What follows belongs to an exercise in optimizing a design on an open flow for small area; a production flow would make more cautious choices.
Only simulation tests tie the RTL to the original design; equivalence was not proved.
The series may have gaps, and a smaller design here may also do less where the tests do not look.
Power figures rest on the tool's default switching activity, not on a simulated workload.

`design.v`:
```
`timescale 1ns / 1ps
module buzzer(
input clk,
input rst,
input up,
input down,
output buzzer_out
    );
    parameter [31:0] period = 32'd500;
    parameter [31:0] length = 32'd2048;
    reg [1:0] crtSong;
    reg [31:0] crtTune;
    reg clk_1000;
    reg [2:0]buzzer_state;
    reg [31:0]cnt;
    reg [31:0]MODE;
    reg [31:0] clkCounter;
    function [8:0] tune_rom;
        input [1:0] song;
        input [31:0] idx;
        begin
            tune_rom = 9'h000;
            if (idx < 32'd512) begin
                case ({song, idx[8:0]})
                11'd512: tune_rom = 9'h008;
                11'd513: tune_rom = 9'h108;
                11'd514: tune_rom = 9'h108;
                11'd515: tune_rom = 9'h108;
                11'd516: tune_rom = 9'h008;
                11'd517: tune_rom = 9'h108;
                11'd518: tune_rom = 9'h108;
                11'd519: tune_rom = 9'h108;
                11'd520: tune_rom = 9'h00c;
                11'd521: tune_rom = 9'h10c;
                11'd522: tune_rom = 9'h10c;
                11'd523: tune_rom = 9'h10c;
                11'd524: tune_rom = 9'h00c;
                11'd525: tune_rom = 9'h10c;
                11'd526: tune_rom = 9'h10c;
                11'd527: tune_rom = 9'h10c;
                11'd528: tune_rom = 9'h00d;
                11'd529: tune_rom = 9'h10d;
                11'd530: tune_rom = 9'h10d;
                11'd531: tune_rom = 9'h10d;
                11'd532: tune_rom = 9'h00d;
                11'd533: tune_rom = 9'h10d;
                11'd534: tune_rom = 9'h10d;
                11'd535: tune_rom = 9'h10d;
                11'd536: tune_rom = 9'h00c;
                11'd537: tune_rom = 9'h10c;
                11'd538: tune_rom = 9'h10c;
                11'd539: tune_rom = 9'h10c;
                11'd540: tune_rom = 9'h10c;
                11'd541: tune_rom = 9'h10c;
                11'd542: tune_rom = 9'h10c;
                11'd543: tune_rom = 9'h10c;
                11'd544: tune_rom = 9'h00b;
                11'd545: tune_rom = 9'h10b;
                11'd546: tune_rom = 9'h10b;
                11'd547: tune_rom = 9'h10b;
                11'd548: tune_rom = 9'h00b;
                11'd549: tune_rom = 9'h10b;
                11'd550: tune_rom = 9'h10b;
                11'd551: tune_rom = 9'h10b;
                11'd552: tune_rom = 9'h00a;
                11'd553: tune_rom = 9'h10a;
                11'd554: tune_rom = 9'h10a;
                11'd555: tune_rom = 9'h10a;
                11'd556: tune_rom = 9'h00a;
                11'd557: tune_rom = 9'h10a;
                11'd558: tune_rom = 9'h10a;
                11'd559: tune_rom = 9'h10a;
                11'd560: tune_rom = 9'h009;
                11'd561: tune_rom = 9'h109;
                11'd562: tune_rom = 9'h109;
                11'd563: tune_rom = 9'h109;
                11'd564: tune_rom = 9'h009;
                11'd565: tune_rom = 9'h109;
                11'd566: tune_rom = 9'h109;
                11'd567: tune_rom = 9'h109;
                11'd568: tune_rom = 9'h008;
                11'd569: tune_rom = 9'h108;
                11'd570: tune_rom = 9'h108;
                11'd571: tune_rom = 9'h108;
                11'd572: tune_rom = 9'h108;
                11'd573: tune_rom = 9'h108;
                11'd574: tune_rom = 9'h108;
                11'd575: tune_rom = 9'h108;
                11'd576: tune_rom = 9'h00c;
                11'd577: tune_rom = 9'h10c;
                11'd578: tune_rom = 9'h10c;
                11'd579: tune_rom = 9'h10c;
                11'd580: tune_rom = 9'h00c;
                11'd581: tune_rom = 9'h10c;
                11'd582: tune_rom = 9'h10c;
                11'd583: tune_rom = 9'h10c;
                11'd584: tune_rom = 9'h00b;
                11'd585: tune_rom = 9'h10b;
                11'd586: tune_rom = 9'h10b;
                11'd587: tune_rom = 9'h10b;
                11'd588: tune_rom = 9'h00b;
                11'd589: tune_rom = 9'h10b;
                11'd590: tune_rom = 9'h10b;
                11'd591: tune_rom = 9'h10b;
                11'd592: tune_rom = 9'h00a;
                11'd593: tune_rom = 9'h10a;
                11'd594: tune_rom = 9'h10a;
                11'd595: tune_rom = 9'h10a;
                11'd596: tune_rom = 9'h00a;
                11'd597: tune_rom = 9'h10a;
                11'd598: tune_rom = 9'h10a;
                11'd599: tune_rom = 9'h10a;
                11'd600: tune_rom = 9'h009;
                11'd601: tune_rom = 9'h109;
                11'd602: tune_rom = 9'h109;
                11'd603: tune_rom = 9'h109;
                11'd604: tune_rom = 9'h109;
                11'd605: tune_rom = 9'h109;
                11'd606: tune_rom = 9'h109;
                11'd607: tune_rom = 9'h109;
                11'd608: tune_rom = 9'h00c;
                11'd609: tune_rom = 9'h10c;
                11'd610: tune_rom = 9'h10c;
                11'd611: tune_rom = 9'h10c;
                11'd612: tune_rom = 9'h00c;
                11'd613: tune_rom = 9'h10c;
                11'd614: tune_rom = 9'h10c;
                11'd615: tune_rom = 9'h10c;
                11'd616: tune_rom = 9'h00b;
                11'd617: tune_rom = 9'h10b;
                11'd618: tune_rom = 9'h10b;
                11'd619: tune_rom = 9'h10b;
                11'd620: tune_rom = 9'h00b;
                11'd621: tune_rom = 9'h10b;
                11'd622: tune_rom = 9'h10b;
                11'd623: tune_rom = 9'h10b;
                11'd624: tune_rom = 9'h00a;
                11'd625: tune_rom = 9'h10a;
                11'd626: tune_rom = 9'h10a;
                11'd627: tune_rom = 9'h10a;
                11'd628: tune_rom = 9'h00a;
                11'd629: tune_rom = 9'h10a;
                11'd630: tune_rom = 9'h10a;
                11'd631: tune_rom = 9'h10a;
                11'd632: tune_rom = 9'h009;
                11'd633: tune_rom = 9'h109;
                11'd634: tune_rom = 9'h109;
                11'd635: tune_rom = 9'h109;
                11'd636: tune_rom = 9'h109;
                11'd637: tune_rom = 9'h109;
                11'd638: tune_rom = 9'h109;
                11'd639: tune_rom = 9'h109;
                11'd1025: tune_rom = 9'h100;
                11'd1026: tune_rom = 9'h00a;
                11'd1027: tune_rom = 9'h10a;
                11'd1028: tune_rom = 9'h00a;
                11'd1029: tune_rom = 9'h10a;
                11'd1030: tune_rom = 9'h00c;
                11'd1031: tune_rom = 9'h10c;
                11'd1032: tune_rom = 9'h00d;
                11'd1033: tune_rom = 9'h10d;
                11'd1034: tune_rom = 9'h10d;
                11'd1035: tune_rom = 9'h10d;
                11'd1036: tune_rom = 9'h10d;
                11'd1037: tune_rom = 9'h10d;
                11'd1038: tune_rom = 9'h00c;
                11'd1039: tune_rom = 9'h00d;
                11'd1040: tune_rom = 9'h00c;
                11'd1041: tune_rom = 9'h10c;
                11'd1042: tune_rom = 9'h00a;
                11'd1043: tune_rom = 9'h10a;
                11'd1044: tune_rom = 9'h009;
                11'd1045: tune_rom = 9'h109;
                11'd1046: tune_rom = 9'h00c;
                11'd1047: tune_rom = 9'h10c;
                11'd1048: tune_rom = 9'h00a;
                11'd1049: tune_rom = 9'h10a;
                11'd1050: tune_rom = 9'h10a;
                11'd1051: tune_rom = 9'h10a;
                11'd1052: tune_rom = 9'h10a;
                11'd1053: tune_rom = 9'h10a;
                11'd1054: tune_rom = 9'h10a;
                11'd1055: tune_rom = 9'h10a;
                11'd1056: tune_rom = 9'h10a;
                11'd1057: tune_rom = 9'h10a;
                11'd1058: tune_rom = 9'h10a;
                11'd1059: tune_rom = 9'h10a;
                11'd1060: tune_rom = 9'h00a;
                11'd1061: tune_rom = 9'h10a;
                11'd1062: tune_rom = 9'h00c;
                11'd1063: tune_rom = 9'h10c;
                11'd1064: tune_rom = 9'h00d;
                11'd1065: tune_rom = 9'h10d;
                11'd1066: tune_rom = 9'h10d;
                11'd1067: tune_rom = 9'h10d;
                11'd1068: tune_rom = 9'h10d;
                11'd1069: tune_rom = 9'h10d;
                11'd1070: tune_rom = 9'h00c;
                11'd1071: tune_rom = 9'h00d;
                11'd1072: tune_rom = 9'h00f;
                11'd1073: tune_rom = 9'h10f;
                11'd1074: tune_rom = 9'h00e;
                11'd1075: tune_rom = 9'h10e;
                11'd1076: tune_rom = 9'h00d;
                11'd1077: tune_rom = 9'h10d;
                11'd1078: tune_rom = 9'h00c;
                11'd1079: tune_rom = 9'h10c;
                11'd1080: tune_rom = 9'h00d;
                11'd1081: tune_rom = 9'h10d;
                11'd1082: tune_rom = 9'h10d;
                11'd1083: tune_rom = 9'h10d;
                11'd1084: tune_rom = 9'h10d;
                11'd1085: tune_rom = 9'h10d;
                11'd1086: tune_rom = 9'h10d;
                11'd1087: tune_rom = 9'h10d;
                11'd1089: tune_rom = 9'h100;
                11'd1090: tune_rom = 9'h00c;
                11'd1091: tune_rom = 9'h00d;
                11'd1092: tune_rom = 9'h00c;
                11'd1093: tune_rom = 9'h10c;
                11'd1094: tune_rom = 9'h00a;
                11'd1095: tune_rom = 9'h10a;
                11'd1096: tune_rom = 9'h009;
                11'd1097: tune_rom = 9'h109;
                11'd1098: tune_rom = 9'h109;
                11'd1099: tune_rom = 9'h109;
                11'd1100: tune_rom = 9'h109;
                11'd1101: tune_rom = 9'h109;
                11'd1102: tune_rom = 9'h109;
                11'd1103: tune_rom = 9'h109;
                11'd1105: tune_rom = 9'h100;
                11'd1106: tune_rom = 9'h00c;
                11'd1107: tune_rom = 9'h00d;
                11'd1108: tune_rom = 9'h00c;
                11'd1109: tune_rom = 9'h10c;
                11'd1110: tune_rom = 9'h009;
                11'd1111: tune_rom = 9'h109;
                11'd1112: tune_rom = 9'h008;
                11'd1113: tune_rom = 9'h108;
                11'd1114: tune_rom = 9'h108;
                11'd1115: tune_rom = 9'h108;
                11'd1116: tune_rom = 9'h108;
                11'd1117: tune_rom = 9'h108;
                11'd1118: tune_rom = 9'h108;
                11'd1119: tune_rom = 9'h108;
                11'd1121: tune_rom = 9'h100;
                11'd1122: tune_rom = 9'h100;
                11'd1123: tune_rom = 9'h100;
                11'd1124: tune_rom = 9'h006;
                11'd1125: tune_rom = 9'h106;
                11'd1126: tune_rom = 9'h007;
                11'd1127: tune_rom = 9'h107;
                11'd1128: tune_rom = 9'h008;
                11'd1129: tune_rom = 9'h108;
                11'd1130: tune_rom = 9'h108;
                11'd1131: tune_rom = 9'h108;
                11'd1132: tune_rom = 9'h108;
                11'd1133: tune_rom = 9'h108;
                11'd1134: tune_rom = 9'h009;
                11'd1135: tune_rom = 9'h109;
                11'd1136: tune_rom = 9'h007;
                11'd1137: tune_rom = 9'h107;
                11'd1138: tune_rom = 9'h107;
                11'd1139: tune_rom = 9'h107;
                11'd1140: tune_rom = 9'h107;
                11'd1141: tune_rom = 9'h107;
                11'd1142: tune_rom = 9'h006;
                11'd1143: tune_rom = 9'h106;
                11'd1144: tune_rom = 9'h006;
                11'd1145: tune_rom = 9'h106;
                11'd1146: tune_rom = 9'h106;
                11'd1147: tune_rom = 9'h106;
                11'd1148: tune_rom = 9'h106;
                11'd1149: tune_rom = 9'h106;
                11'd1150: tune_rom = 9'h106;
                11'd1151: tune_rom = 9'h106;
                11'd1152: tune_rom = 9'h106;
                11'd1153: tune_rom = 9'h106;
                11'd1154: tune_rom = 9'h106;
                11'd1155: tune_rom = 9'h106;
                11'd1157: tune_rom = 9'h100;
                11'd1158: tune_rom = 9'h100;
                11'd1159: tune_rom = 9'h100;
                11'd1161: tune_rom = 9'h100;
                11'd1162: tune_rom = 9'h100;
                11'd1163: tune_rom = 9'h100;
                11'd1164: tune_rom = 9'h009;
                11'd1165: tune_rom = 9'h109;
                11'd1166: tune_rom = 9'h109;
                11'd1167: tune_rom = 9'h109;
                11'd1168: tune_rom = 9'h109;
                11'd1169: tune_rom = 9'h109;
                11'd1170: tune_rom = 9'h109;
                11'd1171: tune_rom = 9'h109;
                11'd1172: tune_rom = 9'h109;
                11'd1173: tune_rom = 9'h109;
                11'd1174: tune_rom = 9'h109;
                11'd1175: tune_rom = 9'h109;
                11'd1176: tune_rom = 9'h109;
                11'd1177: tune_rom = 9'h109;
                11'd1178: tune_rom = 9'h109;
                11'd1179: tune_rom = 9'h109;
                11'd1180: tune_rom = 9'h009;
                11'd1181: tune_rom = 9'h109;
                11'd1182: tune_rom = 9'h109;
                11'd1183: tune_rom = 9'h109;
                11'd1184: tune_rom = 9'h109;
                11'd1185: tune_rom = 9'h109;
                11'd1186: tune_rom = 9'h109;
                11'd1187: tune_rom = 9'h109;
                11'd1188: tune_rom = 9'h008;
                11'd1189: tune_rom = 9'h108;
                11'd1190: tune_rom = 9'h108;
                11'd1191: tune_rom = 9'h108;
                11'd1192: tune_rom = 9'h108;
                11'd1193: tune_rom = 9'h108;
                11'd1194: tune_rom = 9'h108;
                11'd1195: tune_rom = 9'h108;
                11'd1196: tune_rom = 9'h009;
                11'd1197: tune_rom = 9'h109;
                11'd1198: tune_rom = 9'h109;
                11'd1199: tune_rom = 9'h109;
                11'd1200: tune_rom = 9'h109;
                11'd1201: tune_rom = 9'h109;
                11'd1202: tune_rom = 9'h109;
                11'd1203: tune_rom = 9'h109;
                11'd1204: tune_rom = 9'h109;
                11'd1205: tune_rom = 9'h109;
                11'd1206: tune_rom = 9'h109;
                11'd1207: tune_rom = 9'h109;
                11'd1208: tune_rom = 9'h00b;
                11'd1209: tune_rom = 9'h10b;
                11'd1210: tune_rom = 9'h10b;
                11'd1211: tune_rom = 9'h10b;
                11'd1212: tune_rom = 9'h00a;
                11'd1213: tune_rom = 9'h10a;
                11'd1214: tune_rom = 9'h10a;
                11'd1215: tune_rom = 9'h10a;
                11'd1216: tune_rom = 9'h10a;
                11'd1217: tune_rom = 9'h10a;
                11'd1218: tune_rom = 9'h009;
                11'd1219: tune_rom = 9'h109;
                11'd1220: tune_rom = 9'h108;
                11'd1221: tune_rom = 9'h108;
                11'd1222: tune_rom = 9'h108;
                11'd1223: tune_rom = 9'h108;
                11'd1224: tune_rom = 9'h108;
                11'd1225: tune_rom = 9'h108;
                11'd1226: tune_rom = 9'h108;
                11'd1227: tune_rom = 9'h108;
                11'd1228: tune_rom = 9'h009;
                11'd1229: tune_rom = 9'h109;
                11'd1230: tune_rom = 9'h109;
                11'd1231: tune_rom = 9'h109;
                11'd1232: tune_rom = 9'h109;
                11'd1233: tune_rom = 9'h109;
                11'd1234: tune_rom = 9'h109;
                11'd1235: tune_rom = 9'h109;
                11'd1236: tune_rom = 9'h00c;
                11'd1237: tune_rom = 9'h10c;
                11'd1238: tune_rom = 9'h10c;
                11'd1239: tune_rom = 9'h10c;
                11'd1240: tune_rom = 9'h10c;
                11'd1241: tune_rom = 9'h10c;
                11'd1242: tune_rom = 9'h10c;
                11'd1243: tune_rom = 9'h10c;
                11'd1244: tune_rom = 9'h00b;
                11'd1245: tune_rom = 9'h10b;
                11'd1246: tune_rom = 9'h10b;
                11'd1247: tune_rom = 9'h10b;
                11'd1248: tune_rom = 9'h00a;
                11'd1249: tune_rom = 9'h10a;
                11'd1250: tune_rom = 9'h10a;
                11'd1251: tune_rom = 9'h10a;
                11'd1252: tune_rom = 9'h009;
                11'd1253: tune_rom = 9'h109;
                11'd1254: tune_rom = 9'h109;
                11'd1255: tune_rom = 9'h109;
                11'd1256: tune_rom = 9'h00a;
                11'd1257: tune_rom = 9'h10a;
                11'd1258: tune_rom = 9'h10a;
                11'd1259: tune_rom = 9'h10a;
                11'd1260: tune_rom = 9'h00b;
                11'd1261: tune_rom = 9'h10b;
                11'd1262: tune_rom = 9'h10b;
                11'd1263: tune_rom = 9'h10b;
                11'd1264: tune_rom = 9'h10b;
                11'd1265: tune_rom = 9'h10b;
                11'd1266: tune_rom = 9'h00c;
                11'd1267: tune_rom = 9'h10c;
                11'd1268: tune_rom = 9'h10c;
                11'd1269: tune_rom = 9'h10c;
                11'd1270: tune_rom = 9'h10c;
                11'd1271: tune_rom = 9'h10c;
                11'd1272: tune_rom = 9'h00d;
                11'd1273: tune_rom = 9'h10d;
                11'd1274: tune_rom = 9'h10d;
                11'd1275: tune_rom = 9'h10d;
                11'd1276: tune_rom = 9'h10d;
                11'd1277: tune_rom = 9'h10d;
                11'd1278: tune_rom = 9'h10d;
                11'd1279: tune_rom = 9'h10d;
                11'd1280: tune_rom = 9'h00c;
                11'd1281: tune_rom = 9'h10c;
                11'd1282: tune_rom = 9'h10c;
                11'd1283: tune_rom = 9'h10c;
                11'd1284: tune_rom = 9'h00b;
                11'd1285: tune_rom = 9'h10b;
                11'd1286: tune_rom = 9'h10b;
                11'd1287: tune_rom = 9'h10b;
                11'd1288: tune_rom = 9'h00a;
                11'd1289: tune_rom = 9'h10a;
                11'd1290: tune_rom = 9'h10a;
                11'd1291: tune_rom = 9'h10a;
                11'd1292: tune_rom = 9'h009;
                11'd1293: tune_rom = 9'h109;
                11'd1294: tune_rom = 9'h109;
                11'd1295: tune_rom = 9'h109;
                11'd1296: tune_rom = 9'h109;
                11'd1297: tune_rom = 9'h109;
                11'd1298: tune_rom = 9'h109;
                11'd1299: tune_rom = 9'h109;
                11'd1300: tune_rom = 9'h109;
                11'd1301: tune_rom = 9'h109;
                11'd1302: tune_rom = 9'h109;
                11'd1303: tune_rom = 9'h109;
                11'd1304: tune_rom = 9'h109;
                11'd1305: tune_rom = 9'h109;
                11'd1306: tune_rom = 9'h109;
                11'd1307: tune_rom = 9'h109;
                11'd1308: tune_rom = 9'h009;
                11'd1309: tune_rom = 9'h109;
                11'd1310: tune_rom = 9'h109;
                11'd1311: tune_rom = 9'h109;
                11'd1312: tune_rom = 9'h109;
                11'd1313: tune_rom = 9'h109;
                11'd1314: tune_rom = 9'h109;
                11'd1315: tune_rom = 9'h109;
                11'd1316: tune_rom = 9'h008;
                11'd1317: tune_rom = 9'h108;
                11'd1318: tune_rom = 9'h108;
                11'd1319: tune_rom = 9'h108;
                11'd1320: tune_rom = 9'h108;
                11'd1321: tune_rom = 9'h108;
                11'd1322: tune_rom = 9'h108;
                11'd1323: tune_rom = 9'h108;
                11'd1324: tune_rom = 9'h009;
                11'd1325: tune_rom = 9'h109;
                11'd1326: tune_rom = 9'h109;
                11'd1327: tune_rom = 9'h109;
                11'd1328: tune_rom = 9'h109;
                11'd1329: tune_rom = 9'h109;
                11'd1330: tune_rom = 9'h109;
                11'd1331: tune_rom = 9'h109;
                11'd1332: tune_rom = 9'h109;
                11'd1333: tune_rom = 9'h109;
                11'd1334: tune_rom = 9'h109;
                11'd1335: tune_rom = 9'h109;
                11'd1336: tune_rom = 9'h00b;
                11'd1337: tune_rom = 9'h10b;
                11'd1338: tune_rom = 9'h10b;
                11'd1339: tune_rom = 9'h10b;
                11'd1340: tune_rom = 9'h00a;
                11'd1341: tune_rom = 9'h10a;
                11'd1342: tune_rom = 9'h10a;
                11'd1343: tune_rom = 9'h10a;
                11'd1344: tune_rom = 9'h10a;
                11'd1345: tune_rom = 9'h10a;
                11'd1346: tune_rom = 9'h009;
                11'd1347: tune_rom = 9'h109;
                11'd1348: tune_rom = 9'h108;
                11'd1349: tune_rom = 9'h108;
                11'd1350: tune_rom = 9'h108;
                11'd1351: tune_rom = 9'h108;
                11'd1352: tune_rom = 9'h108;
                11'd1353: tune_rom = 9'h108;
                11'd1354: tune_rom = 9'h108;
                11'd1355: tune_rom = 9'h108;
                11'd1356: tune_rom = 9'h009;
                11'd1357: tune_rom = 9'h109;
                11'd1358: tune_rom = 9'h109;
                11'd1359: tune_rom = 9'h109;
                11'd1360: tune_rom = 9'h006;
                11'd1361: tune_rom = 9'h106;
                11'd1362: tune_rom = 9'h008;
                11'd1363: tune_rom = 9'h108;
                11'd1364: tune_rom = 9'h108;
                11'd1365: tune_rom = 9'h108;
                11'd1366: tune_rom = 9'h009;
                11'd1367: tune_rom = 9'h109;
                11'd1368: tune_rom = 9'h006;
                11'd1369: tune_rom = 9'h106;
                11'd1370: tune_rom = 9'h106;
                11'd1371: tune_rom = 9'h106;
                11'd1372: tune_rom = 9'h005;
                11'd1373: tune_rom = 9'h105;
                11'd1374: tune_rom = 9'h105;
                11'd1375: tune_rom = 9'h105;
                11'd1376: tune_rom = 9'h105;
                11'd1377: tune_rom = 9'h105;
                11'd1378: tune_rom = 9'h105;
                11'd1379: tune_rom = 9'h105;
                11'd1380: tune_rom = 9'h006;
                11'd1381: tune_rom = 9'h106;
                11'd1382: tune_rom = 9'h106;
                11'd1383: tune_rom = 9'h106;
                11'd1384: tune_rom = 9'h008;
                11'd1385: tune_rom = 9'h108;
                11'd1386: tune_rom = 9'h108;
                11'd1387: tune_rom = 9'h108;
                11'd1388: tune_rom = 9'h009;
                11'd1389: tune_rom = 9'h109;
                11'd1390: tune_rom = 9'h109;
                11'd1391: tune_rom = 9'h109;
                11'd1392: tune_rom = 9'h109;
                11'd1393: tune_rom = 9'h109;
                11'd1394: tune_rom = 9'h109;
                11'd1395: tune_rom = 9'h109;
                11'd1396: tune_rom = 9'h109;
                11'd1397: tune_rom = 9'h109;
                11'd1398: tune_rom = 9'h109;
                11'd1399: tune_rom = 9'h109;
                11'd1400: tune_rom = 9'h109;
                11'd1401: tune_rom = 9'h109;
                11'd1402: tune_rom = 9'h109;
                11'd1403: tune_rom = 9'h109;
                11'd1404: tune_rom = 9'h109;
                11'd1405: tune_rom = 9'h109;
                11'd1406: tune_rom = 9'h109;
                11'd1407: tune_rom = 9'h109;
                11'd1408: tune_rom = 9'h109;
                11'd1409: tune_rom = 9'h109;
                11'd1410: tune_rom = 9'h109;
                11'd1411: tune_rom = 9'h109;
                11'd1412: tune_rom = 9'h109;
                11'd1413: tune_rom = 9'h109;
                11'd1414: tune_rom = 9'h109;
                11'd1415: tune_rom = 9'h109;
                11'd1416: tune_rom = 9'h109;
                11'd1417: tune_rom = 9'h109;
                11'd1418: tune_rom = 9'h109;
                11'd1419: tune_rom = 9'h109;
                11'd1536: tune_rom = 9'h00a;
                11'd1537: tune_rom = 9'h10a;
                11'd1538: tune_rom = 9'h00a;
                11'd1539: tune_rom = 9'h10a;
                11'd1540: tune_rom = 9'h00a;
                11'd1541: tune_rom = 9'h10a;
                11'd1542: tune_rom = 9'h008;
                11'd1543: tune_rom = 9'h00a;
                11'd1545: tune_rom = 9'h00c;
                11'd1546: tune_rom = 9'h10c;
                11'd1548: tune_rom = 9'h005;
                11'd1549: tune_rom = 9'h105;
                11'd1551: tune_rom = 9'h008;
                11'd1552: tune_rom = 9'h108;
                11'd1554: tune_rom = 9'h005;
                11'd1556: tune_rom = 9'h003;
                11'd1557: tune_rom = 9'h103;
                11'd1559: tune_rom = 9'h006;
                11'd1560: tune_rom = 9'h106;
                11'd1561: tune_rom = 9'h007;
                11'd1562: tune_rom = 9'h107;
                11'd1563: tune_rom = 9'h007;
                11'd1564: tune_rom = 9'h006;
                11'd1565: tune_rom = 9'h106;
                11'd1566: tune_rom = 9'h005;
                11'd1567: tune_rom = 9'h105;
                11'd1568: tune_rom = 9'h00a;
                11'd1569: tune_rom = 9'h10a;
                11'd1570: tune_rom = 9'h00c;
                11'd1571: tune_rom = 9'h00d;
                11'd1573: tune_rom = 9'h00b;
                11'd1574: tune_rom = 9'h00c;
                11'd1576: tune_rom = 9'h00a;
                11'd1578: tune_rom = 9'h008;
                11'd1579: tune_rom = 9'h009;
                11'd1580: tune_rom = 9'h007;
                11'd1581: tune_rom = 9'h107;
                11'd1583: tune_rom = 9'h008;
                11'd1584: tune_rom = 9'h108;
                11'd1586: tune_rom = 9'h005;
                11'd1589: tune_rom = 9'h003;
                11'd1591: tune_rom = 9'h006;
                11'd1592: tune_rom = 9'h106;
                11'd1593: tune_rom = 9'h007;
                11'd1595: tune_rom = 9'h007;
                11'd1596: tune_rom = 9'h006;
                11'd1597: tune_rom = 9'h106;
                11'd1599: tune_rom = 9'h005;
                11'd1600: tune_rom = 9'h00a;
                11'd1601: tune_rom = 9'h10a;
                11'd1602: tune_rom = 9'h00c;
                11'd1603: tune_rom = 9'h10c;
                11'd1604: tune_rom = 9'h00d;
                11'd1605: tune_rom = 9'h10d;
                11'd1606: tune_rom = 9'h00b;
                11'd1607: tune_rom = 9'h10b;
                11'd1608: tune_rom = 9'h00c;
                11'd1609: tune_rom = 9'h10c;
                11'd1611: tune_rom = 9'h00a;
                11'd1612: tune_rom = 9'h10a;
                11'd1613: tune_rom = 9'h009;
                11'd1614: tune_rom = 9'h008;
                11'd1615: tune_rom = 9'h007;
                11'd1616: tune_rom = 9'h107;
                11'd1617: tune_rom = 9'h107;
                11'd1618: tune_rom = 9'h107;
                11'd1620: tune_rom = 9'h00c;
                11'd1621: tune_rom = 9'h10c;
                11'd1622: tune_rom = 9'h00b;
                11'd1623: tune_rom = 9'h00b;
                11'd1624: tune_rom = 9'h00a;
                11'd1625: tune_rom = 9'h10a;
                11'd1626: tune_rom = 9'h00a;
                11'd1627: tune_rom = 9'h10a;
                11'd1628: tune_rom = 9'h005;
                11'd1629: tune_rom = 9'h006;
                11'd1630: tune_rom = 9'h106;
                11'd1631: tune_rom = 9'h008;
                11'd1632: tune_rom = 9'h108;
                11'd1634: tune_rom = 9'h006;
                11'd1635: tune_rom = 9'h008;
                11'd1636: tune_rom = 9'h009;
                11'd1637: tune_rom = 9'h109;
                11'd1639: tune_rom = 9'h00c;
                11'd1640: tune_rom = 9'h00b;
                11'd1641: tune_rom = 9'h00b;
                11'd1642: tune_rom = 9'h10b;
                11'd1643: tune_rom = 9'h00a;
                11'd1644: tune_rom = 9'h10a;
                11'd1646: tune_rom = 9'h00a;
                11'd1647: tune_rom = 9'h10a;
                11'd1648: tune_rom = 9'h001;
                11'd1649: tune_rom = 9'h101;
                11'd1650: tune_rom = 9'h001;
                11'd1651: tune_rom = 9'h101;
                11'd1652: tune_rom = 9'h001;
                11'd1653: tune_rom = 9'h101;
                11'd1655: tune_rom = 9'h00c;
                11'd1656: tune_rom = 9'h00b;
                11'd1657: tune_rom = 9'h00b;
                11'd1658: tune_rom = 9'h00a;
                11'd1659: tune_rom = 9'h10a;
                11'd1660: tune_rom = 9'h00a;
                11'd1662: tune_rom = 9'h005;
                11'd1664: tune_rom = 9'h006;
                11'd1665: tune_rom = 9'h008;
                11'd1666: tune_rom = 9'h108;
                11'd1667: tune_rom = 9'h006;
                11'd1668: tune_rom = 9'h008;
                11'd1670: tune_rom = 9'h009;
                11'd1671: tune_rom = 9'h109;
                11'd1673: tune_rom = 9'h00a;
                11'd1674: tune_rom = 9'h10a;
                11'd1676: tune_rom = 9'h009;
                11'd1677: tune_rom = 9'h109;
                11'd1679: tune_rom = 9'h100;
                11'd1680: tune_rom = 9'h100;
                11'd1681: tune_rom = 9'h100;
                11'd1682: tune_rom = 9'h008;
                11'd1684: tune_rom = 9'h100;
                11'd1685: tune_rom = 9'h100;
                11'd1686: tune_rom = 9'h100;
                11'd1688: tune_rom = 9'h100;
                11'd1689: tune_rom = 9'h100;
                11'd1690: tune_rom = 9'h100;
                11'd1692: tune_rom = 9'h100;
                11'd1693: tune_rom = 9'h100;
                11'd1694: tune_rom = 9'h100;
                11'd1695: tune_rom = 9'h00c;
                default: tune_rom = 9'h000;
                endcase
            end
        end
    endfunction
    wire [8:0] crt_entry  = tune_rom(crtSong, crtTune);
    wire [8:0] next_entry = tune_rom(crtSong, crtTune + 32'd1);
    wire [7:0] crt_note   = crt_entry[7:0];
    wire       next_cont  = next_entry[8];
    always@(posedge clk or negedge rst)
    begin
        if (~rst )
        begin
            crtSong <= 2'd0;
            buzzer_state<=0;
            crtTune <= 0;
            clkCounter <= 32'd0;
        end
        else
        begin
            if (up) begin
               case(crtSong)
                2'b00:begin crtSong <= 2'b11;end
                2'b01:begin crtSong <= 2'b00;end
                2'b10:begin crtSong <= 2'b01;end
                2'b11:begin crtSong <= 2'b10;end
                endcase
                crtTune <= 0;
                clkCounter <= 0;
            end
            else if (down)
            begin
                case(crtSong)
                    2'b00:begin crtSong <= 2'b01;end
                    2'b01:begin crtSong <= 2'b10;end
                    2'b10:begin crtSong <= 2'b11;end
                    2'b11:begin crtSong <= 2'b00;end
                endcase
                crtTune <= 0;
                clkCounter <= 0;
            end
            else
            begin
                crtSong <= crtSong;
                if (crtTune < length && clkCounter == period)
                begin
                        crtTune <= crtTune + 1;
                        clkCounter <= 0;
                end
                else
                begin
                        crtTune <= crtTune;
                        clkCounter <= clkCounter + 1;
                end
            end
            case (crt_note)
                8'd0: begin buzzer_state <= 1; MODE <= 32'd200000; end
                8'd1: begin buzzer_state <= 1; MODE <= 32'd382; end
                8'd2: begin buzzer_state <= 1; MODE <= 32'd340; end
                8'd3: begin buzzer_state <= 1; MODE <= 32'd303; end
                8'd4: begin buzzer_state <= 1; MODE <= 32'd286; end
                8'd5: begin buzzer_state <= 1; MODE <= 32'd255; end
                8'd6: begin buzzer_state <= 1; MODE <= 32'd227; end
                8'd7: begin buzzer_state <= 1; MODE <= 32'd202; end
                8'd8: begin buzzer_state <= 1; MODE <= 32'd191; end
                8'd9: begin buzzer_state <= 1; MODE <= 32'd170; end
                8'd10: begin buzzer_state <= 1; MODE <= 32'd152; end
                8'd11: begin buzzer_state <= 1; MODE <= 32'd143; end
                8'd12: begin buzzer_state <= 1; MODE <= 32'd128; end
                8'd13: begin buzzer_state <= 1; MODE <= 32'd114; end
                8'd14: begin buzzer_state <= 1; MODE <= 32'd101; end
                8'd15: begin buzzer_state <= 1; MODE <= 32'd96; end
                8'd16: begin buzzer_state <= 1; MODE <= 32'd85; end
                8'd17: begin buzzer_state <= 1; MODE <= 32'd76; end
                8'd18: begin buzzer_state <= 1; MODE <= 32'd72; end
                8'd19: begin buzzer_state <= 1; MODE <= 32'd64; end
                8'd20: begin buzzer_state <= 1; MODE <= 32'd57; end
                8'd21: begin buzzer_state <= 1; MODE <= 32'd51; end
               default :buzzer_state<=0;
            endcase
        end
    end
    always@(posedge clk or negedge rst)
    begin
        if (~rst )
        begin
            clk_1000 <= 0;
            cnt <= 0;
        end
        else if(buzzer_state)
        begin
            if (cnt == MODE || (!next_cont && clkCounter == period))
            begin
                clk_1000 <= ~clk_1000;
                cnt <= 0;
            end
            else
            begin
                cnt<=cnt+32'b1;
            end
         end
     end
   assign  buzzer_out = clk_1000;
endmodule
`timescale 1ns / 1ps
module toPosedge(
    input clk,
    input rst_n,
    input  sig_in,
    output sig_out
    );
    reg prevSign;
	reg [99:0] cnt;
	reg [1:0] debounced, debounced_prev;
	always @(posedge clk) begin
	   if (rst_n) begin
	       cnt <= 0;
	       debounced <= 0; 
	       debounced_prev <= 0;
	       prevSign <= 0;
	   end
	   else 
	   begin 
	       prevSign <= sig_in;
           if (sig_in == prevSign) begin
               cnt <= cnt + 1;
            end 
            else 
            begin
               cnt <= 0;
            end
            if (cnt >= 100'd1024) begin
               debounced <= {1'b0, sig_in};
            end
            else begin
               debounced <= 2'b10;
            end
            debounced_prev <= debounced;
	    end
	 end
	assign sig_out = debounced == 2'b0 & debounced_prev == 2'b01;
endmodule
`timescale 1 ns / 1 ns
module vga_640x480(pclk, reset, hsync, vsync, valid, h_cnt, v_cnt);
   input        pclk;
   input        reset;
   output       hsync;
   output       vsync;
   output       valid;
   output [16:0] h_cnt;
   output [16:0] v_cnt;
   parameter    h_frontporch = 95;
   parameter    h_active = 143;
   parameter    h_backporch = 783;
   parameter    h_total = 800;
   parameter    v_frontporch = 2;
   parameter    v_active = 35;
   parameter    v_backporch = 515;
   parameter    v_total = 525;
   reg [16:0]    x_cnt;
   reg [16:0]    y_cnt;
   wire         h_valid;
   wire         v_valid;
   always @(posedge reset or posedge pclk)
      if (reset == 1'b1) begin
         x_cnt <= 0;
      end
      else 
      begin
         if (x_cnt == h_total - 1)
            x_cnt <= 0;
         else
            x_cnt <= x_cnt + 1;
      end
   always @(posedge pclk)
      if (reset == 1'b1)
         y_cnt <= 0;
      else 
      begin
         if (y_cnt == (v_total - 1) & x_cnt == (h_total - 1))
            y_cnt <= 0;
         else if (x_cnt == (h_total - 1))
            y_cnt <= y_cnt + 1;
      end
   assign hsync = ((x_cnt >= h_frontporch)) ? 1'b1 : 
                  1'b0;
   assign vsync = ((y_cnt >= v_frontporch)) ? 1'b1 : 
                  1'b0;
   assign h_valid = ((x_cnt >= h_active) & (x_cnt < h_backporch)) ? 1'b1 : 
                    1'b0;
   assign v_valid = ((y_cnt >= v_active) & (y_cnt < v_backporch)) ? 1'b1 : 
                    1'b0;
   assign valid = ((h_valid == 1'b1) & (v_valid == 1'b1)) ? 1'b1 : 
                  1'b0;
   assign h_cnt = ((h_valid == 1'b1)) ? x_cnt - 17'd143 : 
                  {17'b1111_1111_1111_1111_1};
   assign v_cnt = ((v_valid == 1'b1)) ? y_cnt - 17'd36 : 
                  {17'b1111_1111_1111_1111_1};
endmodule
`timescale 1 ns / 1 ns
module logo_rom(clka, addra, douta, rom_addr, rom_data);
   input         clka;
   input  [16:0] addra;
   output [11:0] douta;
   output [16:0] rom_addr;
   input  [11:0] rom_data;
   reg [11:0] mem_q;
   reg [11:0] out_q;
   assign rom_addr = addra;
   always @(posedge clka) begin
      mem_q <= rom_data;
      out_q <= mem_q;
   end
   assign douta = out_q;
endmodule
`timescale 1 ns / 1 ns
module top_flyinglogo(clk, rst, hsync, vsync, vga_r, vga_g, vga_b, buzzer_out, button, rom_addr, rom_data);
   input           clk;
   input           rst;
   input [1:0]     button;
   output          hsync;
   output          vsync;
   output [3:0]    vga_r;
   output [3:0]    vga_g;
   output [3:0]    vga_b;
   output [16:0]   rom_addr;
   input  [11:0]   rom_data;
   wire            pclk;
   wire            valid;
   wire [16:0]      h_cnt;
   wire [16:0]      v_cnt;
   reg [11:0]       vga_data;
   wire [11:0]      douta;
   wire            inArea;
   reg [9:0]       logo_x;
   reg [9:0]       logo_y;
   parameter [16:0] WIDTH = 17'd320;
   wire [16:0] addr;
   wire             go_up, go_down;
   reg  [1:0]       focus;
   reg [11:0]       color;
   reg [19:0]       cnt;
   reg              darking;
   assign addr = {1'b0, v_cnt[16:1]} * WIDTH + {1'b0, h_cnt[16:1]};
   reg [7:0]       speed_cnt;
   wire            speed_ctrl;
   output buzzer_out;
   buzzer Buzzer(
    clk, rst, go_up, go_down, buzzer_out);
   reg [3:0]       flag_edge;
   reg rst_n;
   toPosedge btnUp(clk, rst_n, button[1], go_up);
   toPosedge btnDown(clk, rst_n ,button[0], go_down);
   always @(posedge clk)
   begin
        if (rst_n) begin
            focus <= 2'b00;
        end
        else begin
            if (go_up == 1'b1) begin
            case(focus)
                2'b00:begin focus <= 2'b11;end
                2'b01:begin focus <= 2'b00;end
                2'b10:begin focus <= 2'b01;end
                2'b11:begin focus <= 2'b10;end
            endcase
          end
          else if (go_down == 1'b1) begin
            case(focus)
                2'b00:begin focus <= 2'b01;end
                2'b01:begin focus <= 2'b10;end
                2'b10:begin focus <= 2'b11;end
                2'b11:begin focus <= 2'b00;end
            endcase
          end
          else begin
            focus <= focus;
          end
        end
        rst_n <= ~rst;
   end 
   assign pclk = clk;
	logo_rom u1 (
          .clka(pclk),     
          .addra(addr),   
          .douta(douta),   
          .rom_addr(rom_addr),
          .rom_data(rom_data)
        );
	vga_640x480 u2 (
		.pclk(pclk), 
		.reset(rst_n), 
		.hsync(hsync), 
		.vsync(vsync), 
		.valid(valid), 
		.h_cnt(h_cnt), 
		.v_cnt(v_cnt)
		);
   always @(posedge pclk)
   begin: logo_display
      if (rst_n == 1'b1) begin
            darking <= 1'b1;
            color <= 12'hfff;
            vga_data <= 12'b0;
            cnt <= 20'b0;
      end
      else 
      begin
          if(cnt < (20'd25000 - 20'd1)) begin
            cnt <= cnt + 20'b1;
            color <= color;
            darking <= darking;
          end
          else begin
            cnt <= 20'b0;
             if(darking) begin
                color <= color - 12'h111;
             end
             else begin 
                color <= color + 12'h111;
             end
             if ((darking && color == 12'h111) || (!darking && color == 12'heee)) begin
                darking <= ~darking;
             end
             else begin
                darking <= darking;
             end
          end
          if (!(hsync && vsync) ) begin
               vga_data <= 12'd0;
          end
          else if (valid == 1'b1) begin
            if(douta != 12'h0)begin
                if(v_cnt >= 0 && v_cnt < 160 && focus == 2'b01)begin
                    vga_data <= color;
                end
                else if (v_cnt >= 160 && v_cnt < 320 && focus == 2'b10) begin
                    vga_data <= color;
                end
                else if (v_cnt >= 320 && v_cnt < 480 && focus == 2'b11) begin
                    vga_data <= color;
                end
                else begin
                    vga_data <= douta;
                end
            end
            else begin
               vga_data <= douta;
            end
         end
         else
         begin
            vga_data <= 12'h0;
         end
      end
   end
   assign vga_r = vga_data[11:8];
   assign vga_g = vga_data[7:4];
   assign vga_b = vga_data[3:0];
endmodule
```
`run.sh`:
```
#!/bin/bash
# synth_recipe.tcl (not shown) runs the flow's synth.tcl, then flattens the netlist and writes it again
# the make line also repeats each setting of config.mk as NAME=value (left out here)
make -C /OpenROAD-flow-scripts/flow DESIGN_CONFIG=/design/flow/config.mk WORK_HOME=/design/flow/orfs CLKGATE_MAP_FILE= SYNTH_SCRIPT=/design/flow/synth_recipe.tcl finish
```
`config.mk`:
```
export PLATFORM = sky130hd
export DESIGN_NAME = top_flyinglogo
export DESIGN_NICKNAME = top_flyinglogo
export VERILOG_FILES = /design/flow/design.v
export SDC_FILE = /design/flow/constraint.sdc
export NUM_CORES = 4
export LEC_CHECK = 0
export CAP_MARGIN = 20
export CORE_MARGIN = 2
export CORE_UTILIZATION = 40
export SLEW_MARGIN = 20
export SYNTH_MEMORY_MAX_BITS = 65536
```
`constraint.sdc`:
```
create_clock -name core_clock -period 10.0 [get_ports {clk}]
set_input_delay 2.0000 -clock core_clock [delete_from_list [all_inputs] [get_ports {clk}]]
set_output_delay 2.0000 -clock core_clock [all_outputs]
set_load 0.01 [all_outputs]
```
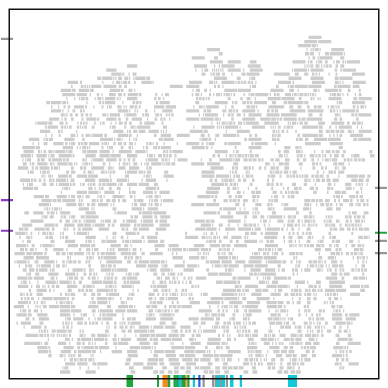
Run 1: pin map
Drawn at 1.5 px/um. Pins as bars across the die edge, other pins in grey.
Key: cyan = rom_addr [pins 17, direction output, edge bottom]; orange = vga_b [pins 4, direction output, edge bottom]; purple = button [pins 2, direction input, edge left]; green = rom_data [pins 12, direction input, edge 11 bottom, 1 right]; blue = hsync [pins 1, direction output, edge bottom]
All pins by edge: 41 bottom, 4 right, 3 left.
total of buffers placed on input and output ports: 47
horizontal die dimension: 245 um

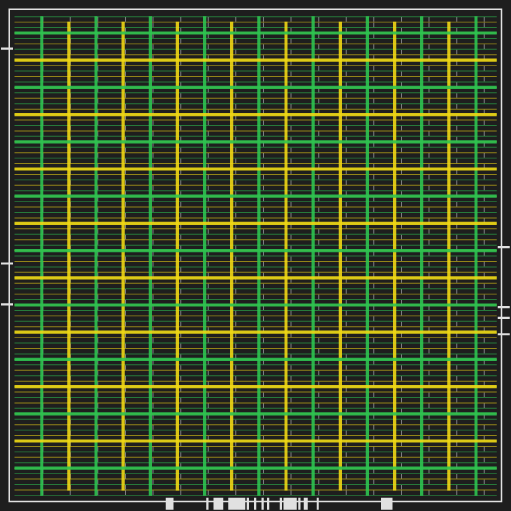
Run 1: power grid
Drawn at 2 px/um. Pins as bars on the die edge. Tap cells in grey.
Key: yellow = VDD; green = VSS
89 met1 rails follow the rows. 17 straps on met4.
Core Area: 57700 sq um
worst supply voltage drop on vdd: 0.000137 V

==> flow_metrics.tcl, run 1 <==
set metrics [dict create \
    power_top_consumer "clock" \
    combinational_family_with_the_most_area_after_synthesis "simple AND/OR/NAND/NOR gates" \
    antenna-diode-count 0 \
    setup-tns-final_ps 0 \
    critical_path.endpoint "rom_addr[16]" \
    dr_wl_met3_um 2210 \
    ff2ff_setup_slack_ps 5400 \
    synth_cell_type_count 90 \
    fin_crit_sh 0.777 \
    tritoncts_clock_tree "done" \
    number_of_hold_violations_in_the_final_report 0 \
    max-clock-path-buffers 3 \
    power.switching_fraction 0.227 \
    clock_skew_ps 41.1 \
    critPathCaptureType "output pin" \
    timing.hold.worst.class "flop to flop" \
    finalSetupViolCount 0 \
    dr_wl_met2_um 25200 \
    min_delay_worst_endpoint "u1.out_q[4]$_DFF_P_" \
    detail_route.wirelength.met1_um 26200 \
    hold_path_startpoint "u1.mem_q[4]$_DFF_P_" \
    p_int_mw 2.81 \
    comb_cell_power_mw 0.0940 \
    number_of_synthesized_register_bits 426 \
    cts.root.buffer_cell "sky130_fd_sc_hd__clkbuf_16" \
    syn2layout_area_growth_pct 11.6 \
    worst_hold_path.num_cells 0 \
    post_synth_xor_area_fraction 0.128 \
    num_rows 88 \
    yosys-mux-area-fraction 0.0180 \
    clkPwrFrac 0.489 \
    grt_start_max_net_pins 100 \
    post_cts_hold_buffer_count 0 \
    routed_wirelength_um 54600 \
    grt_overflow 0 \
    ys_async_sr_fraction 0.275 \
    reg2reg_depth 13 \
    globalRouteTotalUtil 0.179 \
    antenna_found_initial 0 \
    switching_power_summed_over_all_nets_mw 0.827 \
    timing.critical_path.from "u2.y_cnt[7]$_SDFFE_PP0N_" \
    post-synth-top-area-fraction 0.257 \
    fillerInstances 5634 \
    synth_ff_type "sky130_fd_sc_hd__dfxtp_1" \
    yosys.area_share.simple 0.282 \
    detail_route.vias_per_cell 5.41 \
    unrepaired_setup_endpoints_after_global_routing "false" \
    outcome "complete, no violations" \
    cts_made_buffers 47 \
    remaining_drc_errors 0 \
    yosys-top-cells-area "sky130_fd_sc_hd__dfxtp_1 (26%), sky130_fd_sc_hd__dfrtp_1 (13%), sky130_fd_sc_hd__xor2_1 (7.8%)" \
    clock_latency_ps 620 \
    finalNetCount 2850 \
    final_antenna_net_count 0 \
    post_dp_cell_area_sq_um 24400 \
    power.density_cell_area_nw_per_um2 140 \
    share_of_post_route_cells_with_drive_strength_above_1 0.0544 \
    highest_layer "met4" \
    startpoint_kind_of_the_worst_setup_timing_path "flop" \
    numClockSinks 426 \
    p_clk_mw 1.78 \
    gp_routability_congestion 0.912 \
    synth_edf_count 10 \
    design.portCount 48 \
    complex_gate_fraction_of_the_synthesized_area 0.0966 \
    dp.final_hpwl_um 37200 \
    postSynthCellCount 2765 \
    clk_pin_slew_ps 70 \
    crit_required_ps 8000 \
    maxCapViolCount 0 \
    sequentialPower_mw 1.76 \
    synth_seq_area_share 0.395 \
    grt_pass1_vias 18393 \
    min_hold_slack_ps 322 \
    cts.repair.resized 0 \
    worstMarginPinSlew_ps 1020 \
    postLayoutCellArea_sq_um 26000 \
    power.static_leakage_nw 9.95 \
    synthAdderAreaFrac 0.0430 \
    cts_post_setup_buffers_inserted 0 \
    crit-reg2reg-launch "Buzzer.crtTune[2]$_DFFE_PN0P_" \
    yosysWarnings 5 \
    post_place_worst_slack_ps 2850 \
    start_util 0.404 \
    wire_length_of_the_first_global_routing_pass_um 91300 \
    detailedRoute.firstIterationViolations 1542 \
    synth.largest_area_cell "sky130_fd_sc_hd__dfxtp_1" \
    final_period_minus_worst_setup_slack_ps 7770 \
    p_comb_frac 0.026 \
    timing.rr.end "Buzzer.clk_1000$_DFFE_PN0P_" \
    max_freq_mhz 129 \
]
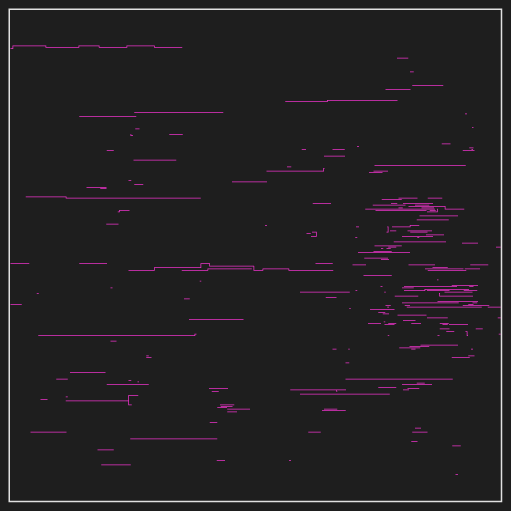
Run 1: signal wires on met3
Drawn at 2 px/um.
125 nets have wire on it. The longest straight run is 78.2 um.
total vias in the final route: 19260
met3 layer usage reported by global route: 0.0250

-- run 1: cell type report --
cell class | count | area [sq um] | area share
sequential | 426 | 9220 | 0.354
timing repair buffer | 67 | 638 | 0.0245
inverter | 81 | 304 | 0.0117
multi-input combinational | 2132 | 13300 | 0.511
clock inverter | 19 | 238 | 0.00913
clock buffer | 68 | 1370 | 0.0525
tap | 765 | 957 | 0.0368
-- run 1: synthesized netlist by cell type, types with 6 or more instances --
cell and n:
sky130_fd_sc_hd__a311oi_1 7, sky130_fd_sc_hd__and3_2 6, sky130_fd_sc_hd__nor2_1 420, sky130_fd_sc_hd__nor3_1 59, sky130_fd_sc_hd__mux2i_1 33, sky130_fd_sc_hd__dfrtp_1 117, sky130_fd_sc_hd__a21o_1 8, sky130_fd_sc_hd__dfxtp_1 299
sky130_fd_sc_hd__o211ai_1 10, sky130_fd_sc_hd__xnor2_1 134, sky130_fd_sc_hd__and3_1 61, sky130_fd_sc_hd__clkbuf_1 100, sky130_fd_sc_hd__nand3b_1 7, sky130_fd_sc_hd__o31ai_1 6, sky130_fd_sc_hd__o22ai_1 7, sky130_fd_sc_hd__o21ai_0 101
sky130_fd_sc_hd__o311ai_0 7, sky130_fd_sc_hd__a21oi_1 85, sky130_fd_sc_hd__or2_2 10, sky130_fd_sc_hd__o21bai_1 8, sky130_fd_sc_hd__nand3_1 135, sky130_fd_sc_hd__inv_1 79, sky130_fd_sc_hd__nand2b_1 28, sky130_fd_sc_hd__nand4_1 97
sky130_fd_sc_hd__buf_2 19, sky130_fd_sc_hd__nand2_1 231, sky130_fd_sc_hd__or4_1 8, sky130_fd_sc_hd__and2_1 34, sky130_fd_sc_hd__nor4_1 82, sky130_fd_sc_hd__a211o_1 6, sky130_fd_sc_hd__and4_1 21, sky130_fd_sc_hd__buf_1 8
sky130_fd_sc_hd__edfxtp_1 10, sky130_fd_sc_hd__or3_1 50, sky130_fd_sc_hd__a211oi_1 16, sky130_fd_sc_hd__a31oi_1 18, sky130_fd_sc_hd__o221ai_1 7, sky130_fd_sc_hd__xor2_1 208, sky130_fd_sc_hd__nor2b_1 28, sky130_fd_sc_hd__ha_1 77
-- run 1: critical path, cell delays in order (launching register included) --
cell	delay (ps)
sky130_fd_sc_hd__dfxtp_1	490
sky130_fd_sc_hd__or4_1	650
sky130_fd_sc_hd__nor4_1	260
sky130_fd_sc_hd__o21ai_0	130
sky130_fd_sc_hd__a21oi_1	190
sky130_fd_sc_hd__o21a_1	350
sky130_fd_sc_hd__nand3_1	180
sky130_fd_sc_hd__ha_1	320
sky130_fd_sc_hd__ha_1	160
sky130_fd_sc_hd__inv_1	50
sky130_fd_sc_hd__fa_1	400
sky130_fd_sc_hd__inv_1	70
sky130_fd_sc_hd__a21oi_1	70
sky130_fd_sc_hd__o21bai_1	220
sky130_fd_sc_hd__a21o_1	160
sky130_fd_sc_hd__a21oi_1	70
sky130_fd_sc_hd__xnor2_1	130
sky130_fd_sc_hd__ha_1	320
sky130_fd_sc_hd__nand2_1	60
sky130_fd_sc_hd__o21ai_0	190
sky130_fd_sc_hd__xnor2_1	150
sky130_fd_sc_hd__clkdlybuf4s50_1	560
-- run 1: stage by stage --
step,util,instances
final,0.451,3558
after global routing,0.451,3558
after CTS,0.451,3557
after detailed placement,0.423,3470
after global placement,0.423,3470
after floorplan,-,2769
-- run 1: cells in the final DEF (no fill, tap or decap), drive strengths merged, types with 33 or more instances in the layout --
cell	synthesis	routed
nand2	231	231
xor2	208	208
or3	53	53
mux2i	33	33
nor4	84	84
and2	37	37
clkdlybuf4s50	0	46
ha	77	77
dfxtp	299	299
nor3	63	63
and3	67	67
o21ai	101	101
inv	79	82
nand3	136	136
dfrtp	117	117
nand4	97	97
xnor2	134	134
a21oi	85	85
clkbuf	101	68
nor2	421	421
-- run 1: routing by layer --
metal  vias to the layer above  global-route usage
li1                       9636                   -
met1                      9195               0.243
met2                       355               0.294
met3                        74              0.0250
met4                         0              0.0515
met5                         -                   0
-- run 1: sequential cells by signal (all words and copies together), names as in the netlist, 12 cells and up --
| name | cells |
|---|---|
| vga_data | 12 |
| u1.out_q | 12 |
| cnt | 20 |
| color | 12 |
| u2.y_cnt | 17 |
| Buzzer.cnt | 32 |
| u1.mem_q | 12 |
| btnDown.cnt | 100 |
| Buzzer.clkCounter | 32 |
| u2.x_cnt | 17 |
| Buzzer.crtTune | 32 |
| btnUp.cnt | 100 |
--- run 2 (changed files replaced; the others as in run 1) ---
==> design.v <==
`timescale 1ns / 1ps
module buzzer(
input clk,
input rst,
input up,
input down,
output buzzer_out
    );
    reg [1:0]  song;
    reg [11:0] tune;       
    reg [8:0]  slot_cnt;   
    reg        run;        
    reg [3:0]  note_q;     
    reg [17:0] cnt;        
    reg        wave;
    function [4:0] song_rom;
        input [10:0] a;
        begin
            song_rom = 5'h00;
            case (a)
            11'd512: song_rom = 5'h18;
            11'd513: song_rom = 5'h18;
            11'd514: song_rom = 5'h18;
            11'd515: song_rom = 5'h08;
            11'd516: song_rom = 5'h18;
            11'd517: song_rom = 5'h18;
            11'd518: song_rom = 5'h18;
            11'd519: song_rom = 5'h08;
            11'd520: song_rom = 5'h1c;
            11'd521: song_rom = 5'h1c;
            11'd522: song_rom = 5'h1c;
            11'd523: song_rom = 5'h0c;
            11'd524: song_rom = 5'h1c;
            11'd525: song_rom = 5'h1c;
            11'd526: song_rom = 5'h1c;
            11'd527: song_rom = 5'h0c;
            11'd528: song_rom = 5'h1d;
            11'd529: song_rom = 5'h1d;
            11'd530: song_rom = 5'h1d;
            11'd531: song_rom = 5'h0d;
            11'd532: song_rom = 5'h1d;
            11'd533: song_rom = 5'h1d;
            11'd534: song_rom = 5'h1d;
            11'd535: song_rom = 5'h0d;
            11'd536: song_rom = 5'h1c;
            11'd537: song_rom = 5'h1c;
            11'd538: song_rom = 5'h1c;
            11'd539: song_rom = 5'h1c;
            11'd540: song_rom = 5'h1c;
            11'd541: song_rom = 5'h1c;
            11'd542: song_rom = 5'h1c;
            11'd543: song_rom = 5'h0c;
            11'd544: song_rom = 5'h1b;
            11'd545: song_rom = 5'h1b;
            11'd546: song_rom = 5'h1b;
            11'd547: song_rom = 5'h0b;
            11'd548: song_rom = 5'h1b;
            11'd549: song_rom = 5'h1b;
            11'd550: song_rom = 5'h1b;
            11'd551: song_rom = 5'h0b;
            11'd552: song_rom = 5'h1a;
            11'd553: song_rom = 5'h1a;
            11'd554: song_rom = 5'h1a;
            11'd555: song_rom = 5'h0a;
            11'd556: song_rom = 5'h1a;
            11'd557: song_rom = 5'h1a;
            11'd558: song_rom = 5'h1a;
            11'd559: song_rom = 5'h0a;
            11'd560: song_rom = 5'h19;
            11'd561: song_rom = 5'h19;
            11'd562: song_rom = 5'h19;
            11'd563: song_rom = 5'h09;
            11'd564: song_rom = 5'h19;
            11'd565: song_rom = 5'h19;
            11'd566: song_rom = 5'h19;
            11'd567: song_rom = 5'h09;
            11'd568: song_rom = 5'h18;
            11'd569: song_rom = 5'h18;
            11'd570: song_rom = 5'h18;
            11'd571: song_rom = 5'h18;
            11'd572: song_rom = 5'h18;
            11'd573: song_rom = 5'h18;
            11'd574: song_rom = 5'h18;
            11'd575: song_rom = 5'h08;
            11'd576: song_rom = 5'h1c;
            11'd577: song_rom = 5'h1c;
            11'd578: song_rom = 5'h1c;
            11'd579: song_rom = 5'h0c;
            11'd580: song_rom = 5'h1c;
            11'd581: song_rom = 5'h1c;
            11'd582: song_rom = 5'h1c;
            11'd583: song_rom = 5'h0c;
            11'd584: song_rom = 5'h1b;
            11'd585: song_rom = 5'h1b;
            11'd586: song_rom = 5'h1b;
            11'd587: song_rom = 5'h0b;
            11'd588: song_rom = 5'h1b;
            11'd589: song_rom = 5'h1b;
            11'd590: song_rom = 5'h1b;
            11'd591: song_rom = 5'h0b;
            11'd592: song_rom = 5'h1a;
            11'd593: song_rom = 5'h1a;
            11'd594: song_rom = 5'h1a;
            11'd595: song_rom = 5'h0a;
            11'd596: song_rom = 5'h1a;
            11'd597: song_rom = 5'h1a;
            11'd598: song_rom = 5'h1a;
            11'd599: song_rom = 5'h0a;
            11'd600: song_rom = 5'h19;
            11'd601: song_rom = 5'h19;
            11'd602: song_rom = 5'h19;
            11'd603: song_rom = 5'h19;
            11'd604: song_rom = 5'h19;
            11'd605: song_rom = 5'h19;
            11'd606: song_rom = 5'h19;
            11'd607: song_rom = 5'h09;
            11'd608: song_rom = 5'h1c;
            11'd609: song_rom = 5'h1c;
            11'd610: song_rom = 5'h1c;
            11'd611: song_rom = 5'h0c;
            11'd612: song_rom = 5'h1c;
            11'd613: song_rom = 5'h1c;
            11'd614: song_rom = 5'h1c;
            11'd615: song_rom = 5'h0c;
            11'd616: song_rom = 5'h1b;
            11'd617: song_rom = 5'h1b;
            11'd618: song_rom = 5'h1b;
            11'd619: song_rom = 5'h0b;
            11'd620: song_rom = 5'h1b;
            11'd621: song_rom = 5'h1b;
            11'd622: song_rom = 5'h1b;
            11'd623: song_rom = 5'h0b;
            11'd624: song_rom = 5'h1a;
            11'd625: song_rom = 5'h1a;
            11'd626: song_rom = 5'h1a;
            11'd627: song_rom = 5'h0a;
            11'd628: song_rom = 5'h1a;
            11'd629: song_rom = 5'h1a;
            11'd630: song_rom = 5'h1a;
            11'd631: song_rom = 5'h0a;
            11'd632: song_rom = 5'h19;
            11'd633: song_rom = 5'h19;
            11'd634: song_rom = 5'h19;
            11'd635: song_rom = 5'h19;
            11'd636: song_rom = 5'h19;
            11'd637: song_rom = 5'h19;
            11'd638: song_rom = 5'h19;
            11'd639: song_rom = 5'h09;
            11'd1024: song_rom = 5'h10;
            11'd1026: song_rom = 5'h1a;
            11'd1027: song_rom = 5'h0a;
            11'd1028: song_rom = 5'h1a;
            11'd1029: song_rom = 5'h0a;
            11'd1030: song_rom = 5'h1c;
            11'd1031: song_rom = 5'h0c;
            11'd1032: song_rom = 5'h1d;
            11'd1033: song_rom = 5'h1d;
            11'd1034: song_rom = 5'h1d;
            11'd1035: song_rom = 5'h1d;
            11'd1036: song_rom = 5'h1d;
            11'd1037: song_rom = 5'h0d;
            11'd1038: song_rom = 5'h0c;
            11'd1039: song_rom = 5'h0d;
            11'd1040: song_rom = 5'h1c;
            11'd1041: song_rom = 5'h0c;
            11'd1042: song_rom = 5'h1a;
            11'd1043: song_rom = 5'h0a;
            11'd1044: song_rom = 5'h19;
            11'd1045: song_rom = 5'h09;
            11'd1046: song_rom = 5'h1c;
            11'd1047: song_rom = 5'h0c;
            11'd1048: song_rom = 5'h1a;
            11'd1049: song_rom = 5'h1a;
            11'd1050: song_rom = 5'h1a;
            11'd1051: song_rom = 5'h1a;
            11'd1052: song_rom = 5'h1a;
            11'd1053: song_rom = 5'h1a;
            11'd1054: song_rom = 5'h1a;
            11'd1055: song_rom = 5'h1a;
            11'd1056: song_rom = 5'h1a;
            11'd1057: song_rom = 5'h1a;
            11'd1058: song_rom = 5'h1a;
            11'd1059: song_rom = 5'h0a;
            11'd1060: song_rom = 5'h1a;
            11'd1061: song_rom = 5'h0a;
            11'd1062: song_rom = 5'h1c;
            11'd1063: song_rom = 5'h0c;
            11'd1064: song_rom = 5'h1d;
            11'd1065: song_rom = 5'h1d;
            11'd1066: song_rom = 5'h1d;
            11'd1067: song_rom = 5'h1d;
            11'd1068: song_rom = 5'h1d;
            11'd1069: song_rom = 5'h0d;
            11'd1070: song_rom = 5'h0c;
            11'd1071: song_rom = 5'h0d;
            11'd1072: song_rom = 5'h1f;
            11'd1073: song_rom = 5'h0f;
            11'd1074: song_rom = 5'h1e;
            11'd1075: song_rom = 5'h0e;
            11'd1076: song_rom = 5'h1d;
            11'd1077: song_rom = 5'h0d;
            11'd1078: song_rom = 5'h1c;
            11'd1079: song_rom = 5'h0c;
            11'd1080: song_rom = 5'h1d;
            11'd1081: song_rom = 5'h1d;
            11'd1082: song_rom = 5'h1d;
            11'd1083: song_rom = 5'h1d;
            11'd1084: song_rom = 5'h1d;
            11'd1085: song_rom = 5'h1d;
            11'd1086: song_rom = 5'h1d;
            11'd1087: song_rom = 5'h0d;
            11'd1088: song_rom = 5'h10;
            11'd1090: song_rom = 5'h0c;
            11'd1091: song_rom = 5'h0d;
            11'd1092: song_rom = 5'h1c;
            11'd1093: song_rom = 5'h0c;
            11'd1094: song_rom = 5'h1a;
            11'd1095: song_rom = 5'h0a;
            11'd1096: song_rom = 5'h19;
            11'd1097: song_rom = 5'h19;
            11'd1098: song_rom = 5'h19;
            11'd1099: song_rom = 5'h19;
            11'd1100: song_rom = 5'h19;
            11'd1101: song_rom = 5'h19;
            11'd1102: song_rom = 5'h19;
            11'd1103: song_rom = 5'h09;
            11'd1104: song_rom = 5'h10;
            11'd1106: song_rom = 5'h0c;
            11'd1107: song_rom = 5'h0d;
            11'd1108: song_rom = 5'h1c;
            11'd1109: song_rom = 5'h0c;
            11'd1110: song_rom = 5'h19;
            11'd1111: song_rom = 5'h09;
            11'd1112: song_rom = 5'h18;
            11'd1113: song_rom = 5'h18;
            11'd1114: song_rom = 5'h18;
            11'd1115: song_rom = 5'h18;
            11'd1116: song_rom = 5'h18;
            11'd1117: song_rom = 5'h18;
            11'd1118: song_rom = 5'h18;
            11'd1119: song_rom = 5'h08;
            11'd1120: song_rom = 5'h10;
            11'd1121: song_rom = 5'h10;
            11'd1122: song_rom = 5'h10;
            11'd1124: song_rom = 5'h16;
            11'd1125: song_rom = 5'h06;
            11'd1126: song_rom = 5'h17;
            11'd1127: song_rom = 5'h07;
            11'd1128: song_rom = 5'h18;
            11'd1129: song_rom = 5'h18;
            11'd1130: song_rom = 5'h18;
            11'd1131: song_rom = 5'h18;
            11'd1132: song_rom = 5'h18;
            11'd1133: song_rom = 5'h08;
            11'd1134: song_rom = 5'h19;
            11'd1135: song_rom = 5'h09;
            11'd1136: song_rom = 5'h17;
            11'd1137: song_rom = 5'h17;
            11'd1138: song_rom = 5'h17;
            11'd1139: song_rom = 5'h17;
            11'd1140: song_rom = 5'h17;
            11'd1141: song_rom = 5'h07;
            11'd1142: song_rom = 5'h16;
            11'd1143: song_rom = 5'h06;
            11'd1144: song_rom = 5'h16;
            11'd1145: song_rom = 5'h16;
            11'd1146: song_rom = 5'h16;
            11'd1147: song_rom = 5'h16;
            11'd1148: song_rom = 5'h16;
            11'd1149: song_rom = 5'h16;
            11'd1150: song_rom = 5'h16;
            11'd1151: song_rom = 5'h16;
            11'd1152: song_rom = 5'h16;
            11'd1153: song_rom = 5'h16;
            11'd1154: song_rom = 5'h16;
            11'd1155: song_rom = 5'h06;
            11'd1156: song_rom = 5'h10;
            11'd1157: song_rom = 5'h10;
            11'd1158: song_rom = 5'h10;
            11'd1160: song_rom = 5'h10;
            11'd1161: song_rom = 5'h10;
            11'd1162: song_rom = 5'h10;
            11'd1164: song_rom = 5'h19;
            11'd1165: song_rom = 5'h19;
            11'd1166: song_rom = 5'h19;
            11'd1167: song_rom = 5'h19;
            11'd1168: song_rom = 5'h19;
            11'd1169: song_rom = 5'h19;
            11'd1170: song_rom = 5'h19;
            11'd1171: song_rom = 5'h19;
            11'd1172: song_rom = 5'h19;
            11'd1173: song_rom = 5'h19;
            11'd1174: song_rom = 5'h19;
            11'd1175: song_rom = 5'h19;
            11'd1176: song_rom = 5'h19;
            11'd1177: song_rom = 5'h19;
            11'd1178: song_rom = 5'h19;
            11'd1179: song_rom = 5'h09;
            11'd1180: song_rom = 5'h19;
            11'd1181: song_rom = 5'h19;
            11'd1182: song_rom = 5'h19;
            11'd1183: song_rom = 5'h19;
            11'd1184: song_rom = 5'h19;
            11'd1185: song_rom = 5'h19;
            11'd1186: song_rom = 5'h19;
            11'd1187: song_rom = 5'h09;
            11'd1188: song_rom = 5'h18;
            11'd1189: song_rom = 5'h18;
            11'd1190: song_rom = 5'h18;
            11'd1191: song_rom = 5'h18;
            11'd1192: song_rom = 5'h18;
            11'd1193: song_rom = 5'h18;
            11'd1194: song_rom = 5'h18;
            11'd1195: song_rom = 5'h08;
            11'd1196: song_rom = 5'h19;
            11'd1197: song_rom = 5'h19;
            11'd1198: song_rom = 5'h19;
            11'd1199: song_rom = 5'h19;
            11'd1200: song_rom = 5'h19;
            11'd1201: song_rom = 5'h19;
            11'd1202: song_rom = 5'h19;
            11'd1203: song_rom = 5'h19;
            11'd1204: song_rom = 5'h19;
            11'd1205: song_rom = 5'h19;
            11'd1206: song_rom = 5'h19;
            11'd1207: song_rom = 5'h09;
            11'd1208: song_rom = 5'h1b;
            11'd1209: song_rom = 5'h1b;
            11'd1210: song_rom = 5'h1b;
            11'd1211: song_rom = 5'h0b;
            11'd1212: song_rom = 5'h1a;
            11'd1213: song_rom = 5'h1a;
            11'd1214: song_rom = 5'h1a;
            11'd1215: song_rom = 5'h1a;
            11'd1216: song_rom = 5'h1a;
            11'd1217: song_rom = 5'h0a;
            11'd1218: song_rom = 5'h19;
            11'd1219: song_rom = 5'h19;
            11'd1220: song_rom = 5'h18;
            11'd1221: song_rom = 5'h18;
            11'd1222: song_rom = 5'h18;
            11'd1223: song_rom = 5'h18;
            11'd1224: song_rom = 5'h18;
            11'd1225: song_rom = 5'h18;
            11'd1226: song_rom = 5'h18;
            11'd1227: song_rom = 5'h08;
            11'd1228: song_rom = 5'h19;
            11'd1229: song_rom = 5'h19;
            11'd1230: song_rom = 5'h19;
            11'd1231: song_rom = 5'h19;
            11'd1232: song_rom = 5'h19;
            11'd1233: song_rom = 5'h19;
            11'd1234: song_rom = 5'h19;
            11'd1235: song_rom = 5'h09;
            11'd1236: song_rom = 5'h1c;
            11'd1237: song_rom = 5'h1c;
            11'd1238: song_rom = 5'h1c;
            11'd1239: song_rom = 5'h1c;
            11'd1240: song_rom = 5'h1c;
            11'd1241: song_rom = 5'h1c;
            11'd1242: song_rom = 5'h1c;
            11'd1243: song_rom = 5'h0c;
            11'd1244: song_rom = 5'h1b;
            11'd1245: song_rom = 5'h1b;
            11'd1246: song_rom = 5'h1b;
            11'd1247: song_rom = 5'h0b;
            11'd1248: song_rom = 5'h1a;
            11'd1249: song_rom = 5'h1a;
            11'd1250: song_rom = 5'h1a;
            11'd1251: song_rom = 5'h0a;
            11'd1252: song_rom = 5'h19;
            11'd1253: song_rom = 5'h19;
            11'd1254: song_rom = 5'h19;
            11'd1255: song_rom = 5'h09;
            11'd1256: song_rom = 5'h1a;
            11'd1257: song_rom = 5'h1a;
            11'd1258: song_rom = 5'h1a;
            11'd1259: song_rom = 5'h0a;
            11'd1260: song_rom = 5'h1b;
            11'd1261: song_rom = 5'h1b;
            11'd1262: song_rom = 5'h1b;
            11'd1263: song_rom = 5'h1b;
            11'd1264: song_rom = 5'h1b;
            11'd1265: song_rom = 5'h0b;
            11'd1266: song_rom = 5'h1c;
            11'd1267: song_rom = 5'h1c;
            11'd1268: song_rom = 5'h1c;
            11'd1269: song_rom = 5'h1c;
            11'd1270: song_rom = 5'h1c;
            11'd1271: song_rom = 5'h0c;
            11'd1272: song_rom = 5'h1d;
            11'd1273: song_rom = 5'h1d;
            11'd1274: song_rom = 5'h1d;
            11'd1275: song_rom = 5'h1d;
            11'd1276: song_rom = 5'h1d;
            11'd1277: song_rom = 5'h1d;
            11'd1278: song_rom = 5'h1d;
            11'd1279: song_rom = 5'h0d;
            11'd1280: song_rom = 5'h1c;
            11'd1281: song_rom = 5'h1c;
            11'd1282: song_rom = 5'h1c;
            11'd1283: song_rom = 5'h0c;
            11'd1284: song_rom = 5'h1b;
            11'd1285: song_rom = 5'h1b;
            11'd1286: song_rom = 5'h1b;
            11'd1287: song_rom = 5'h0b;
            11'd1288: song_rom = 5'h1a;
            11'd1289: song_rom = 5'h1a;
            11'd1290: song_rom = 5'h1a;
            11'd1291: song_rom = 5'h0a;
            11'd1292: song_rom = 5'h19;
            11'd1293: song_rom = 5'h19;
            11'd1294: song_rom = 5'h19;
            11'd1295: song_rom = 5'h19;
            11'd1296: song_rom = 5'h19;
            11'd1297: song_rom = 5'h19;
            11'd1298: song_rom = 5'h19;
            11'd1299: song_rom = 5'h19;
            11'd1300: song_rom = 5'h19;
            11'd1301: song_rom = 5'h19;
            11'd1302: song_rom = 5'h19;
            11'd1303: song_rom = 5'h19;
            11'd1304: song_rom = 5'h19;
            11'd1305: song_rom = 5'h19;
            11'd1306: song_rom = 5'h19;
            11'd1307: song_rom = 5'h09;
            11'd1308: song_rom = 5'h19;
            11'd1309: song_rom = 5'h19;
            11'd1310: song_rom = 5'h19;
            11'd1311: song_rom = 5'h19;
            11'd1312: song_rom = 5'h19;
            11'd1313: song_rom = 5'h19;
            11'd1314: song_rom = 5'h19;
            11'd1315: song_rom = 5'h09;
            11'd1316: song_rom = 5'h18;
            11'd1317: song_rom = 5'h18;
            11'd1318: song_rom = 5'h18;
            11'd1319: song_rom = 5'h18;
            11'd1320: song_rom = 5'h18;
            11'd1321: song_rom = 5'h18;
            11'd1322: song_rom = 5'h18;
            11'd1323: song_rom = 5'h08;
            11'd1324: song_rom = 5'h19;
            11'd1325: song_rom = 5'h19;
            11'd1326: song_rom = 5'h19;
            11'd1327: song_rom = 5'h19;
            11'd1328: song_rom = 5'h19;
            11'd1329: song_rom = 5'h19;
            11'd1330: song_rom = 5'h19;
            11'd1331: song_rom = 5'h19;
            11'd1332: song_rom = 5'h19;
            11'd1333: song_rom = 5'h19;
            11'd1334: song_rom = 5'h19;
            11'd1335: song_rom = 5'h09;
            11'd1336: song_rom = 5'h1b;
            11'd1337: song_rom = 5'h1b;
            11'd1338: song_rom = 5'h1b;
            11'd1339: song_rom = 5'h0b;
            11'd1340: song_rom = 5'h1a;
            11'd1341: song_rom = 5'h1a;
            11'd1342: song_rom = 5'h1a;
            11'd1343: song_rom = 5'h1a;
            11'd1344: song_rom = 5'h1a;
            11'd1345: song_rom = 5'h0a;
            11'd1346: song_rom = 5'h19;
            11'd1347: song_rom = 5'h19;
            11'd1348: song_rom = 5'h18;
            11'd1349: song_rom = 5'h18;
            11'd1350: song_rom = 5'h18;
            11'd1351: song_rom = 5'h18;
            11'd1352: song_rom = 5'h18;
            11'd1353: song_rom = 5'h18;
            11'd1354: song_rom = 5'h18;
            11'd1355: song_rom = 5'h08;
            11'd1356: song_rom = 5'h19;
            11'd1357: song_rom = 5'h19;
            11'd1358: song_rom = 5'h19;
            11'd1359: song_rom = 5'h09;
            11'd1360: song_rom = 5'h16;
            11'd1361: song_rom = 5'h06;
            11'd1362: song_rom = 5'h18;
            11'd1363: song_rom = 5'h18;
            11'd1364: song_rom = 5'h18;
            11'd1365: song_rom = 5'h08;
            11'd1366: song_rom = 5'h19;
            11'd1367: song_rom = 5'h09;
            11'd1368: song_rom = 5'h16;
            11'd1369: song_rom = 5'h16;
            11'd1370: song_rom = 5'h16;
            11'd1371: song_rom = 5'h06;
            11'd1372: song_rom = 5'h15;
            11'd1373: song_rom = 5'h15;
            11'd1374: song_rom = 5'h15;
            11'd1375: song_rom = 5'h15;
            11'd1376: song_rom = 5'h15;
            11'd1377: song_rom = 5'h15;
            11'd1378: song_rom = 5'h15;
            11'd1379: song_rom = 5'h05;
            11'd1380: song_rom = 5'h16;
            11'd1381: song_rom = 5'h16;
            11'd1382: song_rom = 5'h16;
            11'd1383: song_rom = 5'h06;
            11'd1384: song_rom = 5'h18;
            11'd1385: song_rom = 5'h18;
            11'd1386: song_rom = 5'h18;
            11'd1387: song_rom = 5'h08;
            11'd1388: song_rom = 5'h19;
            11'd1389: song_rom = 5'h19;
            11'd1390: song_rom = 5'h19;
            11'd1391: song_rom = 5'h19;
            11'd1392: song_rom = 5'h19;
            11'd1393: song_rom = 5'h19;
            11'd1394: song_rom = 5'h19;
            11'd1395: song_rom = 5'h19;
            11'd1396: song_rom = 5'h19;
            11'd1397: song_rom = 5'h19;
            11'd1398: song_rom = 5'h19;
            11'd1399: song_rom = 5'h19;
            11'd1400: song_rom = 5'h19;
            11'd1401: song_rom = 5'h19;
            11'd1402: song_rom = 5'h19;
            11'd1403: song_rom = 5'h19;
            11'd1404: song_rom = 5'h19;
            11'd1405: song_rom = 5'h19;
            11'd1406: song_rom = 5'h19;
            11'd1407: song_rom = 5'h19;
            11'd1408: song_rom = 5'h19;
            11'd1409: song_rom = 5'h19;
            11'd1410: song_rom = 5'h19;
            11'd1411: song_rom = 5'h19;
            11'd1412: song_rom = 5'h19;
            11'd1413: song_rom = 5'h19;
            11'd1414: song_rom = 5'h19;
            11'd1415: song_rom = 5'h19;
            11'd1416: song_rom = 5'h19;
            11'd1417: song_rom = 5'h19;
            11'd1418: song_rom = 5'h19;
            11'd1419: song_rom = 5'h09;
            11'd1536: song_rom = 5'h1a;
            11'd1537: song_rom = 5'h0a;
            11'd1538: song_rom = 5'h1a;
            11'd1539: song_rom = 5'h0a;
            11'd1540: song_rom = 5'h1a;
            11'd1541: song_rom = 5'h0a;
            11'd1542: song_rom = 5'h08;
            11'd1543: song_rom = 5'h0a;
            11'd1545: song_rom = 5'h1c;
            11'd1546: song_rom = 5'h0c;
            11'd1548: song_rom = 5'h15;
            11'd1549: song_rom = 5'h05;
            11'd1551: song_rom = 5'h18;
            11'd1552: song_rom = 5'h08;
            11'd1554: song_rom = 5'h05;
            11'd1556: song_rom = 5'h13;
            11'd1557: song_rom = 5'h03;
            11'd1559: song_rom = 5'h16;
            11'd1560: song_rom = 5'h06;
            11'd1561: song_rom = 5'h17;
            11'd1562: song_rom = 5'h07;
            11'd1563: song_rom = 5'h07;
            11'd1564: song_rom = 5'h16;
            11'd1565: song_rom = 5'h06;
            11'd1566: song_rom = 5'h15;
            11'd1567: song_rom = 5'h05;
            11'd1568: song_rom = 5'h1a;
            11'd1569: song_rom = 5'h0a;
            11'd1570: song_rom = 5'h0c;
            11'd1571: song_rom = 5'h0d;
            11'd1573: song_rom = 5'h0b;
            11'd1574: song_rom = 5'h0c;
            11'd1576: song_rom = 5'h0a;
            11'd1578: song_rom = 5'h08;
            11'd1579: song_rom = 5'h09;
            11'd1580: song_rom = 5'h17;
            11'd1581: song_rom = 5'h07;
            11'd1583: song_rom = 5'h18;
            11'd1584: song_rom = 5'h08;
            11'd1586: song_rom = 5'h05;
            11'd1589: song_rom = 5'h03;
            11'd1591: song_rom = 5'h16;
            11'd1592: song_rom = 5'h06;
            11'd1593: song_rom = 5'h07;
            11'd1595: song_rom = 5'h07;
            11'd1596: song_rom = 5'h16;
            11'd1597: song_rom = 5'h06;
            11'd1599: song_rom = 5'h05;
            11'd1600: song_rom = 5'h1a;
            11'd1601: song_rom = 5'h0a;
            11'd1602: song_rom = 5'h1c;
            11'd1603: song_rom = 5'h0c;
            11'd1604: song_rom = 5'h1d;
            11'd1605: song_rom = 5'h0d;
            11'd1606: song_rom = 5'h1b;
            11'd1607: song_rom = 5'h0b;
            11'd1608: song_rom = 5'h1c;
            11'd1609: song_rom = 5'h0c;
            11'd1611: song_rom = 5'h1a;
            11'd1612: song_rom = 5'h0a;
            11'd1613: song_rom = 5'h09;
            11'd1614: song_rom = 5'h08;
            11'd1615: song_rom = 5'h17;
            11'd1616: song_rom = 5'h17;
            11'd1617: song_rom = 5'h17;
            11'd1618: song_rom = 5'h07;
            11'd1620: song_rom = 5'h1c;
            11'd1621: song_rom = 5'h0c;
            11'd1622: song_rom = 5'h0b;
            11'd1623: song_rom = 5'h0b;
            11'd1624: song_rom = 5'h1a;
            11'd1625: song_rom = 5'h0a;
            11'd1626: song_rom = 5'h1a;
            11'd1627: song_rom = 5'h0a;
            11'd1628: song_rom = 5'h05;
            11'd1629: song_rom = 5'h16;
            11'd1630: song_rom = 5'h06;
            11'd1631: song_rom = 5'h18;
            11'd1632: song_rom = 5'h08;
            11'd1634: song_rom = 5'h06;
            11'd1635: song_rom = 5'h08;
            11'd1636: song_rom = 5'h19;
            11'd1637: song_rom = 5'h09;
            11'd1639: song_rom = 5'h0c;
            11'd1640: song_rom = 5'h0b;
            11'd1641: song_rom = 5'h1b;
            11'd1642: song_rom = 5'h0b;
            11'd1643: song_rom = 5'h1a;
            11'd1644: song_rom = 5'h0a;
            11'd1646: song_rom = 5'h1a;
            11'd1647: song_rom = 5'h0a;
            11'd1648: song_rom = 5'h11;
            11'd1649: song_rom = 5'h01;
            11'd1650: song_rom = 5'h11;
            11'd1651: song_rom = 5'h01;
            11'd1652: song_rom = 5'h11;
            11'd1653: song_rom = 5'h01;
            11'd1655: song_rom = 5'h0c;
            11'd1656: song_rom = 5'h0b;
            11'd1657: song_rom = 5'h0b;
            11'd1658: song_rom = 5'h1a;
            11'd1659: song_rom = 5'h0a;
            11'd1660: song_rom = 5'h0a;
            11'd1662: song_rom = 5'h05;
            11'd1664: song_rom = 5'h06;
            11'd1665: song_rom = 5'h18;
            11'd1666: song_rom = 5'h08;
            11'd1667: song_rom = 5'h06;
            11'd1668: song_rom = 5'h08;
            11'd1670: song_rom = 5'h19;
            11'd1671: song_rom = 5'h09;
            11'd1673: song_rom = 5'h1a;
            11'd1674: song_rom = 5'h0a;
            11'd1676: song_rom = 5'h19;
            11'd1677: song_rom = 5'h09;
            11'd1678: song_rom = 5'h10;
            11'd1679: song_rom = 5'h10;
            11'd1680: song_rom = 5'h10;
            11'd1682: song_rom = 5'h08;
            11'd1683: song_rom = 5'h10;
            11'd1684: song_rom = 5'h10;
            11'd1685: song_rom = 5'h10;
            11'd1687: song_rom = 5'h10;
            11'd1688: song_rom = 5'h10;
            11'd1689: song_rom = 5'h10;
            11'd1691: song_rom = 5'h10;
            11'd1692: song_rom = 5'h10;
            11'd1693: song_rom = 5'h10;
            11'd1695: song_rom = 5'h0c;
            default: song_rom = 5'h00;
            endcase
        end
    endfunction
    function [17:0] half_period;
        input [3:0] n;
        begin
            case (n)
            4'd0:  half_period = 18'd200000;
            4'd1:  half_period = 18'd382;
            4'd2:  half_period = 18'd340;
            4'd3:  half_period = 18'd303;
            4'd4:  half_period = 18'd286;
            4'd5:  half_period = 18'd255;
            4'd6:  half_period = 18'd227;
            4'd7:  half_period = 18'd202;
            4'd8:  half_period = 18'd191;
            4'd9:  half_period = 18'd170;
            4'd10: half_period = 18'd152;
            4'd11: half_period = 18'd143;
            4'd12: half_period = 18'd128;
            4'd13: half_period = 18'd114;
            4'd14: half_period = 18'd101;
            default: half_period = 18'd96;
            endcase
        end
    endfunction
    wire [4:0] entry     = (tune[11:9] == 3'd0) ? song_rom({song, tune[8:0]}) : 5'h00;
    wire       next_cont = entry[4];
    wire       slot_end  = (slot_cnt == 9'd500);
    wire       finished  = tune[11] & tune[0];
    always @(posedge clk or negedge rst)
    begin
        if (~rst) begin
            song     <= 2'd0;
            tune     <= 12'd0;
            slot_cnt <= 9'd0;
            run      <= 1'b0;
        end
        else begin
            run <= 1'b1;
            if (up) begin
                song     <= song - 2'd1;
                tune     <= 12'd0;
                slot_cnt <= 9'd0;
            end
            else if (down) begin
                song     <= song + 2'd1;
                tune     <= 12'd0;
                slot_cnt <= 9'd0;
            end
            else if (slot_end) begin
                tune     <= tune + 12'd1;
                slot_cnt <= 9'd0;
            end
            else if (!finished)
                slot_cnt <= slot_cnt + 9'd1;
        end
    end
    always @(posedge clk)
        note_q <= entry[3:0];
    always @(posedge clk or negedge rst)
    begin
        if (~rst) begin
            wave <= 1'b0;
            cnt  <= 18'd0;
        end
        else if (run) begin
            if (cnt == half_period(note_q) || (!next_cont && slot_end)) begin
                wave <= ~wave;
                cnt  <= 18'd0;
            end
            else
                cnt <= cnt + 18'd1;
        end
    end
    assign buzzer_out = wave;
endmodule
`timescale 1ns / 1ps
module toPosedge(
    input clk,
    input rst_n,
    input  sig_in,
    output sig_out
    );
    reg        prev;      
    reg        armed;     
    reg [10:0] cnt;       
    wire       sat = cnt[10] & cnt[0];
    always @(posedge clk) begin
        if (rst_n) begin
            prev  <= 1'b0;
            armed <= 1'b0;
            cnt   <= 11'd0;
        end
        else begin
            prev  <= sig_in;
            armed <= sat & prev;
            if (sig_in != prev)
                cnt <= 11'd0;
            else if (!sat)
                cnt <= cnt + 11'd1;
        end
    end
    assign sig_out = armed & ~prev;
endmodule
`timescale 1 ns / 1 ns
module vga_640x480(pclk, reset, hsync, vsync, x_cnt, y_cnt);
   input        pclk;
   input        reset;
   output       hsync;
   output       vsync;
   output reg [9:0] x_cnt;
   output reg [9:0] y_cnt;
   always @(posedge pclk)
      if (reset) begin
         x_cnt <= 10'd0;
         y_cnt <= 10'd0;
      end
      else if (x_cnt == 10'd799) begin
         x_cnt <= 10'd0;
         y_cnt <= (y_cnt == 10'd524) ? 10'd0 : y_cnt + 10'd1;
      end
      else
         x_cnt <= x_cnt + 10'd1;
   assign hsync = (x_cnt >= 10'd95);
   assign vsync = (y_cnt >= 10'd2);
endmodule
`timescale 1 ns / 1 ns
module logo_rom(x_cnt, y_cnt, rom_addr);
   input  [9:0]  x_cnt;
   input  [9:0]  y_cnt;
   output [16:0] rom_addr;
   wire [9:0]  hx = x_cnt - 10'd146;
   wire [9:0]  vy = y_cnt - 10'd36;
   wire [16:0] h  = (x_cnt >= 10'd146) ? {8'd0, hx[9:1]} : 17'h0ffff;
   wire [16:0] v  = (y_cnt >= 10'd36)  ? {8'd0, vy[9:1]} : 17'h0ffff;
   assign rom_addr = v * 17'd320 + h;
endmodule
`timescale 1 ns / 1 ns
module top_flyinglogo(clk, rst, hsync, vsync, vga_r, vga_g, vga_b, buzzer_out, button, rom_addr, rom_data);
   input           clk;
   input           rst;
   input [1:0]     button;
   output          hsync;
   output          vsync;
   output [3:0]    vga_r;
   output [3:0]    vga_g;
   output [3:0]    vga_b;
   output [16:0]   rom_addr;
   input  [11:0]   rom_data;
   output          buzzer_out;
   reg             rst_n;      
   reg             rst_n2;     
   wire            go_up, go_down;
   wire [9:0]      x_cnt, y_cnt;
   always @(posedge clk) begin
      rst_n  <= ~rst;
      rst_n2 <= rst_n;
   end
   toPosedge btnUp(clk, rst_n, button[1], go_up);
   toPosedge btnDown(clk, rst_n, button[0], go_down);
   buzzer Buzzer(clk, rst, go_up, go_down, buzzer_out);
   vga_640x480 u2(.pclk(clk), .reset(rst_n), .hsync(hsync), .vsync(vsync),
                  .x_cnt(x_cnt), .y_cnt(y_cnt));
   logo_rom u1(.x_cnt(x_cnt), .y_cnt(y_cnt), .rom_addr(rom_addr));
   reg             up_d, down_d;
   reg  [1:0]      focus_d;    
   reg  [14:0]     fade_cnt;   
   reg  [3:0]      grey;       
   reg             darking;
   always @(posedge clk) begin
      up_d   <= go_up;
      down_d <= go_down;
      if (rst_n2)
         focus_d <= 2'd0;
      else if (up_d)
         focus_d <= focus_d - 2'd1;
      else if (down_d)
         focus_d <= focus_d + 2'd1;
      if (rst_n2) begin
         fade_cnt <= 15'd0;
         grey     <= 4'hf;
         darking  <= 1'b1;
      end
      else if (fade_cnt == 15'd24999) begin
         fade_cnt <= 15'd0;
         grey     <= darking ? grey - 4'd1 : grey + 4'd1;
         if ((darking && grey == 4'd1) || (!darking && grey == 4'd14))
            darking <= ~darking;
      end
      else
         fade_cnt <= fade_cnt + 15'd1;
   end
   wire visible = (x_cnt >= 10'd144) && (x_cnt < 10'd784) &&
                  (y_cnt >= 10'd35) && (y_cnt < 10'd515);
   wire in_band = ((y_cnt >= 10'd36)  && (y_cnt < 10'd196) && focus_d == 2'd1) ||
                  ((y_cnt >= 10'd196) && (y_cnt < 10'd356) && focus_d == 2'd2) ||
                  ((y_cnt >= 10'd356) && focus_d == 2'd3);
   wire grey_on = in_band && (rom_data != 12'd0);
   wire [11:0] pix = grey_on ? {grey, grey, grey} : rom_data;
   wire [11:0] vga_data = visible ? pix : 12'd0;
   assign vga_r = vga_data[11:8];
   assign vga_g = vga_data[7:4];
   assign vga_b = vga_data[3:0];
endmodule
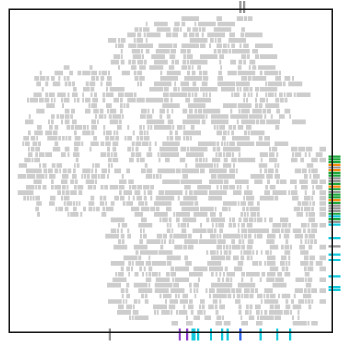
Run 2: pin map
Drawn at 2 px/um. Pins as bars across the die edge, other pins in grey.
Key: green = rom_data [pins 12, direction input, edge right]; orange = vga_b [pins 4, direction output, edge right]; purple = button [pins 2, direction input, edge bottom]; blue = hsync [pins 1, direction output, edge bottom]; cyan = rom_addr [pins 17, direction output, edge 9 bottom, 8 right]
All pins by edge: 33 right, 13 bottom, 2 top.
horizontal die dimension: 161 um
height of the chip: 161 um

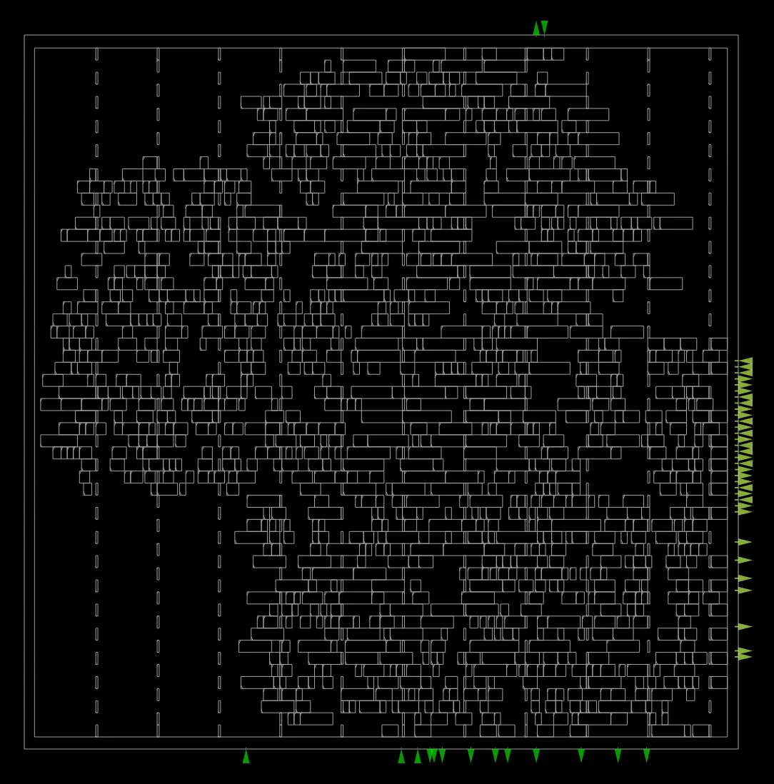
Run 2: placed standard cells
Core Area: 24200 sq um
sequential cell area share: 0.247

==> run 2 against run 1 <==
  * Highest routed layer unchanged
  * Hold slack better by 140 ps
  * Fmax up 7.4%
  * Critical path type unchanged
  * Cell count down 56%
  * Largest cell class unchanged
  * Total power down 64%
  * Sequential power down 68%
  * Global-route usage up 0.051 points
==> flow_metrics.tcl, run 2 <==
set metrics [dict create \
    outcome "complete, no violations" \
    ys_async_sr_fraction 0.344 \
    final_antenna_net_count 0 \
    num_rows 57 \
    cts_post_setup_buffers_inserted 0 \
    number_of_synthesized_register_bits 125 \
    fillerInstances 2380 \
    multi_input_area_sq_um 6480 \
    storage_cell_area_sq_um 2720 \
    path_length_in_cells_of_the_critical_path 21 \
    top_register "Buzzer.cnt" \
    synth_edf_count 0 \
    power.static_leakage_nw 4.37 \
    globalRouteTotalUtil 0.179 \
    critPathCaptureType "output pin" \
    cts_made_buffers 17 \
    cell_with_the_most_instances_after_synthesis "sky130_fd_sc_hd__nor2_1" \
    start_util 0.406 \
    detailedRoute.firstIterationViolations 691 \
    finalSetupViolCount 0 \
    crit_chain "inv_1 -> ha_1 -> nand2b_1 -> o21a_1 -> or3_1 -> o21ai_0 -> ha_1 -> fa_1 -> a21oi_1 -> nor2_1 -> nor2_1 -> o21bai_1 -> a21oi_1 -> xnor2_1 -> ha_1 -> inv_1 -> nor4_1 -> a21oi_1 -> o311a_1 -> o311ai_0 -> clkdlybuf4s50_1" \
    cts.repair.resized 0 \
    combinational_family_with_the_most_area_after_synthesis "simple AND/OR/NAND/NOR gates" \
    cp.buffers_inverters 3 \
    grt_overflow 0 \
    portBuffers 47 \
    timing.critical_path.max_delay_family "adder cells" \
    unrepaired_setup_endpoints_after_global_routing "false" \
    detail_route.vias_per_cell 5.43 \
    grt_start_max_net_pins 83 \
    post-synth-top-area-fraction 0.167 \
    timing.critical_path.from "u2.y_cnt[2]$_SDFFE_PP0P_" \
    layout.cells.most_common_list "sky130_fd_sc_hd__nor2_1 (148), sky130_fd_sc_hd__nand2_1 (117), sky130_fd_sc_hd__dfxtp_1 (82)" \
    maxCapViolCount 0 \
    syn2layout_area_growth_pct 12.1 \
    startpoint_kind_of_the_worst_setup_timing_path "flop" \
    synth.largest_area_cell "sky130_fd_sc_hd__dfxtp_1" \
    synth.top_cells.by_count "sky130_fd_sc_hd__nor2_1 (148), sky130_fd_sc_hd__nand2_1 (117), sky130_fd_sc_hd__dfxtp_1 (82), sky130_fd_sc_hd__ha_1 (81), sky130_fd_sc_hd__a21oi_1 (67)" \
    clk_pin_slew_ps 60 \
    complex_gate_fraction_of_the_synthesized_area 0.174 \
    max_freq_mhz 138 \
    ff2ff_setup_slack_ps 5570 \
    synth_cell_type_count 87 \
    post_dp_cell_area_sq_um 10400 \
    antenna-diode-count 0 \
    commonest_non_fill_non_tap_cell_in_the_layout "sky130_fd_sc_hd__nor2_1" \
    finalNetCount 1324 \
    tritoncts_clock_tree "done" \
    setup-tns-final_ps 0 \
    crit_required_ps 8000 \
    antenna_found_initial 0 \
    final_period_minus_worst_setup_slack_ps 7240 \
    yosys-top-cells-area "sky130_fd_sc_hd__dfxtp_1 (17%), sky130_fd_sc_hd__dfrtp_1 (11%), sky130_fd_sc_hd__ha_1 (10%)" \
    min_hold_slack_ps 463 \
    gp_routability_congestion 0.849 \
    worstMarginPinSlew_ps 816 \
    clock_latency_ps 420 \
    layout_top_registers "Buzzer.cnt x18, fade_cnt x15, Buzzer.tune x12" \
    synth_seq_area_share 0.277 \
    post_synth_xor_area_fraction 0.103 \
    postSynthCellCount 1225 \
    design.portCount 48 \
    wire_length_of_the_first_global_routing_pass_um 38800 \
    yosysWarnings 4 \
    cts.root.buffer_cell "sky130_fd_sc_hd__clkbuf_16" \
    timing.hold.worst.class "flop to flop" \
    dp.final_hpwl_um 15600 \
    clock_skew_ps 6.89 \
    reg2reg_depth 13 \
    postLayoutCellArea_sq_um 11000 \
    critical_path.slowest_cell "sky130_fd_sc_hd__clkdlybuf4s50_1" \
    number_of_hold_violations_in_the_final_report 0 \
    max-clock-path-buffers 2 \
    post_cts_hold_buffer_count 0 \
    yosys-mux-area-fraction 0.0320 \
    synth_ff_type "sky130_fd_sc_hd__dfxtp_1" \
    numClockSinks 125 \
]
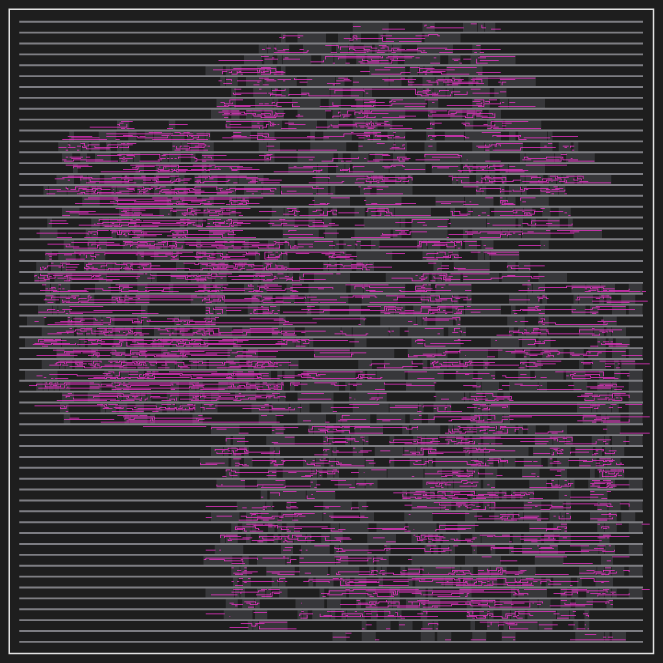
Run 2: the metal 1 layer
Drawn at 4 px/um. Supply wires on this layer in grey.
The longest straight run is 44.6 um. The layer carries 11200 um of wire. The layer holds 49% of the routed length. The wires run mostly horizontal.
Routed Wire Length: 22800 um
met1 routing resource usage after global routing: 0.257
total vias in the final route: 8476

## run 2: layout make-up
| type | instances | area share |
|---|---|---|
| Timing Repair Buffer | 56 | 0.0484 |
| Clock inverter | 9 | 0.0115 |
| Sequential cell | 125 | 0.247 |
| Multi-Input combinational cell | 964 | 0.589 |
| Tap cell | 324 | 0.0368 |
| Clock buffer | 22 | 0.0460 |
| Inverter | 61 | 0.0208 |
## run 2: power breakdown
group	switching (mW)	internal (mW)	total (mW)
clock network	0.221	0.433	0.654
logic	0.0447	0.0442	0.0888
registers	0.0350	0.530	0.565
## run 2: worst min path at each step
stage / from / endpoint / cells after the start
after global routing: Buzzer.wave$_DFFE_PN0P_ / Buzzer.wave$_DFFE_PN0P_ / 1
final: Buzzer.wave$_DFFE_PN0P_ / Buzzer.wave$_DFFE_PN0P_ / 1
after CTS: Buzzer.wave$_DFFE_PN0P_ / Buzzer.wave$_DFFE_PN0P_ / 1
after detailed placement: Buzzer.wave$_DFFE_PN0P_ / Buzzer.wave$_DFFE_PN0P_ / 1
after floorplan: rst_n$_DFF_P_ / rst_n2$_DFF_P_ / 0
after global placement: Buzzer.wave$_DFFE_PN0P_ / Buzzer.wave$_DFFE_PN0P_ / 1
## run 2: stage by stage
| step | utilization | cells |
|---|---|---|
| CTS | 0.455 | 1561 |
| finish | 0.455 | 1561 |
| floorplan | - | 1225 |
| global placement | 0.429 | 1530 |
| detailed placement | 0.429 | 1530 |
| global route | 0.455 | 1561 |
## run 2: routing by layer
layer | track usage | share of wire | wire (um) | up-vias
met5 | 0 | 0 | 0 | -
met4 | 0.0593 | 0.016 | 356 | 0
met3 | 0.0302 | 0.053 | 1200 | 36
met2 | 0.273 | 0.44 | 10100 | 261
met1 | 0.257 | 0.49 | 11200 | 3893
li1 | - | - | - | 4286
## run 2: kinds of logic after synthesis
family          count (synthesis)
compound gates                250
other cells                     1
fa+ha+maj                      83
simple gates                  487
flops                         125
buf+inv                       136
xor+xnor                      116
mux                            27
## Run 3: what changed since run 2
--- a/design.v
+++ b/design.v
@@ -10,6 +10,7 @@
     reg [11:0] tune;       
-    reg [8:0]  slot_cnt;   
+    reg        fin;        
+    reg [8:0]  slot;       
     reg        run;        
-    reg [3:0]  note_q;     
-    reg [17:0] cnt;        
+    reg        match;      
+    reg [8:0]  cnt;        
     reg        wave;
@@ -18,3 +19,2 @@
         begin
-            song_rom = 5'h00;
             case (a)
@@ -671,3 +671,3 @@
     endfunction
-    function [17:0] half_period;
+    function [8:0] pre_match;
         input [3:0] n;
@@ -675,18 +675,17 @@
             case (n)
-            4'd0:  half_period = 18'd200000;
-            4'd1:  half_period = 18'd382;
-            4'd2:  half_period = 18'd340;
-            4'd3:  half_period = 18'd303;
-            4'd4:  half_period = 18'd286;
-            4'd5:  half_period = 18'd255;
-            4'd6:  half_period = 18'd227;
-            4'd7:  half_period = 18'd202;
-            4'd8:  half_period = 18'd191;
-            4'd9:  half_period = 18'd170;
-            4'd10: half_period = 18'd152;
-            4'd11: half_period = 18'd143;
-            4'd12: half_period = 18'd128;
-            4'd13: half_period = 18'd114;
-            4'd14: half_period = 18'd101;
-            default: half_period = 18'd96;
+            4'd0: pre_match = 9'h001;   
+            4'd1: pre_match = 9'h1c4;   
+            4'd3: pre_match = 9'h064;   
+            4'd5: pre_match = 9'h01d;   
+            4'd6: pre_match = 9'h138;   
+            4'd7: pre_match = 9'h1d7;   
+            4'd8: pre_match = 9'h1d2;   
+            4'd9: pre_match = 9'h0bb;   
+            4'd10: pre_match = 9'h014;   
+            4'd11: pre_match = 9'h154;   
+            4'd12: pre_match = 9'h05a;   
+            4'd13: pre_match = 9'h16e;   
+            4'd14: pre_match = 9'h083;   
+            4'd15: pre_match = 9'h174;   
+            default: pre_match = 9'bx;
             endcase
@@ -694,6 +693,9 @@
     endfunction
-    wire [4:0] entry     = (tune[11:9] == 3'd0) ? song_rom({song, tune[8:0]}) : 5'h00;
-    wire       next_cont = entry[4];
-    wire       slot_end  = (slot_cnt == 9'd500);
-    wire       finished  = tune[11] & tune[0];
+    wire [4:0] raw       = song_rom({song, tune[8:0]});
+    wire       in_song   = (tune[11:9] == 3'd0) & ~fin;
+    wire [3:0] note      = in_song ? raw[3:0] : 4'd0;
+    wire       next_cont = in_song & raw[4];
+    wire       slot_end  = (slot == 9'h0c4);
+    wire       fin_flip  = fin & (tune[8:0] == 9'd399) & (slot == 9'h0df);
+    wire       flip      = match | (slot_end & ~fin & ~next_cont) | fin_flip;
     always @(posedge clk or negedge rst)
@@ -701,6 +703,7 @@
         if (~rst) begin
-            song     <= 2'd0;
-            tune     <= 12'd0;
-            slot_cnt <= 9'd0;
-            run      <= 1'b0;
+            song <= 2'd0;
+            tune <= 12'd0;
+            fin  <= 1'b0;
+            slot <= 9'h001;
+            run  <= 1'b0;
         end
@@ -708,18 +711,23 @@
             run <= 1'b1;
-            if (up) begin
-                song     <= song - 2'd1;
-                tune     <= 12'd0;
-                slot_cnt <= 9'd0;
+            if (up | down) begin
+                song <= up ? song - 2'd1 : song + 2'd1;
+                tune <= 12'd0;
+                fin  <= 1'b0;
+                slot <= 9'h001;
             end
-            else if (down) begin
-                song     <= song + 2'd1;
-                tune     <= 12'd0;
-                slot_cnt <= 9'd0;
+            else if (fin_flip) begin
+                tune <= 12'd0;
+                slot <= 9'h001;
             end
             else if (slot_end) begin
-                tune     <= tune + 12'd1;
-                slot_cnt <= 9'd0;
+                slot <= 9'h001;
+                if (tune[11]) begin
+                    fin  <= 1'b1;
+                    tune <= 12'd0;
+                end
+                else
+                    tune <= tune + 12'd1;
             end
-            else if (!finished)
-                slot_cnt <= slot_cnt + 9'd1;
+            else
+                slot <= {slot[7:0], slot[8] ^ slot[4]};
         end
@@ -727,3 +735,3 @@
     always @(posedge clk)
-        note_q <= entry[3:0];
+        match <= run & ~flip & (cnt == pre_match(note));
     always @(posedge clk or negedge rst)
@@ -732,11 +740,11 @@
             wave <= 1'b0;
-            cnt  <= 18'd0;
+            cnt  <= 9'h04d;
         end
         else if (run) begin
-            if (cnt == half_period(note_q) || (!next_cont && slot_end)) begin
+            if (flip) begin
                 wave <= ~wave;
-                cnt  <= 18'd0;
+                cnt  <= 9'h04d;
             end
             else
-                cnt <= cnt + 18'd1;
+                cnt <= {cnt[7:0], cnt[8] ^ cnt[4] ^ ((cnt[7:0] == 8'd0) & cnt[8])};
         end
@@ -754,4 +762,6 @@
     reg        armed;     
-    reg [10:0] cnt;       
-    wire       sat = cnt[10] & cnt[0];
+    reg [10:0] cnt;
+    wire       low_zero = (cnt[9:0] == 10'd0);
+    wire       sat      = low_zero & ~cnt[10];
+    wire       fb       = cnt[10] ^ cnt[8] ^ (low_zero & cnt[10]);
     always @(posedge clk) begin
@@ -760,3 +770,3 @@
             armed <= 1'b0;
-            cnt   <= 11'd0;
+            cnt   <= 11'h7f0;
         end
@@ -766,5 +776,5 @@
             if (sig_in != prev)
-                cnt <= 11'd0;
-            else if (!sat)
-                cnt <= cnt + 11'd1;
+                cnt <= 11'h7f0;
+            else
+                cnt <= {cnt[9:0], fb};
         end
@@ -774,33 +784,43 @@
 `timescale 1 ns / 1 ns
-module vga_640x480(pclk, reset, hsync, vsync, x_cnt, y_cnt);
-   input        pclk;
-   input        reset;
-   output       hsync;
-   output       vsync;
-   output reg [9:0] x_cnt;
-   output reg [9:0] y_cnt;
+module vga_640x480(pclk, reset, hsync, vsync, h_cnt, line_base, line_odd);
+   input             pclk;
+   input             reset;
+   output            hsync;
+   output            vsync;
+   output reg [9:0]  h_cnt;
+   output reg [10:0] line_base;
+   output reg        line_odd;
+   wire line_end  = (h_cnt == 10'd781);
+   wire frame_end = (line_base == 11'd1219) & ~line_odd;
    always @(posedge pclk)
       if (reset) begin
-         x_cnt <= 10'd0;
-         y_cnt <= 10'd0;
+         h_cnt     <= 10'd1006;
+         line_base <= 11'd1957;
+         line_odd  <= 1'b0;
       end
-      else if (x_cnt == 10'd799) begin
-         x_cnt <= 10'd0;
-         y_cnt <= (y_cnt == 10'd524) ? 10'd0 : y_cnt + 10'd1;
+      else if (line_end) begin
+         h_cnt <= 10'd1006;
+         if (frame_end) begin
+            line_base <= 11'd1957;
+            line_odd  <= 1'b0;
+         end
+         else begin
+            if (line_odd)
+               line_base <= line_base + 11'd5;
+            line_odd <= ~line_odd;
+         end
       end
       else
-         x_cnt <= x_cnt + 10'd1;
-   assign hsync = (x_cnt >= 10'd95);
-   assign vsync = (y_cnt >= 10'd2);
+         h_cnt <= h_cnt + 10'd1;
+   assign hsync = (h_cnt >= 10'd77) && (h_cnt < 10'd1006);
+   assign vsync = (line_base != 11'd1957);
 endmodule
 `timescale 1 ns / 1 ns
-module logo_rom(x_cnt, y_cnt, rom_addr);
-   input  [9:0]  x_cnt;
-   input  [9:0]  y_cnt;
+module logo_rom(h_cnt, line_base, rom_addr);
+   input  [9:0]  h_cnt;
+   input  [10:0] line_base;
    output [16:0] rom_addr;
-   wire [9:0]  hx = x_cnt - 10'd146;
-   wire [9:0]  vy = y_cnt - 10'd36;
-   wire [16:0] h  = (x_cnt >= 10'd146) ? {8'd0, hx[9:1]} : 17'h0ffff;
-   wire [16:0] v  = (y_cnt >= 10'd36)  ? {8'd0, vy[9:1]} : 17'h0ffff;
-   assign rom_addr = v * 17'd320 + h;
+   wire [10:0] hi   = line_base + {8'd0, h_cnt[9:7]};
+   wire        at_edge = (h_cnt[9:7] == 3'd0);
+   assign rom_addr = {hi[10] ^ at_edge, hi[9:0], h_cnt[6:1]};
 endmodule
@@ -820,9 +840,8 @@
    reg             rst_n;      
-   reg             rst_n2;     
    wire            go_up, go_down;
-   wire [9:0]      x_cnt, y_cnt;
-   always @(posedge clk) begin
-      rst_n  <= ~rst;
-      rst_n2 <= rst_n;
-   end
+   wire [9:0]      h_cnt;
+   wire [10:0]     line_base;
+   wire            line_odd;
+   always @(posedge clk)
+      rst_n <= ~rst;
    toPosedge btnUp(clk, rst_n, button[1], go_up);
@@ -831,13 +850,14 @@
    vga_640x480 u2(.pclk(clk), .reset(rst_n), .hsync(hsync), .vsync(vsync),
-                  .x_cnt(x_cnt), .y_cnt(y_cnt));
-   logo_rom u1(.x_cnt(x_cnt), .y_cnt(y_cnt), .rom_addr(rom_addr));
+                  .h_cnt(h_cnt), .line_base(line_base), .line_odd(line_odd));
+   logo_rom u1(.h_cnt(h_cnt), .line_base(line_base), .rom_addr(rom_addr));
    reg             up_d, down_d;
    reg  [1:0]      focus_d;    
-   reg  [14:0]     fade_cnt;   
+   reg  [14:0]     fade;       
    reg  [3:0]      grey;       
    reg             darking;
+   wire            fade_end = (fade == 15'h1b5d);
    always @(posedge clk) begin
-      up_d   <= go_up;
-      down_d <= go_down;
-      if (rst_n2)
+      up_d   <= go_up & ~rst_n;
+      down_d <= go_down & ~rst_n;
+      if (rst_n)
          focus_d <= 2'd0;
@@ -847,10 +867,10 @@
          focus_d <= focus_d + 2'd1;
-      if (rst_n2) begin
-         fade_cnt <= 15'd0;
-         grey     <= 4'hf;
-         darking  <= 1'b1;
+      if (rst_n) begin
+         fade    <= 15'h1b5d;
+         grey    <= 4'd14;
+         darking <= 1'b0;
       end
-      else if (fade_cnt == 15'd24999) begin
-         fade_cnt <= 15'd0;
-         grey     <= darking ? grey - 4'd1 : grey + 4'd1;
+      else if (fade_end) begin
+         fade    <= 15'h1b5f;
+         grey    <= darking ? grey - 4'd1 : grey + 4'd1;
          if ((darking && grey == 4'd1) || (!darking && grey == 4'd14))
@@ -859,9 +879,12 @@
       else
-         fade_cnt <= fade_cnt + 15'd1;
+         fade <= {fade[13:0], fade[14] ^ fade[13]};
    end
-   wire visible = (x_cnt >= 10'd144) && (x_cnt < 10'd784) &&
-                  (y_cnt >= 10'd35) && (y_cnt < 10'd515);
-   wire in_band = ((y_cnt >= 10'd36)  && (y_cnt < 10'd196) && focus_d == 2'd1) ||
-                  ((y_cnt >= 10'd196) && (y_cnt < 10'd356) && focus_d == 2'd2) ||
-                  ((y_cnt >= 10'd356) && focus_d == 2'd3);
+   wire row_vis = (line_base == 11'd2042 && line_odd) || (line_base == 11'd2047) ||
+                  (line_base < 11'd1194) || (line_base == 11'd1194 && !line_odd);
+   wire visible = (h_cnt >= 10'd126) && (h_cnt < 10'd766) && row_vis;
+   wire band1   = (line_base == 11'd2047) || (line_base < 11'd399);
+   wire band2   = (line_base >= 11'd399) && (line_base < 11'd799);
+   wire band3   = (line_base >= 11'd799) && (line_base < 11'd1957);
+   wire in_band = (band1 && focus_d == 2'd1) || (band2 && focus_d == 2'd2) ||
+                  (band3 && focus_d == 2'd3);
    wire grey_on = in_band && (rom_data != 12'd0);
==> run 3 against run 2 <==
  * Still clean on timing, DRC and antenna
  * Sequential power shrank 15%
  * Non-clock buffer count is the same
  * Total power down 29%
  * Sequential share of layout area up 1.8 points
==> flow_metrics.tcl, run 3 <==
set metrics [dict create \
    clkPwrFrac 0.392 \
    worst_ep_arrival_time_ps 3850 \
    avgSynthCellArea_sq_um 7.89 \
    finalSetupViolCount 0 \
    maxCapViolCount 0 \
    drv_slew 0 \
    startpoint_kind_of_the_worst_setup_timing_path "input pin" \
    synth_cell_type_count 86 \
    clock_skew_ps 9.80 \
    globalRouteTotalUtil 0.202 \
    yosysWarnings 4 \
    clk_pin_slew_ps 80 \
    worst_supply_voltage_drop_on_vdd_v 0.0000911 \
    tritoncts_clock_tree "done" \
    cts_made_buffers 9 \
    min_hold_slack_ps 447 \
    gp_routability_congestion 0.892 \
    postSynthCellCount 1039 \
    die_area_sq_um 21700 \
    yosys-top-cells-area "sky130_fd_sc_hd__dfxtp_1 (18%), sky130_fd_sc_hd__dfrtp_1 (9.2%), sky130_fd_sc_hd__ha_1 (7.5%)" \
    detail_route.vias_per_cell 5.83 \
    fillerInstances 2066 \
    number_of_synthesized_register_bits 109 \
    crit_required_ps 8000 \
    outcome "complete, no violations" \
    ys_async_sr_fraction 0.321 \
    cts.root.buffer_cell "sky130_fd_sc_hd__clkbuf_16" \
    cp_max_fo 7 \
    layout.cells.most_common_list "sky130_fd_sc_hd__nand2_1 (124), sky130_fd_sc_hd__nor2_1 (80), sky130_fd_sc_hd__dfxtp_1 (74)" \
    grt_overflow 0 \
    power.static_leakage_nw 3.39 \
    setup-tns-final_ps 0 \
    critPathCaptureType "output pin" \
    final_core_utilization 0.443 \
    pwr-share-seq 0.514 \
    max_freq_mhz 171 \
    worstMarginPinSlew_ps 994 \
    number_of_hold_violations_in_the_final_report 0 \
    post-synth-top-area-fraction 0.181 \
    drt-pass1-iter-count 5 \
    share_of_post_route_cells_with_drive_strength_above_1 0.0592 \
    clock_latency_ps 350 \
    power.switching_fraction 0.269 \
    design.portCount 48 \
    synth_seq_area_share 0.288 \
    routed_wire_length_per_instance_um 16.6 \
    syn2layout_area_growth_pct 9.07 \
    power.density_cell_area_nw_per_um2 104 \
    post_synthesis_instance_area_sq_um 8200 \
    synth.largest_area_cell "sky130_fd_sc_hd__dfxtp_1" \
    wire_length_of_the_first_global_routing_pass_um 36400 \
    unrepaired_setup_endpoints_after_global_routing "false" \
    type_of_the_worst_setup_path "input pin to output pin" \
    synth_edf_count 0 \
    cts_post_setup_buffers_inserted 0 \
    largest_register_ffs 15 \
    layout_top_registers "fade x15, Buzzer.tune x12" \
    htree_levels 3 \
    final_period_minus_worst_setup_slack_ps 5850 \
    antenna-diode-count 0 \
    p_comb_frac 0.094 \
    dp.final_hpwl_um 14700 \
    switching_power_summed_over_all_nets_mw 0.251 \
    numClockSinks 109 \
    num_rows 52 \
    p_int_mw 0.682 \
    cell_with_the_most_instances_after_synthesis "sky130_fd_sc_hd__nand2_1" \
    cts.repair.resized 0 \
    commonest_non_fill_non_tap_cell_in_the_layout "sky130_fd_sc_hd__nand2_1" \
    top_register "fade" \
    synth_ff_type "sky130_fd_sc_hd__dfxtp_1" \
    synth.top_cells.by_count "sky130_fd_sc_hd__nand2_1 (124), sky130_fd_sc_hd__nor2_1 (80), sky130_fd_sc_hd__dfxtp_1 (74), sky130_fd_sc_hd__a21oi_1 (56), sky130_fd_sc_hd__ha_1 (49)" \
    max-clock-path-buffers 2 \
    slew_headroom 0.334 \
    final_antenna_net_count 0 \
    fin_crit_sh 0.585 \
    finalNetCount 1091 \
    grt_pass1_vias 6977 \
    remaining_drc_errors 0 \
    portBuffers 47 \
    detailedRoute.firstIterationViolations 696 \
    grt_start_max_net_pins 82 \
    post_cts_hold_buffer_count 0 \
    antenna_found_initial 0 \
    timing.hold.worst.class "flop to flop" \
    start_util 0.406 \
]
==> run 3: power by group through the flow <==
stage | logic [mW] | registers (mW) | clock network [mW]
2_1_floorplan | 0.0654 | 0.478 | 0
6_report | 0.0877 | 0.479 | 0.365
3_5_place_dp | 0.0881 | 0.489 | 0
3_3_place_gp | 0.0879 | 0.489 | 0
5_1_grt | 0.0996 | 0.483 | 0.397
4_1_cts | 0.0886 | 0.479 | 0.380
==> run 3: final timing paths <==
path / from / slack, ps / cells past startpoint / endpoint
worst min-delay path: btnDown.cnt[10]$_SDFF_PP1_ / 450 / 1 / btnDown.armed$_SDFF_PP0_
worst max register to register: Buzzer.tune[1]$_DFFE_PN0P_ / 4890 / 14 / Buzzer.match$_DFF_P_
max in group asynchronous: rst / 7680 / 1 / Buzzer.tune[2]$_DFFE_PN0P_
worst max-delay path: rom_data[7] / 4150 / 7 / vga_b[1]
min in group asynchronous: rst / 1730 / 1 / Buzzer.cnt[5]$_DFFE_PN0P_
worst min register to register: btnDown.cnt[10]$_SDFF_PP1_ / 450 / 1 / btnDown.armed$_SDFF_PP0_
==> run 3: final cells by class <==
cell class / count / area (sq um) / share of cell area
Tap cell: 270 / 338 / 0.0378
Inverter: 38 / 143 / 0.0160
Timing Repair Buffer: 56 / 533 / 0.0596
Multi-Input combinational cell: 811 / 5240 / 0.587
Sequential cell: 109 / 2370 / 0.265
Clock buffer: 9 / 225 / 0.0252
Clock inverter: 7 / 88.8 / 0.00994
==> run 3: cells by family after synthesis <==
family / synth area share
DFF: 0.288
adders and majority gates: 0.0772
buffers and inverters: 0.0719
AOI/OAI and AO/OA: 0.226
xor gates and xnor gates: 0.0502
muxes: 0.0179
other: 0.000458
and+or+nand+nor: 0.268
==> run 3: per-stage QoR <==
| stage | instances | area (sq um) | power (mW) | setup WS (ps) |
|---|---|---|---|---|
| after floorplan | 1039 | 8200 | 0.543 | 5200 |
| after global placement | 1284 | 8630 | 0.577 | 4150 |
| after detailed placement | 1284 | 8630 | 0.577 | 4150 |
| after CTS | 1300 | 8940 | 0.948 | 4150 |
| after global routing | 1300 | 8940 | 0.980 | 4040 |
| final | 1300 | 8940 | 0.932 | 4150 |
==> run 3: worst max-delay path, stage by stage <==
cell and delay, ps:
sky130_fd_sc_hd__clkdlybuf4s50_1 420, sky130_fd_sc_hd__nor4_1 320, sky130_fd_sc_hd__a31o_2 280, sky130_fd_sc_hd__inv_1 110, sky130_fd_sc_hd__nand2_1 130, sky130_fd_sc_hd__a21oi_1 90, sky130_fd_sc_hd__clkdlybuf4s50_1 500
==> run 3: routing by layer <==
metal,vias to the layer above,routed length (um),global-route usage
met4,0,416,0.0663
li1,3712,-,-
met2,253,9590,0.302
met3,37,1220,0.0314
met5,-,0,0
met1,3573,10300,0.297
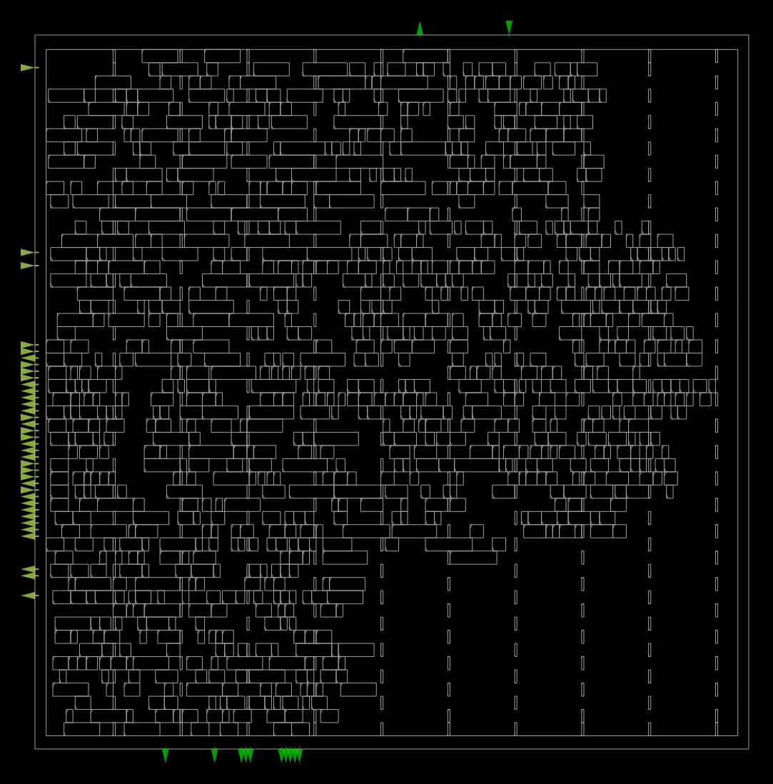
Run 3: placed standard cells
final cell count without fillers: 1300
Core Area: 20200 sq um

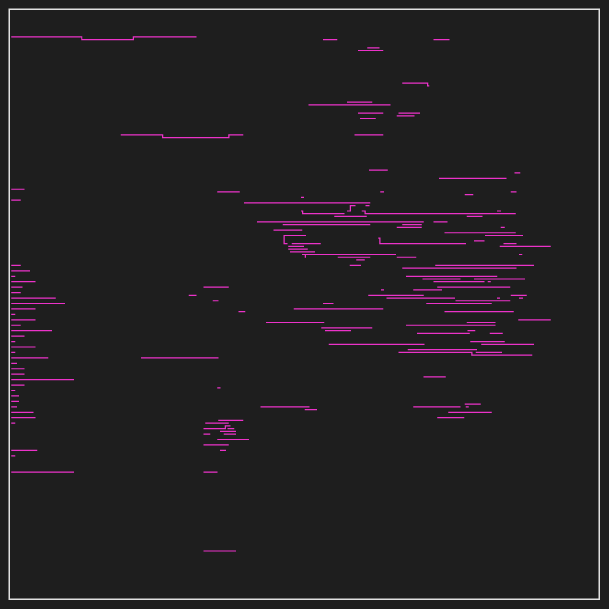
Run 3: signal wires on met3
Drawn at 4 px/um.
The layer carries 1220 um of wire. 106 nets have wire on it.
Routed Wire Length: 21500 um
total vias in the final route: 7575
met3 layer usage reported by global route: 0.0314

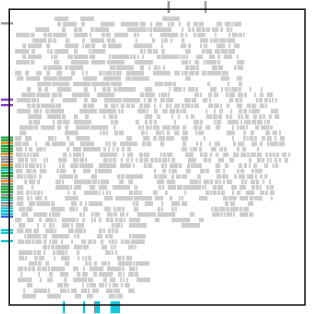
Run 3: pin map
Drawn at 2 px/um. Pins as bars across the die edge, other pins in grey.
Key: green = rom_data [pins 12, direction input, edge left]; cyan = rom_addr [pins 17, direction output, edge 9 bottom, 8 left]; blue = hsync [pins 1, direction output, edge left]; orange = vga_b [pins 4, direction output, edge left]; purple = button [pins 2, direction input, edge left]
All pins by edge: 36 left, 10 bottom, 2 top.
height of the chip: 147 um
horizontal die dimension: 147 um

## Run 4: files that changed since run 3, shown whole
removed: run.sh
==> design.v <==
`timescale 1ns / 1ps
module buzzer(
input clk,
input rst,
input up,
input down,
output buzzer_out
    );
    reg [1:0]  song;
    reg [11:0] tune;       
    reg        fin;        
    reg [8:0]  slot;       
    reg        run;        
    reg        match;      
    reg [8:0]  cnt;        
    reg        wave;
    function [8:0] pre_match;
        input [3:0] n;
        begin
            case (n)
            4'd0: pre_match = 9'h001;   
            4'd1: pre_match = 9'h1c4;   
            4'd3: pre_match = 9'h064;   
            4'd5: pre_match = 9'h01d;   
            4'd6: pre_match = 9'h138;   
            4'd7: pre_match = 9'h1d7;   
            4'd8: pre_match = 9'h1d2;   
            4'd9: pre_match = 9'h0bb;   
            4'd10: pre_match = 9'h014;   
            4'd11: pre_match = 9'h154;   
            4'd12: pre_match = 9'h05a;   
            4'd13: pre_match = 9'h16e;   
            4'd14: pre_match = 9'h083;   
            4'd15: pre_match = 9'h174;   
            default: pre_match = 9'bx;
            endcase
        end
    endfunction
    wire [4:0] raw;
    song_table table0(.a({song, tune[8:0]}), .q(raw));
    wire       in_song   = (tune[11:9] == 3'd0) & ~fin;
    wire [3:0] note      = in_song ? raw[3:0] : 4'd0;
    wire       next_cont = in_song & raw[4];
    wire       slot_end  = (slot == 9'h0c4);
    wire       fin_flip  = fin & (tune[8:0] == 9'd399) & (slot == 9'h0df);
    wire       flip      = match | (slot_end & ~fin & ~next_cont) | fin_flip;
    always @(posedge clk or negedge rst)
    begin
        if (~rst) begin
            song <= 2'd0;
            tune <= 12'd0;
            fin  <= 1'b0;
            slot <= 9'h001;
            run  <= 1'b0;
        end
        else begin
            run <= 1'b1;
            if (up | down) begin
                song <= up ? song - 2'd1 : song + 2'd1;
                tune <= 12'd0;
                fin  <= 1'b0;
                slot <= 9'h001;
            end
            else if (fin_flip) begin
                tune <= 12'd0;
                slot <= 9'h001;
            end
            else if (slot_end) begin
                slot <= 9'h001;
                if (tune[11]) begin
                    fin  <= 1'b1;
                    tune <= 12'd0;
                end
                else
                    tune <= tune + 12'd1;
            end
            else
                slot <= {slot[7:0], slot[8] ^ slot[4]};
        end
    end
    always @(posedge clk)
        match <= run & ~flip & (cnt == pre_match(note));
    always @(posedge clk or negedge rst)
    begin
        if (~rst) begin
            wave <= 1'b0;
            cnt  <= 9'h04d;
        end
        else if (run) begin
            if (flip) begin
                wave <= ~wave;
                cnt  <= 9'h04d;
            end
            else
                cnt <= {cnt[7:0], cnt[8] ^ cnt[4] ^ ((cnt[7:0] == 8'd0) & cnt[8])};
        end
    end
    assign buzzer_out = wave;
endmodule
module song_table(a, q);
  input [10:0] a;
  wire [10:0] a;
  output [4:0] q;
  wire [4:0] q;
  wire _000_;
  wire _001_;
  wire _002_;
  wire _003_;
  wire _004_;
  wire _005_;
  wire _006_;
  wire _007_;
  wire _008_;
  wire _009_;
  wire _010_;
  wire _011_;
  wire _012_;
  wire _013_;
  wire _014_;
  wire _015_;
  wire _016_;
  wire _017_;
  wire _018_;
  wire _019_;
  wire _020_;
  wire _021_;
  wire _022_;
  wire _023_;
  wire _024_;
  wire _025_;
  wire _026_;
  wire _027_;
  wire _028_;
  wire _029_;
  wire _030_;
  wire _031_;
  wire _032_;
  wire _033_;
  wire _034_;
  wire _035_;
  wire _036_;
  wire _037_;
  wire _038_;
  wire _039_;
  wire _040_;
  wire _041_;
  wire _042_;
  wire _043_;
  wire _044_;
  wire _045_;
  wire _046_;
  wire _047_;
  wire _048_;
  wire _049_;
  wire _050_;
  wire _051_;
  wire _052_;
  wire _053_;
  wire _054_;
  wire _055_;
  wire _056_;
  wire _057_;
  wire _058_;
  wire _059_;
  wire _060_;
  wire _061_;
  wire _062_;
  wire _063_;
  wire _064_;
  wire _065_;
  wire _066_;
  wire _067_;
  wire _068_;
  wire _069_;
  wire _070_;
  wire _071_;
  wire _072_;
  wire _073_;
  wire _074_;
  wire _075_;
  wire _076_;
  wire _077_;
  wire _078_;
  wire _079_;
  wire _080_;
  wire _081_;
  wire _082_;
  wire _083_;
  wire _084_;
  wire _085_;
  wire _086_;
  wire _087_;
  wire _088_;
  wire _089_;
  wire _090_;
  wire _091_;
  wire _092_;
  wire _093_;
  wire _094_;
  wire _095_;
  wire _096_;
  wire _097_;
  wire _098_;
  wire _099_;
  wire _100_;
  wire _101_;
  wire _102_;
  wire _103_;
  wire _104_;
  wire _105_;
  wire _106_;
  wire _107_;
  wire _108_;
  wire _109_;
  wire _110_;
  wire _111_;
  wire _112_;
  wire _113_;
  wire _114_;
  wire _115_;
  wire _116_;
  wire _117_;
  wire _118_;
  wire _119_;
  wire _120_;
  wire _121_;
  wire _122_;
  wire _123_;
  wire _124_;
  wire _125_;
  wire _126_;
  wire _127_;
  wire _128_;
  wire _129_;
  wire _130_;
  wire _131_;
  wire _132_;
  wire _133_;
  wire _134_;
  wire _135_;
  wire _136_;
  wire _137_;
  wire _138_;
  wire _139_;
  wire _140_;
  wire _141_;
  wire _142_;
  wire _143_;
  wire _144_;
  wire _145_;
  wire _146_;
  wire _147_;
  wire _148_;
  wire _149_;
  wire _150_;
  wire _151_;
  wire _152_;
  wire _153_;
  wire _154_;
  wire _155_;
  wire _156_;
  wire _157_;
  wire _158_;
  wire _159_;
  wire _160_;
  wire _161_;
  wire _162_;
  wire _163_;
  wire _164_;
  wire _165_;
  wire _166_;
  wire _167_;
  wire _168_;
  wire _169_;
  wire _170_;
  wire _171_;
  wire _172_;
  wire _173_;
  wire _174_;
  wire _175_;
  wire _176_;
  wire _177_;
  wire _178_;
  wire _179_;
  wire _180_;
  wire _181_;
  wire _182_;
  wire _183_;
  wire _184_;
  wire _185_;
  wire _186_;
  wire _187_;
  wire _188_;
  wire _189_;
  wire _190_;
  wire _191_;
  wire _192_;
  wire _193_;
  wire _194_;
  wire _195_;
  wire _196_;
  wire _197_;
  wire _198_;
  wire _199_;
  wire _200_;
  wire _201_;
  wire _202_;
  wire _203_;
  wire _204_;
  wire _205_;
  wire _206_;
  wire _207_;
  wire _208_;
  wire _209_;
  wire _210_;
  wire _211_;
  wire _212_;
  wire _213_;
  wire _214_;
  wire _215_;
  wire _216_;
  wire _217_;
  wire _218_;
  wire _219_;
  wire _220_;
  wire _221_;
  wire _222_;
  wire _223_;
  wire _224_;
  wire _225_;
  wire _226_;
  wire _227_;
  wire _228_;
  wire _229_;
  wire _230_;
  wire _231_;
  wire _232_;
  wire _233_;
  wire _234_;
  wire _235_;
  wire _236_;
  wire _237_;
  wire _238_;
  wire _239_;
  wire _240_;
  wire _241_;
  wire _242_;
  wire _243_;
  wire _244_;
  wire _245_;
  wire _246_;
  wire _247_;
  wire _248_;
  wire _249_;
  wire _250_;
  wire _251_;
  wire _252_;
  wire _253_;
  wire _254_;
  wire _255_;
  wire _256_;
  wire _257_;
  wire _258_;
  wire _259_;
  wire _260_;
  wire _261_;
  wire _262_;
  wire _263_;
  wire _264_;
  wire _265_;
  wire _266_;
  wire _267_;
  wire _268_;
  wire _269_;
  wire _270_;
  wire _271_;
  wire _272_;
  wire _273_;
  wire _274_;
  wire _275_;
  wire _276_;
  wire _277_;
  wire _278_;
  wire _279_;
  wire _280_;
  wire _281_;
  wire _282_;
  wire _283_;
  wire _284_;
  wire _285_;
  wire _286_;
  wire _287_;
  wire _288_;
  wire _289_;
  wire _290_;
  wire _291_;
  wire _292_;
  wire _293_;
  wire _294_;
  wire _295_;
  wire _296_;
  wire _297_;
  wire _298_;
  wire _299_;
  wire _300_;
  wire _301_;
  wire _302_;
  wire _303_;
  wire _304_;
  wire _305_;
  wire _306_;
  wire _307_;
  wire _308_;
  wire _309_;
  wire _310_;
  wire _311_;
  wire _312_;
  wire _313_;
  wire _314_;
  wire _315_;
  wire _316_;
  wire _317_;
  wire _318_;
  wire _319_;
  wire _320_;
  wire _321_;
  wire _322_;
  wire _323_;
  wire _324_;
  wire _325_;
  wire _326_;
  wire _327_;
  wire _328_;
  wire _329_;
  wire _330_;
  wire _331_;
  wire _332_;
  wire _333_;
  wire _334_;
  wire _335_;
  wire _336_;
  wire _337_;
  wire _338_;
  wire _339_;
  wire _340_;
  wire _341_;
  wire _342_;
  wire _343_;
  wire _344_;
  wire _345_;
  wire _346_;
  wire _347_;
  wire _348_;
  wire _349_;
  wire _350_;
  wire _351_;
  wire _352_;
  wire _353_;
  wire _354_;
  wire _355_;
  wire _356_;
  wire _357_;
  wire _358_;
  wire _359_;
  wire _360_;
  wire _361_;
  wire _362_;
  wire _363_;
  wire _364_;
  wire _365_;
  wire _366_;
  wire _367_;
  wire _368_;
  wire _369_;
  wire _370_;
  wire _371_;
  wire _372_;
  wire _373_;
  wire _374_;
  wire _375_;
  wire _376_;
  wire _377_;
  wire _378_;
  wire _379_;
  wire _380_;
  wire _381_;
  wire _382_;
  wire _383_;
  wire _384_;
  wire _385_;
  wire _386_;
  wire _387_;
  wire _388_;
  wire _389_;
  wire _390_;
  wire _391_;
  wire _392_;
  wire _393_;
  wire _394_;
  wire _395_;
  wire _396_;
  wire _397_;
  wire _398_;
  wire _399_;
  wire _400_;
  wire _401_;
  wire _402_;
  wire _403_;
  wire _404_;
  wire _405_;
  wire _406_;
  wire _407_;
  wire _408_;
  wire _409_;
  wire _410_;
  wire _411_;
  wire _412_;
  wire _413_;
  wire _414_;
  wire _415_;
  wire _416_;
  wire _417_;
  wire _418_;
  wire _419_;
  wire _420_;
  wire _421_;
  wire _422_;
  wire _423_;
  wire _424_;
  wire _425_;
  wire _426_;
  wire _427_;
  wire _428_;
  wire _429_;
  wire _430_;
  wire _431_;
  wire _432_;
  wire _433_;
  wire _434_;
  wire _435_;
  wire _436_;
  wire _437_;
  wire _438_;
  wire _439_;
  wire _440_;
  wire _441_;
  wire _442_;
  wire _443_;
  wire _444_;
  wire _445_;
  wire _446_;
  wire _447_;
  wire _448_;
  wire _449_;
  wire _450_;
  assign _069_ = ~a[9];
  assign _080_ = a[8] | a[7];
  assign _091_ = _080_ | _069_;
  assign _102_ = ~_091_;
  assign _113_ = a[4] & ~(a[3]);
  assign _124_ = ~(a[2] & a[1]);
  assign _135_ = _124_ & _113_;
  assign _145_ = a[2] & ~(a[5]);
  assign _156_ = _135_ & ~(_145_);
  assign _167_ = ~a[1];
  assign _178_ = a[2] & ~(a[4]);
  assign _189_ = _178_ ? a[3] : _167_;
  assign _200_ = ~a[0];
  assign _211_ = ~(a[5] | a[1]);
  assign _221_ = _211_ | _200_;
  assign _232_ = _189_ & ~(_221_);
  assign _243_ = _232_ | _156_;
  assign _254_ = a[0] | ~(a[2]);
  assign _265_ = ~(a[6] | a[3]);
  assign _276_ = _265_ | _254_;
  assign _287_ = a[6] | ~(a[2]);
  assign _298_ = a[3] & ~(a[2]);
  assign _308_ = _287_ & ~(_298_);
  assign _319_ = a[0] & ~(_308_);
  assign _330_ = _276_ & ~(_319_);
  assign _341_ = _330_ | _167_;
  assign _352_ = ~(a[2] | a[1]);
  assign _363_ = a[0] | a[6];
  assign _374_ = _352_ & ~(_363_);
  assign _385_ = _341_ & ~(_374_);
  assign _396_ = _385_ & _243_;
  assign _399_ = ~a[6];
  assign _400_ = _399_ & ~(_243_);
  assign _401_ = ~(a[3] & a[4]);
  assign _402_ = a[1] & ~(a[0]);
  assign _403_ = _401_ & ~(_402_);
  assign _404_ = a[5] & ~(_403_);
  assign _405_ = _167_ ? a[4] : _200_;
  assign _406_ = ~a[3];
  assign _407_ = _178_ | _406_;
  assign _408_ = _405_ & ~(_407_);
  assign _409_ = _408_ | _404_;
  assign _410_ = _409_ | _400_;
  assign _411_ = _410_ | _396_;
  assign _412_ = ~a[10];
  assign _413_ = a[1] | ~(a[2]);
  assign _414_ = a[4] & ~(a[5]);
  assign _415_ = ~(_414_ | _413_);
  assign _416_ = a[5] | a[4];
  assign _417_ = a[2] & a[4];
  assign _418_ = _416_ & ~(_417_);
  assign _419_ = _418_ | _415_;
  assign _420_ = a[0] & ~(_413_);
  assign _421_ = ~(a[6] & a[3]);
  assign _422_ = _421_ | _420_;
  assign _423_ = _419_ & ~(_422_);
  assign _424_ = _423_ | _412_;
  assign _425_ = ~a[2];
  assign _426_ = a[0] & ~(a[1]);
  assign _427_ = _425_ & ~(_426_);
  assign _428_ = a[5] | a[2];
  assign _429_ = ~(_428_ & a[3]);
  assign _430_ = _429_ | _427_;
  assign _431_ = a[0] | ~(a[1]);
  assign _432_ = _431_ & ~(_426_);
  assign _433_ = a[5] & a[2];
  assign _434_ = a[3] & ~(a[5]);
  assign _435_ = ~(_434_ | _433_);
  assign _436_ = _432_ & ~(_435_);
  assign _437_ = a[6] | a[4];
  assign _438_ = _437_ | _436_;
  assign _439_ = _430_ & ~(_438_);
  assign _440_ = _439_ | _424_;
  assign _441_ = _411_ & ~(_440_);
  assign _442_ = _102_ & ~(_441_);
  assign _443_ = a[6] | a[5];
  assign _444_ = a[8] | ~(a[7]);
  assign _445_ = _444_ | _069_;
  assign _446_ = _445_ | _443_;
  assign _447_ = a[3] & ~(a[4]);
  assign _448_ = _413_ | ~(_447_);
  assign _449_ = a[8] & ~(a[9]);
  assign _450_ = _449_ & _448_;
  assign _000_ = _450_ | ~(_446_);
  assign _001_ = a[2] & a[3];
  assign _002_ = ~_001_;
  assign _003_ = a[4] | ~(a[7]);
  assign _004_ = _003_ | _443_;
  assign _005_ = _002_ & ~(_004_);
  assign _006_ = _124_ & ~(_352_);
  assign _007_ = _006_ | a[3];
  assign _008_ = a[6] | ~(a[1]);
  assign _009_ = a[4] & ~(a[6]);
  assign _010_ = _009_ | _433_;
  assign _011_ = _008_ & ~(_010_);
  assign _012_ = _011_ | _007_;
  assign _013_ = _012_ & ~(_449_);
  assign _014_ = _005_ & ~(_013_);
  assign _015_ = _448_ & ~(_014_);
  assign _016_ = _000_ & ~(_015_);
  assign _017_ = a[1] & ~(a[3]);
  assign _018_ = ~a[4];
  assign _019_ = a[0] & a[2];
  assign _020_ = _019_ | _018_;
  assign _021_ = a[0] & ~(a[2]);
  assign _022_ = _021_ | ~(_254_);
  assign _023_ = _167_ & ~(_022_);
  assign _024_ = _020_ & ~(_023_);
  assign _025_ = _024_ | _017_;
  assign _026_ = a[0] & a[1];
  assign _027_ = _124_ & ~(_026_);
  assign _028_ = _027_ | ~(_401_);
  assign _029_ = _446_ | ~(_028_);
  assign _030_ = _025_ & ~(_029_);
  assign _031_ = _449_ & ~(a[7]);
  assign _032_ = _031_ | _030_;
  assign _033_ = _414_ & ~(_017_);
  assign _034_ = a[2] & ~(a[3]);
  assign _035_ = _034_ | _399_;
  assign _036_ = _035_ | ~(_033_);
  assign _037_ = a[3] | a[4];
  assign _038_ = _037_ | _399_;
  assign _039_ = a[5] & ~(_038_);
  assign _040_ = _036_ & ~(_039_);
  assign _041_ = _040_ & _032_;
  assign _042_ = ~_444_;
  assign _043_ = _009_ | a[2];
  assign _044_ = a[5] & ~(a[6]);
  assign _045_ = ~(a[1] | a[3]);
  assign _046_ = _044_ | ~(_045_);
  assign _047_ = _046_ | _043_;
  assign _048_ = ~(a[6] & a[5]);
  assign _049_ = ~(_048_ | _447_);
  assign _050_ = _049_ | a[8];
  assign _051_ = _047_ & ~(_050_);
  assign _052_ = _051_ | _042_;
  assign _053_ = _005_ | a[9];
  assign _054_ = _052_ & ~(_053_);
  assign _055_ = ~(_054_ | _041_);
  assign _056_ = _055_ & ~(_016_);
  assign _057_ = a[10] & ~(_056_);
  assign q[3] = _057_ | _442_;
  assign _058_ = ~(a[5] | a[3]);
  assign _059_ = _058_ & ~(a[2]);
  assign _060_ = _437_ | ~(_059_);
  assign _061_ = _060_ & _040_;
  assign _062_ = _069_ & ~(_061_);
  assign _063_ = a[8] & ~(_062_);
  assign _064_ = a[3] | ~(a[6]);
  assign _065_ = a[5] & ~(a[2]);
  assign _066_ = _065_ | _064_;
  assign _067_ = _006_ & ~(_066_);
  assign _068_ = ~(a[8] ^ a[7]);
  assign _070_ = a[3] & ~(a[6]);
  assign _071_ = a[4] ? a[5] : _070_;
  assign _072_ = _071_ | ~(_068_);
  assign _073_ = _072_ | _067_;
  assign _074_ = _012_ & ~(_073_);
  assign _075_ = _074_ | _063_;
  assign _076_ = a[6] & a[4];
  assign _077_ = a[5] & ~(_045_);
  assign _078_ = a[2] | ~(a[3]);
  assign _079_ = _078_ & ~(_034_);
  assign _081_ = _079_ & ~(_077_);
  assign _082_ = _076_ & ~(_081_);
  assign _083_ = a[7] & ~(_082_);
  assign _084_ = _069_ & ~(_083_);
  assign _085_ = _060_ & ~(_084_);
  assign _086_ = _085_ | _030_;
  assign _087_ = _086_ | _075_;
  assign _088_ = _029_ | ~(_025_);
  assign _089_ = _088_ | _385_;
  assign _090_ = _352_ & ~(_434_);
  assign _092_ = _385_ & ~(_090_);
  assign _093_ = _092_ | a[4];
  assign _094_ = a[0] | ~(a[5]);
  assign _095_ = _167_ & ~(_034_);
  assign _096_ = _095_ | _094_;
  assign _097_ = a[2] & ~(_431_);
  assign _098_ = a[6] & ~(_097_);
  assign _099_ = _037_ | a[2];
  assign _100_ = ~(a[6] & a[4]);
  assign _101_ = _001_ & ~(_100_);
  assign _103_ = _099_ & ~(_101_);
  assign _104_ = _096_ ? _098_ : _103_;
  assign _105_ = _417_ | _406_;
  assign _106_ = _428_ & ~(_211_);
  assign _107_ = _105_ & ~(_106_);
  assign _108_ = a[6] & ~(a[2]);
  assign _109_ = _413_ & ~(_108_);
  assign _110_ = a[6] & ~(a[5]);
  assign _111_ = _110_ | a[3];
  assign _112_ = _109_ & ~(_111_);
  assign _114_ = a[3] | ~(a[1]);
  assign _115_ = _114_ & ~(_416_);
  assign _116_ = _115_ & ~(_006_);
  assign _117_ = _116_ | _112_;
  assign _118_ = _117_ | _107_;
  assign _119_ = _104_ & ~(_118_);
  assign _120_ = a[4] & ~(_114_);
  assign _121_ = _120_ & _022_;
  assign _122_ = _058_ & ~(_437_);
  assign _123_ = _045_ & ~(a[6]);
  assign _125_ = _123_ | _091_;
  assign _126_ = _125_ | _122_;
  assign _127_ = _126_ | _121_;
  assign _128_ = _127_ | _119_;
  assign _129_ = _128_ | ~(_093_);
  assign _130_ = ~(_129_ & _089_);
  assign _131_ = _087_ & ~(_130_);
  assign _132_ = a[10] & ~(_131_);
  assign _133_ = _412_ & ~(_091_);
  assign _134_ = _037_ ? _443_ : _399_;
  assign _136_ = _133_ & ~(_134_);
  assign q[2] = _136_ | _132_;
  assign _137_ = _399_ ? a[5] : _037_;
  assign _138_ = _064_ & ~(_018_);
  assign _139_ = _137_ & ~(_138_);
  assign _140_ = _139_ | a[10];
  assign _141_ = a[5] | ~(a[6]);
  assign _142_ = _402_ | a[3];
  assign _143_ = _432_ | _018_;
  assign _144_ = _142_ & ~(_143_);
  assign _146_ = _007_ & ~(_144_);
  assign _147_ = _146_ | _141_;
  assign _148_ = a[2] | ~(a[4]);
  assign _149_ = _402_ | a[6];
  assign _150_ = _149_ | ~(_148_);
  assign _151_ = _070_ | ~(_150_);
  assign _152_ = _433_ | ~(_447_);
  assign _153_ = _094_ & ~(_152_);
  assign _154_ = a[5] & ~(a[4]);
  assign _155_ = ~(_154_ | _001_);
  assign _157_ = a[1] & ~(_155_);
  assign _158_ = _157_ | _153_;
  assign _159_ = _151_ & ~(_158_);
  assign _160_ = _159_ | ~(_147_);
  assign _161_ = ~(_160_ & _096_);
  assign _162_ = ~(a[6] & a[1]);
  assign _163_ = _018_ & ~(_034_);
  assign _164_ = _163_ & ~(_162_);
  assign _165_ = _037_ & ~(_200_);
  assign _166_ = _094_ & ~(_165_);
  assign _168_ = _164_ & ~(_166_);
  assign _169_ = _168_ | _424_;
  assign _170_ = _161_ & ~(_169_);
  assign _171_ = _170_ | _091_;
  assign _172_ = _088_ & ~(_060_);
  assign _173_ = _113_ & ~(_065_);
  assign _174_ = ~(_154_ | _045_);
  assign _175_ = _174_ | _035_;
  assign _176_ = _175_ | _173_;
  assign _177_ = _141_ & ~(_044_);
  assign _179_ = _108_ | _401_;
  assign _180_ = _179_ | _177_;
  assign _181_ = ~(_180_ & a[7]);
  assign _182_ = _176_ & ~(_181_);
  assign _183_ = _069_ & ~(_182_);
  assign _184_ = _183_ | _172_;
  assign _185_ = ~a[8];
  assign _186_ = _124_ | a[6];
  assign _187_ = a[5] | a[1];
  assign _188_ = _287_ & ~(_187_);
  assign _190_ = a[2] ? a[4] : a[6];
  assign _191_ = _190_ | _188_;
  assign _192_ = _186_ & ~(_191_);
  assign _193_ = _185_ & ~(_192_);
  assign _194_ = _193_ | a[3];
  assign _195_ = _265_ | _018_;
  assign _196_ = _177_ & ~(_195_);
  assign _197_ = _196_ | _042_;
  assign _198_ = _194_ & ~(_197_);
  assign _199_ = a[2] | a[1];
  assign _201_ = _141_ | a[7];
  assign _202_ = _201_ | _199_;
  assign _203_ = ~_178_;
  assign _204_ = _177_ & ~(_203_);
  assign _205_ = _204_ | _185_;
  assign _206_ = _202_ & ~(_205_);
  assign _207_ = _206_ | _412_;
  assign _208_ = _207_ | _198_;
  assign _209_ = _184_ & ~(_208_);
  assign _210_ = _437_ & ~(_076_);
  assign _212_ = _210_ | _428_;
  assign _213_ = ~a[5];
  assign _214_ = _009_ & ~(_213_);
  assign _215_ = _212_ & ~(_214_);
  assign _216_ = a[3] & ~(_215_);
  assign _217_ = _216_ & _032_;
  assign _218_ = _217_ | _209_;
  assign _219_ = _171_ & ~(_218_);
  assign q[1] = _140_ & ~(_219_);
  assign _220_ = _421_ & ~(_265_);
  assign _222_ = _220_ | _122_;
  assign _223_ = _133_ & ~(_222_);
  assign _224_ = _078_ & ~(_216_);
  assign _225_ = _148_ & ~(_224_);
  assign _226_ = _048_ | a[8];
  assign _227_ = a[2] & ~(a[8]);
  assign _228_ = _211_ | _178_;
  assign _229_ = ~(_228_ | _227_);
  assign _230_ = ~(_229_ & _226_);
  assign _231_ = _199_ & ~(_064_);
  assign _233_ = _037_ & ~(_231_);
  assign _234_ = a[8] & ~(_443_);
  assign _235_ = _178_ & ~(_226_);
  assign _236_ = _235_ | _234_;
  assign _237_ = _236_ | _233_;
  assign _238_ = _230_ & ~(_237_);
  assign _239_ = _100_ | a[7];
  assign _240_ = ~(_437_ & _421_);
  assign _241_ = _240_ | ~(_239_);
  assign _242_ = _241_ & ~(_428_);
  assign _244_ = _242_ | _068_;
  assign _245_ = _244_ | _238_;
  assign _246_ = _245_ | _225_;
  assign _247_ = _113_ & ~(_150_);
  assign _248_ = _028_ & ~(_247_);
  assign _249_ = _203_ & ~(_248_);
  assign _250_ = _447_ | a[5];
  assign _251_ = _250_ | _249_;
  assign _252_ = ~(_178_ & a[1]);
  assign _253_ = _070_ | _213_;
  assign _255_ = _253_ | _135_;
  assign _256_ = _252_ & ~(_255_);
  assign _257_ = ~(a[0] & a[3]);
  assign _258_ = _008_ | ~(_257_);
  assign _259_ = _407_ & ~(_258_);
  assign _260_ = _259_ | _080_;
  assign _261_ = _260_ | _256_;
  assign _262_ = _251_ & ~(_261_);
  assign _263_ = _246_ & ~(_262_);
  assign _264_ = _263_ | a[9];
  assign _266_ = ~(a[2] | a[4]);
  assign _267_ = _417_ & ~(_187_);
  assign _268_ = ~(_267_ | _266_);
  assign _269_ = _268_ | _064_;
  assign _270_ = _010_ | ~(_428_);
  assign _271_ = _270_ & ~(_028_);
  assign _272_ = _271_ | _091_;
  assign _273_ = _269_ & ~(_272_);
  assign _274_ = a[0] | a[5];
  assign _275_ = _274_ | ~(_417_);
  assign _277_ = _275_ & ~(_065_);
  assign _278_ = _277_ | a[1];
  assign _279_ = _148_ & ~(_178_);
  assign _280_ = _094_ | ~(_413_);
  assign _281_ = _279_ & ~(_280_);
  assign _282_ = a[5] | ~(a[0]);
  assign _283_ = _178_ & ~(_282_);
  assign _284_ = _283_ | _421_;
  assign _285_ = _284_ | _281_;
  assign _286_ = _278_ & ~(_285_);
  assign _288_ = ~(_094_ & _416_);
  assign _289_ = _288_ | _095_;
  assign _290_ = ~(_257_ | _148_);
  assign _291_ = _289_ & ~(_290_);
  assign _292_ = ~(_448_ & _399_);
  assign _293_ = _292_ | _120_;
  assign _294_ = _291_ & ~(_293_);
  assign _295_ = _294_ | _286_;
  assign _296_ = _273_ & ~(_295_);
  assign _297_ = _296_ | _016_;
  assign _299_ = _264_ & ~(_297_);
  assign _300_ = a[10] & ~(_299_);
  assign q[0] = _300_ | _223_;
  assign _301_ = a[3] & ~(_148_);
  assign _302_ = _026_ & ~(_301_);
  assign _303_ = _102_ & ~(_302_);
  assign _304_ = _303_ | a[10];
  assign _305_ = a[5] & ~(_008_);
  assign _306_ = _201_ & ~(_305_);
  assign _307_ = _306_ | _425_;
  assign _309_ = _018_ & ~(_110_);
  assign _310_ = ~(_309_ & _017_);
  assign _311_ = a[4] ? a[3] : _421_;
  assign _312_ = _307_ ? _310_ : _311_;
  assign _313_ = a[8] | ~(a[4]);
  assign _314_ = _199_ | _399_;
  assign _315_ = _313_ & ~(_314_);
  assign _316_ = ~(_315_ | _068_);
  assign _317_ = ~(_316_ & _312_);
  assign _318_ = _186_ | ~(_447_);
  assign _320_ = _177_ | _167_;
  assign _321_ = _309_ | _406_;
  assign _322_ = _320_ & ~(_321_);
  assign _323_ = _018_ ? a[1] : _399_;
  assign _324_ = _065_ & ~(_323_);
  assign _325_ = _298_ | _200_;
  assign _326_ = _325_ | _324_;
  assign _327_ = _326_ | _322_;
  assign _328_ = a[8] & a[7];
  assign _329_ = _059_ & ~(_162_);
  assign _331_ = _329_ | _328_;
  assign _332_ = _331_ | ~(_327_);
  assign _333_ = _332_ & ~(_005_);
  assign _334_ = _318_ & ~(_333_);
  assign _335_ = _317_ & ~(_334_);
  assign _336_ = _100_ & ~(_122_);
  assign _337_ = _185_ & ~(_336_);
  assign _338_ = _078_ & ~(_337_);
  assign _339_ = ~(_080_ & a[0]);
  assign _340_ = _100_ | a[2];
  assign _342_ = _340_ ? _167_ : _077_;
  assign _343_ = _342_ | _339_;
  assign _344_ = _343_ | _338_;
  assign _345_ = _147_ & ~(_344_);
  assign _346_ = _345_ | a[9];
  assign _347_ = _346_ | _335_;
  assign _348_ = a[3] & ~(a[1]);
  assign _349_ = _348_ | _018_;
  assign _350_ = _200_ & ~(_058_);
  assign _351_ = _187_ & ~(_350_);
  assign _353_ = _351_ | _349_;
  assign _354_ = _167_ & ~(_274_);
  assign _355_ = _257_ | ~(_154_);
  assign _356_ = ~(_355_ & _108_);
  assign _357_ = _356_ | _354_;
  assign _358_ = _353_ & ~(_357_);
  assign _359_ = _220_ | _266_;
  assign _360_ = a[0] | a[1];
  assign _361_ = _360_ | _298_;
  assign _362_ = _361_ | ~(_359_);
  assign _364_ = _076_ | _352_;
  assign _365_ = _282_ | _406_;
  assign _366_ = _364_ & ~(_365_);
  assign _367_ = _366_ | _108_;
  assign _368_ = _362_ & ~(_367_);
  assign _369_ = _368_ | _358_;
  assign _370_ = _028_ | _287_;
  assign _371_ = _165_ & ~(_370_);
  assign _372_ = _037_ & _287_;
  assign _373_ = _372_ | _274_;
  assign _375_ = _370_ & ~(_373_);
  assign _376_ = _094_ | ~(_178_);
  assign _377_ = _037_ & ~(_282_);
  assign _378_ = _376_ & ~(_377_);
  assign _379_ = _164_ & ~(_378_);
  assign _380_ = _379_ | _375_;
  assign _381_ = _380_ | _371_;
  assign _382_ = _369_ & ~(_381_);
  assign _383_ = _102_ & ~(_382_);
  assign _384_ = _427_ | _420_;
  assign _386_ = _384_ & ~(a[4]);
  assign _387_ = _045_ & _021_;
  assign _388_ = _431_ & ~(_387_);
  assign _389_ = a[4] & ~(_388_);
  assign _390_ = _178_ & ~(_142_);
  assign _391_ = _390_ | _446_;
  assign _392_ = _391_ | _389_;
  assign _393_ = _392_ | _386_;
  assign _394_ = _089_ & ~(_393_);
  assign _395_ = _394_ | _412_;
  assign _397_ = _395_ | _383_;
  assign _398_ = _347_ & ~(_397_);
  assign q[4] = _304_ & ~(_398_);
endmodule
`timescale 1ns / 1ps
module toPosedge(
    input clk,
    input rst_n,
    input  sig_in,
    output sig_out
    );
    reg        prev;      
    reg        armed;     
    reg [10:0] cnt;
    wire       low_zero = (cnt[9:0] == 10'd0);
    wire       sat      = low_zero & ~cnt[10];
    wire       fb       = cnt[10] ^ cnt[8] ^ (low_zero & cnt[10]);
    always @(posedge clk) begin
        if (rst_n) begin
            prev  <= 1'b0;
            armed <= 1'b0;
            cnt   <= 11'h7f0;
        end
        else begin
            prev  <= sig_in;
            armed <= sat & prev;
            if (sig_in != prev)
                cnt <= 11'h7f0;
            else
                cnt <= {cnt[9:0], fb};
        end
    end
    assign sig_out = armed & ~prev;
endmodule
`timescale 1 ns / 1 ns
module vga_640x480(pclk, reset, hsync, vsync, h_cnt, line_base, line_odd);
   input             pclk;
   input             reset;
   output            hsync;
   output            vsync;
   output reg [9:0]  h_cnt;
   output reg [10:0] line_base;
   output reg        line_odd;
   wire line_end  = (h_cnt == 10'd781);
   wire frame_end = (line_base == 11'd1219) & ~line_odd;
   always @(posedge pclk)
      if (reset) begin
         h_cnt     <= 10'd1006;
         line_base <= 11'd1957;
         line_odd  <= 1'b0;
      end
      else if (line_end) begin
         h_cnt <= 10'd1006;
         if (frame_end) begin
            line_base <= 11'd1957;
            line_odd  <= 1'b0;
         end
         else begin
            if (line_odd)
               line_base <= line_base + 11'd5;
            line_odd <= ~line_odd;
         end
      end
      else
         h_cnt <= h_cnt + 10'd1;
   assign hsync = (h_cnt >= 10'd77) && (h_cnt < 10'd1006);
   assign vsync = (line_base != 11'd1957);
endmodule
`timescale 1 ns / 1 ns
module logo_rom(h_cnt, line_base, rom_addr);
   input  [9:0]  h_cnt;
   input  [10:0] line_base;
   output [16:0] rom_addr;
   wire [10:0] hi   = line_base + {8'd0, h_cnt[9:7]};
   wire        at_edge = (h_cnt[9:7] == 3'd0);
   assign rom_addr = {hi[10] ^ at_edge, hi[9:0], h_cnt[6:1]};
endmodule
`timescale 1 ns / 1 ns
module top_flyinglogo(clk, rst, hsync, vsync, vga_r, vga_g, vga_b, buzzer_out, button, rom_addr, rom_data);
   input           clk;
   input           rst;
   input [1:0]     button;
   output          hsync;
   output          vsync;
   output [3:0]    vga_r;
   output [3:0]    vga_g;
   output [3:0]    vga_b;
   output [16:0]   rom_addr;
   input  [11:0]   rom_data;
   output          buzzer_out;
   reg             rst_n;      
   wire            go_up, go_down;
   wire [9:0]      h_cnt;
   wire [10:0]     line_base;
   wire            line_odd;
   always @(posedge clk)
      rst_n <= ~rst;
   toPosedge btnUp(clk, rst_n, button[1], go_up);
   toPosedge btnDown(clk, rst_n, button[0], go_down);
   buzzer Buzzer(clk, rst, go_up, go_down, buzzer_out);
   vga_640x480 u2(.pclk(clk), .reset(rst_n), .hsync(hsync), .vsync(vsync),
                  .h_cnt(h_cnt), .line_base(line_base), .line_odd(line_odd));
   logo_rom u1(.h_cnt(h_cnt), .line_base(line_base), .rom_addr(rom_addr));
   reg             up_d, down_d;
   reg  [1:0]      focus_d;    
   reg  [14:0]     fade;       
   reg  [3:0]      grey;       
   reg             darking;
   wire            fade_end = (fade == 15'h1b5d);
   always @(posedge clk) begin
      up_d   <= go_up & ~rst_n;
      down_d <= go_down & ~rst_n;
      if (rst_n)
         focus_d <= 2'd0;
      else if (up_d)
         focus_d <= focus_d - 2'd1;
      else if (down_d)
         focus_d <= focus_d + 2'd1;
      if (rst_n) begin
         fade    <= 15'h1b5d;
         grey    <= 4'd14;
         darking <= 1'b0;
      end
      else if (fade_end) begin
         fade    <= 15'h1b5f;
         grey    <= darking ? grey - 4'd1 : grey + 4'd1;
         if ((darking && grey == 4'd1) || (!darking && grey == 4'd14))
            darking <= ~darking;
      end
      else
         fade <= {fade[13:0], fade[14] ^ fade[13]};
   end
   wire row_vis = (line_base == 11'd2042 && line_odd) || (line_base == 11'd2047) ||
                  (line_base < 11'd1194) || (line_base == 11'd1194 && !line_odd);
   wire visible = (h_cnt >= 10'd126) && (h_cnt < 10'd766) && row_vis;
   wire band1   = (line_base == 11'd2047) || (line_base < 11'd399);
   wire band2   = (line_base >= 11'd399) && (line_base < 11'd799);
   wire band3   = (line_base >= 11'd799) && (line_base < 11'd1957);
   wire in_band = (band1 && focus_d == 2'd1) || (band2 && focus_d == 2'd2) ||
                  (band3 && focus_d == 2'd3);
   wire grey_on = in_band && (rom_data != 12'd0);
   wire [11:0] pix = grey_on ? {grey, grey, grey} : rom_data;
   wire [11:0] vga_data = visible ? pix : 12'd0;
   assign vga_r = vga_data[11:8];
   assign vga_g = vga_data[7:4];
   assign vga_b = vga_data[3:0];
endmodule
==> flow/run.sh <==
#!/bin/bash
# Own layout flow: the standard ORFS flow, with two changes:
#  * synthesis maps logic with an area-oriented ABC script (area.abc) in place
#    of ORFS's speed script; everything else in synthesis is the standard flow's own
#    (synth_recipe.tcl is sourced unchanged, only the abc call is redirected);
#  * ports are buffered with sky130_fd_sc_hd__buf_1.
# Each tool's output goes to a log file in the work folder.
set -euo pipefail
W=$(pwd)
export AREA_ABC_SCRIPT="$W/flow/area.abc"
# synthesis script: redirect the abc call, then the standard flow's own script
{
  echo 'proc abc {args} {'
  echo '  set i [lsearch -exact $args -script]'
  echo '  if {$i >= 0} { lset args [expr {$i + 1}] $::env(AREA_ABC_SCRIPT) }'
  echo '  yosys abc {*}$args'
  echo '}'
  cat "$W/synth_recipe.tcl"
} > "$W/area_synth.tcl"
sed -e "s#SYNTH_SCRIPT=[^ ]*#SYNTH_SCRIPT=$W/area_synth.tcl BUFFER_PORTS_ARGS='-buffer_cell sky130_fd_sc_hd__buf_1'#" \
  "$W/standard.sh" > "$W/area_standard.sh"
bash "$W/area_standard.sh" > "$W/flow_make.log" 2>&1
test -f "$W/out/final.def"
==> flow/area.abc <==
strash
dc2
dch -f
if -K 6 -a
mfs2
strash
dc2
dch -f
map -a
mfs2
strash
dch -f
map -a
topo
==> standard.sh <==
#!/bin/bash
# synth_recipe.tcl (not shown) runs the flow's synth.tcl, then flattens the netlist and writes it again
# the make line also repeats each setting of config.mk as NAME=value (left out here)
make -C /OpenROAD-flow-scripts/flow DESIGN_CONFIG=/design/flow/config.mk WORK_HOME=/design/flow/orfs CLKGATE_MAP_FILE= SYNTH_SCRIPT=/design/flow/synth_recipe.tcl "${@:-finish}"
==> config.mk <==
export PLATFORM = sky130hd
export DESIGN_NAME = top_flyinglogo
export DESIGN_NICKNAME = top_flyinglogo
export VERILOG_FILES = /design/flow/design.v
export SDC_FILE = /design/flow/constraint.sdc
export NUM_CORES = 4
export LEC_CHECK = 0
export CAP_MARGIN = 20
export CORE_MARGIN = 2
export CORE_UTILIZATION = 40
export CTS_BUF_LIST = sky130_fd_sc_hd__clkbuf_8
export SLEW_MARGIN = 20
export SYNTH_MEMORY_MAX_BITS = 65536
==> run 4 against run 3 <==
  * Still clean
  * Total power down 15%
  * Synthesized cell count down 5.3%
  * Non-clock buffer count down 4
  * Via count down 7.7%
  * Global-route usage up 1.1 points
  * Fmax up 9.5%
  * First-iteration DRC count down 6.0%
  * Register-to-register slack better by 190 ps
  * Clock power down 28%
  * Sequential share of layout area up 4.3 points
  * Critical endpoint is now vga_b[2]
  * Largest cell class unchanged
  * Largest power group unchanged
  * Highest routed layer unchanged
==> flow_metrics.tcl, run 4 <==
set metrics [dict create \
    final_period_minus_worst_setup_slack_ps 5340 \
    remaining_drc_errors 0 \
    yosys-top-cells-area "sky130_fd_sc_hd__dfxtp_1 (21%), sky130_fd_sc_hd__dfrtp_1 (11%), sky130_fd_sc_hd__ha_1 (10%)" \
    gp_routability_congestion 0.984 \
    worst_supply_voltage_drop_on_vdd_v 0.0000872 \
    post_cts_hold_buffer_count 0 \
    synth.top_cells.by_count "sky130_fd_sc_hd__clkinv_1 (172), sky130_fd_sc_hd__nor2_1 (148), sky130_fd_sc_hd__nand2_1 (101), sky130_fd_sc_hd__o21ai_0 (87), sky130_fd_sc_hd__a21oi_1 (78)" \
    max_freq_mhz 187 \
    yosys.area_share.simple 0.229 \
    syn2layout_area_growth_pct 9.24 \
    unrepaired_setup_endpoints_after_global_routing "false" \
    critical_path.slowest_cell "sky130_fd_sc_hd__nand2_1" \
    antenna_found_initial 1 \
    finalSetupViolCount 0 \
    grt_start_max_net_pins 37 \
    design.portCount 48 \
    tritoncts_clock_tree "done" \
    cts.repair.resized 0 \
    fin_crit_sh 0.534 \
    worst_hold_path.num_cells 2 \
    routed_wire_length_per_instance_um 15.1 \
    reg2reg_depth 22 \
    synthAdderAreaFrac 0.103 \
    post_place_worst_slack_ps 4680 \
    clk_pin_slew_ps 110 \
    power.static_leakage_nw 2.91 \
    worstMarginPinSlew_ps 953 \
    max-clock-path-buffers 2 \
    layout_top_registers "fade x15, Buzzer.tune x12" \
    portBuffers 47 \
    htree_levels 3 \
    num_rows 48 \
    detailedRoute.firstIterationViolations 654 \
    setup-tns-final_ps 0 \
    ys_async_sr_fraction 0.321 \
    dp.final_hpwl_um 14500 \
    numClockSinks 109 \
    startpoint_kind_of_the_worst_setup_timing_path "input pin" \
    cts_post_setup_buffers_inserted 0 \
    yosys-mux-area-fraction 0 \
    cp_max_fo 12 \
    grt_overflow 0 \
    post-synth-top-area-fraction 0.211 \
    cpPeakStageDelay_ps 290 \
    place.detailed.instances 1255 \
    cell_with_the_most_instances_after_synthesis "sky130_fd_sc_hd__clkinv_1" \
    final.setup.worst_slack_ps 4660 \
    grt_pass1_vias 6389 \
    final_antenna_net_count 0 \
    synth.largest_area_cell "sky130_fd_sc_hd__dfxtp_1" \
    post_synthesis_instance_area_sq_um 7030 \
    slew_headroom 0.359 \
    crit_required_ps 8000 \
    top_register "fade" \
    complex_gate_fraction_of_the_synthesized_area 0.205 \
    largest_register_ffs 15 \
    die_area_sq_um 18700 \
    start_util 0.408 \
    timing.hold.worst.class "flop to flop" \
    combinational_family_with_the_most_area_after_synthesis "simple AND/OR/NAND/NOR gates" \
    synth_ff_type "sky130_fd_sc_hd__dfxtp_1" \
    critPathCaptureType "output pin" \
    drt-pass1-iter-count 5 \
    type_of_the_worst_setup_path "input pin to output pin" \
    crit_chain "buf_1 -> nor4_1 -> nand3_1 -> nand2_1 -> clkinv_1 -> nand2_1 -> a21oi_1 -> buf_1" \
    globalRouteTotalUtil 0.213 \
    postSynthCellCount 984 \
    commonest_non_fill_non_tap_cell_in_the_layout "sky130_fd_sc_hd__clkinv_1" \
    cts_made_buffers 9 \
    post_synth_xor_area_fraction 0.0287 \
    share_of_post_route_cells_with_drive_strength_above_1 0.0430 \
    yosysWarnings 4 \
    layout.cells.most_common_list "sky130_fd_sc_hd__clkinv_1 (172), sky130_fd_sc_hd__nor2_1 (148), sky130_fd_sc_hd__nand2_1 (101)" \
    power.density_cell_area_nw_per_um2 103 \
    finalNetCount 1114 \
    clock_latency_ps 390 \
    maxCapViolCount 0 \
    min_hold_slack_ps 426 \
    detail_route.vias_per_cell 5.50 \
    drv_slew 0 \
    number_of_hold_violations_in_the_final_report 0 \
    cts.root.buffer_cell "sky130_fd_sc_hd__clkbuf_8" \
    outcome "complete, no violations" \
    clock_skew_ps 20.6 \
    fillerInstances 1805 \
    synth_cell_type_count 40 \
    wire_length_of_the_first_global_routing_pass_um 31700 \
    synth_seq_area_share 0.336 \
    synth_edf_count 0 \
    avgSynthCellArea_sq_um 7.14 \
    number_of_synthesized_register_bits 109 \
    worst_ep_arrival_time_ps 3340 \
]
[run 4: layer usage]
layer / up-vias / wire (um) / track usage
li1: 3472 / - / -
met5: - / 0 / 0
met3: 48 / 1410 / 0.0430
met4: 0 / 539 / 0.0833
met1: 3202 / 8860 / 0.290
met2: 269 / 8410 / 0.333
[run 4: worst max-delay path, delay by kind of cell]
| kind | cells | cell delay (ps) |
|---|---|---|
| AND/OR/NAND/NOR | 4 | 810 |
| buffers and inverters | 3 | 450 |
| AO/OA/AOI/OAI | 1 | 70 |
[run 4: cells by family (layout without fill, tap and decap cells)]
group,count (synthesis),after routing
other cells,1,2
flops,109,109
buf+inv,178,240
fa+ha+maj,57,57
simple gates,372,372
compound gates,244,244
xor+xnor,23,23
[run 4: layout make-up]
| cell class | count | area [sq um] | share of cell area |
|---|---|---|---|
| Inverter | 172 | 646 | 0.0841 |
| Tap cell | 225 | 282 | 0.0367 |
| Multi-Input combinational cell | 697 | 3980 | 0.518 |
| Clock buffer | 9 | 124 | 0.0161 |
| Clock inverter | 7 | 71.3 | 0.00929 |
| Timing Repair Buffer | 52 | 215 | 0.0280 |
| Antenna cell | 1 | 2.50 | 0.000326 |
| Sequential cell | 109 | 2360 | 0.308 |
[run 4: report_power, final]
| part | switching [mW] | internal [mW] |
|---|---|---|
| Sequential | 0.0129 | 0.454 |
| Combinational | 0.0394 | 0.0232 |
| Clock | 0.164 | 0.0972 |
| Total | 0.216 | 0.574 |
[run 4: path summary, 6_finish.rpt]
| path | startpoint | to | slack, ps |
|---|---|---|---|
| hold / removal | fade[0]$_SDFF_PP1_ | fade[1]$_SDFF_PP0_ | 430 |
| max in group asynchronous | rst | Buzzer.slot[0]$_DFF_PN1_ | 8020 |
| setup reg to reg | Buzzer.tune[3]$_DFFE_PN0P_ | Buzzer.match$_DFF_P_ | 5080 |
| min in group asynchronous | rst | Buzzer.cnt[5]$_DFFE_PN0P_ | 1620 |
| hold reg to reg | fade[0]$_SDFF_PP1_ | fade[1]$_SDFF_PP0_ | 430 |
| setup / recovery | rom_data[0] | vga_b[2] | 4660 |
[run 4: metrics by stage]
stage,area (sq um),utilization,total power [mW]
global placement,7480,0.434,0.540
global route,7680,0.445,0.830
finish,7680,0.445,0.791
floorplan,7030,-,0.521
CTS,7680,0.445,0.801
detailed placement,7480,0.434,0.540
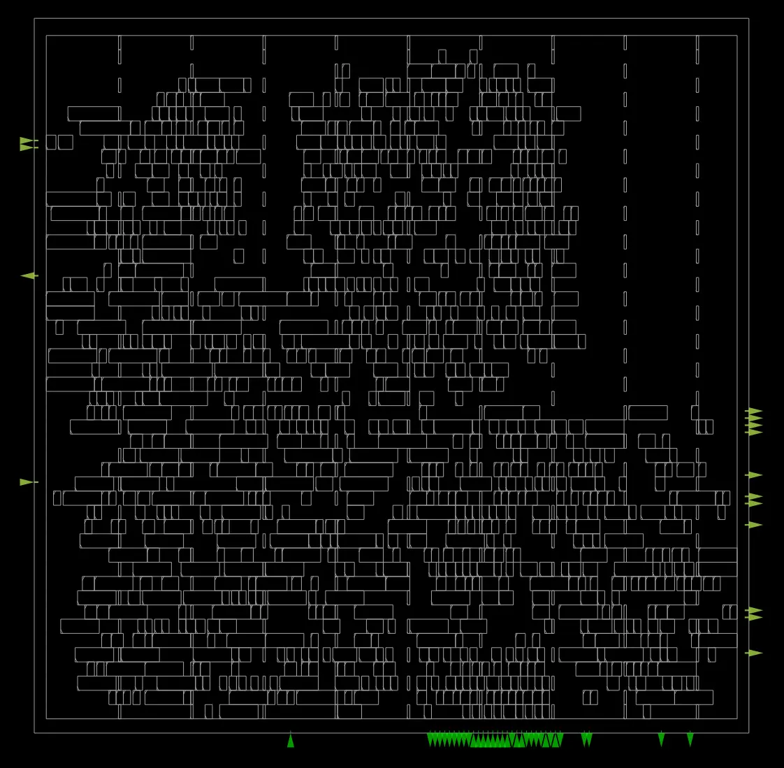
Run 4: placed standard cells
seq_cells: 109
number of tap cells inserted: 225
Core Area: 17200 sq um
final cell count without fillers: 1272

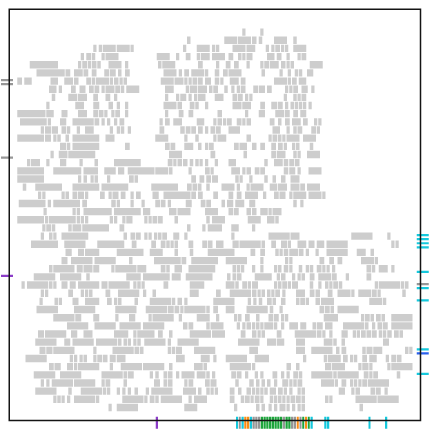
Run 4: pin map
Drawn at 3 px/um. Pins as bars across the die edge, other pins in grey.
Key: orange = vga_b [pins 4, direction output, edge bottom]; cyan = rom_addr [pins 17, direction output, edge 9 right, 8 bottom]; purple = button [pins 2, direction input, edge 1 bottom, 1 left]; green = rom_data [pins 12, direction input, edge bottom]; blue = hsync [pins 1, direction output, edge right]
height of the chip: 137 um
horizontal die dimension: 137 um

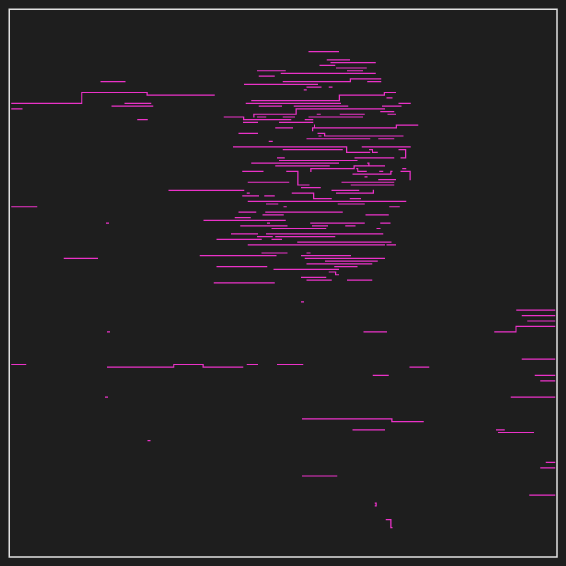
Run 4: signal wires on met3
Drawn at 4 px/um.
The longest straight run is 39.3 um. The layer carries 1410 um of wire. The wires run mostly horizontal. The layer holds 7.4% of the routed length.
total vias in the final route: 6991
Routed Wire Length: 19200 um
met3 layer usage reported by global route: 0.0430

## Run 5: what changed since run 4
--- a/design.v
+++ b/design.v
@@ -12,3 +12,2 @@
     reg [8:0]  slot;       
-    reg        run;        
     reg        match;      
@@ -46,3 +45,3 @@
     wire       flip      = match | (slot_end & ~fin & ~next_cont) | fin_flip;
-    always @(posedge clk or negedge rst)
+    always @(posedge clk)
     begin
@@ -53,6 +52,4 @@
             slot <= 9'h001;
-            run  <= 1'b0;
         end
         else begin
-            run <= 1'b1;
             if (up | down) begin
@@ -81,4 +78,4 @@
     always @(posedge clk)
-        match <= run & ~flip & (cnt == pre_match(note));
-    always @(posedge clk or negedge rst)
+        match <= ~flip & (cnt == pre_match(note));
+    always @(posedge clk)
     begin
@@ -86,5 +83,5 @@
             wave <= 1'b0;
-            cnt  <= 9'h04d;
+            cnt  <= 9'h126;
         end
-        else if (run) begin
+        else begin
             if (flip) begin
@@ -1051,8 +1048,8 @@
    output reg        line_odd;
-   wire line_end  = (h_cnt == 10'd781);
-   wire frame_end = (line_base == 11'd1219) & ~line_odd;
+   wire line_end  = (h_cnt == 10'd909);
+   wire frame_end = (line_base == 11'd1218) & ~line_odd;
    always @(posedge pclk)
       if (reset) begin
-         h_cnt     <= 10'd1006;
-         line_base <= 11'd1957;
+         h_cnt     <= 10'd110;
+         line_base <= 11'd1956;
          line_odd  <= 1'b0;
@@ -1060,5 +1057,5 @@
       else if (line_end) begin
-         h_cnt <= 10'd1006;
+         h_cnt <= 10'd110;
          if (frame_end) begin
-            line_base <= 11'd1957;
+            line_base <= 11'd1956;
             line_odd  <= 1'b0;
@@ -1073,4 +1070,4 @@
          h_cnt <= h_cnt + 10'd1;
-   assign hsync = (h_cnt >= 10'd77) && (h_cnt < 10'd1006);
-   assign vsync = (line_base != 11'd1957);
+   assign hsync = (h_cnt >= 10'd205);
+   assign vsync = (line_base != 11'd1956);
 endmodule
@@ -1081,4 +1078,4 @@
    output [16:0] rom_addr;
-   wire [10:0] hi   = line_base + {8'd0, h_cnt[9:7]};
-   wire        at_edge = (h_cnt[9:7] == 3'd0);
+   wire [10:0] hi      = line_base + {8'd0, h_cnt[9:7]};
+   wire        at_edge = ~h_cnt[9] & ~h_cnt[8];
    assign rom_addr = {hi[10] ^ at_edge, hi[9:0], h_cnt[6:1]};
@@ -1140,8 +1137,8 @@
    end
-   wire row_vis = (line_base == 11'd2042 && line_odd) || (line_base == 11'd2047) ||
-                  (line_base < 11'd1194) || (line_base == 11'd1194 && !line_odd);
-   wire visible = (h_cnt >= 10'd126) && (h_cnt < 10'd766) && row_vis;
-   wire band1   = (line_base == 11'd2047) || (line_base < 11'd399);
-   wire band2   = (line_base >= 11'd399) && (line_base < 11'd799);
-   wire band3   = (line_base >= 11'd799) && (line_base < 11'd1957);
+   wire row_vis = (line_base == 11'd2041 && line_odd) || (line_base == 11'd2046) ||
+                  (line_base < 11'd1192) || (line_base == 11'd1193 && !line_odd);
+   wire visible = (h_cnt >= 10'd254) && (h_cnt < 10'd894) && row_vis;
+   wire band1   = (line_base == 11'd2046) || (line_base < 11'd396);
+   wire band2   = (line_base >= 11'd396) && (line_base < 11'd796);
+   wire band3   = (line_base >= 11'd796) && (line_base < 11'd1956);
    wire in_band = (band1 && focus_d == 2'd1) || (band2 && focus_d == 2'd2) ||
--- a/flow/run.sh
+++ b/flow/run.sh
@@ -5,3 +5,4 @@
 #    (synth_recipe.tcl is sourced unchanged, only the abc call is redirected);
-#  * ports are buffered with sky130_fd_sc_hd__buf_1.
+#  * ports are buffered with sky130_fd_sc_hd__buf_1;
+#  * clock tree synthesis uses clkbuf_8 and inserts no dummy loads.
 # Each tool's output goes to a log file in the work folder.
@@ -19,3 +20,3 @@
 } > "$W/area_synth.tcl"
-sed -e "s#SYNTH_SCRIPT=[^ ]*#SYNTH_SCRIPT=$W/area_synth.tcl BUFFER_PORTS_ARGS='-buffer_cell sky130_fd_sc_hd__buf_1'#" \
+sed -e "s#SYNTH_SCRIPT=[^ ]*#SYNTH_SCRIPT=$W/area_synth.tcl BUFFER_PORTS_ARGS='-buffer_cell sky130_fd_sc_hd__buf_1' CTS_ARGS='-sink_clustering_enable -repair_clock_nets -buf_list sky130_fd_sc_hd__clkbuf_8 -dont_use_dummy_load'#" \
   "$W/standard.sh" > "$W/area_standard.sh"
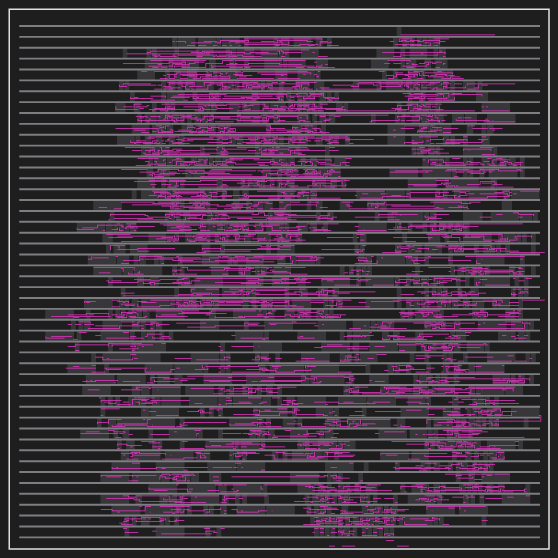
Run 5: the metal 1 layer
Drawn at 4 px/um. Supply wires on this layer in grey.
The longest straight run is 37.3 um. The layer holds 46% of the routed length. The layer carries 8500 um of wire. The wires run mostly horizontal. 1024 nets have wire on it.
met1 routing resource usage after global routing: 0.279
Routed Wire Length: 18500 um
total vias in the final route: 6795

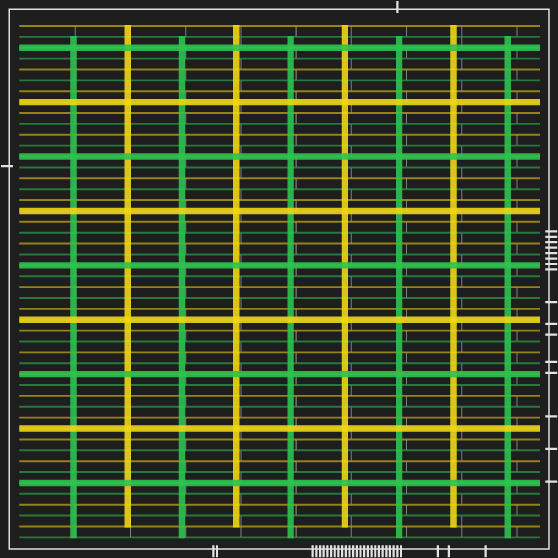
Run 5: power grid
Drawn at 4 px/um. Pins as bars on the die edge. Tap cells in grey.
Key: yellow = VDD; green = VSS
9 straps on met5. 9 straps on met4. 48 signal pins sit on the boundary.
worst supply voltage drop on vdd: 0.0000645 V
height of the chip: 135 um
Core Area: 16600 sq um

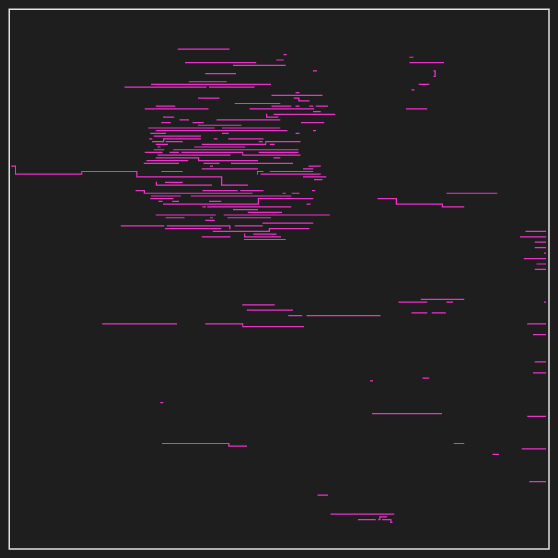
Run 5: signal wires on met3
Drawn at 4 px/um.
The wires run mostly horizontal. The layer holds 7.2% of the routed length. The layer carries 1340 um of wire. 107 nets have wire on it.
met3 layer usage reported by global route: 0.0443

==> run 5 against run 4 <==
  * Fmax fell by 1.0%
  * Count of clock-buffer cells in the layout unchanged
  * Hold slack worse by 23 ps
  * Sequential share of layout area decreased by 1.4 points
  * Final area shrank 4.0%
  * Worst setup slack worse by 55 ps
  * Global-route usage shrank 0.51 points
  * Core utilization decreased by 0.26 points
  * Highest routed layer unchanged
==> flow_metrics.tcl, run 5 <==
set metrics [dict create \
    grt_overflow 0 \
    largest_register_ffs 15 \
    remaining_drc_errors 0 \
    synth.largest_area_cell "sky130_fd_sc_hd__dfxtp_1" \
    detail_route.vias_per_cell 5.40 \
    drv_slew 0 \
    portBuffers 47 \
    design.portCount 48 \
    yosysWarnings 4 \
    worst_ep_arrival_time_ps 3400 \
    fin_crit_sh 0.540 \
    post_synthesis_instance_area_sq_um 6820 \
    synth_cell_type_count 43 \
    cp_max_fo 12 \
    synthAdderAreaFrac 0.108 \
    worstMarginPinSlew_ps 885 \
    layout_top_registers "fade x15, Buzzer.tune x12" \
    cts.repair.resized 0 \
    syn2layout_area_growth_pct 8.11 \
    crit_required_ps 8000 \
    drt-pass1-iter-count 6 \
    final_period_minus_worst_setup_slack_ps 5400 \
    cts_made_buffers 9 \
    clk_pin_slew_ps 100 \
    cell_with_the_most_instances_after_synthesis "sky130_fd_sc_hd__clkinv_1" \
    avgSynthCellArea_sq_um 6.92 \
    layout.cells.most_common_list "sky130_fd_sc_hd__clkinv_1 (170), sky130_fd_sc_hd__nor2_1 (156), sky130_fd_sc_hd__nand2_1 (111)" \
    number_of_hold_violations_in_the_final_report 0 \
    max-clock-path-buffers 2 \
    cts.root.buffer_cell "sky130_fd_sc_hd__clkbuf_8" \
    tritoncts_clock_tree "done" \
    number_of_synthesized_register_bits 108 \
    yosys-top-cells-area "sky130_fd_sc_hd__dfxtp_1 (32%), sky130_fd_sc_hd__ha_1 (10%), sky130_fd_sc_hd__clkinv_1 (9.4%)" \
    cts_post_setup_buffers_inserted 0 \
    slew_headroom 0.409 \
    gp_routability_congestion 0.985 \
    post-synth-top-area-fraction 0.317 \
    finalNetCount 1114 \
    top_register "fade" \
    globalRouteTotalUtil 0.208 \
    post_synth_xor_area_fraction 0.0244 \
    maxCapViolCount 0 \
    ys_async_sr_fraction 0 \
    outcome "complete, no violations" \
    dp.final_hpwl_um 14200 \
    reg2reg_depth 18 \
    post_place_worst_slack_ps 4630 \
    unrepaired_setup_endpoints_after_global_routing "false" \
    critPathCaptureType "output pin" \
    detailedRoute.firstIterationViolations 771 \
    htree_levels 3 \
    antenna_found_initial 0 \
    synth_edf_count 0 \
    wire_length_of_the_first_global_routing_pass_um 31000 \
    share_of_post_route_cells_with_drive_strength_above_1 0.0318 \
    antenna-diode-count 0 \
    final_antenna_net_count 0 \
    power.static_leakage_nw 2.67 \
    synth_seq_area_share 0.317 \
    numClockSinks 108 \
    clock_latency_ps 390 \
    routed_wire_length_per_instance_um 14.7 \
    num_rows 47 \
    post_cts_hold_buffer_count 0 \
    worst_hold_path.num_cells 2 \
    synth_ff_type "sky130_fd_sc_hd__dfxtp_1" \
    yosys-mux-area-fraction 0 \
    startpoint_kind_of_the_worst_setup_timing_path "input pin" \
    final.setup.worst_slack_ps 4600 \
    floorplan.die.width_um 135 \
    yosys.area_share.simple 0.253 \
    complex_gate_fraction_of_the_synthesized_area 0.197 \
    setup-tns-final_ps 0 \
    finalSetupViolCount 0 \
    synth.top_cells.by_count "sky130_fd_sc_hd__clkinv_1 (170), sky130_fd_sc_hd__nor2_1 (156), sky130_fd_sc_hd__nand2_1 (111), sky130_fd_sc_hd__dfxtp_1 (108), sky130_fd_sc_hd__a21oi_1 (83)" \
    start_util 0.410 \
    grt_pass1_vias 6366 \
    timing.hold.worst.class "flop to flop" \
    combinational_family_with_the_most_area_after_synthesis "simple AND/OR/NAND/NOR gates" \
    die_area_sq_um 18100 \
    grt_start_max_net_pins 24 \
    commonest_non_fill_non_tap_cell_in_the_layout "sky130_fd_sc_hd__clkinv_1" \
    postSynthCellCount 985 \
    power.density_cell_area_nw_per_um2 95.6 \
    clock_skew_ps 37.0 \
    max_freq_mhz 185 \
    type_of_the_worst_setup_path "input pin to output pin" \
]
==> run 5: changes by cell type after synthesis, moves of 6 or more <==
cell,delta
sky130_fd_sc_hd__nand2_1,+10
sky130_fd_sc_hd__o21ai_0,-16
sky130_fd_sc_hd__o31ai_1,+6
sky130_fd_sc_hd__dfxtp_1,+34
sky130_fd_sc_hd__dfrtp_1,-30
sky130_fd_sc_hd__nor2_1,+8
==> run 5: worst max-delay path: stages <==
cell	delay [ps]
sky130_fd_sc_hd__buf_1	80
sky130_fd_sc_hd__nor4_1	320
sky130_fd_sc_hd__nand3_1	110
sky130_fd_sc_hd__nand2_1	300
sky130_fd_sc_hd__clkinv_1	200
sky130_fd_sc_hd__nand2_1	150
sky130_fd_sc_hd__a21oi_1	80
sky130_fd_sc_hd__buf_1	150
==> run 5: routing by layer <==
| layer | track usage | wire length, um | share of wire |
|---|---|---|---|
| met1 | 0.279 | 8500 | 0.46 |
| met2 | 0.333 | 8170 | 0.44 |
| met3 | 0.0443 | 1340 | 0.072 |
| met4 | 0.0708 | 530 | 0.029 |
| met5 | 0 | 0 | 0 |
==> run 5: power by group <==
| group | total (mW) | leakage, nW | switching, mW | internal, mW |
|---|---|---|---|---|
| sequential | 0.451 | 0.882 | 0.00932 | 0.442 |
| clock | 0.211 | 0.0647 | 0.130 | 0.0811 |
| combinational | 0.0427 | 1.73 | 0.0278 | 0.0149 |
==> run 5: worst paths after layout <==
kind / start / end / slack, ps
worst max-delay path: rom_data[4] / vga_r[0] / 4600
worst max register to register: Buzzer.tune[4]$_SDFFE_PP0N_ / Buzzer.match$_DFF_P_ / 4960
worst min-delay path: fade[9]$_SDFF_PP1_ / fade[10]$_SDFF_PP0_ / 400
worst min register to register: fade[9]$_SDFF_PP1_ / fade[10]$_SDFF_PP0_ / 400
==> run 5: logic make-up (layout without fill, tap and decap cells) <==
kind of cell / Yosys count / in the layout
DFF: 108 / 108
buffers and inverters: 176 / 229
xor gates and xnor gates: 19 / 19
and+or+nand+nor: 396 / 396
AOI/OAI and AO/OA: 228 / 228
adders and majority gates: 58 / 58
==> run 5: stage by stage <==
step	hold WS (ps)	cells	total power, mW	util	instance area (sq um)
global route	421	1258	0.740	0.443	7370
global placement	411	1249	0.504	0.435	7250
floorplan	398	985	0.492	-	6820
CTS	411	1258	0.715	0.443	7370
finish	403	1258	0.705	0.443	7370
detailed placement	411	1249	0.504	0.435	7250
==> run 5: layout make-up <==
class	count	area (sq um)
fill	1735	9270
clock buffer	9	124
sequential	108	2160
multi-input combinational	701	3970
inverter	170	638
timing repair buffer	50	199
tap	220	275
Run 5, pin map:
Drawn at 3 px/um. Pins as bars across the die edge, other pins in grey.
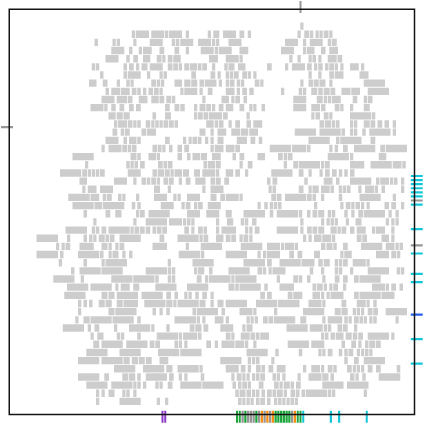

## Run 6: what changed since run 5
==> flow/run.sh (replaced) <==
#!/bin/bash
# Own layout flow: the standard ORFS flow (standard.sh), with these changes:
#  * synthesis maps logic with an area-oriented ABC script (flow/area.abc) in
#    place of ORFS's speed script, and leaves adders to ABC instead of mapping
#    them to half/full-adder cells (ADDER_MAP_FILE empty). Everything else in
#    synthesis is the standard flow's own: synth_recipe.tcl is sourced unchanged and only
#    the abc call's -script argument is redirected;
#  * ports are buffered with sky130_fd_sc_hd__buf_1;
#  * clock tree synthesis uses clkbuf_8 and inserts no dummy loads.
# The make output (all tools) goes to flow_make.log in the work folder; ORFS
# keeps each step's log under orfs/logs/.
set -euo pipefail
W=$(pwd)
export AREA_ABC_SCRIPT="$W/flow/area.abc"
{
  echo 'proc abc {args} {'
  echo '  set i [lsearch -exact $args -script]'
  echo '  if {$i >= 0} { lset args [expr {$i + 1}] $::env(AREA_ABC_SCRIPT) }'
  echo '  yosys abc {*}$args'
  echo '}'
  cat "$W/synth_recipe.tcl"
} > "$W/area_synth.tcl"
EXTRA="SYNTH_SCRIPT=$W/area_synth.tcl ADDER_MAP_FILE= BUFFER_PORTS_ARGS='-buffer_cell sky130_fd_sc_hd__buf_1'"
EXTRA="$EXTRA CTS_ARGS='-sink_clustering_enable -repair_clock_nets -buf_list sky130_fd_sc_hd__clkbuf_8 -dont_use_dummy_load'"
sed -e "s#SYNTH_SCRIPT=[^ ]*#$EXTRA#" "$W/standard.sh" > "$W/area_standard.sh"
bash "$W/area_standard.sh" > "$W/flow_make.log" 2>&1
test -f "$W/out/final.def"
==> flow/area.abc (replaced) <==
strash
dc2
dch -f
if -K 4 -a
mfs2
strash
dc2
dch -f
map -a
mfs2
strash
dch -f
map -a
topo
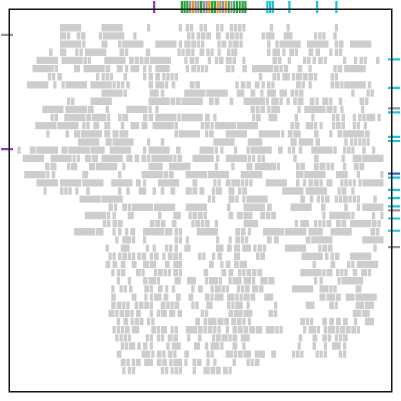
Run 6: pin map
Drawn at 3 px/um. Pins as bars across the die edge, other pins in grey.
Key: purple = button [pins 2, direction input, edge 1 left, 1 top]; cyan = rom_addr [pins 17, direction output, edge 11 right, 6 top]; blue = hsync [pins 1, direction output, edge right]; green = rom_data [pins 12, direction input, edge top]; orange = vga_b [pins 4, direction output, edge top]
All pins by edge: 31 top, 15 right, 2 left.
horizontal die dimension: 127 um
height of the chip: 127 um

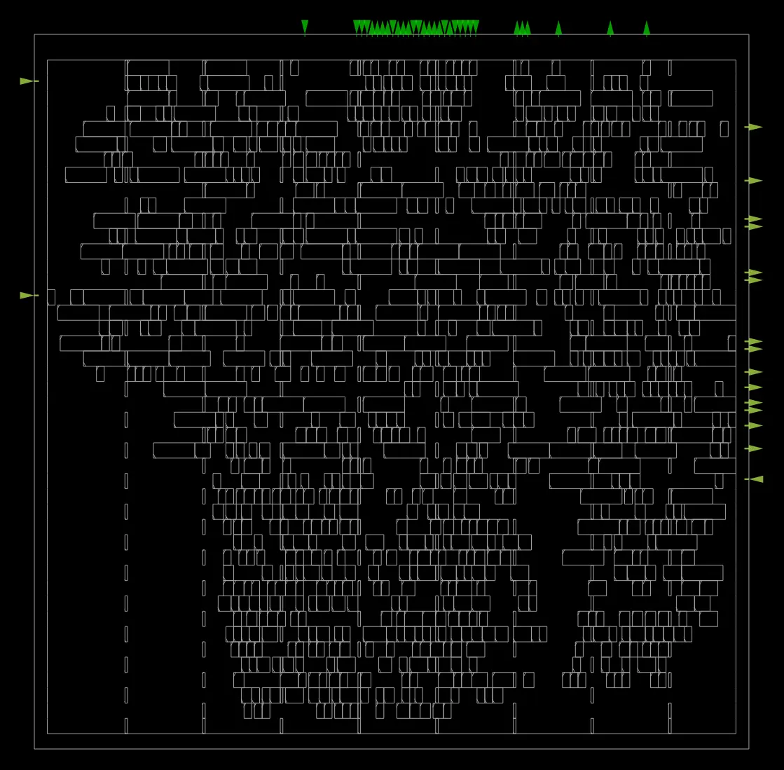
Run 6: placed standard cells
sequential cell area share: 0.329
final-layout fill cell count: 1544
final core utilization: 0.448
count of standard-cell rows: 44

==> run 6 against run 5 <==
  * Combinational power decreased by 11%
  * Via count shrank 5.1%
  * Final area fell by 11%
  * Synthesized cell count decreased by 5.4%
  * Sequential share of layout area is 3.6 points higher
  * Clock skew increased by 2.8 ps
  * Largest power group unchanged
  * Critical path type unchanged
  * Clock power about the same
==> flow_metrics.tcl, run 6 <==
set metrics [dict create \
    cell_with_the_most_instances_after_synthesis "sky130_fd_sc_hd__nor2_1" \
    wire_length_of_the_first_global_routing_pass_um 27800 \
    synth.top_cells.by_count "sky130_fd_sc_hd__nor2_1 (185), sky130_fd_sc_hd__clkinv_1 (159), sky130_fd_sc_hd__nand2_1 (112), sky130_fd_sc_hd__dfxtp_1 (108), sky130_fd_sc_hd__o21ai_0 (91)" \
    crit_chain "buf_1 -> nor4_1 -> a31oi_1 -> nand3_1 -> clkinv_1 -> nand2_1 -> a21oi_1 -> buf_1" \
    cp_max_fo 13 \
    htree_levels 3 \
    start_util 0.413 \
    cp.buffers_inverters 3 \
    die_area_sq_um 16100 \
    grt_pass1_vias 5877 \
    drv_slew 0 \
    avgSynthCellArea_sq_um 6.49 \
    power.density_cell_area_nw_per_um2 106 \
    finalNetCount 1004 \
    crit_path_frequent_cell "sky130_fd_sc_hd__buf_1" \
    max-clock-path-buffers 2 \
    pwr-share-seq 0.647 \
    crit_required_ps 8000 \
    worst_ep_arrival_time_ps 3500 \
    number_of_hold_violations_in_the_final_report 0 \
    globalRouteTotalUtil 0.209 \
    unrepaired_setup_endpoints_after_global_routing "false" \
    ff2ff_setup_slack_ps 5220 \
    yosys-top-cells-area "sky130_fd_sc_hd__dfxtp_1 (36%), sky130_fd_sc_hd__nor2_1 (11%), sky130_fd_sc_hd__clkinv_1 (9.9%)" \
    fin_crit_sh 0.550 \
    cts_made_buffers 9 \
    timing.hold.worst.class "flop to flop" \
    clock_skew_ps 39.8 \
    synth_ff_type "sky130_fd_sc_hd__dfxtp_1" \
    timing.critical_path.max_delay_family "simple AND/OR/NAND/NOR gates" \
    cpPeakStageDelay_ps 340 \
    synth_edf_count 0 \
    clkPwrFrac 0.298 \
    antenna_found_initial 0 \
    via_count 6447 \
    critPathCaptureType "output pin" \
    timing.rr.end "Buzzer.match$_DFF_P_" \
    drt-pass1-iter-count 5 \
    synth_cell_type_count 35 \
    clk_pin_slew_ps 80 \
    worst_hold_path.num_cells 2 \
    top_register "fade" \
    share_of_post_route_cells_with_drive_strength_above_1 0.0345 \
    path_length_in_cells_of_the_critical_path 8 \
    worstMarginPinSlew_ps 716 \
    report.power.total_mw 0.696 \
    crit-reg2reg-launch "Buzzer.tune[1]$_SDFFE_PP0N_" \
    detailedRoute.firstIterationViolations 750 \
    outcome "complete, no violations" \
    design.portCount 48 \
    type_of_the_worst_setup_path "input pin to output pin" \
    yosysWarnings 4 \
    portBuffers 47 \
    power.switching_fraction 0.229 \
    detail_route.vias_per_cell 5.51 \
    cts_post_setup_buffers_inserted 0 \
    routed_wire_length_per_instance_um 14.3 \
    numClockSinks 108 \
    cts.repair.resized 0 \
    critical_path.slowest_cell "sky130_fd_sc_hd__nor4_1" \
    post_cts_hold_buffer_count 0 \
    tritoncts_clock_tree "done" \
    layout_top_registers "fade x15, Buzzer.tune x12" \
    switching_power_summed_over_all_nets_mw 0.159 \
    min_delay_worst_endpoint "down_d$_DFF_P_" \
    grt_start_max_net_pins 24 \
    p_int_mw 0.537 \
    grt_overflow 0 \
    power.static_leakage_nw 2.31 \
    layout.cells.most_common_list "sky130_fd_sc_hd__nor2_1 (185), sky130_fd_sc_hd__clkinv_1 (159), sky130_fd_sc_hd__nand2_1 (112)" \
    p_comb_frac 0.055 \
    largest_register_ffs 15 \
    slew_headroom 0.518 \
    final_antenna_net_count 0 \
    synth_seq_area_share 0.357 \
    synth.largest_area_cell "sky130_fd_sc_hd__dfxtp_1" \
    number_of_synthesized_register_bits 108 \
    dp.final_hpwl_um 12700 \
    commonest_non_fill_non_tap_cell_in_the_layout "sky130_fd_sc_hd__nor2_1" \
    remaining_drc_errors 0 \
    cts.root.buffer_cell "sky130_fd_sc_hd__clkbuf_8" \
    startpoint_kind_of_the_worst_setup_timing_path "input pin" \
    max_freq_mhz 182 \
    gp_routability_congestion 1.02 \
    setup-tns-final_ps 0 \
    finalSetupViolCount 0 \
    routed_wirelength_um 16700 \
    postSynthCellCount 932 \
    post_synthesis_instance_area_sq_um 6050 \
    clock_latency_ps 380 \
    maxCapViolCount 0 \
    reg2reg_depth 18 \
    final_period_minus_worst_setup_slack_ps 5500 \
    antenna-diode-count 0 \
    syn2layout_area_growth_pct 8.52 \
    post-synth-top-area-fraction 0.357 \
    hold_path_startpoint "btnDown.armed$_SDFF_PP0_" \
    ys_async_sr_fraction 0 \
]
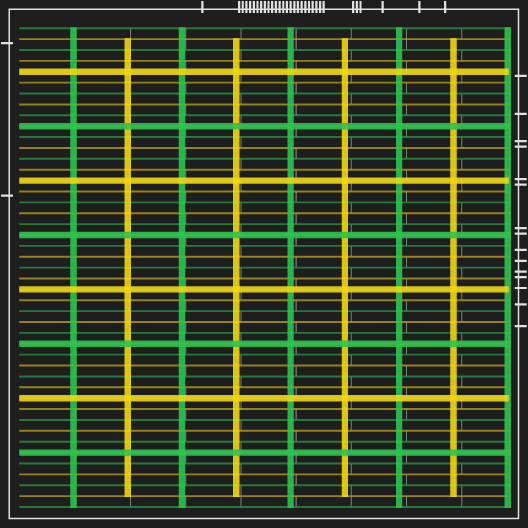
Run 6: power grid
Drawn at 4 px/um. Pins as bars on the die edge. Tap cells in grey.
Key: green = VSS; yellow = VDD
8 straps on met5. The core has 44 rows. 45 met1 rails follow the rows.
worst supply voltage drop on vdd: 0.0000656 V
Core Area: 14600 sq um

[run 6: worst register-to-register path, delay by kind of cell (launching register included)]
| kind | cells | cell delay, ps |
|---|---|---|
| flops | 1 | 690 |
| compound gates | 6 | 1340 |
| buf+inv | 4 | 1110 |
| simple gates | 7 | 1390 |
| xor+xnor | 1 | 150 |
[run 6: power by group through the flow]
stage / Clock [mW] / Combinational [mW] / Sequential [mW]
after floorplan: 0 / 0.0299 / 0.458
after global placement: 0 / 0.0380 / 0.460
after detailed placement: 0 / 0.0382 / 0.460
after CTS: 0.216 / 0.0384 / 0.451
after global routing: 0.233 / 0.0452 / 0.452
final: 0.208 / 0.0381 / 0.450
[run 6: per-stage QoR]
step / std cells / hold WS [ps] / instance area, sq um / setup slack, ps
6_report: 1170 / 404 / 6560 / 4500
4_1_cts: 1170 / 405 / 6560 / 4480
2_1_floorplan: 932 / 398 / 6050 / 4980
3_5_place_dp: 1161 / 411 / 6440 / 4480
5_1_grt: 1170 / 432 / 6560 / 4290
3_3_place_gp: 1161 / 409 / 6440 / 4500
[run 6: worst max path at each step]
stage / from / endpoint / slack, ps
6_report: rom_data[4] / vga_b[1] / 4500
5_1_grt: rom_data[4] / vga_g[2] / 4290
4_1_cts: rom_data[4] / vga_b[1] / 4480
3_5_place_dp: rom_data[4] / vga_b[1] / 4480
3_3_place_gp: rom_data[4] / vga_b[1] / 4500
2_1_floorplan: rom_data[4] / vga_b[1] / 4980
[run 6: cell families after synthesis]
group / synth area share
AOI/OAI and AO/OA: 0.225
xor gates and xnor gates: 0.0246
buffers and inverters: 0.106
DFF: 0.357
and+or+nand+nor: 0.287
[run 6: area by class of cell]
class                   count  area, sq um  share of cell area
clock buffers               9          124              0.0189
inverters                 159          597              0.0909
repair buffers             51          206              0.0315
multi-input cells         659         3240               0.494
well taps                 184          230              0.0351
flip-flops and latches    108         2160               0.329
[run 6: routing by layer]
layer / routed length [um] / vias up / track usage / share of wire
li1: - / 3248 / - / -
met1: 7770 / 2847 / 0.295 / 0.46
met2: 6900 / 290 / 0.307 / 0.41
met3: 1590 / 62 / 0.0569 / 0.095
met4: 474 / 0 / 0.0763 / 0.028
met5: 0 / - / 0 / 0
Run 6, signal wires on met3:
Drawn at 4 px/um.
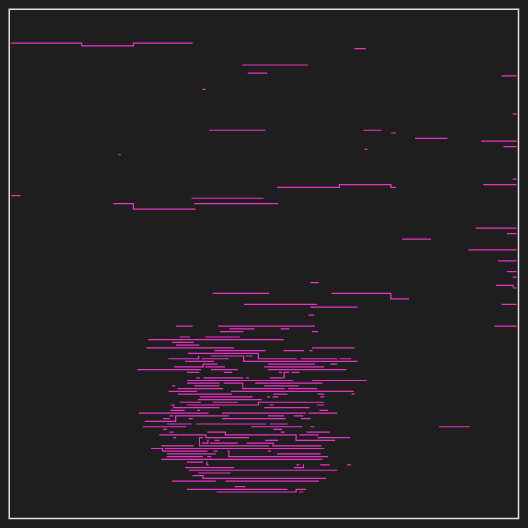

## Run 7: files that changed since run 6, shown whole
==> design.v <==
`timescale 1ns / 1ps
module buzzer(
input clk,
input rst,
input up,
input down,
output buzzer_out
    );
    reg [1:0]  song;
    reg [11:0] tune;       
    reg        fin;        
    reg [8:0]  slot;       
    reg        match;      
    reg [8:0]  cnt;        
    reg        wave;
    function [8:0] pre_match;
        input [3:0] n;
        begin
            case (n)
            4'd0: pre_match = 9'h001;   
            4'd1: pre_match = 9'h1c4;   
            4'd3: pre_match = 9'h064;   
            4'd5: pre_match = 9'h01d;   
            4'd6: pre_match = 9'h138;   
            4'd7: pre_match = 9'h1d7;   
            4'd8: pre_match = 9'h1d2;   
            4'd9: pre_match = 9'h0bb;   
            4'd10: pre_match = 9'h014;   
            4'd11: pre_match = 9'h154;   
            4'd12: pre_match = 9'h05a;   
            4'd13: pre_match = 9'h16e;   
            4'd14: pre_match = 9'h083;   
            4'd15: pre_match = 9'h174;   
            default: pre_match = 9'h001;
            endcase
        end
    endfunction
    wire [4:0] raw;
    song_table table0(.a({song, tune[8:0]}), .q(raw));
    wire       in_song   = (tune[11:9] == 3'd0) & ~fin;
    wire [3:0] note      = in_song ? raw[3:0] : 4'd0;
    wire       next_cont = in_song & raw[4];
    wire       slot_end  = (slot == 9'h0c4);
    wire       fin_flip  = fin & (tune[8:0] == 9'd399) & (slot == 9'h0df);
    wire       flip      = match | (slot_end & ~fin & ~next_cont) | fin_flip;
    always @(posedge clk)
    begin
        if (~rst) begin
            song <= 2'd0;
            tune <= 12'd0;
            fin  <= 1'b0;
            slot <= 9'h001;
        end
        else begin
            if (up | down) begin
                song <= up ? song - 2'd1 : song + 2'd1;
                tune <= 12'd0;
                fin  <= 1'b0;
                slot <= 9'h001;
            end
            else if (fin_flip) begin
                tune <= 12'd0;
                slot <= 9'h001;
            end
            else if (slot_end) begin
                slot <= 9'h001;
                if (tune[11]) begin
                    fin  <= 1'b1;
                    tune <= 12'd0;
                end
                else
                    tune <= tune + 12'd1;
            end
            else
                slot <= {slot[7:0], slot[8] ^ slot[4]};
        end
    end
    always @(posedge clk)
        match <= ~flip & (cnt == pre_match(note));
    always @(posedge clk)
    begin
        if (~rst) begin
            wave <= 1'b0;
            cnt  <= 9'h126;
        end
        else begin
            if (flip) begin
                wave <= ~wave;
                cnt  <= 9'h04d;
            end
            else
                cnt <= {cnt[7:0], cnt[8] ^ cnt[4] ^ ((cnt[7:0] == 8'd0) & cnt[8])};
        end
    end
    assign buzzer_out = wave;
endmodule
module song_table(a, q);
  input [10:0] a;
  wire [10:0] a;
  output [4:0] q;
  wire [4:0] q;
  wire _000_;
  wire _001_;
  wire _002_;
  wire _003_;
  wire _004_;
  wire _005_;
  wire _006_;
  wire _007_;
  wire _008_;
  wire _009_;
  wire _010_;
  wire _011_;
  wire _012_;
  wire _013_;
  wire _014_;
  wire _015_;
  wire _016_;
  wire _017_;
  wire _018_;
  wire _019_;
  wire _020_;
  wire _021_;
  wire _022_;
  wire _023_;
  wire _024_;
  wire _025_;
  wire _026_;
  wire _027_;
  wire _028_;
  wire _029_;
  wire _030_;
  wire _031_;
  wire _032_;
  wire _033_;
  wire _034_;
  wire _035_;
  wire _036_;
  wire _037_;
  wire _038_;
  wire _039_;
  wire _040_;
  wire _041_;
  wire _042_;
  wire _043_;
  wire _044_;
  wire _045_;
  wire _046_;
  wire _047_;
  wire _048_;
  wire _049_;
  wire _050_;
  wire _051_;
  wire _052_;
  wire _053_;
  wire _054_;
  wire _055_;
  wire _056_;
  wire _057_;
  wire _058_;
  wire _059_;
  wire _060_;
  wire _061_;
  wire _062_;
  wire _063_;
  wire _064_;
  wire _065_;
  wire _066_;
  wire _067_;
  wire _068_;
  wire _069_;
  wire _070_;
  wire _071_;
  wire _072_;
  wire _073_;
  wire _074_;
  wire _075_;
  wire _076_;
  wire _077_;
  wire _078_;
  wire _079_;
  wire _080_;
  wire _081_;
  wire _082_;
  wire _083_;
  wire _084_;
  wire _085_;
  wire _086_;
  wire _087_;
  wire _088_;
  wire _089_;
  wire _090_;
  wire _091_;
  wire _092_;
  wire _093_;
  wire _094_;
  wire _095_;
  wire _096_;
  wire _097_;
  wire _098_;
  wire _099_;
  wire _100_;
  wire _101_;
  wire _102_;
  wire _103_;
  wire _104_;
  wire _105_;
  wire _106_;
  wire _107_;
  wire _108_;
  wire _109_;
  wire _110_;
  wire _111_;
  wire _112_;
  wire _113_;
  wire _114_;
  wire _115_;
  wire _116_;
  wire _117_;
  wire _118_;
  wire _119_;
  wire _120_;
  wire _121_;
  wire _122_;
  wire _123_;
  wire _124_;
  wire _125_;
  wire _126_;
  wire _127_;
  wire _128_;
  wire _129_;
  wire _130_;
  wire _131_;
  wire _132_;
  wire _133_;
  wire _134_;
  wire _135_;
  wire _136_;
  wire _137_;
  wire _138_;
  wire _139_;
  wire _140_;
  wire _141_;
  wire _142_;
  wire _143_;
  wire _144_;
  wire _145_;
  wire _146_;
  wire _147_;
  wire _148_;
  wire _149_;
  wire _150_;
  wire _151_;
  wire _152_;
  wire _153_;
  wire _154_;
  wire _155_;
  wire _156_;
  wire _157_;
  wire _158_;
  wire _159_;
  wire _160_;
  wire _161_;
  wire _162_;
  wire _163_;
  wire _164_;
  wire _165_;
  wire _166_;
  wire _167_;
  wire _168_;
  wire _169_;
  wire _170_;
  wire _171_;
  wire _172_;
  wire _173_;
  wire _174_;
  wire _175_;
  wire _176_;
  wire _177_;
  wire _178_;
  wire _179_;
  wire _180_;
  wire _181_;
  wire _182_;
  wire _183_;
  wire _184_;
  wire _185_;
  wire _186_;
  wire _187_;
  wire _188_;
  wire _189_;
  wire _190_;
  wire _191_;
  wire _192_;
  wire _193_;
  wire _194_;
  wire _195_;
  wire _196_;
  wire _197_;
  wire _198_;
  wire _199_;
  wire _200_;
  wire _201_;
  wire _202_;
  wire _203_;
  wire _204_;
  wire _205_;
  wire _206_;
  wire _207_;
  wire _208_;
  wire _209_;
  wire _210_;
  wire _211_;
  wire _212_;
  wire _213_;
  wire _214_;
  wire _215_;
  wire _216_;
  wire _217_;
  wire _218_;
  wire _219_;
  wire _220_;
  wire _221_;
  wire _222_;
  wire _223_;
  wire _224_;
  wire _225_;
  wire _226_;
  wire _227_;
  wire _228_;
  wire _229_;
  wire _230_;
  wire _231_;
  wire _232_;
  wire _233_;
  wire _234_;
  wire _235_;
  wire _236_;
  wire _237_;
  wire _238_;
  wire _239_;
  wire _240_;
  wire _241_;
  wire _242_;
  wire _243_;
  wire _244_;
  wire _245_;
  wire _246_;
  wire _247_;
  wire _248_;
  wire _249_;
  wire _250_;
  wire _251_;
  wire _252_;
  wire _253_;
  wire _254_;
  wire _255_;
  wire _256_;
  wire _257_;
  wire _258_;
  wire _259_;
  wire _260_;
  wire _261_;
  wire _262_;
  wire _263_;
  wire _264_;
  wire _265_;
  wire _266_;
  wire _267_;
  wire _268_;
  wire _269_;
  wire _270_;
  wire _271_;
  wire _272_;
  wire _273_;
  wire _274_;
  wire _275_;
  wire _276_;
  wire _277_;
  wire _278_;
  wire _279_;
  wire _280_;
  wire _281_;
  wire _282_;
  wire _283_;
  wire _284_;
  wire _285_;
  wire _286_;
  wire _287_;
  wire _288_;
  wire _289_;
  wire _290_;
  wire _291_;
  wire _292_;
  wire _293_;
  wire _294_;
  wire _295_;
  wire _296_;
  wire _297_;
  wire _298_;
  wire _299_;
  wire _300_;
  wire _301_;
  wire _302_;
  wire _303_;
  wire _304_;
  wire _305_;
  wire _306_;
  wire _307_;
  wire _308_;
  wire _309_;
  wire _310_;
  wire _311_;
  wire _312_;
  wire _313_;
  wire _314_;
  wire _315_;
  wire _316_;
  wire _317_;
  wire _318_;
  wire _319_;
  wire _320_;
  wire _321_;
  wire _322_;
  wire _323_;
  wire _324_;
  wire _325_;
  wire _326_;
  wire _327_;
  wire _328_;
  wire _329_;
  wire _330_;
  wire _331_;
  wire _332_;
  wire _333_;
  wire _334_;
  wire _335_;
  wire _336_;
  wire _337_;
  wire _338_;
  wire _339_;
  wire _340_;
  wire _341_;
  wire _342_;
  wire _343_;
  wire _344_;
  wire _345_;
  wire _346_;
  wire _347_;
  wire _348_;
  wire _349_;
  wire _350_;
  wire _351_;
  wire _352_;
  wire _353_;
  wire _354_;
  wire _355_;
  wire _356_;
  wire _357_;
  wire _358_;
  wire _359_;
  wire _360_;
  wire _361_;
  wire _362_;
  wire _363_;
  wire _364_;
  wire _365_;
  wire _366_;
  wire _367_;
  wire _368_;
  wire _369_;
  wire _370_;
  wire _371_;
  wire _372_;
  wire _373_;
  wire _374_;
  wire _375_;
  wire _376_;
  wire _377_;
  wire _378_;
  wire _379_;
  wire _380_;
  wire _381_;
  wire _382_;
  wire _383_;
  wire _384_;
  wire _385_;
  wire _386_;
  wire _387_;
  wire _388_;
  wire _389_;
  wire _390_;
  wire _391_;
  wire _392_;
  wire _393_;
  wire _394_;
  wire _395_;
  wire _396_;
  wire _397_;
  wire _398_;
  wire _399_;
  wire _400_;
  wire _401_;
  wire _402_;
  wire _403_;
  wire _404_;
  wire _405_;
  wire _406_;
  wire _407_;
  wire _408_;
  wire _409_;
  wire _410_;
  wire _411_;
  wire _412_;
  wire _413_;
  wire _414_;
  wire _415_;
  wire _416_;
  wire _417_;
  wire _418_;
  wire _419_;
  wire _420_;
  wire _421_;
  wire _422_;
  wire _423_;
  wire _424_;
  wire _425_;
  wire _426_;
  wire _427_;
  wire _428_;
  wire _429_;
  assign _070_ = ~(a[3] | a[4]);
  assign _081_ = ~_070_;
  assign _092_ = ~a[5];
  assign _102_ = a[4] | ~(a[1]);
  assign _113_ = ~a[0];
  assign _124_ = a[3] | ~(a[2]);
  assign _135_ = _113_ & ~(_124_);
  assign _146_ = _102_ & ~(_135_);
  assign _157_ = _146_ | _092_;
  assign _167_ = a[5] | ~(a[6]);
  assign _178_ = ~a[1];
  assign _189_ = a[1] | a[3];
  assign _200_ = a[2] ? _178_ : _189_;
  assign _210_ = ~(a[0] & a[2]);
  assign _221_ = a[3] & ~(_210_);
  assign _232_ = a[0] | ~(a[1]);
  assign _243_ = a[4] & ~(_232_);
  assign _254_ = _243_ | _221_;
  assign _265_ = _200_ & ~(_254_);
  assign _276_ = _265_ | _167_;
  assign _287_ = ~a[6];
  assign _297_ = a[5] | a[2];
  assign _308_ = _297_ & ~(_232_);
  assign _319_ = ~a[2];
  assign _330_ = a[3] | ~(a[4]);
  assign _341_ = _319_ & ~(_330_);
  assign _352_ = _341_ | _308_;
  assign _363_ = _287_ & ~(_352_);
  assign _374_ = _276_ & ~(_363_);
  assign _376_ = _374_ | ~(_157_);
  assign _377_ = _376_ | _081_;
  assign _378_ = ~a[10];
  assign _379_ = ~_210_;
  assign _380_ = a[6] & a[3];
  assign _381_ = ~_380_;
  assign _382_ = a[5] | ~(a[4]);
  assign _383_ = a[2] & ~(a[1]);
  assign _384_ = ~(_383_ & _382_);
  assign _385_ = ~(a[5] | a[4]);
  assign _386_ = a[2] & a[4];
  assign _387_ = ~(_386_ | _385_);
  assign _388_ = _384_ & ~(_387_);
  assign _389_ = ~(_388_ | _381_);
  assign _390_ = _389_ & ~(_379_);
  assign _391_ = _390_ | _378_;
  assign _392_ = _377_ & ~(_391_);
  assign _393_ = a[3] & ~(a[4]);
  assign _394_ = a[6] & a[5];
  assign _395_ = _393_ | ~(_394_);
  assign _396_ = _319_ & ~(_189_);
  assign _397_ = _287_ & ~(_385_);
  assign _398_ = _396_ & ~(_397_);
  assign _399_ = _395_ & ~(_398_);
  assign _400_ = _113_ & ~(_399_);
  assign _401_ = a[5] & a[2];
  assign _402_ = _401_ & ~(a[0]);
  assign _403_ = _297_ & ~(_402_);
  assign _404_ = ~(_403_ | _400_);
  assign _405_ = a[3] & ~(a[6]);
  assign _406_ = _167_ & ~(a[1]);
  assign _407_ = _406_ & ~(_405_);
  assign _408_ = a[3] & a[4];
  assign _409_ = _408_ | _178_;
  assign _410_ = _409_ | ~(_081_);
  assign _411_ = _092_ & ~(_410_);
  assign _412_ = a[6] & ~(a[2]);
  assign _413_ = _330_ & ~(_092_);
  assign _414_ = _412_ & ~(_413_);
  assign _415_ = _377_ & ~(_414_);
  assign _416_ = _415_ | _411_;
  assign _417_ = _382_ | _319_;
  assign _418_ = ~(a[2] | a[4]);
  assign _419_ = _418_ | _386_;
  assign _420_ = a[6] & ~(_419_);
  assign _421_ = _417_ & ~(_420_);
  assign _422_ = ~(_167_ & a[1]);
  assign _423_ = _422_ | _421_;
  assign _424_ = a[3] & ~(_423_);
  assign _425_ = a[2] & ~(a[6]);
  assign _426_ = ~(_425_ & _178_);
  assign _427_ = _157_ & ~(_426_);
  assign _428_ = _427_ | a[0];
  assign _429_ = _428_ | _424_;
  assign _000_ = _429_ | ~(_416_);
  assign _001_ = a[1] & ~(a[6]);
  assign _002_ = _001_ ^ _000_;
  assign _003_ = _393_ & ~(_002_);
  assign _004_ = _003_ | _407_;
  assign _005_ = ~(_004_ & _404_);
  assign _006_ = ~(_001_ | _000_);
  assign _007_ = _407_ | _393_;
  assign _008_ = _007_ | _404_;
  assign _009_ = _006_ & ~(_008_);
  assign _010_ = a[0] & a[5];
  assign _011_ = _010_ | ~(_418_);
  assign _012_ = a[2] | ~(a[4]);
  assign _013_ = a[0] & a[1];
  assign _014_ = _013_ & _012_;
  assign _015_ = ~a[4];
  assign _016_ = _015_ & ~(_124_);
  assign _017_ = _016_ | _014_;
  assign _018_ = _011_ & ~(_017_);
  assign _019_ = _018_ | _009_;
  assign _020_ = _019_ | ~(_005_);
  assign _021_ = _178_ & ~(_012_);
  assign _022_ = _021_ & ~(a[3]);
  assign _023_ = ~(_022_ & _167_);
  assign _024_ = _023_ | _000_;
  assign _025_ = ~(a[1] | a[4]);
  assign _026_ = a[2] & ~(_408_);
  assign _027_ = _026_ | _025_;
  assign _028_ = _027_ & ~(_167_);
  assign _029_ = _024_ & ~(_028_);
  assign _030_ = _015_ & ~(_167_);
  assign _031_ = ~a[3];
  assign _032_ = _167_ & ~(_015_);
  assign _033_ = _032_ | _031_;
  assign _034_ = ~(_033_ | _030_);
  assign _035_ = a[6] & ~(a[3]);
  assign _036_ = _035_ | _210_;
  assign _037_ = ~(_036_ | _034_);
  assign _038_ = _020_ ? _029_ : _037_;
  assign _039_ = _038_ & _392_;
  assign _040_ = ~(a[8] | a[7]);
  assign _041_ = ~(_040_ & a[9]);
  assign _042_ = ~(_041_ | _039_);
  assign _043_ = ~(a[6] | a[5]);
  assign _044_ = ~_043_;
  assign _045_ = a[7] & ~(a[8]);
  assign _046_ = ~(_045_ & a[9]);
  assign _047_ = _046_ | _044_;
  assign _048_ = _232_ | _408_;
  assign _049_ = _025_ & ~(_113_);
  assign _050_ = _048_ & ~(_049_);
  assign _051_ = _050_ | a[2];
  assign _052_ = _408_ & ~(_113_);
  assign _053_ = _052_ | _025_;
  assign _054_ = a[0] & ~(a[1]);
  assign _055_ = _054_ | _319_;
  assign _056_ = _053_ & ~(_055_);
  assign _057_ = _051_ & ~(_056_);
  assign _058_ = _057_ | _047_;
  assign _059_ = a[8] & ~(a[9]);
  assign _060_ = _059_ & ~(a[7]);
  assign _061_ = _060_ | ~(_058_);
  assign _062_ = _408_ | a[5];
  assign _063_ = _062_ | _021_;
  assign _064_ = _070_ & ~(_287_);
  assign _065_ = _167_ & ~(_064_);
  assign _066_ = _063_ & ~(_065_);
  assign _067_ = _066_ | ~(_061_);
  assign _068_ = a[10] & ~(_067_);
  assign _069_ = _399_ | a[7];
  assign _071_ = _043_ & ~(a[4]);
  assign _072_ = ~a[7];
  assign _073_ = a[2] & a[3];
  assign _074_ = _073_ | _072_;
  assign _075_ = _071_ & ~(_074_);
  assign _076_ = ~a[8];
  assign _077_ = a[10] & ~(a[9]);
  assign _078_ = ~(_077_ & _076_);
  assign _079_ = _078_ | _075_;
  assign _080_ = _069_ & ~(_079_);
  assign _082_ = a[10] & ~(_047_);
  assign _083_ = ~(_383_ & _393_);
  assign _084_ = _082_ & ~(_083_);
  assign _085_ = a[2] & a[1];
  assign _086_ = a[8] | ~(a[9]);
  assign _087_ = _085_ & ~(_086_);
  assign _088_ = _087_ | _059_;
  assign _089_ = ~(_075_ & a[10]);
  assign _090_ = _088_ & ~(_089_);
  assign _091_ = _090_ | _084_;
  assign _093_ = _091_ | _080_;
  assign _094_ = _093_ | _068_;
  assign q[3] = _094_ | _042_;
  assign _095_ = _039_ | _276_;
  assign _096_ = _394_ & ~(a[2]);
  assign _097_ = a[0] ? _380_ : _096_;
  assign _098_ = _102_ | ~(_097_);
  assign _099_ = ~_385_;
  assign _100_ = _383_ | _113_;
  assign _101_ = _419_ & ~(_100_);
  assign _103_ = _099_ & ~(_101_);
  assign _104_ = a[3] & ~(_103_);
  assign _105_ = ~(_104_ | _376_);
  assign _106_ = _098_ & ~(_105_);
  assign _107_ = ~(_035_ | _405_);
  assign _108_ = _107_ ^ _379_;
  assign _109_ = _108_ | _092_;
  assign _110_ = _106_ & ~(_109_);
  assign _111_ = ~(a[0] ^ a[2]);
  assign _112_ = ~(_111_ | _410_);
  assign _114_ = _041_ | _378_;
  assign _115_ = _043_ & _070_;
  assign _116_ = _115_ | _114_;
  assign _117_ = _116_ | _389_;
  assign _118_ = _117_ | _112_;
  assign _119_ = _118_ | _110_;
  assign _120_ = _119_ | _004_;
  assign _121_ = _095_ & ~(_120_);
  assign _122_ = _167_ & ~(a[2]);
  assign _123_ = a[2] & ~(_167_);
  assign _125_ = _123_ | _178_;
  assign _126_ = _125_ | _122_;
  assign _127_ = ~(_425_ | _412_);
  assign _128_ = _418_ | a[1];
  assign _129_ = _127_ & ~(_128_);
  assign _130_ = _126_ & ~(_129_);
  assign _131_ = _031_ & ~(_130_);
  assign _132_ = _405_ & ~(a[4]);
  assign _133_ = a[5] & a[4];
  assign _134_ = ~(a[8] ^ a[7]);
  assign _136_ = _133_ | ~(_134_);
  assign _137_ = _136_ | _132_;
  assign _138_ = ~(_137_ | _131_);
  assign _139_ = a[6] & ~(a[8]);
  assign _140_ = _067_ & ~(_139_);
  assign _141_ = a[5] ? _015_ : _386_;
  assign _142_ = _141_ & ~(_381_);
  assign _143_ = _189_ & ~(_015_);
  assign _144_ = _096_ & ~(_143_);
  assign _145_ = _144_ | _072_;
  assign _147_ = ~(_145_ | _142_);
  assign _148_ = _133_ | _408_;
  assign _149_ = _148_ | _386_;
  assign _150_ = ~(_149_ & _147_);
  assign _151_ = _150_ | _140_;
  assign _152_ = ~(_115_ & _058_);
  assign _153_ = _319_ & ~(_152_);
  assign _154_ = _067_ & ~(a[7]);
  assign _155_ = _154_ | _153_;
  assign _156_ = _151_ & ~(_155_);
  assign _158_ = ~(_156_ | _138_);
  assign _159_ = ~_077_;
  assign _160_ = _159_ & ~(_082_);
  assign _161_ = _158_ & ~(_160_);
  assign _162_ = _378_ & ~(_041_);
  assign _163_ = _070_ ? _287_ : _044_;
  assign _164_ = _162_ & ~(_163_);
  assign _165_ = _164_ | _161_;
  assign q[2] = _165_ | _121_;
  assign _166_ = a[6] ? a[3] : a[5];
  assign _168_ = _166_ & ~(a[4]);
  assign _169_ = a[6] & a[4];
  assign _170_ = _169_ & ~(a[3]);
  assign _171_ = _170_ | a[10];
  assign _172_ = _171_ | _168_;
  assign _173_ = _106_ & ~(_391_);
  assign _174_ = _173_ | _041_;
  assign _175_ = _396_ & ~(_099_);
  assign _176_ = _133_ & _405_;
  assign _177_ = _176_ | _175_;
  assign _179_ = _147_ & ~(_177_);
  assign _180_ = _077_ & ~(_179_);
  assign _181_ = _180_ | _153_;
  assign _182_ = _069_ | _167_;
  assign _183_ = ~(_043_ | _394_);
  assign _184_ = _016_ & ~(_183_);
  assign _185_ = _184_ | _076_;
  assign _186_ = _182_ & ~(_185_);
  assign _187_ = ~(a[5] | a[1]);
  assign _188_ = _187_ | ~(_127_);
  assign _190_ = ~(_426_ & _076_);
  assign _191_ = _188_ & ~(_190_);
  assign _192_ = _386_ | a[3];
  assign _193_ = _192_ | _191_;
  assign _194_ = _148_ & ~(_183_);
  assign _195_ = _194_ | a[7];
  assign _196_ = _193_ & ~(_195_);
  assign _197_ = _196_ | _186_;
  assign _198_ = _181_ & ~(_197_);
  assign _199_ = ~(_133_ & _287_);
  assign _201_ = a[6] ^ a[4];
  assign _202_ = ~(_201_ | _297_);
  assign _203_ = _199_ & ~(_202_);
  assign _204_ = _203_ | _031_;
  assign _205_ = _061_ & ~(_204_);
  assign _206_ = _205_ | _198_;
  assign _207_ = _174_ & ~(_206_);
  assign q[1] = _172_ & ~(_207_);
  assign _208_ = ~(_412_ & _330_);
  assign _209_ = a[1] & ~(_167_);
  assign _211_ = ~(_209_ & a[3]);
  assign _212_ = _380_ & ~(_113_);
  assign _213_ = _035_ & _383_;
  assign _214_ = _213_ | _212_;
  assign _215_ = _211_ & ~(_214_);
  assign _216_ = a[4] & ~(_215_);
  assign _217_ = _208_ & ~(_216_);
  assign _218_ = _217_ | _004_;
  assign _219_ = _003_ & ~(_167_);
  assign _220_ = ~(_383_ | _330_);
  assign _222_ = a[0] & ~(a[2]);
  assign _223_ = a[3] & ~(a[1]);
  assign _224_ = _223_ & ~(_222_);
  assign _225_ = _382_ & ~(_010_);
  assign _226_ = _225_ | _224_;
  assign _227_ = _226_ | _220_;
  assign _228_ = _341_ & ~(_232_);
  assign _229_ = _393_ & ~(a[1]);
  assign _230_ = _229_ | a[6];
  assign _231_ = _230_ | _228_;
  assign _233_ = _227_ & ~(_231_);
  assign _234_ = _223_ & ~(_287_);
  assign _235_ = _409_ & ~(_234_);
  assign _236_ = _401_ & ~(_235_);
  assign _237_ = _380_ | a[2];
  assign _238_ = _025_ & ~(_237_);
  assign _239_ = _209_ & _222_;
  assign _240_ = _239_ | _114_;
  assign _241_ = _240_ | _238_;
  assign _242_ = _241_ | _236_;
  assign _244_ = _242_ | _233_;
  assign _245_ = _244_ | _219_;
  assign _246_ = _218_ & ~(_245_);
  assign _247_ = _092_ & ~(_139_);
  assign _248_ = _247_ & ~(_201_);
  assign _249_ = _033_ & ~(_248_);
  assign _250_ = _249_ | a[2];
  assign _251_ = _073_ & ~(_199_);
  assign _252_ = _251_ | _134_;
  assign _253_ = _250_ & ~(_252_);
  assign _255_ = a[2] & ~(_025_);
  assign _256_ = _255_ & ~(_143_);
  assign _257_ = _382_ & ~(_394_);
  assign _258_ = a[4] | ~(a[5]);
  assign _259_ = ~(a[6] & a[1]);
  assign _260_ = _259_ | _401_;
  assign _261_ = a[5] & ~(a[1]);
  assign _262_ = _260_ & ~(_261_);
  assign _263_ = _258_ & ~(_262_);
  assign _264_ = a[3] ? _257_ : _263_;
  assign _266_ = _264_ | _256_;
  assign _267_ = _425_ & _393_;
  assign _268_ = _035_ & ~(_297_);
  assign _269_ = ~(_268_ | _267_);
  assign _270_ = _269_ | _232_;
  assign _271_ = ~(_270_ & _040_);
  assign _272_ = _266_ & ~(_271_);
  assign _273_ = _272_ | _253_;
  assign _274_ = _297_ & ~(_072_);
  assign _275_ = _274_ & ~(_016_);
  assign _277_ = _275_ | _187_;
  assign _278_ = ~_035_;
  assign _279_ = _278_ | _021_;
  assign _280_ = _277_ & ~(_279_);
  assign _281_ = _076_ ? _394_ : _043_;
  assign _282_ = _016_ & ~(_281_);
  assign _283_ = _282_ | _159_;
  assign _284_ = _283_ | _280_;
  assign _285_ = _273_ & ~(_284_);
  assign _286_ = ~(_070_ & _092_);
  assign _288_ = ~(_286_ & _107_);
  assign _289_ = _162_ & ~(_288_);
  assign _290_ = _289_ | _091_;
  assign _291_ = _290_ | _285_;
  assign q[0] = _291_ | _246_;
  assign _292_ = _213_ | _000_;
  assign _293_ = _276_ | ~(_022_);
  assign _294_ = _167_ & ~(_383_);
  assign _295_ = _294_ & ~(_127_);
  assign _296_ = _260_ & ~(_295_);
  assign _298_ = _393_ & ~(_296_);
  assign _299_ = _001_ & ~(_330_);
  assign _300_ = _299_ & ~(_352_);
  assign _301_ = ~(_187_ & _405_);
  assign _302_ = _319_ & ~(_301_);
  assign _303_ = _123_ & _408_;
  assign _304_ = _303_ | _113_;
  assign _305_ = _304_ | _302_;
  assign _306_ = _305_ | _300_;
  assign _307_ = _306_ | _298_;
  assign _309_ = _293_ & ~(_307_);
  assign _310_ = _309_ | _114_;
  assign _311_ = _292_ & ~(_310_);
  assign _312_ = ~(a[8] & a[7]);
  assign _313_ = a[3] | ~(a[0]);
  assign _314_ = _313_ | ~(_394_);
  assign _315_ = _314_ | _146_;
  assign _316_ = _401_ ^ a[4];
  assign _317_ = _278_ & ~(_316_);
  assign _318_ = _315_ & ~(_317_);
  assign _320_ = a[1] & ~(_318_);
  assign _321_ = _319_ ? a[1] : _382_;
  assign _322_ = _035_ & ~(_321_);
  assign _323_ = _322_ | _040_;
  assign _324_ = _323_ | _320_;
  assign _325_ = _269_ & ~(_379_);
  assign _326_ = _325_ | a[7];
  assign _327_ = _258_ | a[1];
  assign _328_ = _313_ | _169_;
  assign _329_ = _327_ & ~(_328_);
  assign _331_ = _326_ & ~(_329_);
  assign _332_ = a[4] & ~(_001_);
  assign _333_ = _167_ & ~(a[8]);
  assign _334_ = ~(_333_ & _382_);
  assign _335_ = _334_ | _332_;
  assign _336_ = _209_ | _031_;
  assign _337_ = _335_ & ~(_336_);
  assign _338_ = ~(a[0] | a[1]);
  assign _339_ = _338_ | _337_;
  assign _340_ = _339_ | _331_;
  assign _342_ = _324_ & ~(_340_);
  assign _343_ = _312_ & ~(_342_);
  assign _344_ = _343_ | _075_;
  assign _345_ = _012_ & ~(_148_);
  assign _346_ = _139_ & ~(_345_);
  assign _347_ = a[3] & ~(a[2]);
  assign _348_ = _115_ & ~(a[8]);
  assign _349_ = _348_ | _347_;
  assign _350_ = _349_ | _346_;
  assign _351_ = _187_ | _040_;
  assign _353_ = _351_ | _223_;
  assign _354_ = ~(_353_ | _100_);
  assign _355_ = ~(_354_ & _423_);
  assign _356_ = _350_ & ~(_355_);
  assign _357_ = _356_ | _159_;
  assign _358_ = _344_ & ~(_357_);
  assign _359_ = _347_ & ~(_015_);
  assign _360_ = _013_ & ~(_359_);
  assign _361_ = _162_ & ~(_360_);
  assign _362_ = _361_ | _358_;
  assign _364_ = ~_054_;
  assign _365_ = a[2] ? _232_ : _364_;
  assign _366_ = _073_ | a[4];
  assign _367_ = _366_ & ~(_049_);
  assign _368_ = _365_ & ~(_367_);
  assign _369_ = _341_ & ~(_364_);
  assign _370_ = ~(_369_ | _243_);
  assign _371_ = ~(_370_ & _082_);
  assign _372_ = ~(_371_ | _368_);
  assign _373_ = _372_ & ~(_158_);
  assign _375_ = _373_ | _362_;
  assign q[4] = _375_ | _311_;
endmodule
`timescale 1ns / 1ps
module toPosedge(
    input clk,
    input rst_n,
    input  sig_in,
    output sig_out
    );
    reg        prev;      
    reg        armed;     
    reg [10:0] cnt;
    wire       low_zero = (cnt[9:0] == 10'd0);
    wire       sat      = low_zero & ~cnt[10];
    wire       fb       = cnt[10] ^ cnt[8] ^ (low_zero & cnt[10]);
    always @(posedge clk) begin
        if (rst_n) begin
            prev  <= 1'b0;
            armed <= 1'b0;
            cnt   <= 11'h7f0;
        end
        else begin
            prev  <= sig_in;
            armed <= sat & prev;
            if (sig_in != prev)
                cnt <= 11'h7f0;
            else
                cnt <= {cnt[9:0], fb};
        end
    end
    assign sig_out = armed & ~prev;
endmodule
`timescale 1 ns / 1 ns
module vga_640x480(pclk, reset, hsync, vsync, h_cnt, line_base, line_odd);
   input             pclk;
   input             reset;
   output            hsync;
   output            vsync;
   output reg [9:0]  h_cnt;
   output reg [10:0] line_base;
   output reg        line_odd;
   wire line_end  = (h_cnt == 10'd909);
   wire frame_end = (line_base == 11'd1218) & ~line_odd;
   always @(posedge pclk)
      if (reset) begin
         h_cnt     <= 10'd110;
         line_base <= 11'd1956;
         line_odd  <= 1'b0;
      end
      else if (line_end) begin
         h_cnt <= 10'd110;
         if (frame_end) begin
            line_base <= 11'd1956;
            line_odd  <= 1'b0;
         end
         else begin
            if (line_odd)
               line_base <= line_base + 11'd5;
            line_odd <= ~line_odd;
         end
      end
      else
         h_cnt <= h_cnt + 10'd1;
   assign hsync = (h_cnt >= 10'd205);
   assign vsync = (line_base != 11'd1956);
endmodule
`timescale 1 ns / 1 ns
module logo_rom(h_cnt, line_base, rom_addr);
   input  [9:0]  h_cnt;
   input  [10:0] line_base;
   output [16:0] rom_addr;
   wire [10:0] hi      = line_base + {8'd0, h_cnt[9:7]};
   wire        at_edge = ~h_cnt[9] & ~h_cnt[8];
   assign rom_addr = {hi[10] ^ at_edge, hi[9:0], h_cnt[6:1]};
endmodule
`timescale 1 ns / 1 ns
module top_flyinglogo(clk, rst, hsync, vsync, vga_r, vga_g, vga_b, buzzer_out, button, rom_addr, rom_data);
   input           clk;
   input           rst;
   input [1:0]     button;
   output          hsync;
   output          vsync;
   output [3:0]    vga_r;
   output [3:0]    vga_g;
   output [3:0]    vga_b;
   output [16:0]   rom_addr;
   input  [11:0]   rom_data;
   output          buzzer_out;
   reg             rst_n;      
   wire            go_up, go_down;
   wire [9:0]      h_cnt;
   wire [10:0]     line_base;
   wire            line_odd;
   always @(posedge clk)
      rst_n <= ~rst;
   toPosedge btnUp(clk, rst_n, button[1], go_up);
   toPosedge btnDown(clk, rst_n, button[0], go_down);
   buzzer Buzzer(clk, rst, go_up, go_down, buzzer_out);
   vga_640x480 u2(.pclk(clk), .reset(rst_n), .hsync(hsync), .vsync(vsync),
                  .h_cnt(h_cnt), .line_base(line_base), .line_odd(line_odd));
   logo_rom u1(.h_cnt(h_cnt), .line_base(line_base), .rom_addr(rom_addr));
   reg             up_d, down_d;
   reg  [1:0]      focus_d;    
   reg  [6:0]      line_cnt;   
   reg  [3:0]      grey;       
   reg             darking;
   wire            line_end = (h_cnt == 10'd909);
   wire            fade_end = (line_cnt == 7'h01 && h_cnt == 10'd110) ||
                              (line_cnt == 7'h0b && h_cnt == 10'd310) ||
                              (line_cnt == 7'h44 && h_cnt == 10'd510) ||
                              (line_cnt == 7'h69 && h_cnt == 10'd710);
   always @(posedge clk) begin
      up_d   <= go_up & ~rst_n;
      down_d <= go_down & ~rst_n;
      if (rst_n)
         focus_d <= 2'd0;
      else if (up_d)
         focus_d <= focus_d - 2'd1;
      else if (down_d)
         focus_d <= focus_d + 2'd1;
      if (rst_n || (line_end && line_cnt == 7'h70))
         line_cnt <= 7'h01;
      else if (line_end)
         line_cnt <= {line_cnt[5:0], line_cnt[6] ^ line_cnt[5]};
      if (rst_n) begin
         grey    <= 4'd14;
         darking <= 1'b0;
      end
      else if (fade_end) begin
         grey    <= darking ? grey - 4'd1 : grey + 4'd1;
         if ((darking && grey == 4'd1) || (!darking && grey == 4'd14))
            darking <= ~darking;
      end
   end
   wire row_vis = (line_base == 11'd2041 && line_odd) || (line_base == 11'd2046) ||
                  (line_base < 11'd1192) || (line_base == 11'd1193 && !line_odd);
   wire visible = (h_cnt >= 10'd254) && (h_cnt < 10'd894) && row_vis;
   wire band1   = (line_base == 11'd2046) || (line_base < 11'd396);
   wire band2   = (line_base >= 11'd396) && (line_base < 11'd796);
   wire band3   = (line_base >= 11'd796) && (line_base < 11'd1956);
   wire in_band = (band1 && focus_d == 2'd1) || (band2 && focus_d == 2'd2) ||
                  (band3 && focus_d == 2'd3);
   wire grey_on = in_band && (rom_data != 12'd0);
   wire [11:0] pix = grey_on ? {grey, grey, grey} : rom_data;
   wire [11:0] vga_data = visible ? pix : 12'd0;
   assign vga_r = vga_data[11:8];
   assign vga_g = vga_data[7:4];
   assign vga_b = vga_data[3:0];
endmodule
==> flow/area.abc <==
strash
dc2
dch -f
if -K 4 -a
mfs2
strash
dc2
dch -f
amap
mfs2
strash
dch -f
amap
topo
==> config.mk <==
export PLATFORM = sky130hd
export DESIGN_NAME = top_flyinglogo
export DESIGN_NICKNAME = top_flyinglogo
export VERILOG_FILES = /design/flow/design.v
export SDC_FILE = /design/flow/constraint.sdc
export NUM_CORES = 4
export LEC_CHECK = 0
export CAP_MARGIN = 20
export CORE_MARGIN = 2
export CORE_UTILIZATION = 65
export CTS_BUF_LIST = sky130_fd_sc_hd__clkbuf_8
export SLEW_MARGIN = 20
export SYNTH_MEMORY_MAX_BITS = 65536
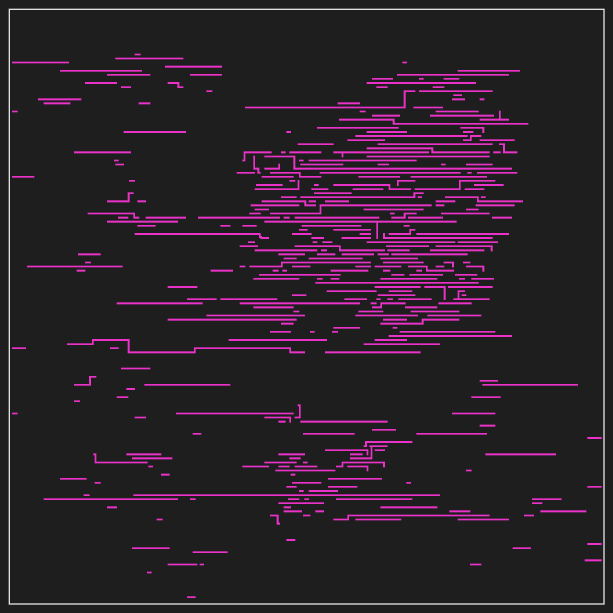
Run 7: signal wires on met3
Drawn at 6 px/um.
The wires run mostly horizontal. The layer carries 2080 um of wire. The layer holds 11% of the routed length. 205 nets have wire on it. The longest straight run is 50.8 um.
total vias in the final route: 6959
met3 layer usage reported by global route: 0.0851
Routed Wire Length: 18400 um

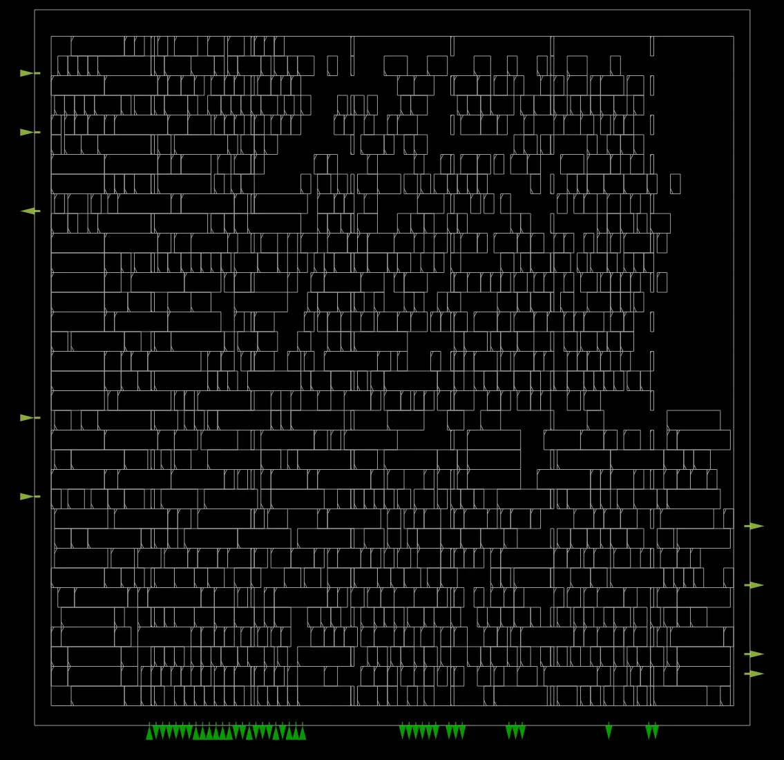
Run 7: placed standard cells
number of tap cells inserted: 108
count of standard-cell rows: 34
final core utilization: 0.716

==> run 7 against run 6 <==
  * Core utilization grew 27 points
  * Routed wire length grew 10%
  * Fmax shrank 22%
  * Critical path depth grew 20
  * Global-route usage grew 17 points
  * Largest power group unchanged
  * Die area shrank 39%
  * Final area shrank 4.9%
  * Count of clock-buffer cells in the layout is the same
  * Clock power is essentially flat
  * Sequential cell count shrank 8
  * Synthesized cell count shrank 7.3%
  * Highest routed layer unchanged
==> flow_metrics.tcl, run 7 <==
set metrics [dict create \
    power.density_cell_area_nw_per_um2 108 \
    cts_made_buffers 9 \
    worst_ep_arrival_time_ps 7330 \
    synth_edf_count 0 \
    grt_pass1_vias 6529 \
    detail_route.vias_per_cell 6.81 \
    slew_headroom 0.335 \
    top_register "Buzzer.tune" \
    switching_power_summed_over_all_nets_mw 0.168 \
    detailedRoute.firstIterationViolations 922 \
    highest_layer "met4" \
    routed_wire_length_per_instance_um 18.0 \
    grt_overflow 0 \
    final_antenna_net_count 0 \
    number_of_hold_violations_in_the_final_report 0 \
    numClockSinks 100 \
    finalNetCount 932 \
    portBuffers 47 \
    postSynthCellCount 864 \
    pwr-share-seq 0.624 \
    synth.largest_area_cell "sky130_fd_sc_hd__dfxtp_1" \
    finalSetupViolCount 0 \
    avgSynthCellArea_sq_um 6.77 \
    floorplan.core_area_sq_um 8720 \
    post-synth-top-area-fraction 0.342 \
    power.switching_fraction 0.249 \
    drt-pass1-iter-count 12 \
    p_comb_frac 0.072 \
    synth_seq_area_share 0.342 \
    timing.hold.worst.class "flop to flop" \
    post_synthesis_instance_area_sq_um 5850 \
    outcome "complete, no violations" \
    yosysWarnings 4 \
    tritoncts_clock_tree "done" \
    startpoint_kind_of_the_worst_setup_timing_path "flop" \
    cell_with_the_most_instances_after_synthesis "sky130_fd_sc_hd__nor2_1" \
    synth_ff_type "sky130_fd_sc_hd__dfxtp_1" \
    power.static_leakage_nw 2.10 \
    syn2layout_area_growth_pct 6.76 \
    die_h_um 98.9 \
    maxCapViolCount 0 \
    crit_required_ps 10300 \
    setup-tns-final_ps 0 \
    max_freq_mhz 142 \
    globalRouteTotalUtil 0.376 \
    worst_supply_voltage_drop_on_vdd_v 0.000116 \
    htree_levels 3 \
    worstMarginPinSlew_ps 993 \
    remaining_drc_errors 0 \
    synth.top_cells.by_count "sky130_fd_sc_hd__nor2_1 (217), sky130_fd_sc_hd__clkinv_1 (104), sky130_fd_sc_hd__dfxtp_1 (100), sky130_fd_sc_hd__nand2_1 (64), sky130_fd_sc_hd__o21ai_0 (54)" \
    number_of_synthesized_register_bits 100 \
    floorplan.die.width_um 98.9 \
    detail_route.wirelength.met1_um 7010 \
    drv_slew 0 \
    wire_length_of_the_first_global_routing_pass_um 30500 \
    share_of_post_route_cells_with_drive_strength_above_1 0.0109 \
    p_int_mw 0.507 \
    fin_crit_sh 0.703 \
    antenna-diode-count 0 \
    cts_post_setup_buffers_inserted 0 \
    dr_wl_met3_um 2080 \
    ys_async_sr_fraction 0 \
    clkPwrFrac 0.304 \
    layout.cells.most_common_list "sky130_fd_sc_hd__nor2_1 (217), sky130_fd_sc_hd__clkinv_1 (104), sky130_fd_sc_hd__dfxtp_1 (100)" \
    fillerInstances 696 \
    type_of_the_worst_setup_path "flop to flop" \
    die_area_sq_um 9770 \
    dr_wl_met2_um 8180 \
    clock_latency_ps 370 \
    start_util 0.671 \
    clk_pin_slew_ps 110 \
    synth_cell_type_count 46 \
    gp_routability_congestion 1.14 \
    critPathCaptureType "flop" \
    grt_start_max_net_pins 22 \
    antenna_found_initial 0 \
    cts.repair.resized 0 \
    dp.final_hpwl_um 13700 \
    unrepaired_setup_endpoints_after_global_routing "false" \
    commonest_non_fill_non_tap_cell_in_the_layout "sky130_fd_sc_hd__nor2_1" \
    final_period_minus_worst_setup_slack_ps 7030 \
    report.power.total_mw 0.675 \
    max-clock-path-buffers 2 \
    post_cts_hold_buffer_count 0 \
    cts.root.buffer_cell "sky130_fd_sc_hd__clkbuf_8" \
    cp_max_fo 21 \
    design.portCount 48 \
    critical_path.slowest_cell "sky130_fd_sc_hd__dfxtp_1" \
    cpPeakStageDelay_ps 830 \
    clock_skew_ps 33.5 \
    crit_path_frequent_cell "sky130_fd_sc_hd__nor2_1" \
    largest_register_ffs 12 \
    yosys-top-cells-area "sky130_fd_sc_hd__dfxtp_1 (34%), sky130_fd_sc_hd__nor2_1 (14%), sky130_fd_sc_hd__clkinv_1 (6.7%)" \
]
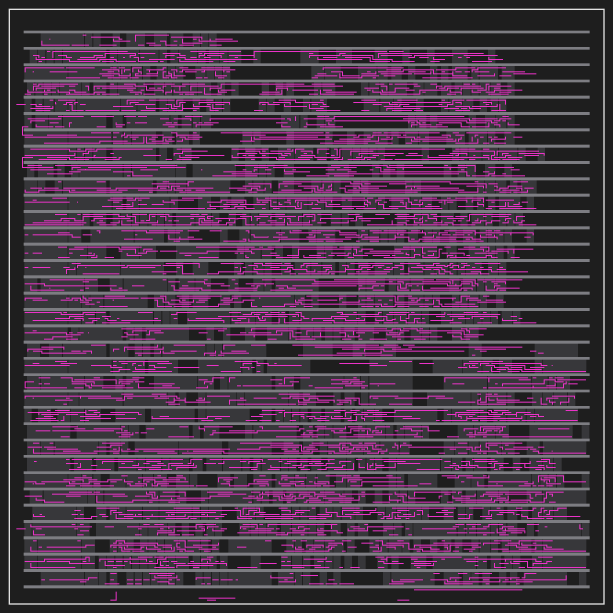
Run 7: the metal 1 layer
Drawn at 6 px/um. Supply wires on this layer in grey.
891 nets have wire on it. The layer holds 38% of the routed length. The layer carries 7010 um of wire. The longest straight run is 22.5 um.
met1 routing resource usage after global routing: 0.474

## run 7: final timing paths
check | start | endpoint | cells past startpoint | slack (ps)
worst min-delay path | Buzzer.slot[5]$_SDFF_PP0_ | Buzzer.slot[6]$_SDFF_PP0_ | 2 | 430
worst max register to register | Buzzer.tune[2]$_SDFFE_PP0N_ | Buzzer.match$_DFF_P_ | 28 | 2970
worst min register to register | Buzzer.slot[5]$_SDFF_PP0_ | Buzzer.slot[6]$_SDFF_PP0_ | 2 | 430
worst max-delay path | Buzzer.tune[2]$_SDFFE_PP0N_ | Buzzer.match$_DFF_P_ | 28 | 2970
## run 7: logic make-up (layout without fill, tap and decap cells)
group / count (synthesis) / after routing / synth area share
AO/OA/AOI/OAI: 221 / 221 / 0.249
XOR/XNOR: 2 / 2 / 0.00300
buffers and inverters: 110 / 160 / 0.0744
flip-flops: 100 / 100 / 0.342
AND/OR/NAND/NOR: 431 / 431 / 0.331
## run 7: area by class of cell
type | count | area [sq um] | share of cell area
flip-flops and latches | 100 | 2000 | 0.321
repair buffers | 47 | 176 | 0.0283
multi-input cells | 654 | 3420 | 0.547
clock buffers | 9 | 124 | 0.0198
inverters | 104 | 390 | 0.0625
well taps | 108 | 135 | 0.0216
## run 7: power by group through the flow
stage	Clock [mW]	Sequential [mW]	Combinational, mW
after CTS	0.206	0.420	0.0478
after global routing	0.219	0.423	0.0542
after global placement	0	0.428	0.0432
after floorplan	0	0.426	0.0355
after detailed placement	0	0.430	0.0470
final	0.205	0.421	0.0489
## run 7: critical path, delay by kind of cell (launching register included)
kind                   cells  cell delay, ps
AOI/OAI and AO/OA         10            2500
and+or+nand+nor           12            2090
buffers and inverters      6            1570
DFF                        1             830
## run 7: through the flow
stage	setup WS (ps)	cells	hold slack [ps]	cell area, sq um
after global placement	3450	1013	411	6120
final	2970	1022	430	6240
after detailed placement	3240	1013	438	6120
after global routing	2290	1022	451	6240
after floorplan	4530	864	403	5850
after CTS	3270	1022	431	6240
## run 7: metal layers
layer	up-vias	global-route usage
li1	3167	-
met1	3079	0.474
met2	574	0.602
met3	139	0.0851
met4	0	0.193
met5	-	0
## Run 8: what changed since run 7
--- a/config.mk
+++ b/config.mk
@@ -9,4 +9,5 @@
 export CORE_MARGIN = 2
-export CORE_UTILIZATION = 65
+export CORE_UTILIZATION = 55
 export CTS_BUF_LIST = sky130_fd_sc_hd__clkbuf_8
+export GPL_TIMING_DRIVEN = 0
 export SLEW_MARGIN = 20
==> run 8 against run 7 <==
  * First-iteration DRC count decreased by 14%
  * Largest cell class unchanged
  * Sequential power about the same
  * Final area increased by 1.3%
  * Count of clock-buffer cells in the layout unchanged
  * Global-route usage decreased by 5.8 points
  * Synthesized cell count unchanged
  * Cell count increased by 3.3%
  * Critical path type unchanged
  * Sequential share of layout area decreased by 0.41 points
==> flow_metrics.tcl, run 8 <==
set metrics [dict create \
    post_synth_xor_area_fraction 0.00299 \
    cp.buffers_inverters 6 \
    crit_required_ps 10290 \
    p_int_mw 0.509 \
    grt_overflow 0 \
    antenna-diode-count 0 \
    finalNetCount 938 \
    cts.repair.resized 0 \
    post_cts_hold_buffer_count 0 \
    floorplan.core_area_sq_um 10300 \
    max_freq_mhz 132 \
    design.portCount 48 \
    type_of_the_worst_setup_path "flop to flop" \
    grt_start_max_net_pins 22 \
    synth_edf_count 0 \
    number_of_synthesized_register_bits 100 \
    layout.cells.most_common_list "sky130_fd_sc_hd__nor2_1 (217), sky130_fd_sc_hd__clkinv_1 (104), sky130_fd_sc_hd__dfxtp_1 (100)" \
    combinational_family_with_the_most_area_after_synthesis "simple AND/OR/NAND/NOR gates" \
    globalRouteTotalUtil 0.318 \
    outcome "complete, no violations" \
    critPathCaptureType "flop" \
    routed_wire_length_per_instance_um 17.1 \
    clk_pin_slew_ps 100 \
    worstMarginPinSlew_ps 942 \
    largest_register_ffs 12 \
    worst_supply_voltage_drop_on_vdd_v 0.000152 \
    power.density_cell_area_nw_per_um2 106 \
    cts_post_setup_buffers_inserted 0 \
    num_rows 37 \
    yosys-mux-area-fraction 0 \
    avgSynthCellArea_sq_um 6.77 \
    grt_pass1_vias 6142 \
    cts.root.buffer_cell "sky130_fd_sc_hd__clkbuf_8" \
    unrepaired_setup_endpoints_after_global_routing "false" \
    start_util 0.567 \
    complex_gate_fraction_of_the_synthesized_area 0.249 \
    synth.largest_area_cell "sky130_fd_sc_hd__dfxtp_1" \
    setup-tns-final_ps 0 \
    synthAdderAreaFrac 0 \
    worst_ep_arrival_time_ps 7880 \
    final_antenna_net_count 0 \
    remaining_drc_errors 0 \
    number_of_hold_violations_in_the_final_report 0 \
    report.power.total_mw 0.668 \
    place.detailed.instances 1047 \
    clock_skew_ps 29.7 \
    maxCapViolCount 0 \
    clkPwrFrac 0.297 \
    cp_max_fo 21 \
    timing.hold.worst.class "flop to flop" \
    cell_with_the_most_instances_after_synthesis "sky130_fd_sc_hd__nor2_1" \
    final_core_utilization 0.613 \
    layout.cells.non_filler 1056 \
    commonest_non_fill_non_tap_cell_in_the_layout "sky130_fd_sc_hd__nor2_1" \
    synth_cell_type_count 46 \
    syn2layout_area_growth_pct 8.13 \
    post-synth-top-area-fraction 0.342 \
    share_of_post_route_cells_with_drive_strength_above_1 0.0174 \
    detail_route.vias_per_cell 6.36 \
    antenna_found_initial 0 \
    top_register "Buzzer.tune" \
    yosys-top-cells-area "sky130_fd_sc_hd__dfxtp_1 (34%), sky130_fd_sc_hd__nor2_1 (14%), sky130_fd_sc_hd__clkinv_1 (6.7%)" \
    cpPeakStageDelay_ps 860 \
    power.switching_fraction 0.238 \
    fin_crit_sh 0.759 \
    slew_headroom 0.356 \
    yosysWarnings 4 \
    switching_power_summed_over_all_nets_mw 0.159 \
    p_comb_frac 0.074 \
    drv_slew 0 \
    ys_async_sr_fraction 0 \
    max-clock-path-buffers 2 \
    path_length_in_cells_of_the_critical_path 28 \
    dp.final_hpwl_um 13500 \
    reg2reg_depth 28 \
    synth_ff_type "sky130_fd_sc_hd__dfxtp_1" \
    wire_length_of_the_first_global_routing_pass_um 29100 \
    synth.top_cells.by_count "sky130_fd_sc_hd__nor2_1 (217), sky130_fd_sc_hd__clkinv_1 (104), sky130_fd_sc_hd__dfxtp_1 (100), sky130_fd_sc_hd__nand2_1 (64), sky130_fd_sc_hd__o21ai_0 (54)" \
    finalSetupViolCount 0 \
    numClockSinks 100 \
    yosys.area_share.simple 0.331 \
    critical_path.slowest_cell "sky130_fd_sc_hd__dfxtp_1" \
    tritoncts_clock_tree "done" \
    cts_made_buffers 9 \
    pwr-share-seq 0.629 \
    gp_routability_congestion 1.05 \
    die_area_sq_um 11500 \
    htree_levels 3 \
    timing.critical_path.max_delay_family "compound AO/OA/AOI/OAI gates" \
]
## run 8: changes by cell type in the layout (fill, tap and decap cells not counted)
| cell | previous run | this run |
|---|---|---|
| sky130_fd_sc_hd__buf_4 | 0 | 6 |
## run 8: cell type report
| cell class | count | area (sq um) |
|---|---|---|
| plain buffers | 6 | 45.0 |
| clock buffers | 9 | 124 |
| fillers | 927 | 4000 |
| inverters | 104 | 390 |
| multi-input cells | 654 | 3420 |
| flip-flops and latches | 100 | 2000 |
| well taps | 136 | 170 |
| repair buffers | 47 | 176 |
## run 8: cell families (layout without fill, tap and decap cells)
logic type	Yosys count	count (layout)
and+or+nand+nor	431	431
AOI/OAI and AO/OA	221	221
buffers and inverters	110	166
DFF	100	100
xor gates and xnor gates	2	2
## run 8: power by group through the flow
stage               sequential, mW  combinational, mW  clock, mW
floorplan                    0.426             0.0355          0
global placement             0.428             0.0457          0
detailed placement           0.429             0.0482          0
CTS                          0.420             0.0486      0.202
global route                 0.422             0.0558      0.221
finish                       0.420             0.0494      0.198
## run 8: layer usage
layer,share of wire,vias to the layer above,track usage
li1,-,3200,-
met1,0.41,3046,0.411
met2,0.45,395,0.496
met3,0.11,76,0.0839
met4,0.036,0,0.141
met5,0,-,0
## run 8: through the flow
step | worst slack, ps | hold slack [ps] | area (sq um)
finish | 2410 | 440 | 6320
floorplan | 4530 | 403 | 5850
CTS | 2710 | 443 | 6320
global route | 1950 | 456 | 6320
global placement | 2570 | 416 | 6200
detailed placement | 2700 | 419 | 6200
## run 8: final timing paths
check,slack (ps),end,from
setup / recovery,2410,Buzzer.match$_DFF_P_,Buzzer.tune[2]$_SDFFE_PP0N_
hold / removal,440,btnUp.cnt[6]$_SDFF_PP1_,btnUp.cnt[5]$_SDFF_PP1_
setup reg to reg,2410,Buzzer.match$_DFF_P_,Buzzer.tune[2]$_SDFFE_PP0N_
hold reg to reg,440,btnUp.cnt[6]$_SDFF_PP1_,btnUp.cnt[5]$_SDFF_PP1_
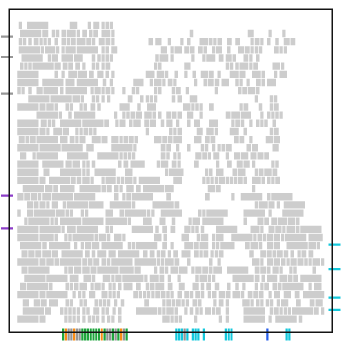
Run 8: pin map
Drawn at 3 px/um. Pins as bars across the die edge, other pins in grey.
Key: cyan = rom_addr [pins 17, direction output, edge 13 bottom, 4 right]; blue = hsync [pins 1, direction output, edge bottom]; purple = button [pins 2, direction input, edge left]; orange = vga_b [pins 4, direction output, edge bottom]; green = rom_data [pins 12, direction input, edge bottom]
All pins by edge: 39 bottom, 5 left, 4 right.
height of the chip: 107 um
horizontal die dimension: 107 um

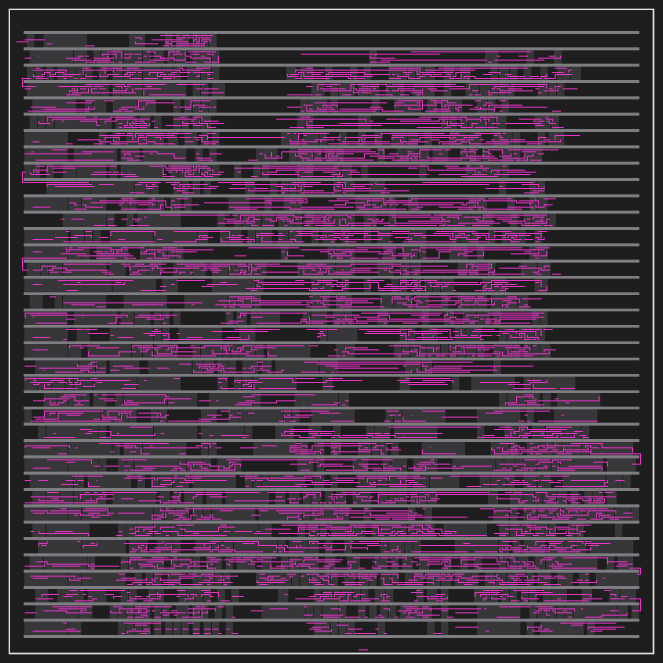
Run 8: the metal 1 layer
Drawn at 6 px/um. Supply wires on this layer in grey.
The longest straight run is 28.1 um. 905 nets have wire on it. The layer carries 7340 um of wire. The layer holds 41% of the routed length.
total vias in the final route: 6717
met1 routing resource usage after global routing: 0.411

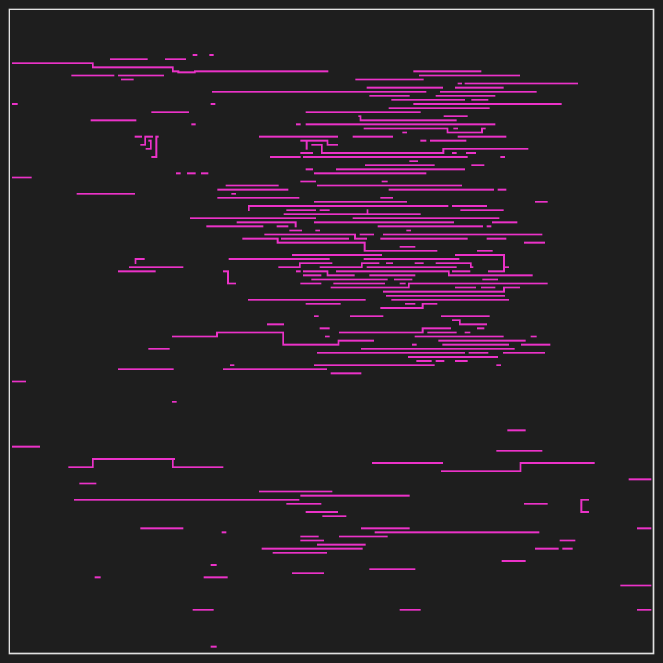
Run 8: signal wires on met3
Drawn at 6 px/um.
The wires run mostly horizontal. The layer holds 11% of the routed length. The longest straight run is 37.3 um. 141 nets have wire on it.
met3 layer usage reported by global route: 0.0839
Routed Wire Length: 18000 um

## Run 9: what changed since run 8
--- a/config.mk
+++ b/config.mk
@@ -9,5 +9,4 @@
 export CORE_MARGIN = 2
-export CORE_UTILIZATION = 55
+export CORE_UTILIZATION = 40
 export CTS_BUF_LIST = sky130_fd_sc_hd__clkbuf_8
-export GPL_TIMING_DRIVEN = 0
 export SLEW_MARGIN = 20
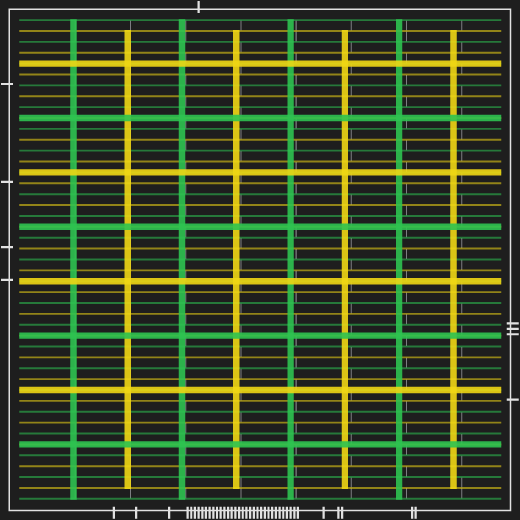
Run 9: power grid
Drawn at 4 px/um. Pins as bars on the die edge. Tap cells in grey.
Key: yellow = VDD; green = VSS
184 tap cells. 8 straps on met5. 48 signal pins sit on the boundary. 45 met1 rails follow the rows. The core has 44 rows.
horizontal die dimension: 125 um
Core Area: 14400 sq um

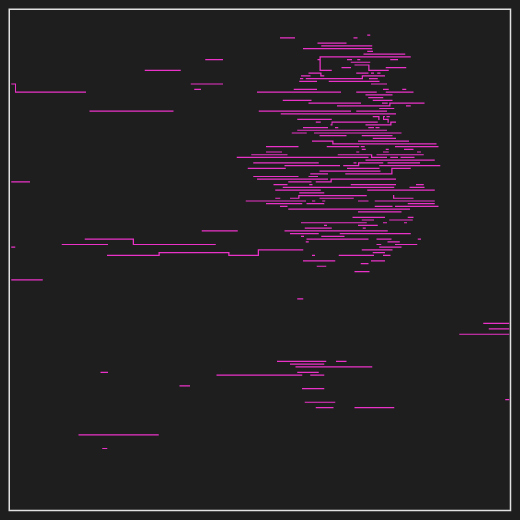
Run 9: signal wires on met3
Drawn at 4 px/um.
The layer carries 1490 um of wire. The layer holds 8.5% of the routed length. The wires run mostly horizontal. The longest straight run is 32.7 um. 121 nets have wire on it.
met3 layer usage reported by global route: 0.0447
Routed Wire Length: 17500 um
total vias in the final route: 6443

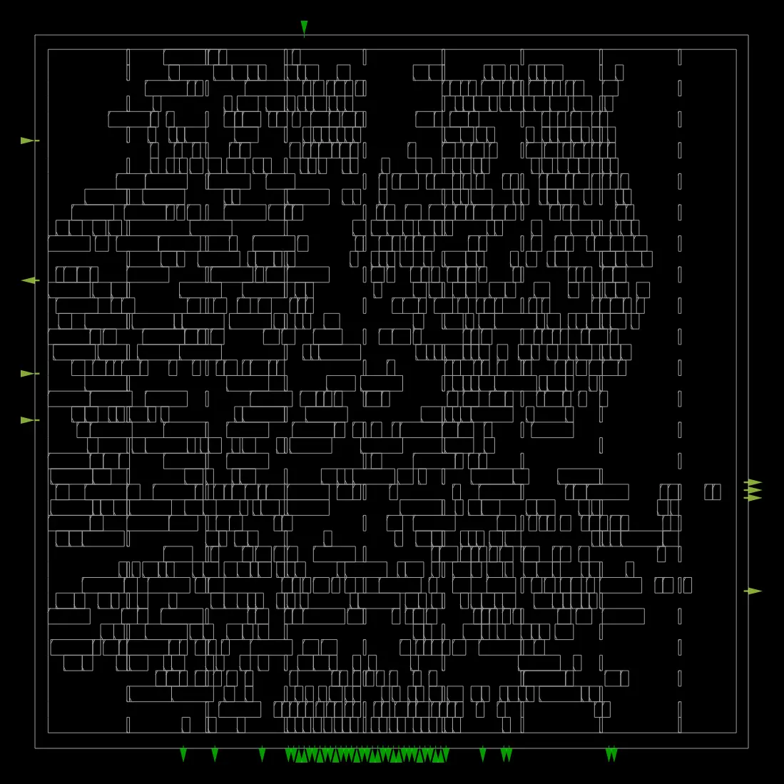
Run 9: placed standard cells
final core utilization: 0.442
count of standard-cell rows: 44
final-layout fill cell count: 1541
seq_cells: 100
sequential cell area share: 0.314

==> run 9 against run 8 <==
  * Still clean on timing, DRC and antenna
  * Clock skew down 8.8 ps
  * Register-to-register slack improved by 880 ps
  * Area after synthesis unchanged
  * Critical path depth shrank 1
  * Total power rose by 0.32%
  * First-iteration DRC count grew 18%
  * Sequential share of layout area fell by 0.24 points
  * Worst setup slack better by 880 ps
  * Hold slack worse by 5.0 ps
  * Final area is 0.75% higher
  * Via count fell by 4.1%
  * Routed wire length fell by 2.7%
  * Critical endpoint unchanged
  * Highest routed layer unchanged
==> flow_metrics.tcl, run 9 <==
set metrics [dict create \
    post_synthesis_instance_area_sq_um 5850 \
    finalNetCount 937 \
    top_register "Buzzer.tune" \
    synth_ff_type "sky130_fd_sc_hd__dfxtp_1" \
    worst_supply_voltage_drop_on_vdd_v 0.000148 \
    tritoncts_clock_tree "done" \
    layout.cells.most_common_list "sky130_fd_sc_hd__nor2_1 (217), sky130_fd_sc_hd__clkinv_1 (104), sky130_fd_sc_hd__dfxtp_1 (100)" \
    crit_required_ps 10280 \
    commonest_non_fill_non_tap_cell_in_the_layout "sky130_fd_sc_hd__nor2_1" \
    final.setup.worst_slack_ps 3290 \
    cts_post_setup_buffers_inserted 0 \
    power.density_cell_area_nw_per_um2 105 \
    postSynthCellCount 864 \
    clock_skew_ps 20.9 \
    start_util 0.406 \
    detail_route.vias_per_cell 5.84 \
    post_cts_hold_buffer_count 0 \
    cts.root.buffer_cell "sky130_fd_sc_hd__clkbuf_8" \
    max_freq_mhz 149 \
    design.portCount 48 \
    yosysWarnings 4 \
    post_place_worst_slack_ps 3470 \
    synth_seq_area_share 0.342 \
    antenna-diode-count 0 \
    grt_overflow 0 \
    multi_input_area_sq_um 3410 \
    htree_levels 3 \
    globalRouteTotalUtil 0.224 \
    final_period_minus_worst_setup_slack_ps 6710 \
    cts_made_buffers 9 \
    largest_register_ffs 12 \
    grt_start_max_net_pins 21 \
    avgSynthCellArea_sq_um 6.77 \
    wire_length_of_the_first_global_routing_pass_um 29000 \
    antenna_found_initial 0 \
    remaining_drc_errors 0 \
    grt_pass1_vias 5737 \
    finalSetupViolCount 0 \
    share_of_post_route_cells_with_drive_strength_above_1 0.0152 \
    yosys-top-cells-area "sky130_fd_sc_hd__dfxtp_1 (34%), sky130_fd_sc_hd__nor2_1 (14%), sky130_fd_sc_hd__clkinv_1 (6.7%)" \
    synth_edf_count 0 \
    post-synth-top-area-fraction 0.342 \
    maxCapViolCount 0 \
    power.static_leakage_nw 2.13 \
    outcome "complete, no violations" \
    number_of_synthesized_register_bits 100 \
    dp.final_hpwl_um 13300 \
    critPathCaptureType "flop" \
    fin_crit_sh 0.671 \
    syn2layout_area_growth_pct 8.94 \
    cell_with_the_most_instances_after_synthesis "sky130_fd_sc_hd__nor2_1" \
    unrepaired_setup_endpoints_after_global_routing "false" \
    synth.largest_area_cell "sky130_fd_sc_hd__dfxtp_1" \
    routed_wire_length_per_instance_um 15.9 \
    numClockSinks 100 \
    drv_slew 0 \
    max-clock-path-buffers 2 \
    final_antenna_net_count 0 \
    worst_ep_arrival_time_ps 6990 \
    clk_pin_slew_ps 100 \
    gp_routability_congestion 0.995 \
    post_dp_cell_area_sq_um 6250 \
    storage_cell_area_sq_um 2000 \
    slew_headroom 0.472 \
    worstMarginPinSlew_ps 772 \
    detailedRoute.firstIterationViolations 935 \
    cts.repair.resized 0 \
    die_area_sq_um 15600 \
    setup-tns-final_ps 0 \
    postLayoutCellArea_sq_um 6370 \
    portBuffers 47 \
    synth_cell_type_count 46 \
    ys_async_sr_fraction 0 \
    report.power.total_mw 0.670 \
    timing.hold.worst.class "flop to flop" \
    synth.top_cells.by_count "sky130_fd_sc_hd__nor2_1 (217), sky130_fd_sc_hd__clkinv_1 (104), sky130_fd_sc_hd__dfxtp_1 (100), sky130_fd_sc_hd__nand2_1 (64), sky130_fd_sc_hd__o21ai_0 (54)" \
    type_of_the_worst_setup_path "flop to flop" \
    cp_max_fo 19 \
    clock_latency_ps 370 \
    number_of_hold_violations_in_the_final_report 0 \
    startpoint_kind_of_the_worst_setup_timing_path "flop" \
    drt-pass1-iter-count 6 \
]
==> run 9: cell families (layout without fill, tap and decap cells) <==
kind of cell | Yosys count | count (layout) | share of synthesized area
simple gates | 431 | 431 | 0.331
compound gates | 221 | 221 | 0.249
buf+inv | 110 | 165 | 0.0744
flops | 100 | 100 | 0.342
xor+xnor | 2 | 2 | 0.00300
==> run 9: area by class of cell <==
class | count | area share
clock buffers | 9 | 0.0194
inverters | 104 | 0.0613
multi-input cells | 654 | 0.535
flip-flops and latches | 100 | 0.314
well taps | 184 | 0.0361
repair buffers | 52 | 0.0336
==> run 9: metrics by stage <==
stage / std cells / hold slack [ps]
final: 1103 / 435
after global routing: 1103 / 459
after CTS: 1103 / 442
after detailed placement: 1094 / 427
after global placement: 1094 / 422
after floorplan: 864 / 403
==> run 9: report_power, final <==
group	switching [mW]	internal, mW
combinational	0.0275	0.0173
clock	0.124	0.0810
sequential	0.0121	0.408
==> run 9: worst paths after layout <==
path                                    end  depth (start not counted)                         from  slack [ps]
hold reg to reg   btnDown.cnt[6]$_SDFF_PP1_                          1    btnDown.cnt[5]$_SDFF_PP1_         440
setup / recovery       Buzzer.match$_DFF_P_                         27  Buzzer.tune[4]$_SDFFE_PP0N_        3290
setup reg to reg       Buzzer.match$_DFF_P_                         27  Buzzer.tune[4]$_SDFFE_PP0N_        3290
hold / removal    btnDown.cnt[6]$_SDFF_PP1_                          1    btnDown.cnt[5]$_SDFF_PP1_         440
==> run 9: routing by layer <==
| layer | up-vias | track usage | share of wire |
|---|---|---|---|
| li1 | 3207 | - | - |
| met1 | 2830 | 0.321 | 0.46 |
| met2 | 321 | 0.323 | 0.41 |
| met3 | 85 | 0.0447 | 0.085 |
| met4 | 0 | 0.107 | 0.046 |
| met5 | - | 0 | 0 |
==> run 9: worst max-delay path, cell delays in order (launching register included) <==
cell                       delay [ps]
sky130_fd_sc_hd__dfxtp_1          630
sky130_fd_sc_hd__clkinv_1         650
sky130_fd_sc_hd__nor2_1           480
sky130_fd_sc_hd__nand2_1          120
sky130_fd_sc_hd__o21ai_0          130
sky130_fd_sc_hd__nor2_1            60
sky130_fd_sc_hd__o22ai_1          160
sky130_fd_sc_hd__nor3_1           110
sky130_fd_sc_hd__nor2_1           140
sky130_fd_sc_hd__a21oi_1           50
sky130_fd_sc_hd__nor4_1           490
sky130_fd_sc_hd__clkinv_1         200
sky130_fd_sc_hd__o221ai_1         260
sky130_fd_sc_hd__o31ai_1          150
sky130_fd_sc_hd__clkinv_1          90
sky130_fd_sc_hd__o221ai_1         140
sky130_fd_sc_hd__o21a_1           140
sky130_fd_sc_hd__nor4_1           330
sky130_fd_sc_hd__nor2_1            70
sky130_fd_sc_hd__o41ai_1          660
sky130_fd_sc_hd__clkinv_1         230
sky130_fd_sc_hd__nor2_1           210
sky130_fd_sc_hd__clkinv_1         130
sky130_fd_sc_hd__nor2_1           160
sky130_fd_sc_hd__nor2_1            70
sky130_fd_sc_hd__a22o_1           260
sky130_fd_sc_hd__a221o_1          350
sky130_fd_sc_hd__nor3b_1          160

==> layout pictures side by side <==
Power grid.
image #1
Drawn at 4 px/um. Pins as bars on the die edge. Tap cells in grey.
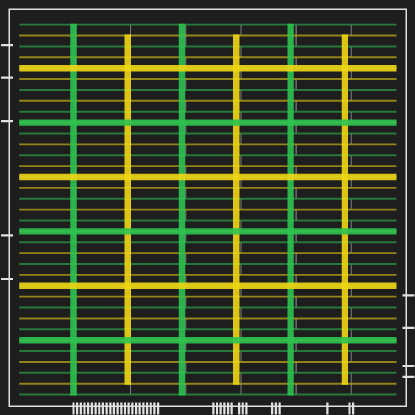
image #2
Drawn at 3 px/um. Pins as bars on the die edge. Tap cells in grey.
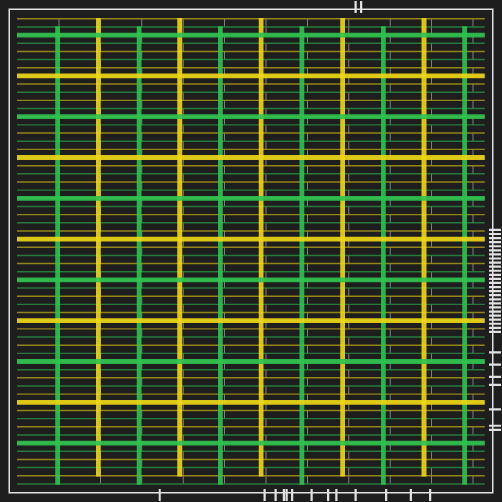
image #3
Drawn at 3 px/um. Pins as bars on the die edge. Tap cells in grey.
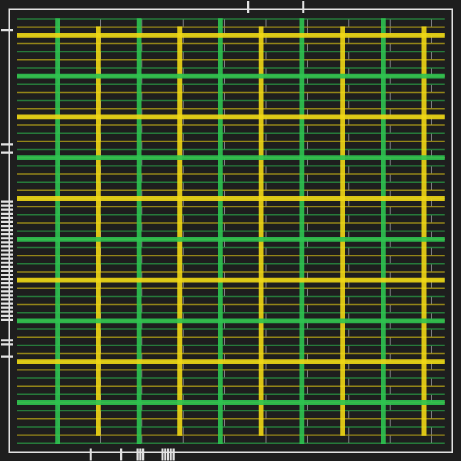
image #4
Drawn at 3 px/um. Pins as bars on the die edge. Tap cells in grey.
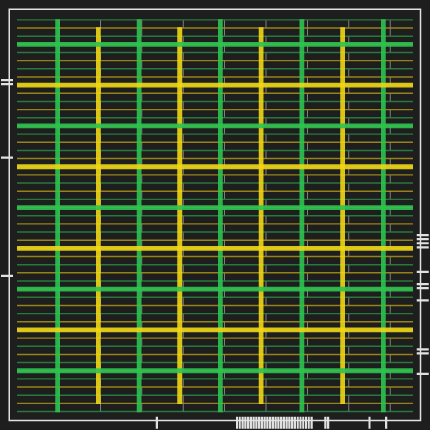
Of these, smallest die: image #1
Of these, largest die: image #2
- image #4 = run 4
- image #3 = run 3
- image #2 = run 2
- image #1 = run 7


==> gallery <==
The metal 1 layer.
panel A
Drawn at 4 px/um. Supply wires on this layer in grey.
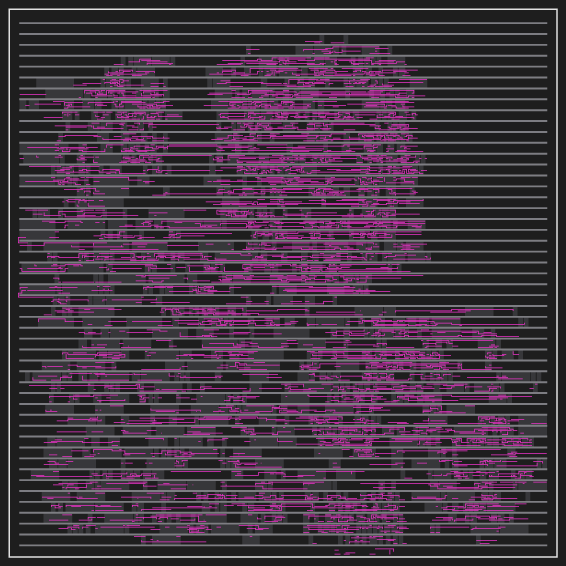
panel B
Drawn at 6 px/um. Supply wires on this layer in grey.
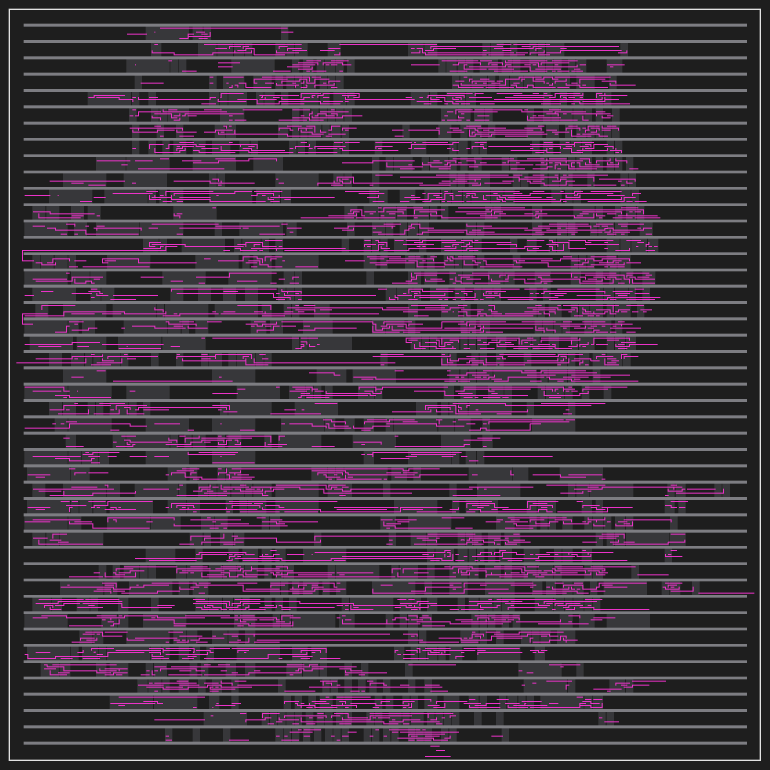
panel C
Drawn at 3 px/um. Supply wires on this layer in grey.
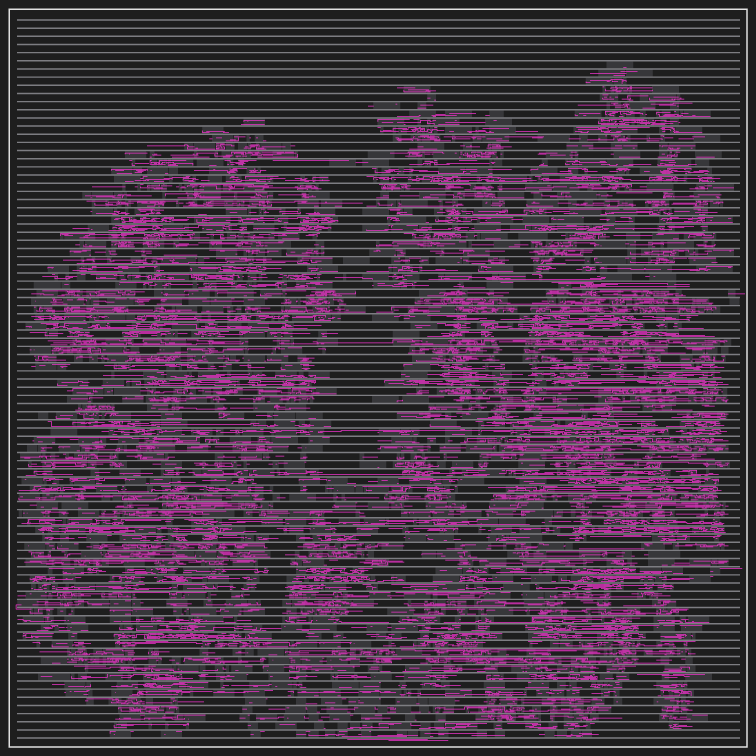
panel D
Drawn at 4 px/um. Supply wires on this layer in grey.
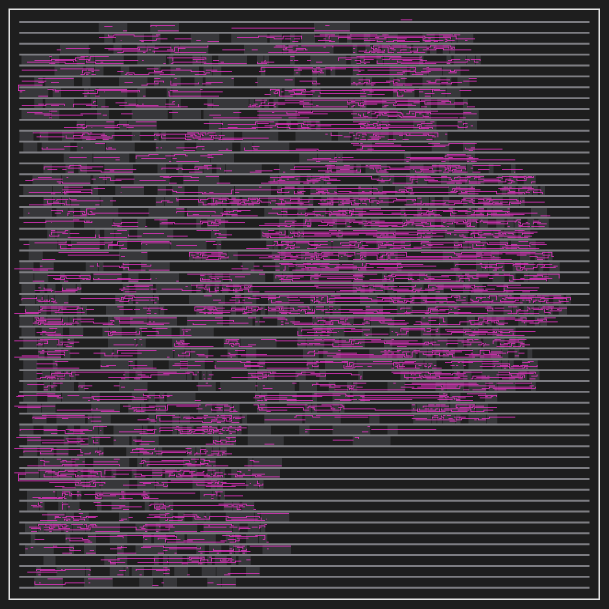
panel E
Drawn at 6 px/um. Supply wires on this layer in grey.
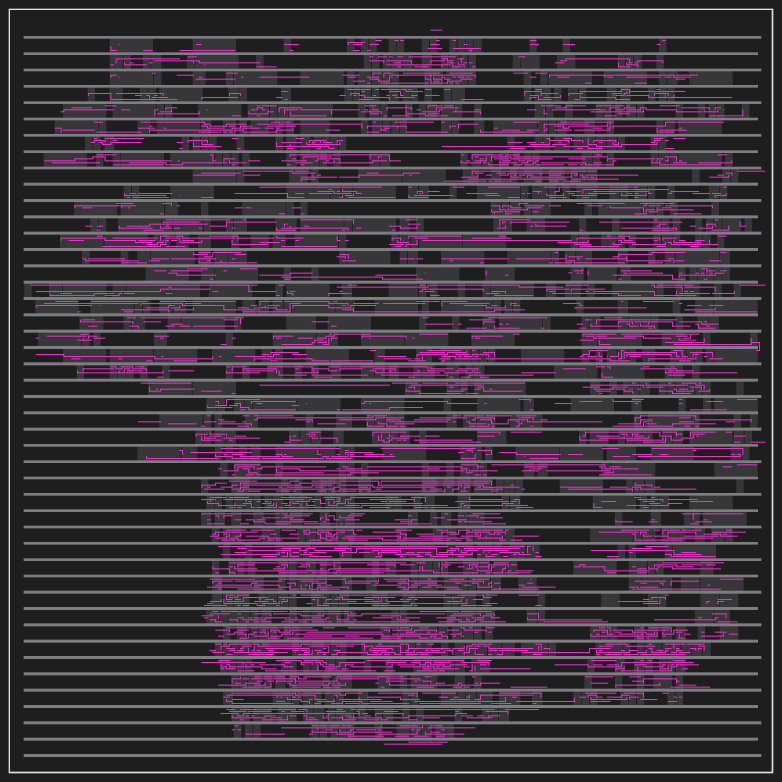
| picture | from |
|---|---|
| panel C | run 1 |
| panel A | run 4 |
| panel D | run 3 |
| panel B | run 9 |
| panel E | run 6 |

Key to panel D:
The layer holds 48% of the routed length. 981 nets have wire on it.

## afterwards: timing with drivers on the ports
The results above use ideal ports. As a check the final layouts listed here were re-extracted and re-timed, cells and wires unchanged. Step 1: set_driving_cell puts a clkbuf_16 on clk and a buf_2 on each other input, an assumption about the parent block. Step 2 times the ports against the registers' clock, not the clock port: input delays grow and output delays shrink by t, the midpoint of the rising clock arrivals with the driver on. Three values: ideal, step 1, step 2; two values: the first two.
run | shift t [ns] | setup WS [ns] | hold slack, ns | latest minus earliest clock arrival (ns) | worst data-port slew with drivers (ns)
run 1 | 0.653 | 2.228 / 2.169 / 2.823 | 0.322 / 0.322 / 0.322 | 0.041 / 0.041 | 0.06
run 2 | 0.452 | 2.762 / 2.722 / 3.174 | 0.463 / 0.463 / 0.463 | 0.007 / 0.007 | 0.05
run 3 | 0.390 | 4.152 / 4.129 / 4.129 | 0.447 / 0.447 / 0.447 | 0.010 / 0.010 | 0.04
run 4 | 0.418 | 4.659 / 4.635 / 4.635 | 0.426 / 0.426 / 0.426 | 0.020 / 0.021 | 0.04
run 5 | 0.409 | 4.604 / 4.578 / 4.583 | 0.403 / 0.403 / 0.403 | 0.037 / 0.038 | 0.04
run 6 | 0.392 | 4.495 / 4.470 / 4.470 | 0.404 / 0.404 / 0.404 | 0.051 / 0.050 | 0.04
run 7 | 0.390 | 2.969 / 2.969 / 2.969 | 0.430 / 0.430 / 0.430 | 0.034 / 0.034 | 0.04
run 8 | 0.398 | 2.410 / 2.410 / 2.410 | 0.440 / 0.440 / 0.440 | 0.032 / 0.032 | 0.04
run 9 | 0.394 | 3.289 / 3.289 / 3.289 | 0.435 / 0.435 / 0.435 | 0.021 / 0.021 | 0.03
After both steps setup and hold are still met in every run listed. The setup slack of run 6, which loses most, moves by -0.025 ns with the drivers and by -0.025 ns with both steps.
